From an optimization exercise on the open Yosys and OpenROAD flow, aimed at small area, a short achievable clock period and few clock cycles; shortcuts taken in it are not production practice. Where RTL was checked, it was by simulation tests only, not by an equivalence proof against the original. Some runs may be left out. An edit can pass the tests and still lose a function that they never use. For run 5, only the layout was checked, not whether the RTL still works.

Fig. 1: run 1, routed metal per tile
26 x 26 tiles, from dark purple (low) to yellow (high), scaled to the fullest tile. Values are wire area over tile area, all layers added.
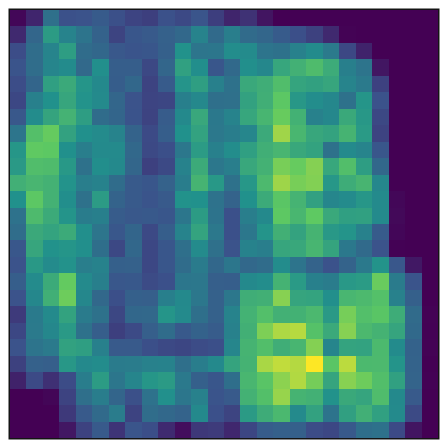
Fig. 2: run 1, clock distribution
(1 px per um)
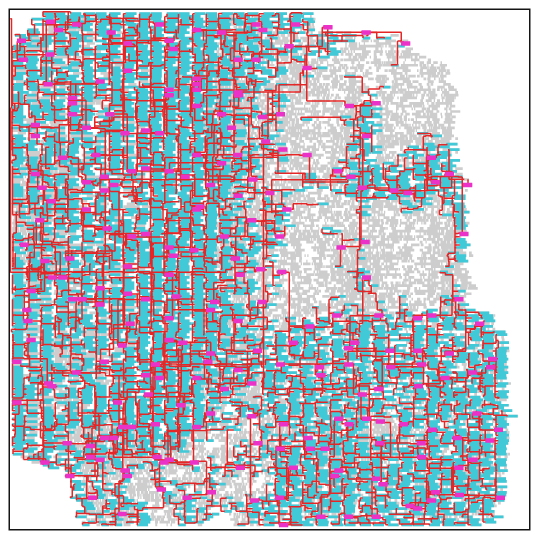
Fig. 3: run 1, final layout
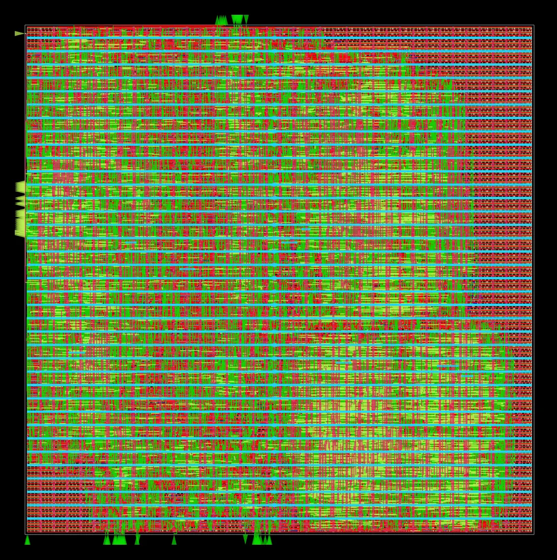
`flow/standard.sh`:
```
#!/bin/bash
# synth_recipe.tcl (not shown) runs the flow's synth.tcl, then flattens the netlist and writes it again
# the make line also repeats each setting of config.mk as NAME=value (left out here)
make -C /OpenROAD-flow-scripts/flow DESIGN_CONFIG=/design/flow/config.mk WORK_HOME=/design/flow/orfs CLKGATE_MAP_FILE= SYNTH_SCRIPT=/design/flow/synth_recipe.tcl "${@:-finish}"
```
`flow/config.mk`:
```
export PLATFORM = sky130hd
export DESIGN_NAME = conv
export DESIGN_NICKNAME = conv
export VERILOG_FILES = /design/flow/design.v
export SDC_FILE = /design/flow/constraint.sdc
export NUM_CORES = 8
export LEC_CHECK = 0
export CAP_MARGIN = 20
export CORE_MARGIN = 2
export CORE_UTILIZATION = 65
export CTS_CLUSTER_DIAMETER = 80
export CTS_CLUSTER_SIZE = 20
export PLACE_DENSITY = 0.8
export SLEW_MARGIN = 20
```
`flow/constraint.sdc`:
```
create_clock -name core_clock -period 16.0 [get_ports {clk}]
set_input_delay 3.2000 -clock core_clock [delete_from_list [all_inputs] [get_ports {clk}]]
set_output_delay 3.2000 -clock core_clock [all_outputs]
set_load 0.01 [all_outputs]
```
`flow/design.v`:
```
module skid2 #(parameter W = 8) (
  input              clk,
  input              rst_n,
  input              in_vld,
  input  [W-1:0]     in_data,
  output             in_rdy,
  output             out_vld,
  output [W-1:0]     out_data,
  input              out_take
);
  reg [W-1:0] d0, d1;
  reg         wp, rp, rdy_r;
  reg [1:0]   cnt;
  wire        enq = in_vld & rdy_r;
  wire [1:0]  cnt_n = cnt + {1'b0, enq} - {1'b0, out_take};
  assign in_rdy   = rdy_r;
  assign out_vld  = (cnt != 2'd0);
  assign out_data = rp ? d1 : d0;
  always @(posedge clk) begin
    if (enq & ~wp) d0 <= in_data;
    if (enq &  wp) d1 <= in_data;
    if (!rst_n) begin
      wp    <= 1'b0;
      rp    <= 1'b0;
      cnt   <= 2'd0;
      rdy_r <= 1'b1;
    end else begin
      if (enq)      wp <= ~wp;
      if (out_take) rp <= ~rp;
      cnt   <= cnt_n;
      rdy_r <= ~cnt_n[1];
    end
  end
endmodule
module benc8 (input [7:0] w, output [11:0] e);
  wire [8:0] wx = {w, 1'b0};
  genvar k;
  generate
    for (k = 0; k < 4; k = k + 1) begin : dg
      wire b0 = wx[2*k];
      wire b1 = wx[2*k+1];
      wire b2 = wx[2*k+2];
      assign e[3*k]   = b0 ^ b1;
      assign e[3*k+1] = (b2 & ~b1 & ~b0) | (~b2 & b1 & b0);
      assign e[3*k+2] = b2 & ~(b1 & b0);
    end
  endgenerate
endmodule
module dot4 (
  input  [11:0] e0, e1, e2, e3,    
  input  [7:0]  w0, w1, w2, w3,
  output [21:0] s,
  output [21:0] c
);
  wire [9:0] w1_0 = {{2{w0[7]}}, w0};
  wire [9:0] w2_0 = {w0[7], w0, 1'b0};
  wire [9:0] r0_0 = (({10{e0[0]}} & w1_0) | ({10{e0[1]}} & w2_0)) ^ {10{e0[2]}};
  wire [9:0] r0_1 = (({10{e0[3]}} & w1_0) | ({10{e0[4]}} & w2_0)) ^ {10{e0[5]}};
  wire [9:0] r0_2 = (({10{e0[6]}} & w1_0) | ({10{e0[7]}} & w2_0)) ^ {10{e0[8]}};
  wire [9:0] r0_3 = (({10{e0[9]}} & w1_0) | ({10{e0[10]}} & w2_0)) ^ {10{e0[11]}};
  wire [9:0] w1_1 = {{2{w1[7]}}, w1};
  wire [9:0] w2_1 = {w1[7], w1, 1'b0};
  wire [9:0] r1_0 = (({10{e1[0]}} & w1_1) | ({10{e1[1]}} & w2_1)) ^ {10{e1[2]}};
  wire [9:0] r1_1 = (({10{e1[3]}} & w1_1) | ({10{e1[4]}} & w2_1)) ^ {10{e1[5]}};
  wire [9:0] r1_2 = (({10{e1[6]}} & w1_1) | ({10{e1[7]}} & w2_1)) ^ {10{e1[8]}};
  wire [9:0] r1_3 = (({10{e1[9]}} & w1_1) | ({10{e1[10]}} & w2_1)) ^ {10{e1[11]}};
  wire [9:0] w1_2 = {{2{w2[7]}}, w2};
  wire [9:0] w2_2 = {w2[7], w2, 1'b0};
  wire [9:0] r2_0 = (({10{e2[0]}} & w1_2) | ({10{e2[1]}} & w2_2)) ^ {10{e2[2]}};
  wire [9:0] r2_1 = (({10{e2[3]}} & w1_2) | ({10{e2[4]}} & w2_2)) ^ {10{e2[5]}};
  wire [9:0] r2_2 = (({10{e2[6]}} & w1_2) | ({10{e2[7]}} & w2_2)) ^ {10{e2[8]}};
  wire [9:0] r2_3 = (({10{e2[9]}} & w1_2) | ({10{e2[10]}} & w2_2)) ^ {10{e2[11]}};
  wire [9:0] w1_3 = {{2{w3[7]}}, w3};
  wire [9:0] w2_3 = {w3[7], w3, 1'b0};
  wire [9:0] r3_0 = (({10{e3[0]}} & w1_3) | ({10{e3[1]}} & w2_3)) ^ {10{e3[2]}};
  wire [9:0] r3_1 = (({10{e3[3]}} & w1_3) | ({10{e3[4]}} & w2_3)) ^ {10{e3[5]}};
  wire [9:0] r3_2 = (({10{e3[6]}} & w1_3) | ({10{e3[7]}} & w2_3)) ^ {10{e3[8]}};
  wire [9:0] r3_3 = (({10{e3[9]}} & w1_3) | ({10{e3[10]}} & w2_3)) ^ {10{e3[11]}};
  wire t1 = r0_0[6] ^ r0_1[4];
  wire t2 = r0_0[6] & r0_1[4];
  wire t3 = r0_0[4] ^ r0_1[2] ^ r0_2[0];
  wire t4 = (r0_0[4] & r0_1[2]) | (r0_0[4] & r0_2[0]) | (r0_1[2] & r0_2[0]);
  wire t5 = e0[8] ^ r1_0[4];
  wire t6 = e0[8] & r1_0[4];
  wire t7 = r0_0[5] ^ r0_1[3];
  wire t8 = r0_0[5] & r0_1[3];
  wire t9 = t1 ^ r0_2[2] ^ r0_3[0];
  wire t10 = (t1 & r0_2[2]) | (t1 & r0_3[0]) | (r0_2[2] & r0_3[0]);
  wire t11 = e0[11] ^ r1_0[6] ^ r1_1[4];
  wire t12 = (e0[11] & r1_0[6]) | (e0[11] & r1_1[4]) | (r1_0[6] & r1_1[4]);
  wire t13 = r1_2[2] ^ r1_3[0] ^ e1[11];
  wire t14 = (r1_2[2] & r1_3[0]) | (r1_2[2] & e1[11]) | (r1_3[0] & e1[11]);
  wire t15 = r2_0[6] ^ r2_1[4];
  wire t16 = r2_0[6] & r2_1[4];
  wire t17 = t2 ^ r0_0[7] ^ r0_1[5];
  wire t18 = (t2 & r0_0[7]) | (t2 & r0_1[5]) | (r0_0[7] & r0_1[5]);
  wire t19 = r0_2[3] ^ r0_3[1] ^ r1_0[7];
  wire t20 = (r0_2[3] & r0_3[1]) | (r0_2[3] & r1_0[7]) | (r0_3[1] & r1_0[7]);
  wire t21 = r1_1[5] ^ r1_2[3] ^ r1_3[1];
  wire t22 = (r1_1[5] & r1_2[3]) | (r1_1[5] & r1_3[1]) | (r1_2[3] & r1_3[1]);
  wire t23 = r2_0[7] ^ r2_1[5] ^ r2_2[3];
  wire t24 = (r2_0[7] & r2_1[5]) | (r2_0[7] & r2_2[3]) | (r2_1[5] & r2_2[3]);
  wire t25 = r0_0[8] ^ r0_1[6] ^ r0_2[4];
  wire t26 = (r0_0[8] & r0_1[6]) | (r0_0[8] & r0_2[4]) | (r0_1[6] & r0_2[4]);
  wire t27 = r0_3[2] ^ r1_0[8] ^ r1_1[6];
  wire t28 = (r0_3[2] & r1_0[8]) | (r0_3[2] & r1_1[6]) | (r1_0[8] & r1_1[6]);
  wire t29 = r1_2[4] ^ r1_3[2] ^ r2_0[8];
  wire t30 = (r1_2[4] & r1_3[2]) | (r1_2[4] & r2_0[8]) | (r1_3[2] & r2_0[8]);
  wire t31 = r2_1[6] ^ r2_2[4];
  wire t32 = r2_1[6] & r2_2[4];
  wire t33 = ~r0_0[9] ^ r0_1[7] ^ r0_2[5];
  wire t34 = (~r0_0[9] & r0_1[7]) | (~r0_0[9] & r0_2[5]) | (r0_1[7] & r0_2[5]);
  wire t35 = r0_3[3] ^ ~r1_0[9] ^ r1_1[7];
  wire t36 = (r0_3[3] & ~r1_0[9]) | (r0_3[3] & r1_1[7]) | (~r1_0[9] & r1_1[7]);
  wire t37 = r1_2[5] ^ r1_3[3] ^ ~r2_0[9];
  wire t38 = (r1_2[5] & r1_3[3]) | (r1_2[5] & ~r2_0[9]) | (r1_3[3] & ~r2_0[9]);
  wire t39 = r2_1[7] ^ r2_2[5];
  wire t40 = r2_1[7] & r2_2[5];
  wire t41 = r0_1[8] ^ r0_2[6] ^ r0_3[4];
  wire t42 = (r0_1[8] & r0_2[6]) | (r0_1[8] & r0_3[4]) | (r0_2[6] & r0_3[4]);
  wire t43 = r1_1[8] ^ r1_2[6];
  wire t44 = r1_1[8] & r1_2[6];
  wire t45 = ~r0_1[9] ^ r0_2[7] ^ r0_3[5];
  wire t46 = (~r0_1[9] & r0_2[7]) | (~r0_1[9] & r0_3[5]) | (r0_2[7] & r0_3[5]);
  wire t47 = r0_0[2] ^ r0_1[0] ^ e0[5];
  wire t48 = (r0_0[2] & r0_1[0]) | (r0_0[2] & e0[5]) | (r0_1[0] & e0[5]);
  wire t49 = r1_0[2] ^ r1_1[0];
  wire t50 = r1_0[2] & r1_1[0];
  wire t51 = r0_0[3] ^ r0_1[1];
  wire t52 = r0_0[3] & r0_1[1];
  wire t53 = t3 ^ t5 ^ r1_1[2];
  wire t54 = (t3 & t5) | (t3 & r1_1[2]) | (t5 & r1_1[2]);
  wire t55 = r1_2[0] ^ e1[8] ^ r2_0[4];
  wire t56 = (r1_2[0] & e1[8]) | (r1_2[0] & r2_0[4]) | (e1[8] & r2_0[4]);
  wire t57 = r2_1[2] ^ r2_2[0];
  wire t58 = r2_1[2] & r2_2[0];
  wire t59 = t4 ^ t6 ^ t7;
  wire t60 = (t4 & t6) | (t4 & t7) | (t6 & t7);
  wire t61 = r0_2[1] ^ r1_0[5] ^ r1_1[3];
  wire t62 = (r0_2[1] & r1_0[5]) | (r0_2[1] & r1_1[3]) | (r1_0[5] & r1_1[3]);
  wire t63 = r1_2[1] ^ r2_0[5] ^ r2_1[3];
  wire t64 = (r1_2[1] & r2_0[5]) | (r1_2[1] & r2_1[3]) | (r2_0[5] & r2_1[3]);
  wire t65 = r2_2[1] ^ r3_0[5];
  wire t66 = r2_2[1] & r3_0[5];
  wire t67 = t8 ^ t9 ^ t11;
  wire t68 = (t8 & t9) | (t8 & t11) | (t9 & t11);
  wire t69 = t13 ^ t15 ^ r2_2[2];
  wire t70 = (t13 & t15) | (t13 & r2_2[2]) | (t15 & r2_2[2]);
  wire t71 = r2_3[0] ^ e2[11] ^ r3_0[6];
  wire t72 = (r2_3[0] & e2[11]) | (r2_3[0] & r3_0[6]) | (e2[11] & r3_0[6]);
  wire t73 = r3_1[4] ^ r3_2[2] ^ r3_3[0];
  wire t74 = (r3_1[4] & r3_2[2]) | (r3_1[4] & r3_3[0]) | (r3_2[2] & r3_3[0]);
  wire t75 = t10 ^ t12 ^ t14;
  wire t76 = (t10 & t12) | (t10 & t14) | (t12 & t14);
  wire t77 = t16 ^ t17 ^ t19;
  wire t78 = (t16 & t17) | (t16 & t19) | (t17 & t19);
  wire t79 = t21 ^ t23 ^ r2_3[1];
  wire t80 = (t21 & t23) | (t21 & r2_3[1]) | (t23 & r2_3[1]);
  wire t81 = r3_0[7] ^ r3_1[5] ^ r3_2[3];
  wire t82 = (r3_0[7] & r3_1[5]) | (r3_0[7] & r3_2[3]) | (r3_1[5] & r3_2[3]);
  wire t83 = t18 ^ t20 ^ t22;
  wire t84 = (t18 & t20) | (t18 & t22) | (t20 & t22);
  wire t85 = t24 ^ t25 ^ t27;
  wire t86 = (t24 & t25) | (t24 & t27) | (t25 & t27);
  wire t87 = t29 ^ t31 ^ r2_3[2];
  wire t88 = (t29 & t31) | (t29 & r2_3[2]) | (t31 & r2_3[2]);
  wire t89 = r3_0[8] ^ r3_1[6] ^ r3_2[4];
  wire t90 = (r3_0[8] & r3_1[6]) | (r3_0[8] & r3_2[4]) | (r3_1[6] & r3_2[4]);
  wire t91 = t26 ^ t28 ^ t30;
  wire t92 = (t26 & t28) | (t26 & t30) | (t28 & t30);
  wire t93 = t32 ^ t33 ^ t35;
  wire t94 = (t32 & t33) | (t32 & t35) | (t33 & t35);
  wire t95 = t37 ^ t39 ^ r2_3[3];
  wire t96 = (t37 & t39) | (t37 & r2_3[3]) | (t39 & r2_3[3]);
  wire t97 = ~r3_0[9] ^ r3_1[7] ^ r3_2[5];
  wire t98 = (~r3_0[9] & r3_1[7]) | (~r3_0[9] & r3_2[5]) | (r3_1[7] & r3_2[5]);
  wire t99 = t34 ^ t36 ^ t38;
  wire t100 = (t34 & t36) | (t34 & t38) | (t36 & t38);
  wire t101 = t40 ^ t41 ^ t43;
  wire t102 = (t40 & t41) | (t40 & t43) | (t41 & t43);
  wire t103 = r1_3[4] ^ r2_1[8] ^ r2_2[6];
  wire t104 = (r1_3[4] & r2_1[8]) | (r1_3[4] & r2_2[6]) | (r2_1[8] & r2_2[6]);
  wire t105 = r2_3[4] ^ r3_1[8] ^ r3_2[6];
  wire t106 = (r2_3[4] & r3_1[8]) | (r2_3[4] & r3_2[6]) | (r3_1[8] & r3_2[6]);
  wire t107 = t42 ^ t44 ^ t45;
  wire t108 = (t42 & t44) | (t42 & t45) | (t44 & t45);
  wire t109 = ~r1_1[9] ^ r1_2[7] ^ r1_3[5];
  wire t110 = (~r1_1[9] & r1_2[7]) | (~r1_1[9] & r1_3[5]) | (r1_2[7] & r1_3[5]);
  wire t111 = ~r2_1[9] ^ r2_2[7] ^ r2_3[5];
  wire t112 = (~r2_1[9] & r2_2[7]) | (~r2_1[9] & r2_3[5]) | (r2_2[7] & r2_3[5]);
  wire t113 = ~r3_1[9] ^ r3_2[7] ^ r3_3[5];
  wire t114 = (~r3_1[9] & r3_2[7]) | (~r3_1[9] & r3_3[5]) | (r3_2[7] & r3_3[5]);
  wire t115 = t46 ^ r0_2[8] ^ r0_3[6];
  wire t116 = (t46 & r0_2[8]) | (t46 & r0_3[6]) | (r0_2[8] & r0_3[6]);
  wire t117 = r1_2[8] ^ r1_3[6] ^ r2_2[8];
  wire t118 = (r1_2[8] & r1_3[6]) | (r1_2[8] & r2_2[8]) | (r1_3[6] & r2_2[8]);
  wire t119 = r2_3[6] ^ r3_2[8];
  wire t120 = r2_3[6] & r3_2[8];
  wire t121 = ~r0_2[9] ^ r0_3[7] ^ ~r1_2[9];
  wire t122 = (~r0_2[9] & r0_3[7]) | (~r0_2[9] & ~r1_2[9]) | (r0_3[7] & ~r1_2[9]);
  wire t123 = r0_0[0] ^ e0[2] ^ r1_0[0];
  wire t124 = (r0_0[0] & e0[2]) | (r0_0[0] & r1_0[0]) | (e0[2] & r1_0[0]);
  wire t125 = t47 ^ t49 ^ e1[5];
  wire t126 = (t47 & t49) | (t47 & e1[5]) | (t49 & e1[5]);
  wire t127 = r2_0[2] ^ r2_1[0];
  wire t128 = r2_0[2] & r2_1[0];
  wire t129 = t48 ^ t50 ^ t51;
  wire t130 = (t48 & t50) | (t48 & t51) | (t50 & t51);
  wire t131 = r1_0[3] ^ r1_1[1] ^ r2_0[3];
  wire t132 = (r1_0[3] & r1_1[1]) | (r1_0[3] & r2_0[3]) | (r1_1[1] & r2_0[3]);
  wire t133 = r2_1[1] ^ r3_0[3];
  wire t134 = r2_1[1] & r3_0[3];
  wire t135 = t52 ^ t53 ^ t55;
  wire t136 = (t52 & t53) | (t52 & t55) | (t53 & t55);
  wire t137 = t57 ^ e2[8] ^ r3_0[4];
  wire t138 = (t57 & e2[8]) | (t57 & r3_0[4]) | (e2[8] & r3_0[4]);
  wire t139 = r3_1[2] ^ r3_2[0] ^ e3[8];
  wire t140 = (r3_1[2] & r3_2[0]) | (r3_1[2] & e3[8]) | (r3_2[0] & e3[8]);
  wire t141 = t54 ^ t56 ^ t58;
  wire t142 = (t54 & t56) | (t54 & t58) | (t56 & t58);
  wire t143 = t59 ^ t61 ^ t63;
  wire t144 = (t59 & t61) | (t59 & t63) | (t61 & t63);
  wire t145 = t65 ^ r3_1[3] ^ r3_2[1];
  wire t146 = (t65 & r3_1[3]) | (t65 & r3_2[1]) | (r3_1[3] & r3_2[1]);
  wire t147 = t60 ^ t62 ^ t64;
  wire t148 = (t60 & t62) | (t60 & t64) | (t62 & t64);
  wire t149 = t66 ^ t67 ^ t69;
  wire t150 = (t66 & t67) | (t66 & t69) | (t67 & t69);
  wire t151 = t71 ^ t73 ^ e3[11];
  wire t152 = (t71 & t73) | (t71 & e3[11]) | (t73 & e3[11]);
  wire t153 = t68 ^ t70 ^ t72;
  wire t154 = (t68 & t70) | (t68 & t72) | (t70 & t72);
  wire t155 = t74 ^ t75 ^ t77;
  wire t156 = (t74 & t75) | (t74 & t77) | (t75 & t77);
  wire t157 = t79 ^ t81 ^ r3_3[1];
  wire t158 = (t79 & t81) | (t79 & r3_3[1]) | (t81 & r3_3[1]);
  wire t159 = t76 ^ t78 ^ t80;
  wire t160 = (t76 & t78) | (t76 & t80) | (t78 & t80);
  wire t161 = t82 ^ t83 ^ t85;
  wire t162 = (t82 & t83) | (t82 & t85) | (t83 & t85);
  wire t163 = t87 ^ t89 ^ r3_3[2];
  wire t164 = (t87 & t89) | (t87 & r3_3[2]) | (t89 & r3_3[2]);
  wire t165 = t84 ^ t86 ^ t88;
  wire t166 = (t84 & t86) | (t84 & t88) | (t86 & t88);
  wire t167 = t90 ^ t91 ^ t93;
  wire t168 = (t90 & t91) | (t90 & t93) | (t91 & t93);
  wire t169 = t95 ^ t97 ^ r3_3[3];
  wire t170 = (t95 & t97) | (t95 & r3_3[3]) | (t97 & r3_3[3]);
  wire t171 = t92 ^ t94 ^ t96;
  wire t172 = (t92 & t94) | (t92 & t96) | (t94 & t96);
  wire t173 = t98 ^ t99 ^ t101;
  wire t174 = (t98 & t99) | (t98 & t101) | (t99 & t101);
  wire t175 = t103 ^ t105 ^ r3_3[4];
  wire t176 = (t103 & t105) | (t103 & r3_3[4]) | (t105 & r3_3[4]);
  wire t177 = t100 ^ t102 ^ t104;
  wire t178 = (t100 & t102) | (t100 & t104) | (t102 & t104);
  wire t179 = t106 ^ t107 ^ t109;
  wire t180 = (t106 & t107) | (t106 & t109) | (t107 & t109);
  wire t181 = t111 ^ t113 ^ 1'b1;
  wire t182 = (t111 & t113) | (t111 & 1'b1) | (t113 & 1'b1);
  wire t183 = t108 ^ t110 ^ t112;
  wire t184 = (t108 & t110) | (t108 & t112) | (t110 & t112);
  wire t185 = t114 ^ t115 ^ t117;
  wire t186 = (t114 & t115) | (t114 & t117) | (t115 & t117);
  wire t187 = t119 ^ r3_3[6] ^ 1'b1;
  wire t188 = (t119 & r3_3[6]) | (t119 & 1'b1) | (r3_3[6] & 1'b1);
  wire t189 = t116 ^ t118 ^ t120;
  wire t190 = (t116 & t118) | (t116 & t120) | (t118 & t120);
  wire t191 = t121 ^ r1_3[7] ^ ~r2_2[9];
  wire t192 = (t121 & r1_3[7]) | (t121 & ~r2_2[9]) | (r1_3[7] & ~r2_2[9]);
  wire t193 = r2_3[7] ^ ~r3_2[9] ^ r3_3[7];
  wire t194 = (r2_3[7] & ~r3_2[9]) | (r2_3[7] & r3_3[7]) | (~r3_2[9] & r3_3[7]);
  wire t195 = t122 ^ r0_3[8] ^ r1_3[8];
  wire t196 = (t122 & r0_3[8]) | (t122 & r1_3[8]) | (r0_3[8] & r1_3[8]);
  wire t197 = r2_3[8] ^ r3_3[8];
  wire t198 = r2_3[8] & r3_3[8];
  wire t199 = t123 ^ e1[2] ^ r2_0[0];
  wire t200 = (t123 & e1[2]) | (t123 & r2_0[0]) | (e1[2] & r2_0[0]);
  wire t201 = t124 ^ r0_0[1] ^ r1_0[1];
  wire t202 = (t124 & r0_0[1]) | (t124 & r1_0[1]) | (r0_0[1] & r1_0[1]);
  wire t203 = t125 ^ t127 ^ e2[5];
  wire t204 = (t125 & t127) | (t125 & e2[5]) | (t127 & e2[5]);
  wire t205 = r3_0[2] ^ r3_1[0];
  wire t206 = r3_0[2] & r3_1[0];
  wire t207 = t126 ^ t128 ^ t129;
  wire t208 = (t126 & t128) | (t126 & t129) | (t128 & t129);
  wire t209 = t131 ^ t133 ^ r3_1[1];
  wire t210 = (t131 & t133) | (t131 & r3_1[1]) | (t133 & r3_1[1]);
  wire t211 = t130 ^ t132 ^ t134;
  wire t212 = (t130 & t132) | (t130 & t134) | (t132 & t134);
  wire t213 = t135 ^ t137 ^ t139;
  wire t214 = (t135 & t137) | (t135 & t139) | (t137 & t139);
  wire t215 = t136 ^ t138 ^ t140;
  wire t216 = (t136 & t138) | (t136 & t140) | (t138 & t140);
  wire t217 = t141 ^ t143 ^ t145;
  wire t218 = (t141 & t143) | (t141 & t145) | (t143 & t145);
  wire t219 = t142 ^ t144 ^ t146;
  wire t220 = (t142 & t144) | (t142 & t146) | (t144 & t146);
  wire t221 = t147 ^ t149 ^ t151;
  wire t222 = (t147 & t149) | (t147 & t151) | (t149 & t151);
  wire t223 = t148 ^ t150 ^ t152;
  wire t224 = (t148 & t150) | (t148 & t152) | (t150 & t152);
  wire t225 = t153 ^ t155 ^ t157;
  wire t226 = (t153 & t155) | (t153 & t157) | (t155 & t157);
  wire t227 = t154 ^ t156 ^ t158;
  wire t228 = (t154 & t156) | (t154 & t158) | (t156 & t158);
  wire t229 = t159 ^ t161 ^ t163;
  wire t230 = (t159 & t161) | (t159 & t163) | (t161 & t163);
  wire t231 = t160 ^ t162 ^ t164;
  wire t232 = (t160 & t162) | (t160 & t164) | (t162 & t164);
  wire t233 = t165 ^ t167 ^ t169;
  wire t234 = (t165 & t167) | (t165 & t169) | (t167 & t169);
  wire t235 = t166 ^ t168 ^ t170;
  wire t236 = (t166 & t168) | (t166 & t170) | (t168 & t170);
  wire t237 = t171 ^ t173 ^ t175;
  wire t238 = (t171 & t173) | (t171 & t175) | (t173 & t175);
  wire t239 = t172 ^ t174 ^ t176;
  wire t240 = (t172 & t174) | (t172 & t176) | (t174 & t176);
  wire t241 = t177 ^ t179 ^ t181;
  wire t242 = (t177 & t179) | (t177 & t181) | (t179 & t181);
  wire t243 = t178 ^ t180 ^ t182;
  wire t244 = (t178 & t180) | (t178 & t182) | (t180 & t182);
  wire t245 = t183 ^ t185 ^ t187;
  wire t246 = (t183 & t185) | (t183 & t187) | (t185 & t187);
  wire t247 = t184 ^ t186 ^ t188;
  wire t248 = (t184 & t186) | (t184 & t188) | (t186 & t188);
  wire t249 = t189 ^ t191 ^ t193;
  wire t250 = (t189 & t191) | (t189 & t193) | (t191 & t193);
  wire t251 = t190 ^ t192 ^ t194;
  wire t252 = (t190 & t192) | (t190 & t194) | (t192 & t194);
  wire t253 = t195 ^ t197 ^ 1'b1;
  wire t254 = (t195 & t197) | (t195 & 1'b1) | (t197 & 1'b1);
  wire t255 = t196 ^ t198 ^ ~r0_3[9];
  wire t256 = (t196 & t198) | (t196 & ~r0_3[9]) | (t198 & ~r0_3[9]);
  wire t257 = ~r1_3[9] ^ ~r2_3[9] ^ ~r3_3[9];
  wire t258 = (~r1_3[9] & ~r2_3[9]) | (~r1_3[9] & ~r3_3[9]) | (~r2_3[9] & ~r3_3[9]);
  wire t259 = t199 ^ e2[2];
  wire t260 = t199 & e2[2];
  wire t261 = t200 ^ t201 ^ r2_0[1];
  wire t262 = (t200 & t201) | (t200 & r2_0[1]) | (t201 & r2_0[1]);
  wire t263 = t202 ^ t203 ^ t205;
  wire t264 = (t202 & t203) | (t202 & t205) | (t203 & t205);
  wire t265 = t204 ^ t206 ^ t207;
  wire t266 = (t204 & t206) | (t204 & t207) | (t206 & t207);
  wire t267 = t208 ^ t210 ^ t211;
  wire t268 = (t208 & t210) | (t208 & t211) | (t210 & t211);
  wire t269 = t212 ^ t214 ^ t215;
  wire t270 = (t212 & t214) | (t212 & t215) | (t214 & t215);
  wire t271 = t216 ^ t218 ^ t219;
  wire t272 = (t216 & t218) | (t216 & t219) | (t218 & t219);
  wire t273 = t220 ^ t222 ^ t223;
  wire t274 = (t220 & t222) | (t220 & t223) | (t222 & t223);
  wire t275 = t224 ^ t226 ^ t227;
  wire t276 = (t224 & t226) | (t224 & t227) | (t226 & t227);
  wire t277 = t228 ^ t230 ^ t231;
  wire t278 = (t228 & t230) | (t228 & t231) | (t230 & t231);
  wire t279 = t232 ^ t234 ^ t235;
  wire t280 = (t232 & t234) | (t232 & t235) | (t234 & t235);
  wire t281 = t236 ^ t238 ^ t239;
  wire t282 = (t236 & t238) | (t236 & t239) | (t238 & t239);
  wire t283 = t240 ^ t242 ^ t243;
  wire t284 = (t240 & t242) | (t240 & t243) | (t242 & t243);
  wire t285 = t244 ^ t246 ^ t247;
  wire t286 = (t244 & t246) | (t244 & t247) | (t246 & t247);
  wire t287 = t248 ^ t250 ^ t251;
  wire t288 = (t248 & t250) | (t248 & t251) | (t250 & t251);
  wire t289 = t252 ^ t254 ^ t255;
  wire t290 = (t252 & t254) | (t252 & t255) | (t254 & t255);
  wire t291 = t256 ^ t258;
  wire t292 = t256 & t258;
  wire t293 = t259 ^ r3_0[0];
  wire t294 = t259 & r3_0[0];
  wire t295 = t260 ^ t261 ^ r3_0[1];
  wire t296 = (t260 & t261) | (t260 & r3_0[1]) | (t261 & r3_0[1]);
  wire t297 = t262 ^ t263 ^ e3[5];
  wire t298 = (t262 & t263) | (t262 & e3[5]) | (t263 & e3[5]);
  wire t299 = t264 ^ t265 ^ t209;
  wire t300 = (t264 & t265) | (t264 & t209) | (t265 & t209);
  wire t301 = t266 ^ t267 ^ t213;
  wire t302 = (t266 & t267) | (t266 & t213) | (t267 & t213);
  wire t303 = t268 ^ t269 ^ t217;
  wire t304 = (t268 & t269) | (t268 & t217) | (t269 & t217);
  wire t305 = t270 ^ t271 ^ t221;
  wire t306 = (t270 & t271) | (t270 & t221) | (t271 & t221);
  wire t307 = t272 ^ t273 ^ t225;
  wire t308 = (t272 & t273) | (t272 & t225) | (t273 & t225);
  wire t309 = t274 ^ t275 ^ t229;
  wire t310 = (t274 & t275) | (t274 & t229) | (t275 & t229);
  wire t311 = t276 ^ t277 ^ t233;
  wire t312 = (t276 & t277) | (t276 & t233) | (t277 & t233);
  wire t313 = t278 ^ t279 ^ t237;
  wire t314 = (t278 & t279) | (t278 & t237) | (t279 & t237);
  wire t315 = t280 ^ t281 ^ t241;
  wire t316 = (t280 & t281) | (t280 & t241) | (t281 & t241);
  wire t317 = t282 ^ t283 ^ t245;
  wire t318 = (t282 & t283) | (t282 & t245) | (t283 & t245);
  wire t319 = t284 ^ t285 ^ t249;
  wire t320 = (t284 & t285) | (t284 & t249) | (t285 & t249);
  wire t321 = t286 ^ t287 ^ t253;
  wire t322 = (t286 & t287) | (t286 & t253) | (t287 & t253);
  wire t323 = t288 ^ t289 ^ t257;
  wire t324 = (t288 & t289) | (t288 & t257) | (t289 & t257);
  wire t325 = t290 ^ t291 ^ 1'b1;
  wire t326 = (t290 & t291) | (t290 & 1'b1) | (t291 & 1'b1);
  assign s = {1'b1, 1'b1, 1'b1, 1'b1, t326, t324, t322, t320, t318, t316, t314, t312, t310, t308, t306, t304, t302, t300, t298, t296, t294, t293};
  assign c = {1'b0, 1'b0, 1'b0, 1'b0, t292, t325, t323, t321, t319, t317, t315, t313, t311, t309, t307, t305, t303, t301, t299, t297, t295, e3[2]};
endmodule
module conv #(parameter AW = 5, parameter DB = 10) (
  input         clk,
  input         rst_n,
  input  [7:0]  ifmap_data,
  output        ifmap_rdy,
  input         ifmap_vld,
  input  [7:0]  weight_data,
  output        weight_rdy,
  input         weight_vld,
  output [31:0] ofmap_data,
  input         ofmap_rdy,
  output        ofmap_vld,
  input  [15:0] config_data,
  output        config_rdy,
  input         config_vld
);
  integer i;
  genvar g, h;
  reg        cfg_rdy_r;
  reg        cfg_v;
  reg [5:0]  cfg_a;
  reg [7:0]  cfg_d;
  reg        st_r;       
  reg [4:0]  c_zm1;      
  reg [3:0]  c_pm1;      
  reg [3:0]  c_oxm1;     
  reg [1:0]  c_fxm1;     
  reg [1:0]  c_fym1;     
  reg [1:0]  c_s;        
  reg [4:0]  c_ix;       
  reg [4:0]  c_iy;       
  reg [3:0]  c_ic1m1;    
  reg [7:0]  c_oc1m1;    
  assign config_rdy = cfg_rdy_r;
  always @(posedge clk) begin
    if (!rst_n) begin
      cfg_rdy_r <= 1'b1;
      cfg_v     <= 1'b0;
      st_r      <= 1'b0;
    end else begin
      cfg_v <= config_vld & cfg_rdy_r;
      st_r  <= cfg_v && (cfg_a == 6'd34);
      if (cfg_v && cfg_a == 6'd34) cfg_rdy_r <= 1'b0;
    end
    cfg_a <= config_data[13:8];
    cfg_d <= config_data[7:0];
    if (cfg_v) begin
      case (cfg_a)
        6'd2:  c_zm1   <= cfg_d[4:0];
        6'd4:  c_pm1   <= cfg_d[3:0];
        6'd6:  c_oxm1  <= cfg_d[3:0] - 4'd1;
        6'd10: c_fxm1  <= cfg_d[1:0] - 2'd1;
        6'd12: c_fym1  <= cfg_d[1:0] - 2'd1;
        6'd14: c_s     <= cfg_d[1:0];
        6'd16: c_ix    <= cfg_d[4:0];
        6'd18: c_iy    <= cfg_d[4:0];
        6'd20: c_ic1m1 <= cfg_d[3:0] - 4'd1;
        6'd22: c_oc1m1 <= cfg_d - 8'd1;
        default: ;
      endcase
    end
  end
  reg [4:0] d_rowstep;   
  reg [4:0] d_stepfy;    
  reg [4:0] d_stepic;    
  reg [5:0] d_z;         
  reg [3:0] d_pm2, d_oxm2;
  reg [7:0] d_oc1m2;
  reg       d_ox1, d_fx1, d_fy1, d_ic11, d_oc11;
  reg [7:0] d_ins;       
  wire [4:0] dx   = c_ix - {1'b0, c_oxm1};
  wire [4:0] dyf  = c_iy - {3'b0, c_fym1};
  wire [4:0] ixdy = c_ix * dyf;
  always @(posedge clk) begin
    d_rowstep <= (c_s == 2'd2) ? {dx[3:0], 1'b0} :
                 (c_s == 2'd3) ? dx + {dx[3:0], 1'b0} : dx;
    d_stepfy  <= c_ix - {3'b0, c_fxm1};
    d_stepic  <= ixdy - {3'b0, c_fxm1};
    d_z       <= {1'b0, c_zm1} + 6'd1;
    d_pm2     <= c_pm1 - 4'd1;
    d_oxm2    <= c_oxm1 - 4'd1;
    d_oc1m2   <= c_oc1m1 - 8'd1;
    d_ox1     <= (c_oxm1 == 4'd0);
    d_fx1     <= (c_fxm1 == 2'd0);
    d_fy1     <= (c_fym1 == 2'd0);
    d_ic11    <= (c_ic1m1 == 4'd0);
    d_oc11    <= (c_oc1m1 == 8'd0);
    for (i = 0; i < 8; i = i + 1) d_ins[i] <= (c_pm1[2:0] == i);
  end
  wire       w_v, i_v;
  wire [7:0] w_d, i_d;
  wire       w_take, i_take;
  skid2 #(.W(8)) wsk (
    .clk(clk), .rst_n(rst_n),
    .in_vld(weight_vld), .in_data(weight_data), .in_rdy(weight_rdy),
    .out_vld(w_v), .out_data(w_d), .out_take(w_take)
  );
  skid2 #(.W(8)) isk (
    .clk(clk), .rst_n(rst_n),
    .in_vld(ifmap_vld), .in_data(ifmap_data), .in_rdy(ifmap_rdy),
    .out_vld(i_v), .out_data(i_d), .out_take(i_take)
  );
  reg [3:0] s;           
  reg       s0;          
  reg       pend;        
  reg       rl;          
  reg [3:0] ox;          
  reg       oxl;         
  reg [1:0] fx, fy;
  reg [3:0] ic1;
  reg [7:0] oc1;
  reg       fxl, fyl, icl, ocl;   
  reg       fb;          
  reg [4:0] rel;         
  reg [AW-1:0] rd;       
  reg [4:0] bo;          
  reg [AW-1:0] bb;       
  reg [AW-1:0] rtb;      
  reg       rpar;        
  wire       lb    = fxl & fyl & icl;    
  wire [4:0] bstep = !fxl ? 5'd1 : !fyl ? d_stepfy : d_stepic;
  wire [4:0] bo_nx = bo + bstep;
  reg [7:0] ib [0:(4<<AW)-1];
  reg [AW+1:0] wa;       
  reg [5:0] wwd;         
  reg       wpar;        
  reg       tfull;       
  reg       wlast;       
  reg [6:0] ovl;         
  reg [6:0] fr;          
  reg [5:0] cw;          
  reg       cpar;        
  reg              wv;   
  reg [AW+1:0]     wadr;
  reg [7:0]        wdat;
  wire      ahead = wpar ^ rpar;
  wire      wr_ok = ~tfull & (~ahead | (ovl < fr));
  wire [4:0] fpt  = lb ? (rl ? rel : 5'd31) : ((rl && rel < bo_nx) ? rel : bo_nx);
  assign i_take = i_v & wr_ok;
  always @(posedge clk) begin
    fr   <= (ocl ? {2'b00, fpt} : 7'd0) + (7'd1 << AW);
    wadr <= wa;
    wdat <= i_d;
    if (wv) ib[wadr] <= wdat;
    if (!rst_n) begin
      wa    <= 0;
      wwd   <= 6'd0;
      wpar  <= 1'b0;
      tfull <= 1'b0;
      wlast <= 1'b0;
      ovl   <= 7'd0;
      cw    <= 6'd0;
      cpar  <= 1'b0;
      wv    <= 1'b0;
    end else begin
      cw   <= wwd;
      cpar <= wpar;
      wv   <= i_take;
      if (st_r) begin
        wlast <= (d_z == 6'd1);
        ovl   <= {1'b0, d_z};
      end
      if (i_take) begin
        wa <= wa + 1'b1;
        if (wa[1:0] == 2'd3) begin
          if (wlast && !ahead) begin
            wwd   <= 6'd0;
            wpar  <= ~wpar;
            wlast <= (d_z == 6'd1);
            ovl   <= {1'b0, d_z};
          end else begin
            wwd   <= wwd + 6'd1;
            tfull <= wlast;
            wlast <= (wwd + 6'd2 == d_z);
            ovl   <= ovl + 7'd1;
          end
        end
      end else if (tfull && !ahead) begin
        wwd   <= 6'd0;
        wpar  <= ~wpar;
        tfull <= 1'b0;
        wlast <= (d_z == 6'd1);
        ovl   <= {1'b0, d_z};
      end
    end
  end
  reg [7:0] ws [0:15];
  reg [7:0] wst [0:15];
  reg [4:0] wcnt;
  wire      ws_full = wcnt[4];
  wire      take;
  assign w_take = w_v & (~ws_full | take);
  always @(posedge clk) begin
    if (w_take) begin
      ws[15] <= w_d;
      for (i = 0; i < 15; i = i + 1) ws[i] <= ws[i+1];
    end
    if (take)
      for (i = 0; i < 16; i = i + 1) wst[i] <= ws[i];
    if (!rst_n) wcnt <= 5'd0;
    else        wcnt <= take ? {4'd0, w_take} : wcnt + {4'd0, w_take};
  end
  reg [3:0] wp;          
  reg [3:0] rp;          
  reg [1:0] dq;          
  reg [4:0] nal;         
  reg [4:0] nav;         
  wire      pdone;       
  wire avail = (cpar ^ rpar) | ({1'b0, rel} < cw);
  wire dok   = (nal != DB);
  wire issue = (~s0 | ws_full) & (~rl | (avail & (~lb | dok)));
  assign take = issue & s0;
  wire [4:0]    pstep = oxl ? d_rowstep : {3'd0, c_s};
  wire [AW-1:0] rtb_n = rtb + d_z;
  always @(posedge clk) begin
    if (!rst_n) begin
      s <= 4'd0; s0 <= 1'b1; pend <= 1'b0; rl <= 1'b1; ox <= 4'd0; oxl <= 1'b0;
      fx <= 2'd0; fy <= 2'd0; ic1 <= 4'd0; oc1 <= 8'd0;
      fxl <= 1'b0; fyl <= 1'b0; icl <= 1'b0; ocl <= 1'b0; fb <= 1'b1;
      rel <= 5'd0; bo <= 5'd0; bb <= 0; rtb <= 0;
      rpar <= 1'b0;
    end else if (st_r) begin
      oxl <= d_ox1;
      fxl <= d_fx1;
      fyl <= d_fy1;
      icl <= d_ic11;
      ocl <= d_oc11;
    end else if (issue) begin
      if (pend) begin
        s    <= 4'd0;
        s0   <= 1'b1;
        pend <= 1'b0;
        rl   <= 1'b1;
        ox   <= 4'd0;
        oxl  <= d_ox1;
        if (lb) begin
          fx <= 2'd0; fy <= 2'd0; ic1 <= 4'd0;
          fxl <= d_fx1; fyl <= d_fy1; icl <= d_ic11;
          fb <= 1'b1;
          bo <= 5'd0; rel <= 5'd0;
          if (ocl) begin
            oc1 <= 8'd0; ocl <= d_oc11;
            rtb <= rtb_n; rpar <= ~rpar; bb <= rtb_n;
          end else begin
            oc1 <= oc1 + 8'd1; ocl <= (oc1 == d_oc1m2);
            bb <= rtb;
          end
        end else begin
          fb <= 1'b0;
          if (!fxl) begin
            fx <= fx + 2'd1; fxl <= (fx + 2'd1 == c_fxm1);
          end else begin
            fx <= 2'd0; fxl <= d_fx1;
            if (!fyl) begin
              fy <= fy + 2'd1; fyl <= (fy + 2'd1 == c_fym1);
            end else begin
              fy <= 2'd0; fyl <= d_fy1;
              ic1 <= ic1 + 4'd1; icl <= (ic1 + 4'd1 == c_ic1m1);
            end
          end
          bo  <= bo_nx;
          rel <= bo_nx;
          bb  <= bb + bstep;
        end
      end else begin
        s    <= s + 4'd1;
        s0   <= 1'b0;
        pend <= (s == 4'd14);
        rl   <= rl & (s != c_pm1);
        if (rl) begin
          ox   <= oxl ? 4'd0 : ox + 4'd1;
          oxl  <= oxl ? d_ox1 : (ox == d_oxm2);
          rel  <= rel + pstep;
        end
      end
    end
  end
  reg  [31:0]   rd_oh;       
  wire [AW-1:0] rd_nx = !issue ? rd :
                        !pend  ? (rl ? rd + pstep : rd) :
                        lb     ? (ocl ? rtb_n : rtb) : bb + bstep;
  always @(posedge clk) begin
    if (!rst_n) begin
      rd    <= 0;
      rd_oh <= 32'd1;
    end else if (!st_r) begin
      rd    <= rd_nx;
      for (i = 0; i < 32; i = i + 1) rd_oh[i] <= (rd_nx == i);
    end
  end
  reg        t1_v, t1_first, t1_final, t1_real, t1_end;
  reg [47:0] x_r;           
  reg        t2_v, t2_final, t2_real;
  reg        t2_zero;       
  reg [21:0] cs_s [0:3];    
  reg [21:0] cs_c [0:3];
  wire [31:0] x_t [0:32];
  assign x_t[0] = 32'd0;
  generate
    for (g = 0; g < 32; g = g + 1) begin : rdw
      assign x_t[g+1] = x_t[g] | ({32{rd_oh[g]}} & {ib[4*g+3], ib[4*g+2], ib[4*g+1], ib[4*g]});
    end
  endgenerate
  wire [31:0] x_w = x_t[32];
  wire [47:0] x_e;
  generate
    for (g = 0; g < 4; g = g + 1) begin : xe
      benc8 enc (.w(x_w[g*8 +: 8]), .e(x_e[g*12 +: 12]));
    end
  endgenerate
  always @(posedge clk) begin
    t1_first <= fb;
    t1_final <= lb;
    t1_real  <= rl;
    t1_end   <= pend;
    x_r      <= x_e;
    t2_final <= t1_final;
    t2_real  <= t1_real;
    t2_zero  <= t1_end ? t1_final : t1_first;
    if (!rst_n) begin
      t1_v <= 1'b0;
      t2_v <= 1'b0;
    end else begin
      t1_v <= issue;
      t2_v <= t1_v;
    end
  end
  generate
    for (h = 0; h < 4; h = h + 1) begin : mo
      wire [21:0] sv, cv;
      dot4 dp (
        .e0(x_r[0*12 +: 12]), .e1(x_r[1*12 +: 12]), .e2(x_r[2*12 +: 12]), .e3(x_r[3*12 +: 12]),
        .w0(wst[0*4+h]), .w1(wst[1*4+h]), .w2(wst[2*4+h]), .w3(wst[3*4+h]),
        .s(sv), .c(cv)
      );
      always @(posedge clk) begin
        cs_s[h] <= sv;
        cs_c[h] <= cv;
      end
    end
  endgenerate
  reg  [87:0] ch [0:15];
  wire [87:0] acc_n;
  generate
    for (g = 0; g < 4; g = g + 1) begin : acc
      assign acc_n[g*22 +: 22] = ch[0][g*22 +: 22] + cs_s[g] + cs_c[g];
    end
  endgenerate
  always @(posedge clk) begin
    if (t2_v) begin
      for (i = 1; i < 15; i = i + 1) ch[i] <= ch[i+1];
      ch[15] <= acc_n;
    end
    if (!rst_n)    ch[0] <= 88'd0;
    else if (t2_v) ch[0] <= t2_zero ? 88'd0 : ch[1];
  end
  reg [87:0] db [0:DB-1];
  reg        navnz;      
  reg        dwr;        
  reg [21:0] oq [0:1];   
  reg [1:0]  qn;         
  reg        qw, qh;     
  reg [21:0] o_p;        
  reg        o_s;        
  reg        ov;         
  wire       alloc = issue & lb & rl;
  wire [87:0] dpix = db[rp];
  wire [21:0] dval = dpix[dq*22 +: 22];
  wire       push  = navnz & ~qn[1];
  wire       pop   = ov & ofmap_rdy;
  assign pdone = push & (dq == 2'd3);
  wire [4:0] nal_a = nal + {4'd0, alloc};
  wire [4:0] nav_a = nav + {4'd0, dwr};
  wire [4:0] nal_d = nal_a - 5'd1;
  wire [4:0] nav_d = nav_a - 5'd1;
  wire [3:0] rp_i  = (rp == DB - 1) ? 4'd0 : rp + 4'd1;
  wire [21:0] hd_pop  = qn[1] ? oq[~qh] : dval;           
  wire [21:0] hd_stay = (qn != 2'd0) ? oq[qh] : dval;     
  wire [1:0] qn_a = qn + {1'b0, push};
  always @(posedge clk) begin
    if (dwr) db[wp] <= ch[15];
    if (push) oq[qw] <= dval;
    o_p <= pop ? hd_pop : hd_stay;
    o_s <= pop ? hd_pop[21] : (ov ? o_p[21] : dval[21]);
    if (!rst_n) begin
      dwr   <= 1'b0;
      wp    <= 4'd0;
      rp    <= 4'd0;
      dq    <= 2'd0;
      nal   <= 5'd0;
      nav   <= 5'd0;
      navnz <= 1'b0;
      qn    <= 2'd0;
      qw    <= 1'b0;
      qh    <= 1'b0;
      ov    <= 1'b0;
    end else begin
      dwr <= t2_v & t2_final & t2_real;
      if (dwr) wp <= (wp == DB - 1) ? 4'd0 : wp + 4'd1;
      if (pdone) rp <= rp_i;
      if (push) begin
        dq <= dq + 2'd1;
        qw <= ~qw;
      end
      nal   <= pdone ? nal_d : nal_a;
      nav   <= pdone ? nav_d : nav_a;
      navnz <= pdone ? (nav_d != 5'd0) : (nav_a != 5'd0);
      if (pop) qh <= ~qh;
      qn <= pop ? qn_a - 2'd1 : qn_a;
      ov <= pop ? (qn_a != 2'd1) : (qn_a != 2'd0);
    end
  end
  assign ofmap_vld  = ov;
  assign ofmap_data = {{10{o_s}}, o_p};
endmodule
```
`flow/flow/run.sh`:
```
#!/bin/bash
# Layout flow: the standard synthesis and ORFS layout, with the post-placement
# timing repair (repair_timing) asked to leave a larger setup margin, so that it
# keeps optimising paths well below the 16 ns clock. The SDC and the clock period
# are the design's own; only the optimisation target of the repair changes.
set -euo pipefail
MARGIN=${MARGIN:-11.7}
# 1. Standard synthesis, unchanged.
bash standard.sh synth > synth.log 2>&1
# 2. Floorplan to final layout with the same ORFS make command, plus the margin.
MAKECMD=$(grep '^make ' standard.sh | sed 's/"\${@:-finish}"//')
eval "$MAKECMD SETUP_SLACK_MARGIN=$MARGIN SKIP_GATE_CLONING=1 finish" > layout.log 2>&1
# 3. Write out/final.def (targets are up to date, so make does nothing here).
bash standard.sh finish > def.log 2>&1
```
==> qor.csv, run 1 <==
stage,metric,value,unit
run_status,status,timing/DRC/antenna clean,
finish,clk_share,3.69,%
floorplanning,tap_cells,3533,
synthesis,ys_seq_area_share,69.1,%
route,highest_layer,met5,
finish,multi_input_cells,4953,
route,via_count,96962,
synthesis,syn-cell-area,172000,um2
timing,setup_violations,0,
clock_network,cts_buffer_depth,4,
finish,final_common_cell,edfxtp_1,
route,wl_per_cell,32.8,um
floorplanning,core,264000,um2
finish,seqCellArea,119000,um2
timing,max_freq,208,MHz
finish,num_antenna_cells,9,
timing,holdWs,305,ps
clock_network,cts_tree,done,
setup_path,cp.arrival,1600,ps
synthesis,syn-num-nets,11413,
timing,worst_slack,11200,ps
finish,multi_input_area_share,26.2,%
route,drc,0,
finish,nClkBuffers,368,
synthesis,yosys.area.top_type,edfxtp_1,
floorplanning,start_util,65.2,%
route,wl_met1,161,mm
placed_design,dp_slack,9840,ps
timing,rsz0062_at_grt,yes,
timing,hold_violations,0,
global_routing,first_global_vias,98664,
finish,num-nonclk-buffers,400,
clock_network,cts_setup_buffers,129,
route,postRouteAntennaNets,0,
synthesis,synth_simple_gate_area_share,3.54,%
route,via_per_inst,6.81,
synthesis,synth_area_leaders,"edfxtp_1, fa_1, dfxtp_1",
route,dr.pass1.iters,7,
clock_network,clockRootBuffer,clkbuf_16,
setup_path,endpoint,ofmap_data[30],
worst_hold_path,holdPathEnd,wadr[6]$_DFF_P_,
route,dr_wl_met2,220,mm
setup_path,path_max_fanout,6,
setup_path,path_depth,2,
route,wl_met3,58.3,mm
setup_path,crit_buf_inv,2,
clock_network,cts_hold_buf,0,
timing,min_period,4800,ps
timing,relSlewSlack,14.7,%
placed_design,dp.cells,13684,
finish,buffer_area_share,2.33,%
synthesis,synthFlopType,edfxtp_1,
worst_hold_path,hold_class,reg2reg,
finish,postLayoutCellArea,187000,um2
synthesis,synth_cell_types,79,
setup_path,worstSetupPathType,reg2out,
timing,tightestPinTransition,1280,ps
finish,drive_gt1_share,13.5,%
global_routing,grt_use_met1,46.2,%
Testbench counts for the RTL of run 1, summed over its fixed seeds: cycles 19,358.
Back to the opening pictures, Fig. 1:
emptiest ninth of the die = north-east
mean over tiles = 0.30
tiles over half the peak = 32%
densest ninth of the die = south-east
fullest tile = 0.77

Back to the opening pictures, Fig. 2:
cyan -> flip-flops  # count 4,150
magenta -> clock drivers  # count 241
red -> clock wires  # length 42.4 mm
flops lie = widely spread

Back to the opening pictures, Fig. 3:
Die Area: 269,000 um2
Routed WL: 467 mm
site row count: 189
I/O pin total: 74
post-layout util: 70.7%

==> run 2: changes to the inputs <==
--- a/flow/flow/run.sh
+++ b/flow/flow/run.sh
@@ -4,7 +4,7 @@
 # keeps optimising paths well below the 16 ns clock. The SDC and the clock period
 # are the design's own; only the optimisation target of the repair changes.
 set -euo pipefail
-MARGIN=${MARGIN:-11.7}
+MARGIN=${MARGIN:-11.5}
 # 1. Standard synthesis, unchanged.
 bash standard.sh synth > synth.log 2>&1
 # 2. Floorplan to final layout with the same ORFS make command, plus the margin.
--- a/flow/config.mk
+++ b/flow/config.mk
@@ -8,7 +8,8 @@
 export CAP_MARGIN = 20
 export CORE_MARGIN = 2
 export CORE_UTILIZATION = 65
-export CTS_CLUSTER_DIAMETER = 80
-export CTS_CLUSTER_SIZE = 20
+export CTS_CLUSTER_DIAMETER = 70
+export CTS_CLUSTER_SIZE = 16
 export PLACE_DENSITY = 0.8
 export SLEW_MARGIN = 20
+export TNS_END_PERCENT = 10
==> run 2 against run 1 <==
Against the previous run:
- largest cell class unchanged
- worst setup slack improved by 78 ps
- highest routed layer unchanged
- synthesized cell count is the same
- critical path type unchanged
- area after synthesis unchanged
- register-to-register slack worse by 60 ps
- design area grew 0.43%
==> qor.csv, run 2 <==
stage,metric,value,unit,change
setup_path,path_cells,buf_6 -> buf_6,,was buf_4 -> buf_6
placed_design,portBuffers,71,,unchanged
synthesis,ys_top_cells_by_count,"edfxtp_1, a22oi_1, inv_1",,unchanged
timing,hold_violations,0,,unchanged
placed_design,dp.cells,13684,,unchanged
clock_network,cts.repair.resized,195,,was 467
finish,largestClassByArea,registers,,unchanged
global_routing,use_met2,55.4,%,was 55.0%
worst_hold_path,min_from,t1_real$_DFF_P_,,was wa[6]$_SDFFE_PN0P_
setup_path,critPathMaxStageDelay,360,ps,was 370 ps
clock_network,clockRootBuffer,clkbuf_16,,unchanged
setup_path,r2r_cells,14,,was 16
synthesis,synth.area.mux_share,4.42,%,unchanged
floorplanning,io_pins,74,,unchanged
clock_network,cts_tree,done,,unchanged
finish,num-nonclk-buffers,356,,was 400
synthesis,synth_simple_gate_area_share,3.54,%,unchanged
setup_path,crit_slowest_cell,dfxtp_4,,unchanged
synthesis,ys_seq_area_share,69.1,%,unchanged
synthesis,synth_edf_count,3597,,unchanged
finish,seqCellArea,119000,um2,about the same
timing,rsz0062_at_grt,yes,,unchanged
timing,max_freq,212,MHz,was 208 MHz
clock_network,cts_setup_buffers,6,,was 129
synthesis,synth_most_common_cell,edfxtp_1,,unchanged
synthesis,synth_warnings,12,,unchanged
setup_path,path_max_fanout,5,,was 6
clock_network,cts_inserted_buffers,312,,was 241
setup_path,endpoint,ofmap_data[27],,was ofmap_data[30]
setup_path,worstSetupPathType,reg2out,,unchanged
route,dr.pass1.iters,9,,was 7
finish,nFillCells,15465,,"was 15,699"
floorplanning,rows,189,,unchanged
clock_network,clk_latency,920,ps,was 1020 ps
setup_path,required,12800,ps,about the same
finish,clk_share,4.81,%,was 3.69%
route,wl_met1,162,mm,was 161 mm
finish,multi_input_area_share,25.8,%,was 26.2%
finish,multi_input_area,48400,um2,"was 49,000 um2"
global_routing,busiest_layer,met2,,unchanged
setup_path,r2r_slack,11320,ps,"was 11,380 ps"
clock_network,cts_hold_buf,0,,unchanged
finish,most-common-layout-cells,"edfxtp_1, a22oi_1, inv_1, fa_1, xnor2_1",,"was edfxtp_1, a22oi_1, inv_1, xnor2_1, fa_1"
route,drc,0,,unchanged
timing,tightestPinTransition,1270,ps,was 1280 ps
setup_path,rr_endpoint,ch[15][85]$_DFFE_PP_,,was cs_c[3][7]$_DFF_P_
synthesis,synth_xor_area_share,4.00,%,unchanged
setup_path,endpoint_kind,output port,,unchanged
synthesis,async_reset_ff_share,0,%,unchanged
synthesis,synth.avg_cell_area,16.4,um2,unchanged
finish,nNetsFinal,11499,,"was 11,472"
finish,inv_count,808,,unchanged
global_routing,antenna_found_initial,24,,was 27
timing,setup_tns,0,ps,unchanged
placed_design,dp_hpwl,266,mm,unchanged
floorplanning,die_y,519,um,unchanged
clock_network,cts.clk_slew.worst_paths,80,ps,about the same
finish,nClkBuffers,455,,was 368
synthesis,synthFlopType,edfxtp_1,,unchanged
timing,holdWs,330,ps,was 305 ps
setup_path,cp_common_cell,buf_6,,
synthesis,yosys.area.top_type,edfxtp_1,,unchanged
timing,slew_violations,0,,unchanged
clock_network,cts_sinks,4150,,unchanged
synthesis,yosys.area_share.adder,9.12,%,unchanged
finish,buffer_area_share,1.94,%,was 2.33%
setup_path,crit_path_start,o_s$_DFF_P_,,unchanged
timing,setup_violations,0,,unchanged
synthesis,syn-num-nets,11413,,unchanged
timing,worst_slack,11280,ps,"was 11,200 ps"
run,max_cap_viol_count,0,,unchanged
floorplanning,start_util,65.2,%,unchanged
setup_path,r2r_start,cs_c[0][0]$_DFF_P_,,was x_r[4]$_DFF_P_
clock_network,h-tree-depth,5,,was 4
setup_path,path_depth,2,,unchanged
synthesis,synth_area_leaders,"edfxtp_1, fa_1, dfxtp_1",,unchanged
placed_design,dp_slack,9840,ps,unchanged
synthesis,syn-cell-area,172000,um2,unchanged
floorplanning,die_w,519,um,unchanged
finish,num_antenna_cells,12,,was 9
clock_network,cts_buffer_depth,4,,unchanged
global_routing,grt_use_met1,46.6,%,was 46.2%
global_routing,grt_start_max_net_pins,132,,unchanged
placed_design,place.gp.congestion,0.915,,unchanged
finish,area_growth,8.94,%,was 8.48%
route,drtIter0Drc,16851,,"was 15,829"
global_routing,grt_first_pass_wirelength,680,mm,was 676 mm
route,dr_wl_met2,224,mm,was 220 mm
global_routing,grt_overflow,0,,unchanged
worst_hold_path,holdPathStages,0,,unchanged
finish,final_common_cell,edfxtp_1,,unchanged
setup_path,cp.arrival,1520,ps,was 1600 ps
global_routing,grt.met3_usage,7.51,%,was 8.10%
finish,seq_area_share,63.5,%,was 63.8%
finish,top_regs,"ch x1408, ib x1024, db x880",,unchanged
route,wl_met3,61.5,mm,was 58.3 mm
floorplanning,tap_cells,3533,,unchanged
placed_design,dpl_cell_area,177000,um2,unchanged
setup_path,crit_buf_inv,2,,unchanged
route,via_per_inst,6.88,,was 6.81
floorplanning,die-area,269000,um2,unchanged
synthesis,synth_top_area_share,62.6,%,unchanged
synthesis,netlist_instances,10495,,unchanged
synthesis,synth_cell_types,79,,unchanged
finish,drive_gt1_share,11.5,%,was 13.5%
run_status,status,timing/DRC/antenna clean,,unchanged
finish,multi_input_cells,4953,,unchanged
finish,instances_no_fill,14304,,"was 14,247"
finish,largest_register,ch,,unchanged
floorplanning,core,264000,um2,unchanged
finish,postLayoutCellArea,188000,um2,"was 187,000 um2"
timing,relSlewSlack,15.1,%,was 14.7%
route,highest_layer,met5,,unchanged
finish,final_core_util,71.0,%,was 70.7%
worst_hold_path,holdPathEnd,t2_real$_DFF_P_,,was wadr[6]$_DFF_P_
timing,fin_crit_sh,29.5,%,was 30.0%
timing,min_period,4720,ps,was 4800 ps
route,postRouteAntennaNets,0,,unchanged
synthesis,ys_seq_elements,4150,,unchanged
global_routing,first_global_vias,99536,,"was 98,664"
worst_hold_path,hold_class,reg2reg,,unchanged
synthesis,synth_top_family_by_area,adder cells,,unchanged
Fig. 4: run 2, routed metal per tile
26 x 26 tiles, from dark purple (low) to yellow (high), scaled to the fullest tile. Values are wire area over tile area, all layers added.
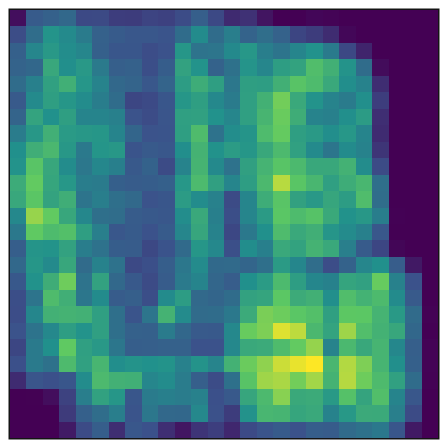
fullest tile = 0.77
emptiest ninth of the die = north-east
tiles over half the peak = 37%
mean over tiles = 0.31
nearly empty tiles = 11%
GRT Total Usage: 34.8%
Routed WL: 478 mm
vias: 98,422
drt wl/cell: 33.4 um

Fig. 5: run 2, clock distribution
(1 px per um)
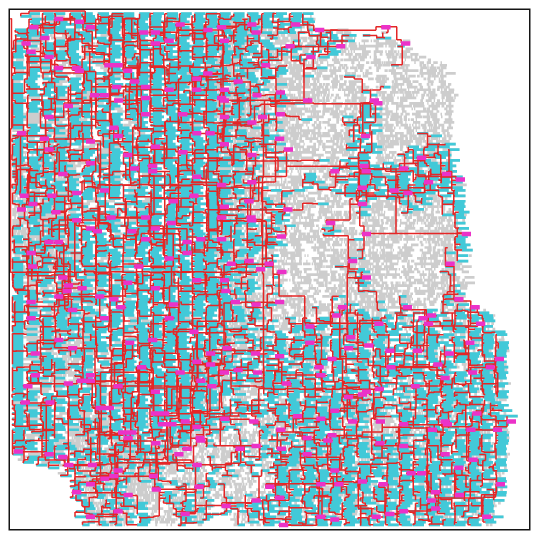
Worst Skew: 82.4 ps

==> run 3: changes to the inputs <==
--- a/flow/config.mk
+++ b/flow/config.mk
@@ -12,4 +12,3 @@
 export CTS_CLUSTER_SIZE = 16
 export PLACE_DENSITY = 0.8
 export SLEW_MARGIN = 20
-export TNS_END_PERCENT = 10
==> run 3 against run 2 <==
Against the previous run:
- still clean
- sequential share of layout area decreased by 0.095 points
- worst hold slack got worse by 11 ps
- maximum frequency about the same
- sequential cell count unchanged
- worst setup slack about the same
- design area increased by 0.18%
- routed wire length decreased by 0.78%
- critical endpoint is now ofmap_data[28]
- highest routed layer unchanged
==> qor.csv, run 3 <==
stage,metric,value,unit,change
finish,final_common_cell,edfxtp_1,,unchanged
clock_network,cts_sinks,4150,,unchanged
route,dr_wl_met2,224,mm,about the same
synthesis,synth_warnings,12,,unchanged
timing,min_period,4720,ps,about the same
setup_path,path_max_fanout,5,,unchanged
finish,seq_area_share,63.4,%,was 63.5%
setup_path,path_depth,2,,unchanged
setup_path,r2r_slack,11410,ps,"was 11,320 ps"
placed_design,dp.cells,13684,,unchanged
finish,buffer_area_share,2.04,%,was 1.94%
synthesis,synth_top_area_share,62.6,%,unchanged
timing,relSlewSlack,16.1,%,was 15.1%
clock_network,cts.clk_slew.worst_paths,80,ps,about the same
finish,nFillCells,15431,,"was 15,465"
placed_design,dpl_cell_area,177000,um2,unchanged
setup_path,endpoint_kind,output port,,unchanged
synthesis,async_reset_ff_share,0,%,unchanged
global_routing,grt_overflow,0,,unchanged
placed_design,portBuffers,71,,unchanged
synthesis,synth_xor_area_share,4.00,%,unchanged
timing,max_freq,212,MHz,about the same
setup_path,critPathMaxStageDelay,370,ps,was 360 ps
finish,most-common-layout-cells,"edfxtp_1, a22oi_1, inv_1, fa_1, xnor2_1",,unchanged
timing,fin_crit_sh,29.5,%,about the same
synthesis,yosys.area.top_type,edfxtp_1,,unchanged
finish,multi_input_area,48600,um2,"was 48,400 um2"
floorplanning,rows,189,,unchanged
route,wl_per_cell,33.1,um,was 33.4 um
setup_path,required,12800,ps,about the same
timing,tightestPinTransition,1250,ps,was 1270 ps
worst_hold_path,holdPathEnd,t2_real$_DFF_P_,,unchanged
worst_hold_path,holdPathStages,0,,unchanged
finish,num_antenna_cells,4,,was 12
run_status,status,timing/DRC/antenna clean,,unchanged
finish,nNetsFinal,11510,,"was 11,499"
timing,rsz0062_at_grt,yes,,unchanged
global_routing,grt_usage,35.0,%,was 34.8%
clock_network,cts.repair.resized,325,,was 195
floorplanning,core,264000,um2,unchanged
synthesis,synth_area_leaders,"edfxtp_1, fa_1, dfxtp_1",,unchanged
clock_network,cts_tree,done,,unchanged
finish,num-nonclk-buffers,367,,was 356
synthesis,synthFlopType,edfxtp_1,,unchanged
global_routing,antenna_found_initial,25,,was 24
synthesis,synth_cell_types,79,,unchanged
synthesis,synth_simple_gate_area_share,3.54,%,unchanged
finish,area_growth,9.14,%,was 8.94%
setup_path,cp.arrival,1520,ps,about the same
setup_path,crit_path_start,o_s$_DFF_P_,,unchanged
finish,clk_share,4.80,%,was 4.81%
timing,hold_violations,0,,unchanged
finish,inv_count,808,,unchanged
route,wl_met3,60.7,mm,was 61.5 mm
route,via_count,98042,,"was 98,422"
synthesis,ys_seq_elements,4150,,unchanged
floorplanning,tap_cells,3533,,unchanged
finish,largestClassByArea,registers,,unchanged
finish,multi_input_area_share,25.8,%,about the same
synthesis,synth.avg_cell_area,16.4,um2,unchanged
finish,top_regs,"ch x1408, ib x1024, db x880",,unchanged
route,routed_wl,474,mm,was 478 mm
route,drc,0,,unchanged
global_routing,grt_use_met1,46.2,%,was 46.6%
global_routing,use_met2,55.5,%,was 55.4%
setup_path,rr_endpoint,o_p[5]$_DFF_P_,,was ch[15][85]$_DFFE_PP_
Fig. 6: run 3, clock distribution
(1 px per um)
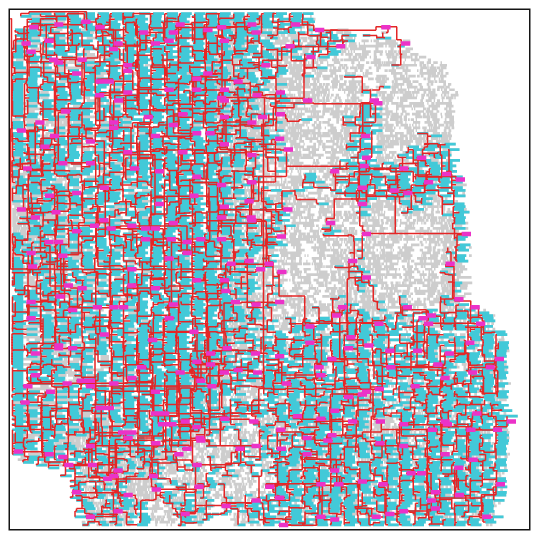
Worst-Skew Late Latency: 920 ps
Worst Skew: 96.7 ps

Fig. 7: run 3, final layout
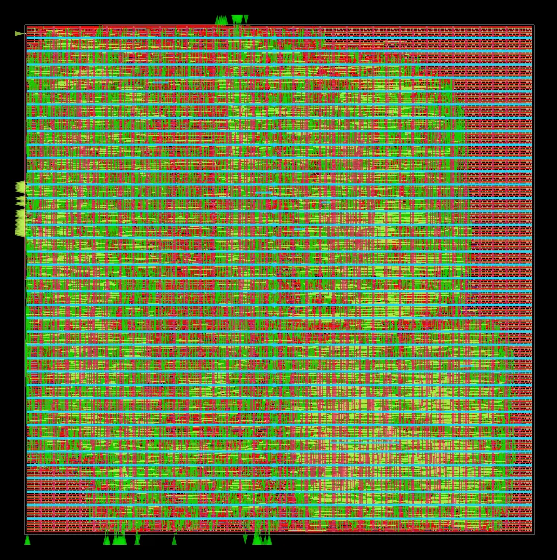
Die Wd: 519 um
post-layout util: 71.2%
non-filler cells in the finished layout: 14,307

==> run 4: changes to the inputs <==
--- a/flow/config.mk
+++ b/flow/config.mk
@@ -5,10 +5,11 @@
 export SDC_FILE = /design/flow/constraint.sdc
 export NUM_CORES = 8
 export LEC_CHECK = 0
-export CAP_MARGIN = 20
+export CAP_MARGIN = 0
 export CORE_MARGIN = 2
 export CORE_UTILIZATION = 65
 export CTS_CLUSTER_DIAMETER = 70
 export CTS_CLUSTER_SIZE = 16
 export PLACE_DENSITY = 0.8
-export SLEW_MARGIN = 20
+export SLEW_MARGIN = 0
+export TNS_END_PERCENT = 10
==> run 4 against run 3 <==
Against the previous run:
- now fails the layout checks on max-capacitance violations, max-slew violations
- routed wire length down 0.69%
- global-route usage fell by 0.67 points
- sequential cell count stayed put
- synthesized cell count unchanged
- maximum frequency shrank 0.84%
- clock-buffer cell count decreased by 8
- sequential share of layout area rose by 0.15 points
- critical path type unchanged
==> qor.csv, run 4 <==
stage,metric,value,unit,change
setup_path,path_depth,1,,was 2
setup_path,crit_buf_inv,1,,was 2
setup_path,path_max_fanout,1,,was 5
clock_network,h-tree-depth,5,,unchanged
route,wl_per_cell,32.9,um,was 33.1 um
setup_path,startpoint_type,register,,unchanged
synthesis,ys_seq_area_share,69.1,%,unchanged
synthesis,async_reset_ff_share,0,%,unchanged
clock_network,cts_tree,done,,unchanged
synthesis,synth_area_leaders,"edfxtp_1, fa_1, dfxtp_1",,unchanged
route,dr_wl_met2,220,mm,was 224 mm
finish,num_antenna_cells,16,,was 4
synthesis,synth_most_common_cell,edfxtp_1,,unchanged
floorplanning,io_pins,74,,unchanged
timing,max_freq,210,MHz,was 212 MHz
finish,multi_input_cells,4953,,unchanged
route,drtIter0Drc,15798,,"was 16,390"
run,max_cap_viol_count,2,,was 0
timing,hold_violations,0,,unchanged
synthesis,synthFlopType,edfxtp_1,,unchanged
finish,multi_input_area_share,25.8,%,about the same
finish,largest_reg_flops,1408,,unchanged
synthesis,synth_top_area_share,62.6,%,unchanged
route,wl_met1,163,mm,was 161 mm
setup_path,rr_endpoint,ch[15][85]$_DFFE_PP_,,was o_p[5]$_DFF_P_
placed_design,dp_hpwl,266,mm,about the same
synthesis,yosys.area_share.adder,9.12,%,unchanged
finish,inv_count,808,,unchanged
placed_design,portBuffers,71,,unchanged
finish,buffer_area_share,1.91,%,was 2.04%
synthesis,synth_simple_gate_area_share,3.54,%,unchanged
clock_network,cts_setup_buffers,7,,was 68
synthesis,synth_edf_count,3597,,unchanged
synthesis,synth.avg_cell_area,16.4,um2,unchanged
setup_path,endpoint,ofmap_data[6],,was ofmap_data[28]
run_status,status,finished with violations,,was timing/DRC/antenna clean
clock_network,clockRootBuffer,clkbuf_16,,unchanged
setup_path,critPathMaxStageDelay,440,ps,was 370 ps
floorplanning,die_w,519,um,unchanged
finish,largest_register,ch,,unchanged
placed_design,dp_slack,9860,ps,was 9840 ps
setup_path,path_delay_family,flip-flops,,unchanged
placed_design,dp.cells,13682,,"was 13,684"
global_routing,grt_first_pass_wirelength,672,mm,was 683 mm
run_status,violations,"max-capacitance violations, max-slew violations",,
global_routing,first_global_vias,98959,,"was 99,949"
global_routing,grt_start_max_net_pins,132,,unchanged
finish,instances_no_fill,14291,,"was 14,307"
clock_network,cts_buffer_depth,4,,unchanged
synthesis,synth_cell_types,79,,unchanged
floorplanning,rows,189,,unchanged
clock_network,cts.clk_slew.worst_paths,70,ps,was 80 ps
global_routing,grt_use_met1,46.4,%,was 46.2%
setup_path,path_cells,buf_4,,was buf_12 -> buf_6
finish,nNetsFinal,11489,,"was 11,510"
timing,relSlewSlack,-6.89,%,was 16.1%
floorplanning,start_util,65.2,%,unchanged
global_routing,busiest_layer,met2,,unchanged
finish,most-common-layout-cells,"edfxtp_1, a22oi_1, inv_1, fa_1, xnor2_1",,unchanged
clock_network,cts_sinks,4150,,unchanged
timing,holdWs,304,ps,was 319 ps
finish,seq_area_share,63.5,%,was 63.4%
placed_design,dpl_cell_area,177000,um2,about the same
synthesis,ys_top_cells_by_count,"edfxtp_1, a22oi_1, inv_1",,unchanged
finish,area_growth,8.85,%,was 9.14%
synthesis,netlist_instances,10495,,unchanged
route,postRouteAntennaNets,0,,unchanged
finish,final_core_util,71.0,%,was 71.2%
route,drc,0,,unchanged
global_routing,grt.met3_usage,7.60,%,was 8.33%
synthesis,yosys.area.top_type,edfxtp_1,,unchanged
floorplanning,core,264000,um2,unchanged
worst_hold_path,hold_class,reg2reg,,unchanged
placed_design,place.gp.congestion,0.915,,unchanged
clock_network,cts_inserted_buffers,311,,was 312
finish,final_common_cell,edfxtp_1,,unchanged
timing,tightestPinTransition,1600,ps,was 1250 ps
synthesis,syn-cell-area,172000,um2,unchanged
worst_hold_path,holdPathEnd,wadr[6]$_DFF_P_,,was t2_real$_DFF_P_
finish,seqCellArea,119000,um2,about the same
timing,setup_violations,0,,unchanged
setup_path,r2r_slack,11430,ps,"was 11,410 ps"
route,via_count,97452,,"was 98,042"
synthesis,synth_warnings,12,,unchanged
global_routing,grt_overflow,0,,unchanged
finish,design.seq.count,4150,,unchanged
finish,largestClassByArea,registers,,unchanged
finish,drive_gt1_share,11.0,%,was 12.0%
finish,top_regs,"ch x1408, ib x1024, db x880",,unchanged
finish,nClkBuffers,447,,was 455
finish,clk_share,4.79,%,was 4.80%
floorplanning,die-area,269000,um2,unchanged
route,via_per_inst,6.82,,was 6.85
finish,num-nonclk-buffers,347,,was 367
timing,fin_crit_sh,29.8,%,was 29.5%
timing,worst_slack,11240,ps,"was 11,280 ps"
setup_path,r2r_cells,14,,was 7
finish,nFillCells,15553,,"was 15,431"
clock_network,cts.repair.resized,173,,was 325
synthesis,synth_xor_area_share,4.00,%,unchanged
synthesis,ys_seq_elements,4150,,unchanged
global_routing,antenna_found_initial,34,,was 25
clock_network,clk_latency,950,ps,was 920 ps
worst_hold_path,min_from,wa[6]$_SDFFE_PN0P_,,was t1_real$_DFF_P_
finish,multi_input_area,48400,um2,"was 48,600 um2"
synthesis,synth_compound_area_share,6.72,%,unchanged
setup_path,endpoint_kind,output port,,unchanged
route,highest_layer,met5,,unchanged
setup_path,crit_path_start,o_p[6]$_DFF_P_,,was o_s$_DFF_P_
synthesis,synth_top_family_by_area,adder cells,,unchanged
setup_path,cp.arrival,1560,ps,was 1520 ps
timing,min_period,4760,ps,was 4720 ps
synthesis,synth.area.mux_share,4.42,%,unchanged
global_routing,grt_usage,34.3,%,was 35.0%
setup_path,crit_slowest_cell,dfxtp_2,,was dfxtp_4
finish,postLayoutCellArea,188000,um2,about the same
worst_hold_path,holdPathStages,0,,unchanged
setup_path,required,12800,ps,about the same
setup_path,worstSetupPathType,reg2out,,unchanged
timing,rsz0062_at_grt,yes,,unchanged
floorplanning,die_y,519,um,unchanged
clock_network,cts_hold_buf,0,,unchanged
synthesis,syn-num-nets,11413,,unchanged
route,dr.pass1.iters,9,,was 10
global_routing,use_met2,54.0,%,was 55.5%
timing,slew_violations,9,,was 0
setup_path,r2r_start,cs_c[0][0]$_DFF_P_,,
floorplanning,tap_cells,3533,,unchanged
timing,setup_tns,0,ps,unchanged
route,wl_met3,58.3,mm,was 60.7 mm
route,routed_wl,471,mm,was 474 mm
Fig. 8: run 4, clock distribution
(1 px per um)
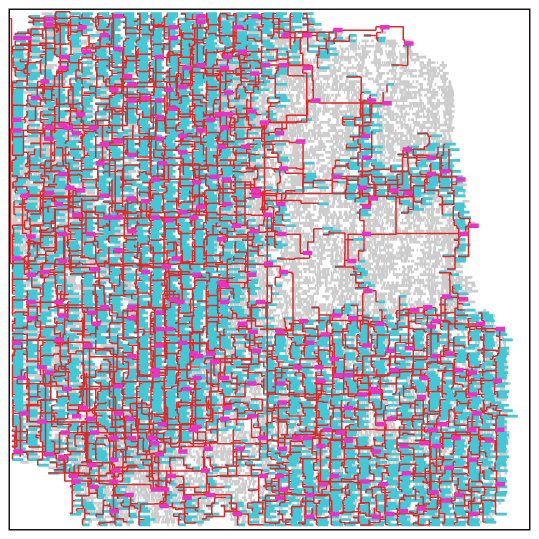
Worst Skew: 85.2 ps

Fig. 9: run 4, routed metal per tile
26 x 26 tiles, from dark purple (low) to yellow (high), scaled to the fullest tile. Values are wire area over tile area, all layers added.
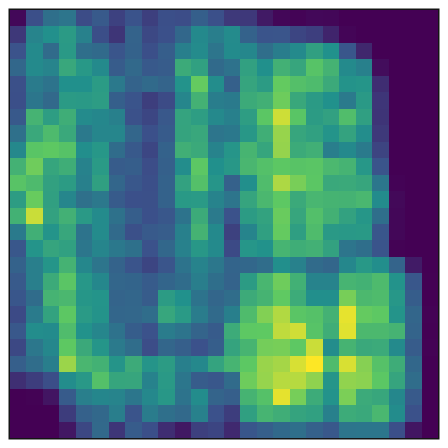
mean over tiles = 0.31
emptiest ninth of the die = north-east
fullest tile = 0.73
nearly empty tiles = 11%

==> run 5: changes to the inputs <==
--- a/flow/design.v
+++ b/flow/design.v
@@ -608,7 +608,6 @@
     else        wcnt <= take ? {4'd0, w_take} : wcnt + {4'd0, w_take};
   end
   reg [3:0] wp;          
-  reg [3:0] rp;          
   reg [1:0] dq;          
   reg [4:0] nal;         
   reg [4:0] nav;         
@@ -771,8 +770,15 @@
   reg        o_s;        
   reg        ov;         
   wire       alloc = issue & lb & rl;
-  wire [87:0] dpix = db[rp];
-  wire [21:0] dval = dpix[dq*22 +: 22];
+  reg  [4*DB-1:0] rsel;   
+  wire [21:0] dv_t [0:4*DB];
+  assign dv_t[0] = 22'd0;
+  generate
+    for (g = 0; g < 4*DB; g = g + 1) begin : rdd
+      assign dv_t[g+1] = dv_t[g] | ({22{rsel[g]}} & db[g/4][(g%4)*22 +: 22]);
+    end
+  endgenerate
+  wire [21:0] dval = dv_t[4*DB];
   wire       push  = navnz & ~qn[1];
   wire       pop   = ov & ofmap_rdy;
   assign pdone = push & (dq == 2'd3);
@@ -780,7 +786,6 @@
   wire [4:0] nav_a = nav + {4'd0, dwr};
   wire [4:0] nal_d = nal_a - 5'd1;
   wire [4:0] nav_d = nav_a - 5'd1;
-  wire [3:0] rp_i  = (rp == DB - 1) ? 4'd0 : rp + 4'd1;
   wire [21:0] hd_pop  = qn[1] ? oq[~qh] : dval;           
   wire [21:0] hd_stay = (qn != 2'd0) ? oq[qh] : dval;     
   wire [1:0] qn_a = qn + {1'b0, push};
@@ -792,7 +797,7 @@
     if (!rst_n) begin
       dwr   <= 1'b0;
       wp    <= 4'd0;
-      rp    <= 4'd0;
+      rsel  <= 1;
       dq    <= 2'd0;
       nal   <= 5'd0;
       nav   <= 5'd0;
@@ -804,8 +809,8 @@
     end else begin
       dwr <= t2_v & t2_final & t2_real;
       if (dwr) wp <= (wp == DB - 1) ? 4'd0 : wp + 4'd1;
-      if (pdone) rp <= rp_i;
       if (push) begin
+        rsel <= {rsel[4*DB-2:0], rsel[4*DB-1]};
         dq <= dq + 2'd1;
         qw <= ~qw;
       end
==> flow/config.mk (replaced) <==
export PLATFORM = sky130hd
export DESIGN_NAME = conv
export DESIGN_NICKNAME = conv
export VERILOG_FILES = /design/flow/design.v
export SDC_FILE = /design/flow/constraint.sdc
export NUM_CORES = 8
export LEC_CHECK = 0
export CAP_MARGIN = 20
export CORE_MARGIN = 2
export CORE_UTILIZATION = 65
export CTS_CLUSTER_DIAMETER = 70
export CTS_CLUSTER_SIZE = 16
export PLACE_DENSITY = 0.8
export SLEW_MARGIN = 20
==> run 5 against run 4 <==
Against the previous run:
- clock skew is 0.83 ps lower
- non-clock buffer count is 34 higher
- sequential share of layout area is 0.58 points higher
- worst hold slack better by 46 ps
- maximum frequency is 0.12% higher
- now clean on timing, DRC and antenna
- die area is 0.69% lower
==> qor.csv, run 5 <==
stage,metric,value,unit,change
setup_path,worstSetupPathType,reg2out,,unchanged
finish,num-nonclk-buffers,381,,was 347
setup_path,rr_endpoint,cs_c[3][9]$_DFF_P_,,was ch[15][85]$_DFFE_PP_
route,highest_layer,met5,,unchanged
finish,inv_count,837,,was 808
finish,multi_input_cells,5353,,"was 4,953"
route,wl_met3,73.3,mm,was 58.3 mm
finish,final_common_cell,edfxtp_1,,unchanged
route,wl_met1,157,mm,was 163 mm
clock_network,h-tree-depth,5,,unchanged
clock_network,cts.clk_slew.worst_paths,70,ps,about the same
timing,hold_violations,0,,unchanged
global_routing,grt_use_met1,45.1,%,was 46.4%
synthesis,synth_simple_gate_area_share,4.26,%,was 3.54%
timing,slew_violations,0,,was 9
finish,clk_share,4.89,%,was 4.79%
setup_path,path_cells,buf_6 -> buf_6,,was buf_4
route,dr.pass1.iters,10,,was 9
placed_design,dpl_cell_area,176000,um2,"was 177,000 um2"
placed_design,portBuffers,71,,unchanged
route,via_count,100878,,"was 97,452"
synthesis,synth_warnings,12,,unchanged
synthesis,ys_seq_area_share,69.9,%,was 69.1%
setup_path,cp_common_cell,buf_6,,
placed_design,dp_slack,9880,ps,was 9860 ps
setup_path,r2r_cells,15,,was 14
clock_network,cts_buffer_depth,4,,unchanged
setup_path,path_max_fanout,5,,was 1
global_routing,first_global_vias,101028,,"was 98,959"
finish,num_antenna_cells,15,,was 16
finish,area_growth,9.25,%,was 8.85%
clock_network,cts_sinks,4182,,"was 4,150"
worst_hold_path,hold_class,reg2reg,,unchanged
synthesis,synth_cell_types,85,,was 79
finish,buffer_area_share,2.07,%,was 1.91%
synthesis,synth.avg_cell_area,15.6,um2,was 16.4 um2
synthesis,synth_most_common_cell,edfxtp_1,,unchanged
finish,largestClassByArea,registers,,unchanged
timing,rsz0062_at_grt,yes,,unchanged
synthesis,syn-num-nets,11929,,"was 11,413"
synthesis,syn-cell-area,171000,um2,"was 172,000 um2"
finish,seqCellArea,120000,um2,"was 119,000 um2"
global_routing,grt.met3_usage,12.0,%,was 7.60%
timing,clock_skew,84.4,ps,was 85.2 ps
finish,largest_reg_flops,1408,,unchanged
synthesis,synth_area_leaders,"edfxtp_1, fa_1, dfxtp_1",,unchanged
setup_path,path_depth,2,,was 1
synthesis,synthFlopType,edfxtp_1,,unchanged
global_routing,grt_overflow,0,,unchanged
timing,min_period,4750,ps,was 4760 ps
setup_path,required,12800,ps,about the same
synthesis,async_reset_ff_share,0,%,unchanged
setup_path,r2r_start,x_r[3]$_DFF_P_,,was cs_c[0][0]$_DFF_P_
setup_path,critPathMaxStageDelay,360,ps,was 440 ps
synthesis,ys_top_cells_by_count,"edfxtp_1, a22oi_1, inv_1",,unchanged
finish,nClkBuffers,508,,was 447
synthesis,yosys.area.top_type,edfxtp_1,,unchanged
clock_network,cts_hold_buf,0,,unchanged
finish,nNetsFinal,11991,,"was 11,489"
global_routing,grt_usage,35.3,%,was 34.3%
timing,worst_slack,11250,ps,"was 11,240 ps"
finish,seq_area_share,64.1,%,was 63.5%
setup_path,crit_buf_inv,2,,was 1
setup_path,startpoint_type,register,,unchanged
setup_path,crit_slowest_cell,dfxtp_4,,was dfxtp_2
worst_hold_path,holdPathStages,0,,unchanged
finish,instances_no_fill,14829,,"was 14,291"
placed_design,place.gp.congestion,0.925,,was 0.915
finish,largest_register,ch,,unchanged
synthesis,yosys.area_share.adder,9.27,%,was 9.12%
floorplanning,io_pins,74,,unchanged
timing,setup_violations,0,,unchanged
floorplanning,tap_cells,3515,,"was 3,533"
global_routing,use_met2,53.4,%,was 54.0%
timing,relSlewSlack,7.18,%,was -6.89%
synthesis,synth_top_area_share,63.1,%,was 62.6%
synthesis,ys_seq_elements,4182,,"was 4,150"
global_routing,grt_first_pass_wirelength,679,mm,was 672 mm
clock_network,clockRootBuffer,clkbuf_16,,unchanged
global_routing,antenna_found_initial,45,,was 34
global_routing,grt_start_max_net_pins,218,,was 132
finish,drive_gt1_share,8.81,%,was 11.0%
setup_path,cp.arrival,1550,ps,was 1560 ps
floorplanning,start_util,65.3,%,was 65.2%
route,drtIter0Drc,16021,,"was 15,798"
clock_network,cts_inserted_buffers,306,,was 311
clock_network,cts_setup_buffers,39,,was 7
finish,multi_input_area_share,24.9,%,was 25.8%
route,via_per_inst,6.80,,was 6.82
finish,multi_input_area,46500,um2,"was 48,400 um2"
synthesis,synth_edf_count,3597,,unchanged
route,wl_per_cell,32.2,um,was 32.9 um
placed_design,dp_hpwl,279,mm,was 266 mm
timing,holdWs,349,ps,was 304 ps
floorplanning,core,262000,um2,"was 264,000 um2"
route,drc,0,,unchanged
clock_network,cts_tree,done,,unchanged
run,max_cap_viol_count,0,,was 2
setup_path,endpoint,ofmap_data[23],,was ofmap_data[6]
synthesis,synth.area.mux_share,0.516,%,was 4.42%
setup_path,r2r_slack,11540,ps,"was 11,430 ps"
finish,nFillCells,15391,,"was 15,553"
run_status,status,timing/DRC/antenna clean,,was finished with violations
synthesis,netlist_instances,10999,,"was 10,495"
global_routing,busiest_layer,met2,,unchanged
timing,setup_tns,0,ps,unchanged
route,postRouteAntennaNets,0,,unchanged
synthesis,synth_top_family_by_area,adder cells,,unchanged
worst_hold_path,holdPathEnd,t2_real$_DFF_P_,,was wadr[6]$_DFF_P_
setup_path,path_delay_family,flip-flops,,unchanged
placed_design,dp.cells,14147,,"was 13,682"
finish,top_regs,"ch x1408, ib x1024, db x880",,unchanged
timing,fin_crit_sh,29.7,%,was 29.8%
timing,max_freq,210,MHz,about the same
synthesis,synth_xor_area_share,3.92,%,was 4.00%
worst_hold_path,min_from,t1_real$_DFF_P_,,was wa[6]$_SDFFE_PN0P_
finish,design.seq.count,4182,,"was 4,150"
setup_path,crit_path_start,o_s$_DFF_P_,,was o_p[6]$_DFF_P_
synthesis,synth_compound_area_share,8.82,%,was 6.72%
finish,most-common-layout-cells,"edfxtp_1, a22oi_1, inv_1, fa_1, xnor2_1",,unchanged
clock_network,cts.repair.resized,283,,was 173
route,dr_wl_met2,214,mm,was 220 mm
setup_path,endpoint_kind,output port,,unchanged
timing,tightestPinTransition,1390,ps,was 1600 ps
floorplanning,rows,188,,was 189
Fig. 10: run 5, final layout
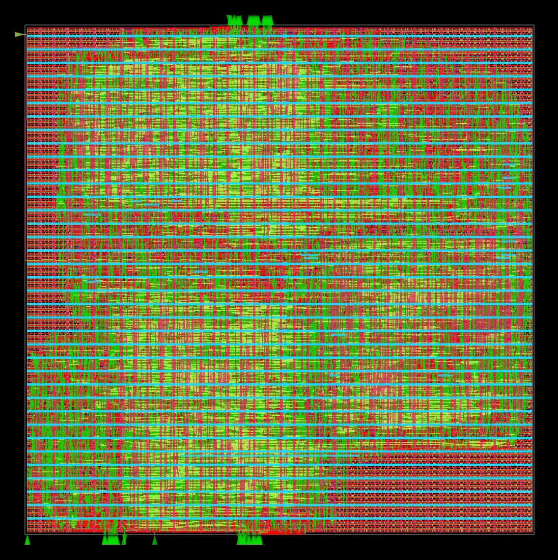
Routed WL: 478 mm
post-layout util: 71.3%
Die Area: 268,000 um2
Non-Filler Cell Area, Final: 187,000 um2
Die Wd: 517 um

Fig. 11: run 5, clock distribution
(1 px per um)
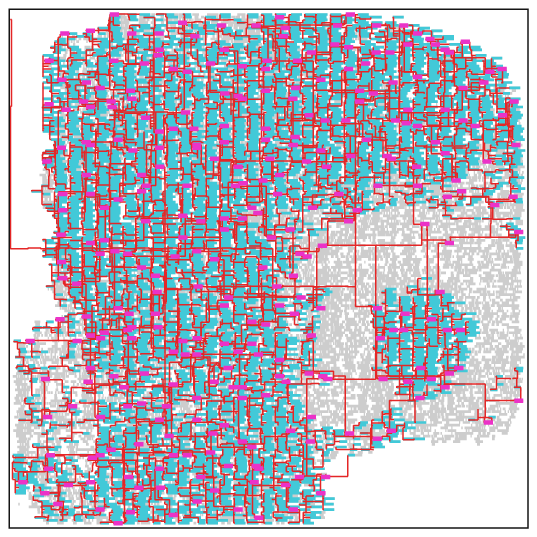
Worst-Skew Late Latency: 960 ps

==> run 6: changes to the inputs <==
--- a/flow/design.v
+++ b/flow/design.v
@@ -49,8 +49,8 @@
 module dot4 (
   input  [11:0] e0, e1, e2, e3,    
   input  [7:0]  w0, w1, w2, w3,
-  output [21:0] s,
-  output [21:0] c
+  output [20:0] s,
+  output [20:0] c
 );
   wire [9:0] w1_0 = {{2{w0[7]}}, w0};
   wire [9:0] w2_0 = {w0[7], w0, 1'b0};
@@ -402,8 +402,8 @@
   wire t324 = (t288 & t289) | (t288 & t257) | (t289 & t257);
   wire t325 = t290 ^ t291 ^ 1'b1;
   wire t326 = (t290 & t291) | (t290 & 1'b1) | (t291 & 1'b1);
-  assign s = {1'b1, 1'b1, 1'b1, 1'b1, t326, t324, t322, t320, t318, t316, t314, t312, t310, t308, t306, t304, t302, t300, t298, t296, t294, t293};
-  assign c = {1'b0, 1'b0, 1'b0, 1'b0, t292, t325, t323, t321, t319, t317, t315, t313, t311, t309, t307, t305, t303, t301, t299, t297, t295, e3[2]};
+  assign s = {1'b1, 1'b1, 1'b1, t326, t324, t322, t320, t318, t316, t314, t312, t310, t308, t306, t304, t302, t300, t298, t296, t294, t293};
+  assign c = {1'b0, 1'b0, 1'b0, t292, t325, t323, t321, t319, t317, t315, t313, t311, t309, t307, t305, t303, t301, t299, t297, t295, e3[2]};
 endmodule
 module conv #(parameter AW = 5, parameter DB = 10) (
   input         clk,
@@ -698,8 +698,8 @@
   reg [47:0] x_r;           
   reg        t2_v, t2_final, t2_real;
   reg        t2_zero;       
-  reg [21:0] cs_s [0:3];    
-  reg [21:0] cs_c [0:3];
+  reg [20:0] cs_s [0:3];    
+  reg [20:0] cs_c [0:3];
   wire [31:0] x_t [0:32];
   assign x_t[0] = 32'd0;
   generate
@@ -733,7 +733,7 @@
   end
   generate
     for (h = 0; h < 4; h = h + 1) begin : mo
-      wire [21:0] sv, cv;
+      wire [20:0] sv, cv;
       dot4 dp (
         .e0(x_r[0*12 +: 12]), .e1(x_r[1*12 +: 12]), .e2(x_r[2*12 +: 12]), .e3(x_r[3*12 +: 12]),
         .w0(wst[0*4+h]), .w1(wst[1*4+h]), .w2(wst[2*4+h]), .w3(wst[3*4+h]),
@@ -745,11 +745,11 @@
       end
     end
   endgenerate
-  reg  [87:0] ch [0:15];
-  wire [87:0] acc_n;
+  reg  [83:0] ch [0:15];
+  wire [83:0] acc_n;
   generate
     for (g = 0; g < 4; g = g + 1) begin : acc
-      assign acc_n[g*22 +: 22] = ch[0][g*22 +: 22] + cs_s[g] + cs_c[g];
+      assign acc_n[g*21 +: 21] = ch[0][g*21 +: 21] + cs_s[g] + cs_c[g];
     end
   endgenerate
   always @(posedge clk) begin
@@ -757,28 +757,28 @@
       for (i = 1; i < 15; i = i + 1) ch[i] <= ch[i+1];
       ch[15] <= acc_n;
     end
-    if (!rst_n)    ch[0] <= 88'd0;
-    else if (t2_v) ch[0] <= t2_zero ? 88'd0 : ch[1];
+    if (!rst_n)    ch[0] <= 84'd0;
+    else if (t2_v) ch[0] <= t2_zero ? 84'd0 : ch[1];
   end
-  reg [87:0] db [0:DB-1];
+  reg [83:0] db [0:DB-1];
   reg        navnz;      
   reg        dwr;        
-  reg [21:0] oq [0:1];   
+  reg [20:0] oq [0:1];   
   reg [1:0]  qn;         
   reg        qw, qh;     
-  reg [21:0] o_p;        
+  reg [20:0] o_p;        
   reg        o_s;        
   reg        ov;         
   wire       alloc = issue & lb & rl;
   reg  [4*DB-1:0] rsel;   
-  wire [21:0] dv_t [0:4*DB];
-  assign dv_t[0] = 22'd0;
+  wire [20:0] dv_t [0:4*DB];
+  assign dv_t[0] = 21'd0;
   generate
     for (g = 0; g < 4*DB; g = g + 1) begin : rdd
-      assign dv_t[g+1] = dv_t[g] | ({22{rsel[g]}} & db[g/4][(g%4)*22 +: 22]);
+      assign dv_t[g+1] = dv_t[g] | ({21{rsel[g]}} & db[g/4][(g%4)*21 +: 21]);
     end
   endgenerate
-  wire [21:0] dval = dv_t[4*DB];
+  wire [20:0] dval = dv_t[4*DB];
   wire       push  = navnz & ~qn[1];
   wire       pop   = ov & ofmap_rdy;
   assign pdone = push & (dq == 2'd3);
@@ -786,14 +786,14 @@
   wire [4:0] nav_a = nav + {4'd0, dwr};
   wire [4:0] nal_d = nal_a - 5'd1;
   wire [4:0] nav_d = nav_a - 5'd1;
-  wire [21:0] hd_pop  = qn[1] ? oq[~qh] : dval;           
-  wire [21:0] hd_stay = (qn != 2'd0) ? oq[qh] : dval;     
+  wire [20:0] hd_pop  = qn[1] ? oq[~qh] : dval;           
+  wire [20:0] hd_stay = (qn != 2'd0) ? oq[qh] : dval;     
   wire [1:0] qn_a = qn + {1'b0, push};
   always @(posedge clk) begin
     if (dwr) db[wp] <= ch[15];
     if (push) oq[qw] <= dval;
     o_p <= pop ? hd_pop : hd_stay;
-    o_s <= pop ? hd_pop[21] : (ov ? o_p[21] : dval[21]);
+    o_s <= pop ? hd_pop[20] : (ov ? o_p[20] : dval[20]);
     if (!rst_n) begin
       dwr   <= 1'b0;
       wp    <= 4'd0;
@@ -823,5 +823,5 @@
     end
   end
   assign ofmap_vld  = ov;
-  assign ofmap_data = {{10{o_s}}, o_p};
+  assign ofmap_data = {{11{o_s}}, o_p};
 endmodule
==> run 6 against run 5 <==
Against the previous run:
- clock-buffer cell count shrank 47
- clock skew grew 17 ps
- synthesized cell count shrank 1.9%
- routed wire length shrank 1.7%
- global-route usage shrank 0.41 points
- still clean
- register-to-register slack lost 150 ps
- non-clock buffer count grew 2
==> qor.csv, run 6 <==
stage,metric,value,unit,change
clock_network,cts.repair.resized,283,,unchanged
finish,clk_share,4.76,%,was 4.89%
timing,holdWs,356,ps,was 349 ps
clock_network,cts.clk_slew.worst_paths,80,ps,was 70 ps
worst_hold_path,holdPathEnd,t2_real$_DFF_P_,,unchanged
finish,buffer_area_share,2.11,%,was 2.07%
synthesis,ys_seq_elements,4075,,"was 4,182"
timing,clock_skew,101,ps,was 84.4 ps
finish,nClkBuffers,461,,was 508
finish,postLayoutCellArea,183000,um2,"was 187,000 um2"
synthesis,synthFlopType,edfxtp_1,,unchanged
clock_network,clk_latency,1010,ps,was 960 ps
clock_network,cts_inserted_buffers,311,,was 306
worst_hold_path,hold_class,reg2reg,,unchanged
placed_design,dp.cells,13808,,"was 14,147"
synthesis,synth_top_family_by_area,adder cells,,unchanged
route,postRouteAntennaNets,0,,unchanged
finish,nFillCells,14697,,"was 15,391"
finish,largest_reg_flops,1344,,"was 1,408"
synthesis,syn-num-nets,11713,,"was 11,929"
timing,worst_slack,11220,ps,"was 11,250 ps"
setup_path,worstSetupPathType,reg2out,,unchanged
finish,largestClassByArea,registers,,unchanged
finish,multi_input_cells,5280,,"was 5,353"
timing,slew_violations,0,,unchanged
synthesis,synth_area_leaders,"edfxtp_1, fa_1, dfxtp_1",,unchanged
global_routing,busiest_layer,met2,,unchanged
finish,top_regs,"ch x1344, ib x1024, db x840",,"was ch x1408, ib x1024, db x880"
route,drtIter0Drc,16174,,"was 16,021"
route,dr.pass1.iters,8,,was 10
clock_network,cts_sinks,4075,,"was 4,182"
synthesis,synth.area.mux_share,0.584,%,was 0.516%
finish,num_antenna_cells,19,,was 15
setup_path,required,12800,ps,about the same
floorplanning,start_util,65.4,%,was 65.3%
synthesis,synth_xor_area_share,4.03,%,was 3.92%
timing,rsz0062_at_grt,yes,,unchanged
clock_network,cts_setup_buffers,45,,was 39
route,highest_layer,met5,,unchanged
finish,most-common-layout-cells,"edfxtp_1, a22oi_1, inv_1, fa_1, xnor2_1",,unchanged
global_routing,grt.met3_usage,10.7,%,was 12.0%
finish,seq_area_share,63.8,%,was 64.1%
synthesis,synth_warnings,12,,unchanged
worst_hold_path,min_from,t1_real$_DFF_P_,,unchanged
clock_network,cts_buffer_depth,4,,unchanged
placed_design,dp_slack,10360,ps,was 9880 ps
finish,inv_count,814,,was 837
finish,final_common_cell,edfxtp_1,,unchanged
setup_path,path_max_fanout,5,,unchanged
finish,area_growth,9.06,%,was 9.25%
finish,multi_input_area,46400,um2,"was 46,500 um2"
setup_path,path_depth,2,,unchanged
synthesis,netlist_instances,10787,,"was 10,999"
setup_path,r2r_slack,11390,ps,"was 11,540 ps"
synthesis,yosys.area_share.adder,9.43,%,was 9.27%
run,max_cap_viol_count,0,,unchanged
synthesis,synth_most_common_cell,edfxtp_1,,unchanged
setup_path,cp_common_cell,buf_6,,unchanged
placed_design,dpl_cell_area,172000,um2,"was 176,000 um2"
route,via_per_inst,6.92,,was 6.80
run_status,status,timing/DRC/antenna clean,,unchanged
placed_design,dp_hpwl,268,mm,was 279 mm
timing,min_period,4780,ps,was 4750 ps
timing,setup_tns,0,ps,unchanged
timing,tightestPinTransition,1290,ps,was 1390 ps
finish,multi_input_area_share,25.3,%,was 24.9%
global_routing,use_met2,52.7,%,was 53.4%
synthesis,async_reset_ff_share,0,%,unchanged
timing,max_freq,209,MHz,was 210 MHz
setup_path,crit_slowest_cell,dfxtp_4,,unchanged
floorplanning,rows,186,,was 188
global_routing,grt_start_max_net_pins,214,,was 218
setup_path,rr_endpoint,ch[15][82]$_DFFE_PP_,,was cs_c[3][9]$_DFF_P_
Testbench counts for the RTL of run 6, summed over its fixed seeds: cycles 19,358.
Fig. 12: run 6, routed metal per tile
26 x 26 tiles, from dark purple (low) to yellow (high), scaled to the fullest tile. Values are wire area over tile area, all layers added.
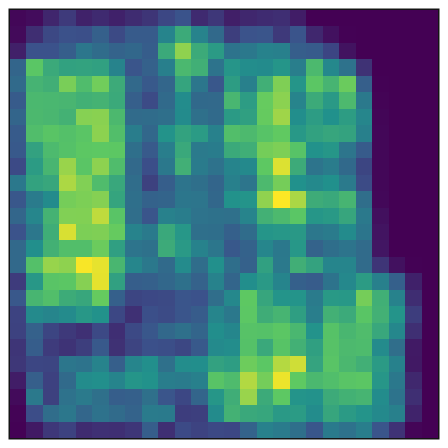
fullest tile = 0.81
nearly empty tiles = 12%
tiles over half the peak = 36%
densest ninth of the die = west
Routed WL: 469 mm
drt wl/cell: 32.5 um
GRT Total Usage: 34.9%
vias: 99,955

Fig. 13: run 6, final layout
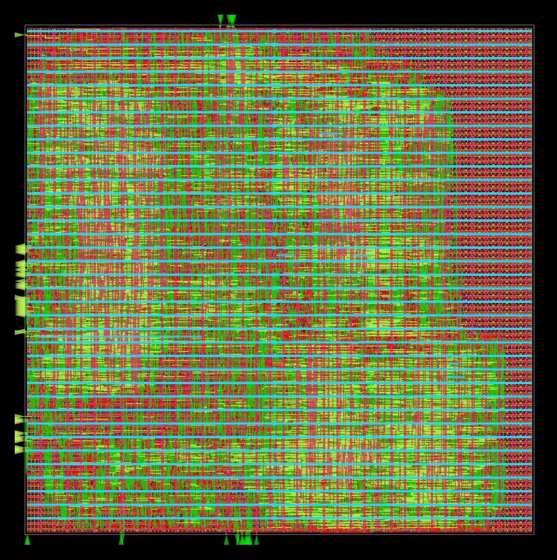
non-filler cells in the finished layout: 14,441
Die Wd: 512 um

==> run 7: changes to the inputs <==
--- a/flow/design.v
+++ b/flow/design.v
@@ -424,10 +424,10 @@
   integer i;
   genvar g, h;
   reg        cfg_rdy_r;
-  reg        cfg_v;
-  reg [5:0]  cfg_a;
-  reg [7:0]  cfg_d;
   reg        st_r;       
+  wire       cfg_fire = config_vld & cfg_rdy_r;
+  wire [5:0] cfg_a    = config_data[13:8];
+  wire [7:0] cfg_d    = config_data[7:0];
   reg [4:0]  c_zm1;      
   reg [3:0]  c_pm1;      
   reg [3:0]  c_oxm1;     
@@ -436,22 +436,18 @@
   reg [1:0]  c_s;        
   reg [4:0]  c_ix;       
   reg [4:0]  c_iy;       
-  reg [3:0]  c_ic1m1;    
+  reg [1:0]  c_ic1m1;    
   reg [7:0]  c_oc1m1;    
   assign config_rdy = cfg_rdy_r;
   always @(posedge clk) begin
     if (!rst_n) begin
       cfg_rdy_r <= 1'b1;
-      cfg_v     <= 1'b0;
       st_r      <= 1'b0;
     end else begin
-      cfg_v <= config_vld & cfg_rdy_r;
-      st_r  <= cfg_v && (cfg_a == 6'd34);
-      if (cfg_v && cfg_a == 6'd34) cfg_rdy_r <= 1'b0;
-    end
-    cfg_a <= config_data[13:8];
-    cfg_d <= config_data[7:0];
-    if (cfg_v) begin
+      st_r  <= cfg_fire && (cfg_a == 6'd34);
+      if (cfg_fire && cfg_a == 6'd34) cfg_rdy_r <= 1'b0;
+    end
+    if (cfg_fire) begin
       case (cfg_a)
         6'd2:  c_zm1   <= cfg_d[4:0];
         6'd4:  c_pm1   <= cfg_d[3:0];
@@ -461,7 +457,7 @@
         6'd14: c_s     <= cfg_d[1:0];
         6'd16: c_ix    <= cfg_d[4:0];
         6'd18: c_iy    <= cfg_d[4:0];
-        6'd20: c_ic1m1 <= cfg_d[3:0] - 4'd1;
+        6'd20: c_ic1m1 <= cfg_d[1:0] - 2'd1;
         6'd22: c_oc1m1 <= cfg_d - 8'd1;
         default: ;
       endcase
@@ -471,8 +467,6 @@
   reg [4:0] d_stepfy;    
   reg [4:0] d_stepic;    
   reg [5:0] d_z;         
-  reg [3:0] d_pm2, d_oxm2;
-  reg [7:0] d_oc1m2;
   reg       d_ox1, d_fx1, d_fy1, d_ic11, d_oc11;
   reg [7:0] d_ins;       
   wire [4:0] dx   = c_ix - {1'b0, c_oxm1};
@@ -484,13 +478,10 @@
     d_stepfy  <= c_ix - {3'b0, c_fxm1};
     d_stepic  <= ixdy - {3'b0, c_fxm1};
     d_z       <= {1'b0, c_zm1} + 6'd1;
-    d_pm2     <= c_pm1 - 4'd1;
-    d_oxm2    <= c_oxm1 - 4'd1;
-    d_oc1m2   <= c_oc1m1 - 8'd1;
     d_ox1     <= (c_oxm1 == 4'd0);
     d_fx1     <= (c_fxm1 == 2'd0);
     d_fy1     <= (c_fym1 == 2'd0);
-    d_ic11    <= (c_ic1m1 == 4'd0);
+    d_ic11    <= (c_ic1m1 == 2'd0);
     d_oc11    <= (c_oc1m1 == 8'd0);
     for (i = 0; i < 8; i = i + 1) d_ins[i] <= (c_pm1[2:0] == i);
   end
@@ -514,7 +505,7 @@
   reg [3:0] ox;          
   reg       oxl;         
   reg [1:0] fx, fy;
-  reg [3:0] ic1;
+  reg [1:0] ic1;
   reg [7:0] oc1;
   reg       fxl, fyl, icl, ocl;   
   reg       fb;          
@@ -621,7 +612,7 @@
   always @(posedge clk) begin
     if (!rst_n) begin
       s <= 4'd0; s0 <= 1'b1; pend <= 1'b0; rl <= 1'b1; ox <= 4'd0; oxl <= 1'b0;
-      fx <= 2'd0; fy <= 2'd0; ic1 <= 4'd0; oc1 <= 8'd0;
+      fx <= 2'd0; fy <= 2'd0; ic1 <= 2'd0; oc1 <= 8'd0;
       fxl <= 1'b0; fyl <= 1'b0; icl <= 1'b0; ocl <= 1'b0; fb <= 1'b1;
       rel <= 5'd0; bo <= 5'd0; bb <= 0; rtb <= 0;
       rpar <= 1'b0;
@@ -640,7 +631,7 @@
         ox   <= 4'd0;
         oxl  <= d_ox1;
         if (lb) begin
-          fx <= 2'd0; fy <= 2'd0; ic1 <= 4'd0;
+          fx <= 2'd0; fy <= 2'd0; ic1 <= 2'd0;
           fxl <= d_fx1; fyl <= d_fy1; icl <= d_ic11;
           fb <= 1'b1;
           bo <= 5'd0; rel <= 5'd0;
@@ -648,7 +639,7 @@
             oc1 <= 8'd0; ocl <= d_oc11;
             rtb <= rtb_n; rpar <= ~rpar; bb <= rtb_n;
           end else begin
-            oc1 <= oc1 + 8'd1; ocl <= (oc1 == d_oc1m2);
+            oc1 <= oc1 + 8'd1; ocl <= (oc1 + 8'd1 == c_oc1m1);
             bb <= rtb;
           end
         end else begin
@@ -661,7 +652,7 @@
               fy <= fy + 2'd1; fyl <= (fy + 2'd1 == c_fym1);
             end else begin
               fy <= 2'd0; fyl <= d_fy1;
-              ic1 <= ic1 + 4'd1; icl <= (ic1 + 4'd1 == c_ic1m1);
+              ic1 <= ic1 + 2'd1; icl <= (ic1 + 2'd1 == c_ic1m1);
             end
           end
           bo  <= bo_nx;
@@ -675,7 +666,7 @@
         rl   <= rl & (s != c_pm1);
         if (rl) begin
           ox   <= oxl ? 4'd0 : ox + 4'd1;
-          oxl  <= oxl ? d_ox1 : (ox == d_oxm2);
+          oxl  <= oxl ? d_ox1 : (ox + 4'd1 == c_oxm1);
           rel  <= rel + pstep;
         end
       end
@@ -767,7 +758,7 @@
   reg [1:0]  qn;         
   reg        qw, qh;     
   reg [20:0] o_p;        
-  reg        o_s;        
+  reg        o_s, o_t;   
   reg        ov;         
   wire       alloc = issue & lb & rl;
   reg  [4*DB-1:0] rsel;   
@@ -794,6 +785,7 @@
     if (push) oq[qw] <= dval;
     o_p <= pop ? hd_pop : hd_stay;
     o_s <= pop ? hd_pop[20] : (ov ? o_p[20] : dval[20]);
+    o_t <= pop ? hd_pop[20] : (ov ? o_s : dval[20]);
     if (!rst_n) begin
       dwr   <= 1'b0;
       wp    <= 4'd0;
@@ -823,5 +815,5 @@
     end
   end
   assign ofmap_vld  = ov;
-  assign ofmap_data = {{11{o_s}}, o_p};
+  assign ofmap_data = {{6{o_t}}, {5{o_s}}, o_p};
 endmodule
==> run 7 against run 6 <==
Against the previous run:
- utilization up 0.14 points
- register-to-register slack better by 80 ps
- sequential share of layout area up 0.051 points
- largest cell class unchanged
- highest routed layer unchanged
==> qor.csv, run 7 <==
stage,metric,value,unit,change
synthesis,ys_top_cells_by_count,"edfxtp_1, a22oi_1, inv_1",,unchanged
setup_path,startpoint_type,register,,unchanged
timing,hold_violations,0,,unchanged
timing,worst_slack,11300,ps,"was 11,220 ps"
run,max_cap_viol_count,0,,unchanged
synthesis,synth_compound_area_share,8.94,%,was 8.97%
finish,final_common_cell,edfxtp_1,,unchanged
route,postRouteAntennaNets,0,,unchanged
route,dr.pass1.iters,7,,was 8
setup_path,required,12800,ps,about the same
clock_network,clockRootBuffer,clkbuf_16,,unchanged
worst_hold_path,hold_class,reg2reg,,unchanged
placed_design,portBuffers,71,,unchanged
finish,seqCellArea,116000,um2,"was 117,000 um2"
floorplanning,die-area,261000,um2,"was 262,000 um2"
timing,tightestPinTransition,1330,ps,was 1290 ps
worst_hold_path,holdPathStages,0,,unchanged
floorplanning,core,255000,um2,"was 257,000 um2"
setup_path,r2r_cells,14,,was 15
run_status,status,timing/DRC/antenna clean,,unchanged
finish,multi_input_area_share,25.3,%,about the same
finish,buffer_area_share,1.91,%,was 2.11%
finish,most-common-layout-cells,"edfxtp_1, a22oi_1, inv_1, fa_1, xnor2_1",,unchanged
floorplanning,rows,185,,was 186
setup_path,cp.arrival,1500,ps,was 1580 ps
timing,holdWs,337,ps,was 356 ps
synthesis,yosys.area_share.adder,9.45,%,was 9.43%
finish,final_core_util,71.4,%,was 71.3%
finish,largest_reg_flops,1344,,unchanged
route,wl_per_cell,31.7,um,was 32.5 um
setup_path,path_max_fanout,6,,was 5
global_routing,use_met2,51.6,%,was 52.7%
synthesis,syn-cell-area,167000,um2,"was 168,000 um2"
finish,top_regs,"ch x1344, ib x1024, db x840",,unchanged
global_routing,antenna_found_initial,37,,was 30
timing,rsz0062_at_grt,yes,,unchanged
finish,nFillCells,15076,,"was 14,697"
placed_design,dp_hpwl,270,mm,was 268 mm
finish,multi_input_area,46100,um2,"was 46,400 um2"
finish,num_antenna_cells,16,,was 19
finish,area_growth,9.02,%,was 9.06%
finish,design.seq.count,4045,,"was 4,075"
setup_path,endpoint_kind,output port,,unchanged
global_routing,grt_start_max_net_pins,182,,was 214
worst_hold_path,min_from,t1_real$_DFF_P_,,unchanged
setup_path,path_cells,buf_6 -> buf_6,,unchanged
finish,drive_gt1_share,8.80,%,was 9.35%
synthesis,synth_xor_area_share,3.98,%,was 4.03%
finish,nNetsFinal,11701,,"was 11,791"
route,via_per_inst,6.81,,was 6.92
route,drtIter0Drc,15815,,"was 16,174"
floorplanning,start_util,65.5,%,was 65.4%
clock_network,cts_setup_buffers,49,,was 45
synthesis,synth_most_common_cell,edfxtp_1,,unchanged
clock_network,cts_sinks,4045,,"was 4,075"
timing,min_period,4700,ps,was 4780 ps
route,wl_met3,70.9,mm,was 72.0 mm
setup_path,r2r_slack,11470,ps,"was 11,390 ps"
setup_path,endpoint,ofmap_data[31],,was ofmap_data[28]
floorplanning,tap_cells,3366,,"was 3,384"
synthesis,synth_top_family_by_area,adder cells,,unchanged
synthesis,synthFlopType,edfxtp_1,,unchanged
setup_path,path_delay_family,flip-flops,,unchanged
global_routing,grt_first_pass_wirelength,655,mm,was 667 mm
global_routing,grt_usage,34.5,%,was 34.9%
clock_network,cts_hold_buf,0,,unchanged
clock_network,cts.repair.resized,277,,was 283
synthesis,synth_simple_gate_area_share,4.29,%,was 4.23%
synthesis,synth_cell_types,83,,was 93
setup_path,rr_endpoint,cs_c[1][7]$_DFF_P_,,was ch[15][82]$_DFFE_PP_
route,drc,0,,unchanged
synthesis,synth.area.mux_share,0.576,%,was 0.584%
finish,instances_no_fill,14388,,"was 14,441"
route,wl_met1,154,mm,was 155 mm
floorplanning,die_w,511,um,was 512 um
finish,num-nonclk-buffers,342,,was 383
clock_network,cts_tree,done,,unchanged
global_routing,grt_overflow,0,,unchanged
setup_path,crit_slowest_cell,dfxtp_4,,unchanged
synthesis,netlist_instances,10750,,"was 10,787"
placed_design,dp.cells,13745,,"was 13,808"
synthesis,synth_top_area_share,62.9,%,was 62.5%
placed_design,dp_slack,10540,ps,"was 10,360 ps"
timing,slew_violations,0,,unchanged
global_routing,first_global_vias,99516,,"was 100,457"
finish,clk_share,4.95,%,was 4.76%
synthesis,synth_area_leaders,"edfxtp_1, fa_1, dfxtp_1",,unchanged
synthesis,ys_seq_area_share,69.5,%,about the same
setup_path,worstSetupPathType,reg2out,,unchanged
synthesis,yosys.area.top_type,edfxtp_1,,unchanged
finish,seq_area_share,63.8,%,about the same
finish,postLayoutCellArea,182000,um2,"was 183,000 um2"
Testbench counts for the RTL of run 7, summed over its fixed seeds: cycles 19,358.
Fig. 14: run 7, routed metal per tile
26 x 26 tiles, from dark purple (low) to yellow (high), scaled to the fullest tile. Values are wire area over tile area, all layers added.
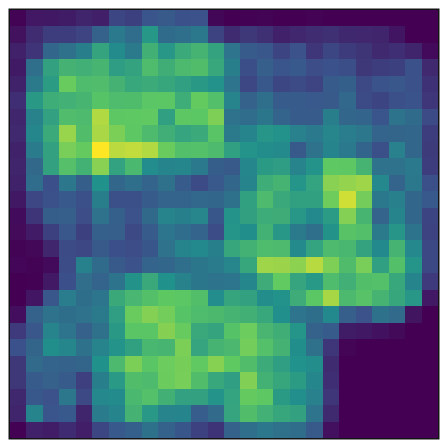
Routed WL: 455 mm
vias: 97,913

Fig. 15: run 7, clock distribution
(1 px per um)
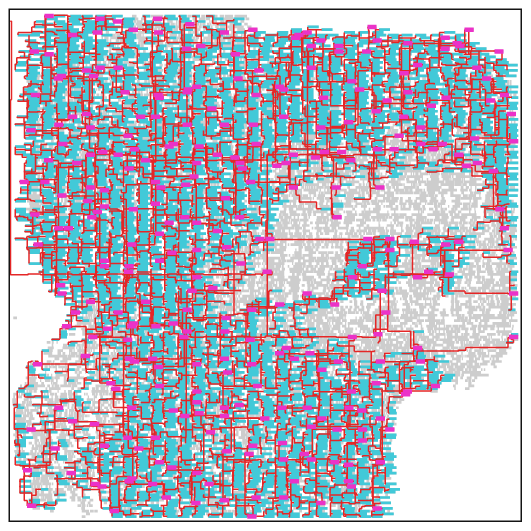
Worst-Skew Late Latency: 920 ps
Worst Skew: 77.7 ps

==> run 8: changes to the inputs <==
--- a/flow/design.v
+++ b/flow/design.v
@@ -405,7 +405,7 @@
   assign s = {1'b1, 1'b1, 1'b1, t326, t324, t322, t320, t318, t316, t314, t312, t310, t308, t306, t304, t302, t300, t298, t296, t294, t293};
   assign c = {1'b0, 1'b0, 1'b0, t292, t325, t323, t321, t319, t317, t315, t313, t311, t309, t307, t305, t303, t301, t299, t297, t295, e3[2]};
 endmodule
-module conv #(parameter AW = 5, parameter DB = 10) (
+module conv #(parameter AW = 5, parameter DB = 11) (
   input         clk,
   input         rst_n,
   input  [7:0]  ifmap_data,
@@ -605,7 +605,8 @@
   wire      pdone;       
   wire avail = (cpar ^ rpar) | ({1'b0, rel} < cw);
   wire dok   = (nal != DB);
-  wire issue = (~s0 | ws_full) & (~rl | (avail & (~lb | dok)));
+  reg  [3:0] hph;       
+  wire issue = (s == hph + 4'd2) & (~s0 | ws_full) & (~rl | (avail & (~lb | dok)));
   assign take = issue & s0;
   wire [4:0]    pstep = oxl ? d_rowstep : {3'd0, c_s};
   wire [AW-1:0] rtb_n = rtb + d_z;
@@ -672,6 +673,10 @@
       end
     end
   end
+  always @(posedge clk) begin
+    if (!rst_n) hph <= 4'd0;
+    else        hph <= hph + 4'd1;
+  end
   reg  [31:0]   rd_oh;       
   wire [AW-1:0] rd_nx = !issue ? rd :
                         !pend  ? (rl ? rd + pstep : rd) :
@@ -685,10 +690,9 @@
       for (i = 0; i < 32; i = i + 1) rd_oh[i] <= (rd_nx == i);
     end
   end
-  reg        t1_v, t1_first, t1_final, t1_real, t1_end;
+  reg        t1_v, t1_first, t1_final, t1_real;
   reg [47:0] x_r;           
   reg        t2_v, t2_final, t2_real;
-  reg        t2_zero;       
   reg [20:0] cs_s [0:3];    
   reg [20:0] cs_c [0:3];
   wire [31:0] x_t [0:32];
@@ -709,11 +713,9 @@
     t1_first <= fb;
     t1_final <= lb;
     t1_real  <= rl;
-    t1_end   <= pend;
-    x_r      <= x_e;
+    x_r      <= issue ? x_e : 48'd0;    
     t2_final <= t1_final;
     t2_real  <= t1_real;
-    t2_zero  <= t1_end ? t1_final : t1_first;
     if (!rst_n) begin
       t1_v <= 1'b0;
       t2_v <= 1'b0;
@@ -744,12 +746,9 @@
     end
   endgenerate
   always @(posedge clk) begin
-    if (t2_v) begin
-      for (i = 1; i < 15; i = i + 1) ch[i] <= ch[i+1];
-      ch[15] <= acc_n;
-    end
-    if (!rst_n)    ch[0] <= 84'd0;
-    else if (t2_v) ch[0] <= t2_zero ? 84'd0 : ch[1];
+    for (i = 1; i < 15; i = i + 1) ch[i] <= ch[i+1];
+    ch[15] <= acc_n;
+    ch[0]  <= (t1_v & t1_first) ? 84'd0 : ch[1];
   end
   reg [83:0] db [0:DB-1];
   reg        navnz;      
==> run 8 against run 7 <==
Against the previous run:
- sequential cell count is 90 higher
- critical path depth is 1 lower
- first-iteration DRC count is 5.7% lower
- largest cell class unchanged
- highest routed layer unchanged
==> qor.csv, run 8 <==
stage,metric,value,unit,change
synthesis,synth_most_common_cell,edfxtp_1,,unchanged
setup_path,startpoint_type,register,,unchanged
synthesis,synth_top_area_share,44.4,%,was 62.9%
setup_path,critPathMaxStageDelay,370,ps,was 380 ps
setup_path,worstSetupPathType,reg2out,,unchanged
floorplanning,tap_cells,3185,,"was 3,366"
finish,final_core_util,71.4,%,about the same
route,wl_met1,147,mm,was 154 mm
timing,rsz0062_at_grt,yes,,unchanged
timing,hold_violations,0,,unchanged
finish,nFillCells,14538,,"was 15,076"
worst_hold_path,holdPathStages,0,,unchanged
setup_path,path_depth,1,,was 2
global_routing,grt_first_pass_wirelength,638,mm,was 655 mm
clock_network,cts.clk_slew.worst_paths,70,ps,about the same
route,drc,0,,unchanged
placed_design,dp_hpwl,261,mm,was 270 mm
synthesis,netlist_instances,10696,,"was 10,750"
clock_network,cts.repair.resized,236,,was 277
timing,min_period,4670,ps,was 4700 ps
finish,design.seq.count,4135,,"was 4,045"
worst_hold_path,holdPathEnd,ch[6][28]$_DFF_P_,,was t2_real$_DFF_P_
placed_design,dp_slack,10440,ps,"was 10,540 ps"
timing,tightestPinTransition,1250,ps,was 1330 ps
route,wl_met3,67.0,mm,was 70.9 mm
route,via_per_inst,6.71,,was 6.81
clock_network,cts_tree,done,,unchanged
global_routing,use_met2,54.5,%,was 51.6%
synthesis,synth_cell_types,85,,was 83
route,dr.pass1.iters,9,,was 7
floorplanning,rows,180,,was 185
finish,multi_input_area,45900,um2,"was 46,100 um2"
placed_design,place.gp.congestion,0.951,,was 0.944
global_routing,grt.met3_usage,11.1,%,was 11.2%
synthesis,syn-cell-area,157000,um2,"was 167,000 um2"
clock_network,cts_sinks,4135,,"was 4,045"
clock_network,h-tree-depth,5,,unchanged
floorplanning,start_util,65.2,%,was 65.5%
finish,seqCellArea,106000,um2,"was 116,000 um2"
finish,num_antenna_cells,11,,was 16
synthesis,synth_xor_area_share,4.33,%,was 3.98%
finish,final_common_cell,edfxtp_1,,unchanged
finish,largestClassByArea,registers,,unchanged
synthesis,async_reset_ff_share,0,%,unchanged
finish,inv_count,800,,was 794
placed_design,dpl_cell_area,161000,um2,"was 171,000 um2"
timing,holdWs,262,ps,was 337 ps
timing,max_freq,214,MHz,was 213 MHz
synthesis,syn-num-nets,11620,,"was 11,672"
synthesis,ys_seq_area_share,67.6,%,was 69.5%
clock_network,cts_inserted_buffers,314,,was 305
setup_path,r2r_slack,11460,ps,"was 11,470 ps"
route,highest_layer,met5,,unchanged
route,via_count,94928,,"was 97,913"
worst_hold_path,hold_class,reg2reg,,unchanged
setup_path,cp.arrival,1470,ps,was 1500 ps
finish,buffer_area_share,2.01,%,was 1.91%
global_routing,grt_usage,35.9,%,was 34.5%
synthesis,synth_edf_count,2317,,"was 3,493"
clock_network,cts_buffer_depth,4,,unchanged
clock_network,cts_hold_buf,0,,unchanged
timing,relSlewSlack,16.2,%,was 11.2%
placed_design,portBuffers,71,,unchanged
global_routing,first_global_vias,96603,,"was 99,516"
synthesis,synth_area_leaders,"edfxtp_1, dfxtp_1, fa_1",,"was edfxtp_1, fa_1, dfxtp_1"
route,postRouteAntennaNets,0,,unchanged
global_routing,grt_overflow,0,,unchanged
setup_path,r2r_cells,14,,unchanged
setup_path,path_max_fanout,6,,unchanged
global_routing,busiest_layer,met2,,unchanged
finish,multi_input_cells,5158,,"was 5,291"
setup_path,endpoint,ofmap_data[23],,was ofmap_data[31]
finish,nNetsFinal,11695,,"was 11,701"
floorplanning,core,240000,um2,"was 255,000 um2"
synthesis,synth_top_family_by_area,adder cells,,unchanged
timing,slew_violations,0,,unchanged
clock_network,clockRootBuffer,clkbuf_16,,unchanged
finish,largest_register,ch,,unchanged
synthesis,ys_seq_elements,4135,,"was 4,045"
setup_path,crit_slowest_cell,dfxtp_4,,unchanged
setup_path,path_cells,buf_2,,was buf_6 -> buf_6
route,wl_per_cell,31.5,um,was 31.7 um
finish,clk_share,5.15,%,was 4.95%
synthesis,synthFlopType,edfxtp_1,,unchanged
synthesis,synth.avg_cell_area,14.6,um2,was 15.5 um2
synthesis,yosys.area_share.adder,10.1,%,was 9.45%
global_routing,grt_use_met1,46.2,%,was 45.8%
run_status,status,timing/DRC/antenna clean,,unchanged
setup_path,endpoint_kind,output port,,unchanged
run,max_cap_viol_count,0,,unchanged
Testbench counts for the RTL of run 8, summed over its fixed seeds: cycles 19,816.
Fig. 16: run 8, clock distribution
(1 px per um)
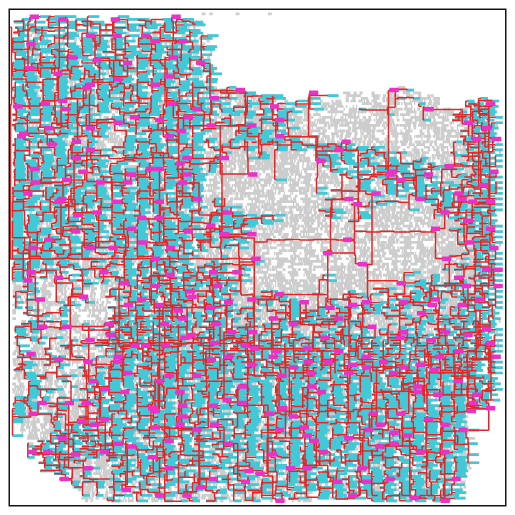
magenta -> clock drivers  # count 314
cyan -> flip-flops  # count 4,135
red -> clock wires  # length 40.5 mm
routed clock nets = 315
flops lie = widely spread

Fig. 17: run 8, final layout
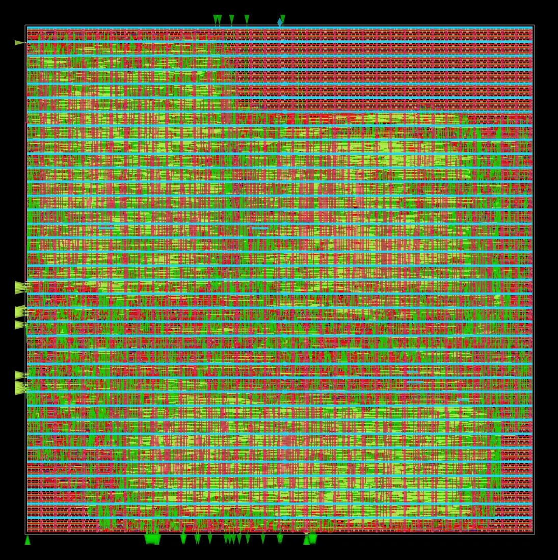
Die Y: 495 um
Routed WL: 445 mm
Non-Filler Cell Area, Final: 171,000 um2
Die Area: 245,000 um2

==> run 9: changes to the inputs <==
--- a/flow/design.v
+++ b/flow/design.v
@@ -405,7 +405,7 @@
   assign s = {1'b1, 1'b1, 1'b1, t326, t324, t322, t320, t318, t316, t314, t312, t310, t308, t306, t304, t302, t300, t298, t296, t294, t293};
   assign c = {1'b0, 1'b0, 1'b0, t292, t325, t323, t321, t319, t317, t315, t313, t311, t309, t307, t305, t303, t301, t299, t297, t295, e3[2]};
 endmodule
-module conv #(parameter AW = 5, parameter DB = 11) (
+module conv #(parameter AW = 5, parameter DB = 10) (
   input         clk,
   input         rst_n,
   input  [7:0]  ifmap_data,
@@ -604,9 +604,16 @@
   reg [4:0] nav;         
   wire      pdone;       
   wire avail = (cpar ^ rpar) | ({1'b0, rel} < cw);
-  wire dok   = (nal != DB);
   reg  [3:0] hph;       
-  wire issue = (s == hph + 4'd2) & (~s0 | ws_full) & (~rl | (avail & (~lb | dok)));
+  reg        evp;       
+  reg  [3:0] evs;       
+  wire [3:0] ps    = hph + 4'd2;           
+  wire space  = (nal != DB);
+  wire need_ev = evp & (s == evs);
+  wire direct  = rl & lb & ~evp & space;
+  wire issue = (s == ps) & (~s0 | (ws_full & ~(lb & evp))) &
+               (~rl | (avail & (~need_ev | space)));
+  wire fl_issue = ~issue & evp & (ps == evs) & space & ~(lb & ~s0);
   assign take = issue & s0;
   wire [4:0]    pstep = oxl ? d_rowstep : {3'd0, c_s};
   wire [AW-1:0] rtb_n = rtb + d_z;
@@ -677,6 +684,18 @@
     if (!rst_n) hph <= 4'd0;
     else        hph <= hph + 4'd1;
   end
+  always @(posedge clk) begin
+    if (!rst_n) begin
+      evp <= 1'b0;
+      evs <= 4'd0;
+    end else if ((issue & need_ev) | fl_issue) begin
+      evs <= evs + 4'd1;
+      if (evs == c_pm1) evp <= 1'b0;
+    end else if (issue & rl & lb & ~direct & ~evp) begin
+      evp <= 1'b1;
+      evs <= s;
+    end
+  end
   reg  [31:0]   rd_oh;       
   wire [AW-1:0] rd_nx = !issue ? rd :
                         !pend  ? (rl ? rd + pstep : rd) :
@@ -690,9 +709,9 @@
       for (i = 0; i < 32; i = i + 1) rd_oh[i] <= (rd_nx == i);
     end
   end
-  reg        t1_v, t1_first, t1_final, t1_real;
+  reg        t1_v, t1_first, t1_final, t1_real, t1_dir, t1_ev;
   reg [47:0] x_r;           
-  reg        t2_v, t2_final, t2_real;
+  reg        t2_v, t2_final, t2_real, t2_dir;
   reg [20:0] cs_s [0:3];    
   reg [20:0] cs_c [0:3];
   wire [31:0] x_t [0:32];
@@ -710,17 +729,20 @@
     end
   endgenerate
   always @(posedge clk) begin
-    t1_first <= fb;
-    t1_final <= lb;
-    t1_real  <= rl;
+    t1_first <= fb & issue;
+    t1_final <= lb & issue;
+    t1_real  <= rl & issue;
+    t1_dir   <= direct & issue;
+    t1_ev    <= (need_ev & issue) | fl_issue;
     x_r      <= issue ? x_e : 48'd0;    
     t2_final <= t1_final;
     t2_real  <= t1_real;
+    t2_dir   <= t1_dir;
     if (!rst_n) begin
       t1_v <= 1'b0;
       t2_v <= 1'b0;
     end else begin
-      t1_v <= issue;
+      t1_v <= issue | fl_issue;
       t2_v <= t1_v;
     end
   end
@@ -759,7 +781,8 @@
   reg [20:0] o_p;        
   reg        o_s, o_t;   
   reg        ov;         
-  wire       alloc = issue & lb & rl;
+  wire       alloc = (issue & (direct | need_ev)) | fl_issue;
+  wire       evw   = t1_v & t1_ev;    
   reg  [4*DB-1:0] rsel;   
   wire [20:0] dv_t [0:4*DB];
   assign dv_t[0] = 21'd0;
@@ -773,14 +796,14 @@
   wire       pop   = ov & ofmap_rdy;
   assign pdone = push & (dq == 2'd3);
   wire [4:0] nal_a = nal + {4'd0, alloc};
-  wire [4:0] nav_a = nav + {4'd0, dwr};
+  wire [4:0] nav_a = nav + {4'd0, dwr | evw};
   wire [4:0] nal_d = nal_a - 5'd1;
   wire [4:0] nav_d = nav_a - 5'd1;
   wire [20:0] hd_pop  = qn[1] ? oq[~qh] : dval;           
   wire [20:0] hd_stay = (qn != 2'd0) ? oq[qh] : dval;     
   wire [1:0] qn_a = qn + {1'b0, push};
   always @(posedge clk) begin
-    if (dwr) db[wp] <= ch[15];
+    if (dwr | evw) db[wp] <= evw ? ch[1] : ch[15];
     if (push) oq[qw] <= dval;
     o_p <= pop ? hd_pop : hd_stay;
     o_s <= pop ? hd_pop[20] : (ov ? o_p[20] : dval[20]);
@@ -798,8 +821,8 @@
       qh    <= 1'b0;
       ov    <= 1'b0;
     end else begin
-      dwr <= t2_v & t2_final & t2_real;
-      if (dwr) wp <= (wp == DB - 1) ? 4'd0 : wp + 4'd1;
+      dwr <= t2_v & t2_final & t2_real & t2_dir;
+      if (dwr | evw) wp <= (wp == DB - 1) ? 4'd0 : wp + 4'd1;
       if (push) begin
         rsel <= {rsel[4*DB-2:0], rsel[4*DB-1]};
         dq <= dq + 2'd1;
--- a/flow/flow/run.sh
+++ b/flow/flow/run.sh
@@ -4,7 +4,7 @@
 # keeps optimising paths well below the 16 ns clock. The SDC and the clock period
 # are the design's own; only the optimisation target of the repair changes.
 set -euo pipefail
-MARGIN=${MARGIN:-11.5}
+MARGIN=${MARGIN:-11.3}
 # 1. Standard synthesis, unchanged.
 bash standard.sh synth > synth.log 2>&1
 # 2. Floorplan to final layout with the same ORFS make command, plus the margin.
==> run 9 against run 8 <==
Against the previous run:
- still clean on timing, DRC and antenna
- die area shrank 0.95%
- design area shrank 1.7%
- global-route usage shrank 1.1 points
- non-clock buffer count shrank 82
- routed wire length shrank 4.4%
- first-iteration DRC count shrank 12%
- area after synthesis shrank 0.95%
- critical path depth grew 1
- via count shrank 2.2%
==> qor.csv, run 9 <==
stage,metric,value,unit,change
run_status,status,timing/DRC/antenna clean,,unchanged
finish,largest_reg_flops,1344,,unchanged
floorplanning,start_util,65.3,%,was 65.2%
synthesis,synth_simple_gate_area_share,4.56,%,was 4.50%
synthesis,yosys.area_share.adder,10.2,%,was 10.1%
finish,final_common_cell,edfxtp_1,,unchanged
synthesis,async_reset_ff_share,0,%,unchanged
global_routing,use_met2,53.8,%,was 54.5%
synthesis,synth_top_area_share,43.2,%,was 44.4%
global_routing,antenna_found_initial,17,,was 13
global_routing,grt_use_met1,44.3,%,was 46.2%
synthesis,ys_top_cells_by_count,"edfxtp_1, dfxtp_1, a22oi_1",,unchanged
clock_network,cts.repair.resized,218,,was 236
finish,final_core_util,70.9,%,was 71.4%
clock_network,cts_inserted_buffers,312,,was 314
floorplanning,die_w,493,um,was 495 um
synthesis,synth_xor_area_share,4.39,%,was 4.33%
finish,multi_input_cells,5250,,"was 5,158"
setup_path,startpoint_type,register,,unchanged
finish,seqCellArea,104000,um2,"was 106,000 um2"
clock_network,h-tree-depth,5,,unchanged
timing,relSlewSlack,16.3,%,was 16.2%
finish,num_antenna_cells,3,,was 11
global_routing,busiest_layer,met2,,unchanged
clock_network,cts_hold_buf,0,,unchanged
finish,num-nonclk-buffers,280,,was 362
finish,multi_input_area_share,27.6,%,was 26.8%
clock_network,cts_tree,done,,unchanged
floorplanning,rows,179,,was 180
placed_design,dp_hpwl,259,mm,was 261 mm
route,wl_per_cell,30.3,um,was 31.5 um
floorplanning,die_y,493,um,was 495 um
setup_path,required,12800,ps,about the same
timing,setup_tns,0,ps,unchanged
global_routing,grt_overflow,0,,unchanged
finish,largestClassByArea,registers,,unchanged
route,postRouteAntennaNets,0,,unchanged
setup_path,endpoint_kind,output port,,unchanged
timing,fin_crit_sh,30.1,%,was 29.2%
setup_path,cp.arrival,1610,ps,was 1470 ps
route,drtIter0Drc,13139,,"was 14,917"
clock_network,clockRootBuffer,clkbuf_16,,unchanged
global_routing,grt_start_max_net_pins,105,,was 128
setup_path,path_max_fanout,5,,was 6
route,dr.pass1.iters,10,,was 9
timing,worst_slack,11190,ps,"was 11,330 ps"
clock_network,cts_buffer_depth,4,,unchanged
route,via_per_inst,6.62,,was 6.71
finish,top_regs,"ch x1344, ib x1024, db x840",,"was ch x1344, ib x1024, db x924"
global_routing,grt_usage,34.8,%,was 35.9%
setup_path,path_delay_family,flip-flops,,unchanged
global_routing,grt.met3_usage,9.81,%,was 11.1%
finish,nNetsFinal,11630,,"was 11,695"
setup_path,r2r_cells,11,,was 14
finish,seq_area_share,61.5,%,was 61.9%
synthesis,synth_warnings,12,,unchanged
synthesis,synth_cell_types,84,,was 85
synthesis,synth_compound_area_share,9.41,%,was 9.43%
worst_hold_path,holdPathStages,0,,unchanged
timing,holdWs,247,ps,was 262 ps
clock_network,cts_sinks,4055,,"was 4,135"
finish,inv_count,806,,was 800
clock_network,cts_setup_buffers,5,,was 67
timing,slew_violations,0,,unchanged
route,wl_met1,144,mm,was 147 mm
setup_path,crit_buf_inv,2,,was 1
synthesis,synth_edf_count,2233,,"was 2,317"
route,routed_wl,425,mm,was 445 mm
synthesis,yosys.area.top_type,edfxtp_1,,unchanged
finish,instances_no_fill,14024,,"was 14,148"
setup_path,critPathMaxStageDelay,360,ps,was 370 ps
setup_path,path_depth,2,,was 1
synthesis,synth_area_leaders,"edfxtp_1, dfxtp_1, fa_1",,unchanged
setup_path,r2r_start,x_r[9]$_SDFF_PN0_,,was x_r[3]$_SDFF_PN0_
synthesis,synth.avg_cell_area,14.5,um2,was 14.6 um2
timing,setup_violations,0,,unchanged
route,highest_layer,met5,,unchanged
finish,nClkBuffers,434,,was 480
route,wl_met3,59.1,mm,was 67.0 mm
timing,rsz0062_at_grt,yes,,unchanged
finish,multi_input_area,46500,um2,"was 45,900 um2"
timing,min_period,4810,ps,was 4670 ps
synthesis,synth_most_common_cell,edfxtp_1,,unchanged
clock_network,cts.clk_slew.worst_paths,70,ps,about the same
Testbench counts for the RTL of run 9, summed over its fixed seeds: cycles 19,176.
Fig. 18: run 9, clock distribution
(1 px per um)
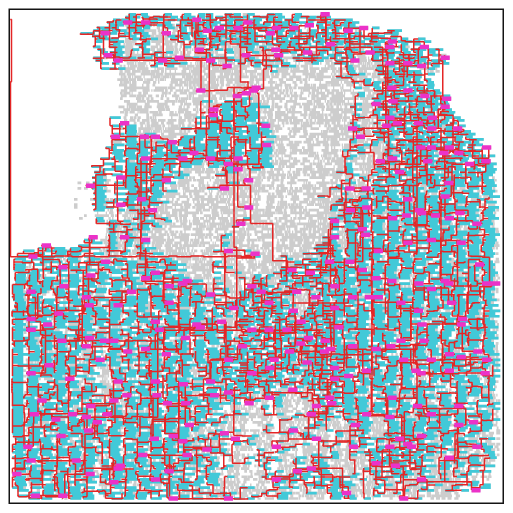
Worst-Skew Late Latency: 1020 ps

Fig. 19: run 9, routed metal per tile
25 x 25 tiles, from dark purple (low) to yellow (high), scaled to the fullest tile. Values are wire area over tile area, all layers added.
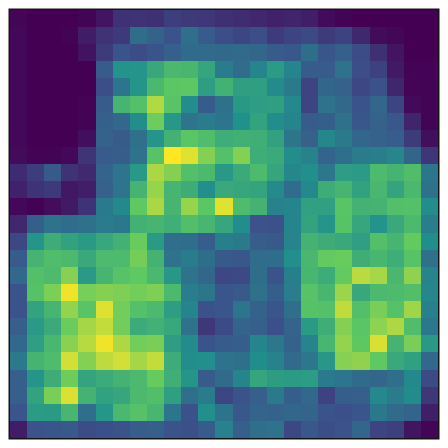
mean over tiles = 0.32
tiles over half the peak = 40%
fullest tile = 0.74

==> run 10: changes to the inputs <==
--- a/flow/flow/run.sh
+++ b/flow/flow/run.sh
@@ -4,7 +4,7 @@
 # keeps optimising paths well below the 16 ns clock. The SDC and the clock period
 # are the design's own; only the optimisation target of the repair changes.
 set -euo pipefail
-MARGIN=${MARGIN:-11.3}
+MARGIN=${MARGIN:-11.5}
 # 1. Standard synthesis, unchanged.
 bash standard.sh synth > synth.log 2>&1
 # 2. Floorplan to final layout with the same ORFS make command, plus the margin.
==> run 10 against run 9 <==
Against the previous run:
- clock skew increased by 3.0 ps
- synthesized cell count unchanged
- die area unchanged
- register-to-register slack improved by 120 ps
- global-route usage decreased by 0.069 points
==> qor.csv, run 10 <==
stage,metric,value,unit,change
setup_path,crit_slowest_cell,dfxtp_4,,unchanged
clock_network,cts_inserted_buffers,310,,was 312
clock_network,h-tree-depth,5,,unchanged
synthesis,yosys.area_share.adder,10.2,%,unchanged
synthesis,syn-num-nets,11645,,unchanged
setup_path,path_cells,buf_2,,was buf_4 -> buf_6
placed_design,dpl_cell_area,159000,um2,about the same
finish,nFillCells,14234,,"was 14,398"
route,wl_met1,144,mm,about the same
synthesis,synth.avg_cell_area,14.5,um2,unchanged
route,dr.pass1.iters,9,,was 10
synthesis,ys_seq_elements,4055,,unchanged
finish,design.seq.count,4055,,unchanged
floorplanning,tap_cells,3167,,unchanged
route,drtIter0Drc,13757,,"was 13,139"
synthesis,synth_compound_area_share,9.41,%,unchanged
timing,tightestPinTransition,1330,ps,was 1250 ps
finish,instances_no_fill,14084,,"was 14,024"
synthesis,synth.area.mux_share,1.21,%,unchanged
clock_network,cts_tree,done,,unchanged
finish,area_growth,9.11,%,was 8.53%
run,max_cap_viol_count,0,,unchanged
finish,num_antenna_cells,7,,was 3
global_routing,grt_first_pass_wirelength,616,mm,was 618 mm
global_routing,grt_use_met1,44.1,%,was 44.3%
synthesis,synth_cell_types,84,,unchanged
finish,clk_share,5.11,%,was 5.21%
finish,final_common_cell,edfxtp_1,,unchanged
clock_network,cts.clk_slew.worst_paths,70,ps,about the same
setup_path,crit_path_start,o_t$_DFF_P_,,unchanged
finish,multi_input_cells,5250,,unchanged
finish,seqCellArea,104000,um2,about the same
synthesis,synth_area_leaders,"edfxtp_1, dfxtp_1, fa_1",,unchanged
clock_network,cts.repair.resized,268,,was 218
global_routing,grt_overflow,0,,unchanged
finish,postLayoutCellArea,169000,um2,"was 168,000 um2"
floorplanning,io_pins,74,,unchanged
finish,top_regs,"ch x1344, ib x1024, db x840",,unchanged
setup_path,startpoint_type,register,,unchanged
setup_path,path_max_fanout,6,,was 5
synthesis,async_reset_ff_share,0,%,unchanged
setup_path,path_depth,1,,was 2
finish,largestClassByArea,registers,,unchanged
route,routed_wl,430,mm,was 425 mm
timing,setup_tns,0,ps,unchanged
synthesis,ys_top_cells_by_count,"edfxtp_1, dfxtp_1, a22oi_1",,unchanged
timing,rsz0062_at_grt,yes,,unchanged
synthesis,synth_most_common_cell,edfxtp_1,,unchanged
finish,nNetsFinal,11684,,"was 11,630"
clock_network,cts_sinks,4055,,unchanged
setup_path,path_delay_family,flip-flops,,unchanged
timing,holdWs,253,ps,was 247 ps
timing,fin_crit_sh,29.4,%,was 30.1%
route,postRouteAntennaNets,0,,unchanged
timing,slew_violations,0,,unchanged
finish,buffer_area_share,1.91,%,was 1.48%
global_routing,busiest_layer,met2,,unchanged
timing,hold_violations,0,,unchanged
placed_design,portBuffers,71,,unchanged
setup_path,crit_buf_inv,1,,was 2
route,dr_wl_met2,193,mm,was 191 mm
finish,largest_reg_flops,1344,,unchanged
synthesis,synth_simple_gate_area_share,4.56,%,unchanged
setup_path,worstSetupPathType,reg2out,,unchanged
global_routing,grt_start_max_net_pins,114,,was 105
clock_network,clockRootBuffer,clkbuf_16,,unchanged
floorplanning,die-area,243000,um2,unchanged
timing,clock_skew,129,ps,was 126 ps
finish,final_core_util,71.2,%,was 70.9%
timing,worst_slack,11300,ps,"was 11,190 ps"
placed_design,dp.cells,13531,,"was 13,535"
synthesis,synth_top_family_by_area,adder cells,,unchanged
finish,nClkBuffers,441,,was 434
floorplanning,start_util,65.3,%,unchanged
finish,most-common-layout-cells,"edfxtp_1, dfxtp_1, a22oi_1, inv_1, fa_1",,unchanged
route,drc,0,,unchanged
route,highest_layer,met5,,unchanged
synthesis,synthFlopType,edfxtp_1,,unchanged
setup_path,r2r_cells,13,,was 11
setup_path,r2r_start,wst[3][6]$_DFFE_PP_,,was x_r[9]$_SDFF_PN0_
setup_path,required,12800,ps,about the same
synthesis,synth_edf_count,2233,,unchanged
finish,num-nonclk-buffers,336,,was 280
finish,largest_register,ch,,unchanged
setup_path,rr_endpoint,cs_c[3][9]$_DFF_P_,,was cs_c[0][11]$_DFF_P_
synthesis,synth_xor_area_share,4.39,%,unchanged
synthesis,netlist_instances,10720,,unchanged
run_status,status,timing/DRC/antenna clean,,unchanged
setup_path,cp.arrival,1500,ps,was 1610 ps
finish,seq_area_share,61.2,%,was 61.5%
clock_network,clk_latency,1030,ps,was 1020 ps
floorplanning,core,238000,um2,unchanged
synthesis,syn-cell-area,155000,um2,unchanged
timing,setup_violations,0,,unchanged
clock_network,cts_setup_buffers,21,,was 5
global_routing,use_met2,53.7,%,was 53.8%
setup_path,critPathMaxStageDelay,360,ps,about the same
placed_design,dp_hpwl,257,mm,was 259 mm
worst_hold_path,hold_class,reg2reg,,unchanged
setup_path,endpoint,ofmap_data[29],,unchanged
setup_path,r2r_slack,11450,ps,"was 11,330 ps"
clock_network,cts_buffer_depth,4,,unchanged
setup_path,endpoint_kind,output port,,unchanged
global_routing,grt.met3_usage,9.63,%,was 9.81%
timing,min_period,4700,ps,was 4810 ps
finish,drive_gt1_share,9.18,%,was 8.09%
timing,max_freq,213,MHz,was 208 MHz
timing,relSlewSlack,10.8,%,was 16.3%
clock_network,cts_hold_buf,0,,unchanged
route,wl_per_cell,30.5,um,was 30.3 um
global_routing,antenna_found_initial,16,,was 17
finish,multi_input_area_share,27.6,%,about the same
finish,multi_input_area,46700,um2,"was 46,500 um2"
placed_design,place.gp.congestion,0.913,,was 0.924
placed_design,dp_slack,10660,ps,"was 10,460 ps"
finish,inv_count,806,,unchanged
Fig. 20: run 10, routed metal per tile
25 x 25 tiles, from dark purple (low) to yellow (high), scaled to the fullest tile. Values are wire area over tile area, all layers added.
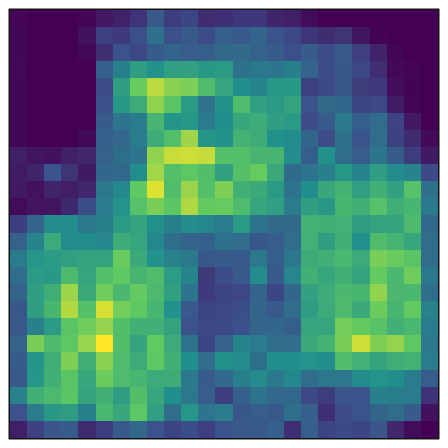
fullest tile = 0.79
nearly empty tiles = 9.3%
tiles over half the peak = 39%

Fig. 21: run 10, final layout
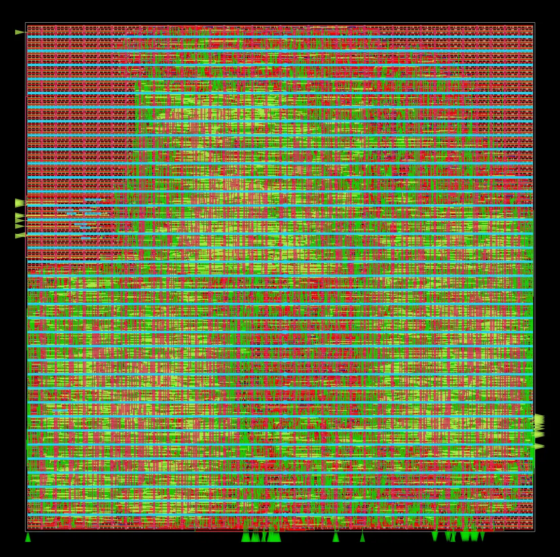
site row count: 179
Die Wd: 493 um

==> run 11: changes to the inputs <==
--- a/flow/config.mk
+++ b/flow/config.mk
@@ -8,7 +8,7 @@
 export CAP_MARGIN = 20
 export CORE_MARGIN = 2
 export CORE_UTILIZATION = 65
-export CTS_CLUSTER_DIAMETER = 70
-export CTS_CLUSTER_SIZE = 16
+export CTS_CLUSTER_DIAMETER = 100
+export CTS_CLUSTER_SIZE = 24
 export PLACE_DENSITY = 0.8
 export SLEW_MARGIN = 20
==> run 11 against run 10 <==
Against the previous run:
- worst hold slack gained 19 ps
- maximum frequency increased by 1.4%
- global-route usage decreased by 0.82 points
- clock skew decreased by 25 ps
- area after synthesis is the same
- sequential cell count is the same
==> qor.csv, run 11 <==
stage,metric,value,unit,change
run_status,status,timing/DRC/antenna clean,,unchanged
synthesis,synth_warnings,12,,unchanged
global_routing,grt_use_met1,43.9,%,was 44.1%
timing,setup_tns,0,ps,unchanged
clock_network,cts_hold_buf,0,,unchanged
finish,area_growth,6.89,%,was 9.11%
floorplanning,io_pins,74,,unchanged
setup_path,rr_endpoint,cs_c[1][10]$_DFF_P_,,was cs_c[3][9]$_DFF_P_
timing,holdWs,272,ps,was 253 ps
finish,inv_count,806,,unchanged
synthesis,async_reset_ff_share,0,%,unchanged
synthesis,ys_seq_area_share,66.7,%,unchanged
worst_hold_path,hold_class,reg2reg,,unchanged
synthesis,synth_top_family_by_area,adder cells,,unchanged
synthesis,synth_compound_area_share,9.41,%,unchanged
timing,setup_violations,0,,unchanged
route,highest_layer,met5,,unchanged
timing,min_period,4630,ps,was 4700 ps
finish,multi_input_area,46600,um2,"was 46,700 um2"
floorplanning,start_util,65.3,%,unchanged
clock_network,cts_inserted_buffers,191,,was 310
floorplanning,tap_cells,3167,,unchanged
setup_path,r2r_slack,11550,ps,"was 11,450 ps"
route,wl_met1,143,mm,was 144 mm
clock_network,cts.repair.resized,249,,was 268
placed_design,dp.cells,13531,,unchanged
clock_network,cts_setup_buffers,18,,was 21
setup_path,r2r_cells,12,,was 13
global_routing,grt_start_max_net_pins,114,,unchanged
synthesis,synth_most_common_cell,edfxtp_1,,unchanged
timing,fin_crit_sh,29.0,%,was 29.4%
finish,seqCellArea,104000,um2,about the same
route,drc,0,,unchanged
synthesis,syn-num-nets,11645,,unchanged
synthesis,ys_top_cells_by_count,"edfxtp_1, dfxtp_1, a22oi_1",,unchanged
finish,largest_reg_flops,1344,,unchanged
synthesis,synth_area_leaders,"edfxtp_1, dfxtp_1, fa_1",,unchanged
setup_path,worstSetupPathType,reg2out,,unchanged
setup_path,path_cells,buf_2,,unchanged
finish,clk_share,3.44,%,was 5.11%
synthesis,synth_simple_gate_area_share,4.56,%,unchanged
clock_network,cts_tree,done,,unchanged
placed_design,dp_hpwl,257,mm,unchanged
placed_design,dpl_cell_area,159000,um2,unchanged
global_routing,first_global_vias,91615,,"was 94,039"
route,dr.pass1.iters,10,,was 9
clock_network,cts_sinks,4055,,unchanged
finish,num_antenna_cells,9,,was 7
global_routing,grt_overflow,0,,unchanged
worst_hold_path,holdPathEnd,ch[3][77]$_DFF_P_,,was ch[3][7]$_DFF_P_
placed_design,dp_slack,10660,ps,unchanged
finish,multi_input_area_share,28.1,%,was 27.6%
finish,largest_register,ch,,unchanged
finish,buffer_area_share,1.71,%,was 1.91%
setup_path,cp.arrival,1430,ps,was 1500 ps
global_routing,use_met2,52.5,%,was 53.7%
global_routing,antenna_found_initial,16,,unchanged
clock_network,clk_latency,960,ps,was 1030 ps
synthesis,yosys.area_share.adder,10.2,%,unchanged
finish,instances_no_fill,13910,,"was 14,084"
finish,nClkBuffers,292,,was 441
setup_path,endpoint,ofmap_data[21],,was ofmap_data[29]
finish,nNetsFinal,11534,,"was 11,684"
synthesis,synth.avg_cell_area,14.5,um2,unchanged
Fig. 22: run 11, clock distribution
(1 px per um)
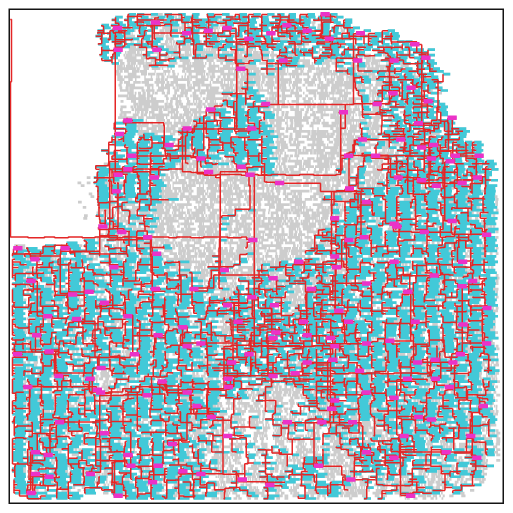
cyan -> flip-flops  # count 4,055
magenta -> clock drivers  # count 191
red -> clock wires  # length 35.0 mm
routed clock nets = 192
flops lie = widely spread

Fig. 23: run 11, final layout
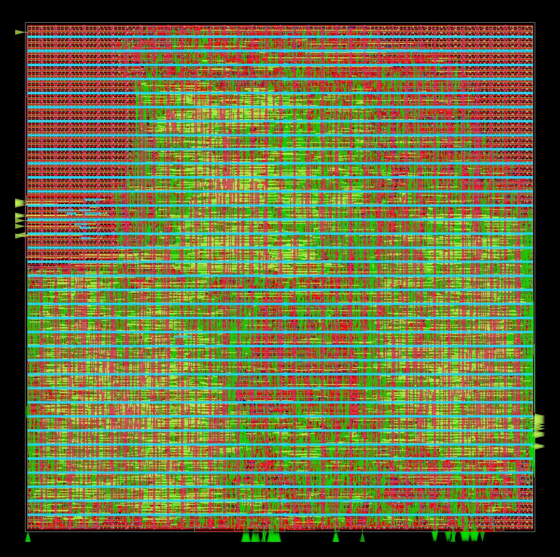
post-layout util: 69.8%
Routed WL: 417 mm
Die Area: 243,000 um2

==> run 12: changes to the inputs <==
--- a/flow/config.mk
+++ b/flow/config.mk
@@ -8,7 +8,7 @@
 export CAP_MARGIN = 20
 export CORE_MARGIN = 2
 export CORE_UTILIZATION = 65
-export CTS_CLUSTER_DIAMETER = 100
-export CTS_CLUSTER_SIZE = 24
+export CTS_CLUSTER_DIAMETER = 90
+export CTS_CLUSTER_SIZE = 20
 export PLACE_DENSITY = 0.8
 export SLEW_MARGIN = 20
==> run 12 against run 11 <==
Against the previous run:
- sequential share of layout area down 0.47 points
- still clean on timing, DRC and antenna
- sequential cell count did not move
- highest routed layer unchanged
- design area grew 0.75%
- clock skew grew 29 ps
- maximum frequency decreased by 0.74%
- cell count grew 0.61%
- first-iteration DRC count increased by 1.1%
- utilization rose by 0.53 points
==> qor.csv, run 12 <==
stage,metric,value,unit,change
finish,area_growth,7.70,%,was 6.89%
clock_network,clockRootBuffer,clkbuf_16,,unchanged
timing,rsz0062_at_grt,yes,,unchanged
worst_hold_path,holdPathStages,0,,unchanged
global_routing,grt_start_max_net_pins,114,,unchanged
synthesis,synth_warnings,12,,unchanged
worst_hold_path,min_from,ch[8][6]$_DFF_P_,,was ch[4][77]$_DFF_P_
finish,multi_input_cells,5250,,unchanged
finish,multi_input_area,46600,um2,about the same
placed_design,dp_hpwl,257,mm,unchanged
clock_network,cts_inserted_buffers,227,,was 191
finish,seq_area_share,62.0,%,was 62.5%
global_routing,grt_use_met1,44.2,%,was 43.9%
clock_network,cts_setup_buffers,23,,was 18
synthesis,synth_most_common_cell,edfxtp_1,,unchanged
route,postRouteAntennaNets,0,,unchanged
floorplanning,tap_cells,3167,,unchanged
global_routing,first_global_vias,92484,,"was 91,615"
synthesis,async_reset_ff_share,0,%,unchanged
timing,max_freq,214,MHz,was 216 MHz
placed_design,dp_slack,10660,ps,unchanged
clock_network,cts_tree,done,,unchanged
setup_path,path_delay_family,flip-flops,,unchanged
finish,final_core_util,70.3,%,was 69.8%
floorplanning,die_y,493,um,unchanged
global_routing,busiest_layer,met2,,unchanged
synthesis,yosys.area_share.adder,10.2,%,unchanged
clock_network,cts.repair.resized,258,,was 249
synthesis,ys_seq_elements,4055,,unchanged
finish,num_antenna_cells,11,,was 9
route,wl_met3,57.7,mm,was 56.6 mm
synthesis,synth_cell_types,84,,unchanged
setup_path,r2r_slack,11530,ps,"was 11,550 ps"
clock_network,cts.clk_slew.worst_paths,80,ps,was 100 ps
finish,seqCellArea,104000,um2,about the same
setup_path,crit_path_start,o_s$_DFF_P_,,unchanged
setup_path,endpoint,ofmap_data[21],,unchanged
synthesis,synth.area.mux_share,1.21,%,unchanged
setup_path,endpoint_kind,output port,,unchanged
setup_path,path_max_fanout,6,,unchanged
finish,nNetsFinal,11582,,"was 11,534"
finish,num-nonclk-buffers,317,,was 305
run_status,status,timing/DRC/antenna clean,,unchanged
timing,relSlewSlack,16.1,%,was 14.4%
placed_design,place.gp.congestion,0.913,,unchanged
floorplanning,start_util,65.3,%,unchanged
timing,tightestPinTransition,1250,ps,was 1280 ps
global_routing,grt_first_pass_wirelength,607,mm,was 601 mm
finish,largest_reg_flops,1344,,unchanged
worst_hold_path,hold_class,reg2reg,,unchanged
finish,largestClassByArea,registers,,unchanged
clock_network,cts_buffer_depth,3,,unchanged
synthesis,syn-cell-area,155000,um2,unchanged
finish,final_common_cell,edfxtp_1,,unchanged
setup_path,cp.arrival,1470,ps,was 1430 ps
setup_path,crit_slowest_cell,dfxtp_4,,unchanged
finish,buffer_area_share,1.79,%,was 1.71%
placed_design,dp.cells,13531,,unchanged
finish,nClkBuffers,359,,was 292
route,highest_layer,met5,,unchanged
timing,hold_violations,0,,unchanged
timing,min_period,4670,ps,was 4630 ps
synthesis,netlist_instances,10720,,unchanged
placed_design,portBuffers,71,,unchanged
setup_path,r2r_cells,15,,was 12
synthesis,ys_top_cells_by_count,"edfxtp_1, dfxtp_1, a22oi_1",,unchanged
route,drtIter0Drc,13326,,"was 13,183"
setup_path,critPathMaxStageDelay,370,ps,was 380 ps
setup_path,crit_buf_inv,1,,unchanged
finish,largest_register,ch,,unchanged
finish,most-common-layout-cells,"edfxtp_1, dfxtp_1, a22oi_1, inv_1, fa_1",,unchanged
setup_path,worstSetupPathType,reg2out,,unchanged
synthesis,syn-num-nets,11645,,unchanged
synthesis,ys_seq_area_share,66.7,%,unchanged
floorplanning,die-area,243000,um2,unchanged
setup_path,required,12800,ps,about the same
synthesis,synth_compound_area_share,9.41,%,unchanged
setup_path,startpoint_type,register,,unchanged
global_routing,use_met2,52.8,%,was 52.5%
synthesis,yosys.area.top_type,edfxtp_1,,unchanged
timing,setup_violations,0,,unchanged
synthesis,synth_top_area_share,43.2,%,unchanged
setup_path,path_depth,1,,unchanged
clock_network,cts_hold_buf,0,,unchanged
timing,fin_crit_sh,29.2,%,was 29.0%
finish,nFillCells,14732,,"was 14,913"
floorplanning,die_w,493,um,unchanged
floorplanning,rows,179,,unchanged
worst_hold_path,holdPathEnd,ch[7][6]$_DFF_P_,,was ch[3][77]$_DFF_P_
finish,multi_input_area_share,27.9,%,was 28.1%
synthesis,synth_xor_area_share,4.39,%,unchanged
route,dr_wl_met2,189,mm,about the same
finish,drive_gt1_share,8.17,%,was 7.55%
setup_path,path_cells,buf_2,,unchanged
floorplanning,core,238000,um2,unchanged
timing,worst_slack,11330,ps,"was 11,370 ps"
clock_network,h-tree-depth,4,,unchanged
timing,holdWs,256,ps,was 272 ps
global_routing,antenna_found_initial,15,,was 16
timing,slew_violations,0,,unchanged
route,drc,0,,unchanged
run,max_cap_viol_count,0,,unchanged
Fig. 24: run 12, routed metal per tile
25 x 25 tiles, from dark purple (low) to yellow (high), scaled to the fullest tile. Values are wire area over tile area, all layers added.
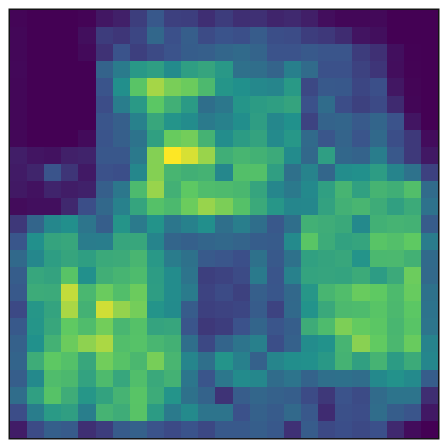
GRT Total Usage: 34.3%
vias: 92,421
Routed WL: 420 mm
drt wl/cell: 30.0 um

Fig. 25: run 12, clock distribution
(1 px per um)
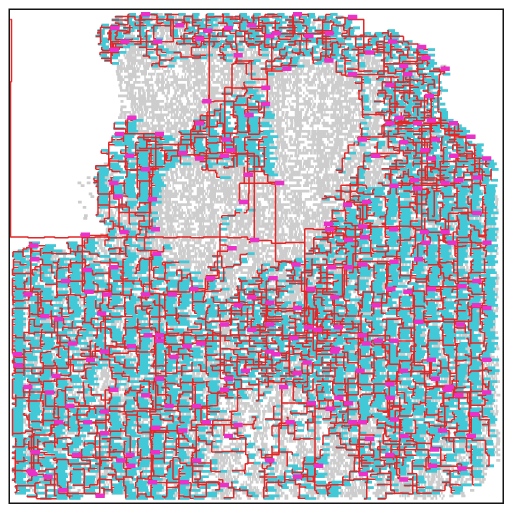
magenta -> clock drivers  # count 227
red -> clock wires  # length 36.0 mm
cyan -> flip-flops  # count 4,055
flops lie = widely spread
Worst Skew: 133 ps
Worst-Skew Late Latency: 970 ps

==> run 13: changes to the inputs <==
--- a/flow/design.v
+++ b/flow/design.v
@@ -681,8 +681,9 @@
     end
   end
   always @(posedge clk) begin
-    if (!rst_n) hph <= 4'd0;
-    else        hph <= hph + 4'd1;
+    if (!rst_n)    hph <= 4'd0;
+    else if (st_r) hph <= 4'd14;    
+    else           hph <= hph + 4'd1;
   end
   always @(posedge clk) begin
     if (!rst_n) begin
--- a/flow/config.mk
+++ b/flow/config.mk
@@ -8,7 +8,7 @@
 export CAP_MARGIN = 20
 export CORE_MARGIN = 2
 export CORE_UTILIZATION = 65
-export CTS_CLUSTER_DIAMETER = 90
-export CTS_CLUSTER_SIZE = 20
+export CTS_CLUSTER_DIAMETER = 100
+export CTS_CLUSTER_SIZE = 24
 export PLACE_DENSITY = 0.8
 export SLEW_MARGIN = 20
==> run 13 against run 12 <==
Against the previous run:
- worst setup slack better by 33 ps
- sequential share of layout area increased by 0.38 points
- cell count down 0.36%
- critical endpoint unchanged
- utilization shrank 0.42 points
- synthesized cell count about the same
- highest routed layer unchanged
- worst hold slack gained 41 ps
- clock skew fell by 41 ps
==> qor.csv, run 13 <==
stage,metric,value,unit,change
route,via_per_inst,6.58,,was 6.60
timing,hold_violations,0,,unchanged
placed_design,dpl_cell_area,159000,um2,about the same
placed_design,dp_hpwl,258,mm,was 257 mm
finish,multi_input_cells,5250,,unchanged
setup_path,crit_path_start,o_s$_DFF_P_,,unchanged
finish,design.seq.count,4055,,unchanged
finish,instances_no_fill,13944,,"was 13,995"
setup_path,rr_endpoint,cs_c[2][7]$_DFF_P_,,unchanged
finish,top_regs,"ch x1344, ib x1024, db x840",,unchanged
timing,max_freq,216,MHz,was 214 MHz
setup_path,worstSetupPathType,reg2out,,unchanged
finish,seqCellArea,104000,um2,about the same
timing,worst_slack,11360,ps,"was 11,330 ps"
finish,nFillCells,14929,,"was 14,732"
setup_path,startpoint_type,register,,unchanged
setup_path,path_delay_family,flip-flops,,unchanged
floorplanning,die-area,243000,um2,about the same
setup_path,crit_buf_inv,1,,unchanged
placed_design,portBuffers,71,,unchanged
placed_design,dp.cells,13530,,"was 13,531"
route,postRouteAntennaNets,0,,unchanged
synthesis,synth_warnings,12,,unchanged
clock_network,cts_sinks,4055,,unchanged
global_routing,busiest_layer,met2,,unchanged
run,max_cap_viol_count,0,,unchanged
finish,multi_input_area_share,28.1,%,was 27.9%
route,wl_per_cell,30.0,um,about the same
floorplanning,rows,179,,unchanged
finish,largestClassByArea,registers,,unchanged
route,dr.pass1.iters,11,,was 7
route,dr_wl_met2,185,mm,was 189 mm
floorplanning,core,238000,um2,unchanged
finish,area_growth,7.08,%,was 7.70%
clock_network,cts_setup_buffers,19,,was 23
synthesis,synth_area_leaders,"edfxtp_1, dfxtp_1, fa_1",,unchanged
worst_hold_path,hold_class,reg2reg,,unchanged
setup_path,path_cells,buf_2,,unchanged
clock_network,cts.repair.resized,257,,was 258
synthesis,netlist_instances,10723,,"was 10,720"
setup_path,r2r_slack,11450,ps,"was 11,530 ps"
synthesis,synth_top_area_share,43.2,%,about the same
setup_path,endpoint,ofmap_data[21],,unchanged
global_routing,grt.met3_usage,8.99,%,was 9.14%
setup_path,r2r_cells,13,,was 15
synthesis,synth_xor_area_share,4.45,%,was 4.39%
global_routing,grt_first_pass_wirelength,601,mm,was 607 mm
finish,clk_share,3.39,%,was 4.05%
setup_path,critPathMaxStageDelay,370,ps,about the same
timing,fin_crit_sh,29.0,%,was 29.2%
finish,num-nonclk-buffers,327,,was 317
floorplanning,tap_cells,3167,,unchanged
synthesis,synth.avg_cell_area,14.5,um2,about the same
synthesis,syn-num-nets,11648,,"was 11,645"
setup_path,required,12800,ps,about the same
timing,setup_violations,0,,unchanged
route,routed_wl,418,mm,was 420 mm
timing,min_period,4640,ps,was 4670 ps
synthesis,synth_simple_gate_area_share,4.52,%,was 4.56%
route,highest_layer,met5,,unchanged
setup_path,r2r_start,wst[2][6]$_DFFE_PP_,,was x_r[0]$_SDFF_PN0_
finish,nClkBuffers,308,,was 359
synthesis,synth_cell_types,86,,was 84
clock_network,cts_hold_buf,0,,unchanged
global_routing,antenna_found_initial,17,,was 15
floorplanning,die_y,493,um,about the same
finish,seq_area_share,62.4,%,was 62.0%
global_routing,first_global_vias,91731,,"was 92,484"
floorplanning,io_pins,74,,unchanged
timing,slew_violations,0,,unchanged
floorplanning,start_util,65.3,%,about the same
setup_path,cp.arrival,1440,ps,was 1470 ps
synthesis,async_reset_ff_share,0,%,unchanged
worst_hold_path,holdPathStages,0,,unchanged
route,wl_met3,58.5,mm,was 57.7 mm
synthesis,synth_most_common_cell,edfxtp_1,,unchanged
timing,setup_tns,0,ps,unchanged
synthesis,syn-cell-area,155000,um2,about the same
finish,largest_register,ch,,unchanged
finish,buffer_area_share,1.88,%,was 1.79%
global_routing,grt_usage,34.0,%,was 34.3%
synthesis,synth_compound_area_share,9.38,%,was 9.41%
synthesis,ys_top_cells_by_count,"edfxtp_1, dfxtp_1, a22oi_1",,unchanged
route,via_count,91808,,"was 92,421"
global_routing,grt_start_max_net_pins,129,,was 114
timing,holdWs,297,ps,was 256 ps
synthesis,yosys.area.top_type,edfxtp_1,,unchanged
finish,inv_count,806,,unchanged
timing,rsz0062_at_grt,yes,,unchanged
finish,most-common-layout-cells,"edfxtp_1, dfxtp_1, a22oi_1, inv_1, fa_1",,unchanged
clock_network,clockRootBuffer,clkbuf_16,,unchanged
finish,final_core_util,69.9,%,was 70.3%
finish,largest_reg_flops,1344,,unchanged
global_routing,grt_use_met1,44.7,%,was 44.2%
synthesis,yosys.area_share.adder,10.2,%,about the same
finish,final_common_cell,edfxtp_1,,unchanged
run_status,status,timing/DRC/antenna clean,,unchanged
setup_path,path_depth,1,,unchanged
worst_hold_path,holdPathEnd,ch[4][3]$_DFF_P_,,was ch[7][6]$_DFF_P_
synthesis,synth_edf_count,2233,,unchanged
route,wl_met1,144,mm,was 143 mm
timing,tightestPinTransition,1270,ps,was 1250 ps
route,drtIter0Drc,13409,,"was 13,326"
global_routing,grt_overflow,0,,unchanged
finish,multi_input_area,46600,um2,about the same
setup_path,endpoint_kind,output port,,unchanged
synthesis,ys_seq_elements,4055,,unchanged
clock_network,cts_buffer_depth,3,,unchanged
synthesis,synth.area.mux_share,1.18,%,was 1.21%
route,drc,0,,unchanged
timing,relSlewSlack,15.2,%,was 16.1%
Testbench counts for the RTL of run 13, summed over its fixed seeds: cycles 19,064.
Fig. 26: run 13, clock distribution
(1 px per um)
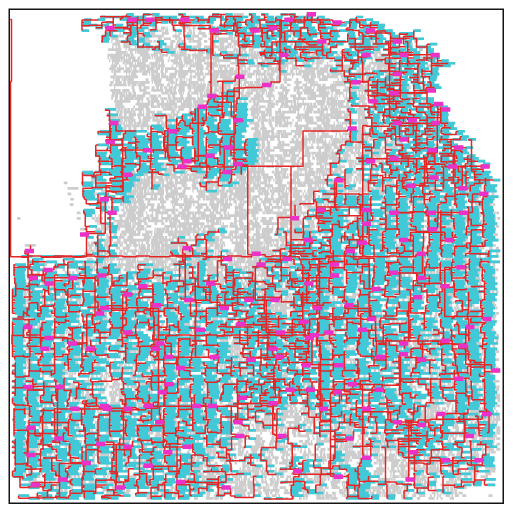
Worst-Skew Late Latency: 930 ps
Worst Skew: 91.6 ps

Fig. 27: run 13, routed metal per tile
25 x 25 tiles, from dark purple (low) to yellow (high), scaled to the fullest tile. Values are wire area over tile area, all layers added.
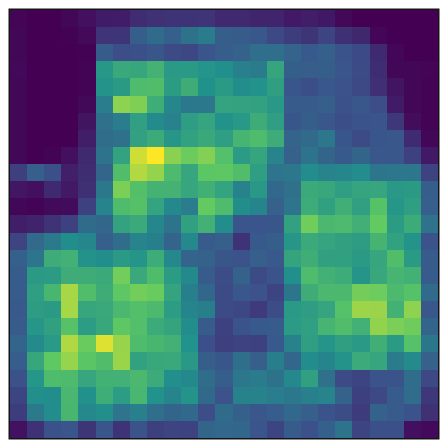
tiles over half the peak = 37%
fullest tile = 0.80
mean over tiles = 0.31
nearly empty tiles = 9.6%

-- re-timing with driven ports --
The flow's constraints put no driver on any port. The routed layouts listed below were extracted and timed again, unchanged, in two steps.
Step 1 assumes that a clkbuf_16 drives the clock port and a buf_2 every other input.
Step 2 also shifts input and output timing later by t, the mid clock arrival at the registers, as if the neighbouring blocks saw the same clock.
Slacks: no drivers / after step 1 / after step 2; pairs: no drivers / after step 1.
| run | shift t [ns] | setup slack, ns | worst hold slack (ns) | latest minus earliest clock arrival (ns) | worst slew at a driven data input, ns |
|---|---|---|---|---|---|
| run 1 | 1.060 | 11.202 / 11.094 / 10.791 | 0.305 / 0.305 / 0.305 | 0.130 / 0.129 | 0.05 |
| run 2 | 0.994 | 11.280 / 11.170 / 10.380 | 0.330 / 0.330 / 0.330 | 0.088 / 0.089 | 0.05 |
| run 3 | 0.984 | 11.280 / 11.172 / 10.756 | 0.319 / 0.319 / 0.319 | 0.100 / 0.100 | 0.05 |
| run 4 | 1.016 | 11.240 / 11.131 / 10.562 | 0.304 / 0.304 / 0.304 | 0.089 / 0.088 | 0.05 |
| run 5 | 1.018 | 11.245 / 11.150 / 10.633 | 0.349 / 0.349 / 0.349 | 0.098 / 0.098 | 0.08 |
| run 6 | 1.070 | 11.222 / 11.115 / 10.639 | 0.356 / 0.356 / 0.356 | 0.123 / 0.123 | 0.33 |
| run 7 | 0.972 | 11.298 / 11.206 / 10.680 | 0.337 / 0.337 / 0.337 | 0.087 / 0.087 | 0.28 |
| run 8 | 1.056 | 11.330 / 11.231 / 10.573 | 0.262 / 0.262 / 0.262 | 0.111 / 0.111 | 0.21 |
| run 9 | 1.048 | 11.186 / 11.093 / 10.405 | 0.247 / 0.247 / 0.247 | 0.132 / 0.131 | 0.08 |
| run 10 | 1.050 | 11.298 / 11.207 / 10.657 | 0.253 / 0.253 / 0.253 | 0.148 / 0.148 | 0.09 |
| run 11 | 0.990 | 11.365 / 11.275 / 10.670 | 0.272 / 0.272 / 0.272 | 0.114 / 0.114 | 0.09 |
| run 12 | 0.996 | 11.331 / 11.241 / 10.700 | 0.256 / 0.256 / 0.256 | 0.136 / 0.136 | 0.09 |
| run 13 | 0.979 | 11.364 / 11.274 / 10.775 | 0.297 / 0.297 / 0.297 | 0.102 / 0.102 | 0.08 |
The setup slack of run 2, which loses most, moves by -0.110 ns with the drivers and by -0.900 ns with both steps.
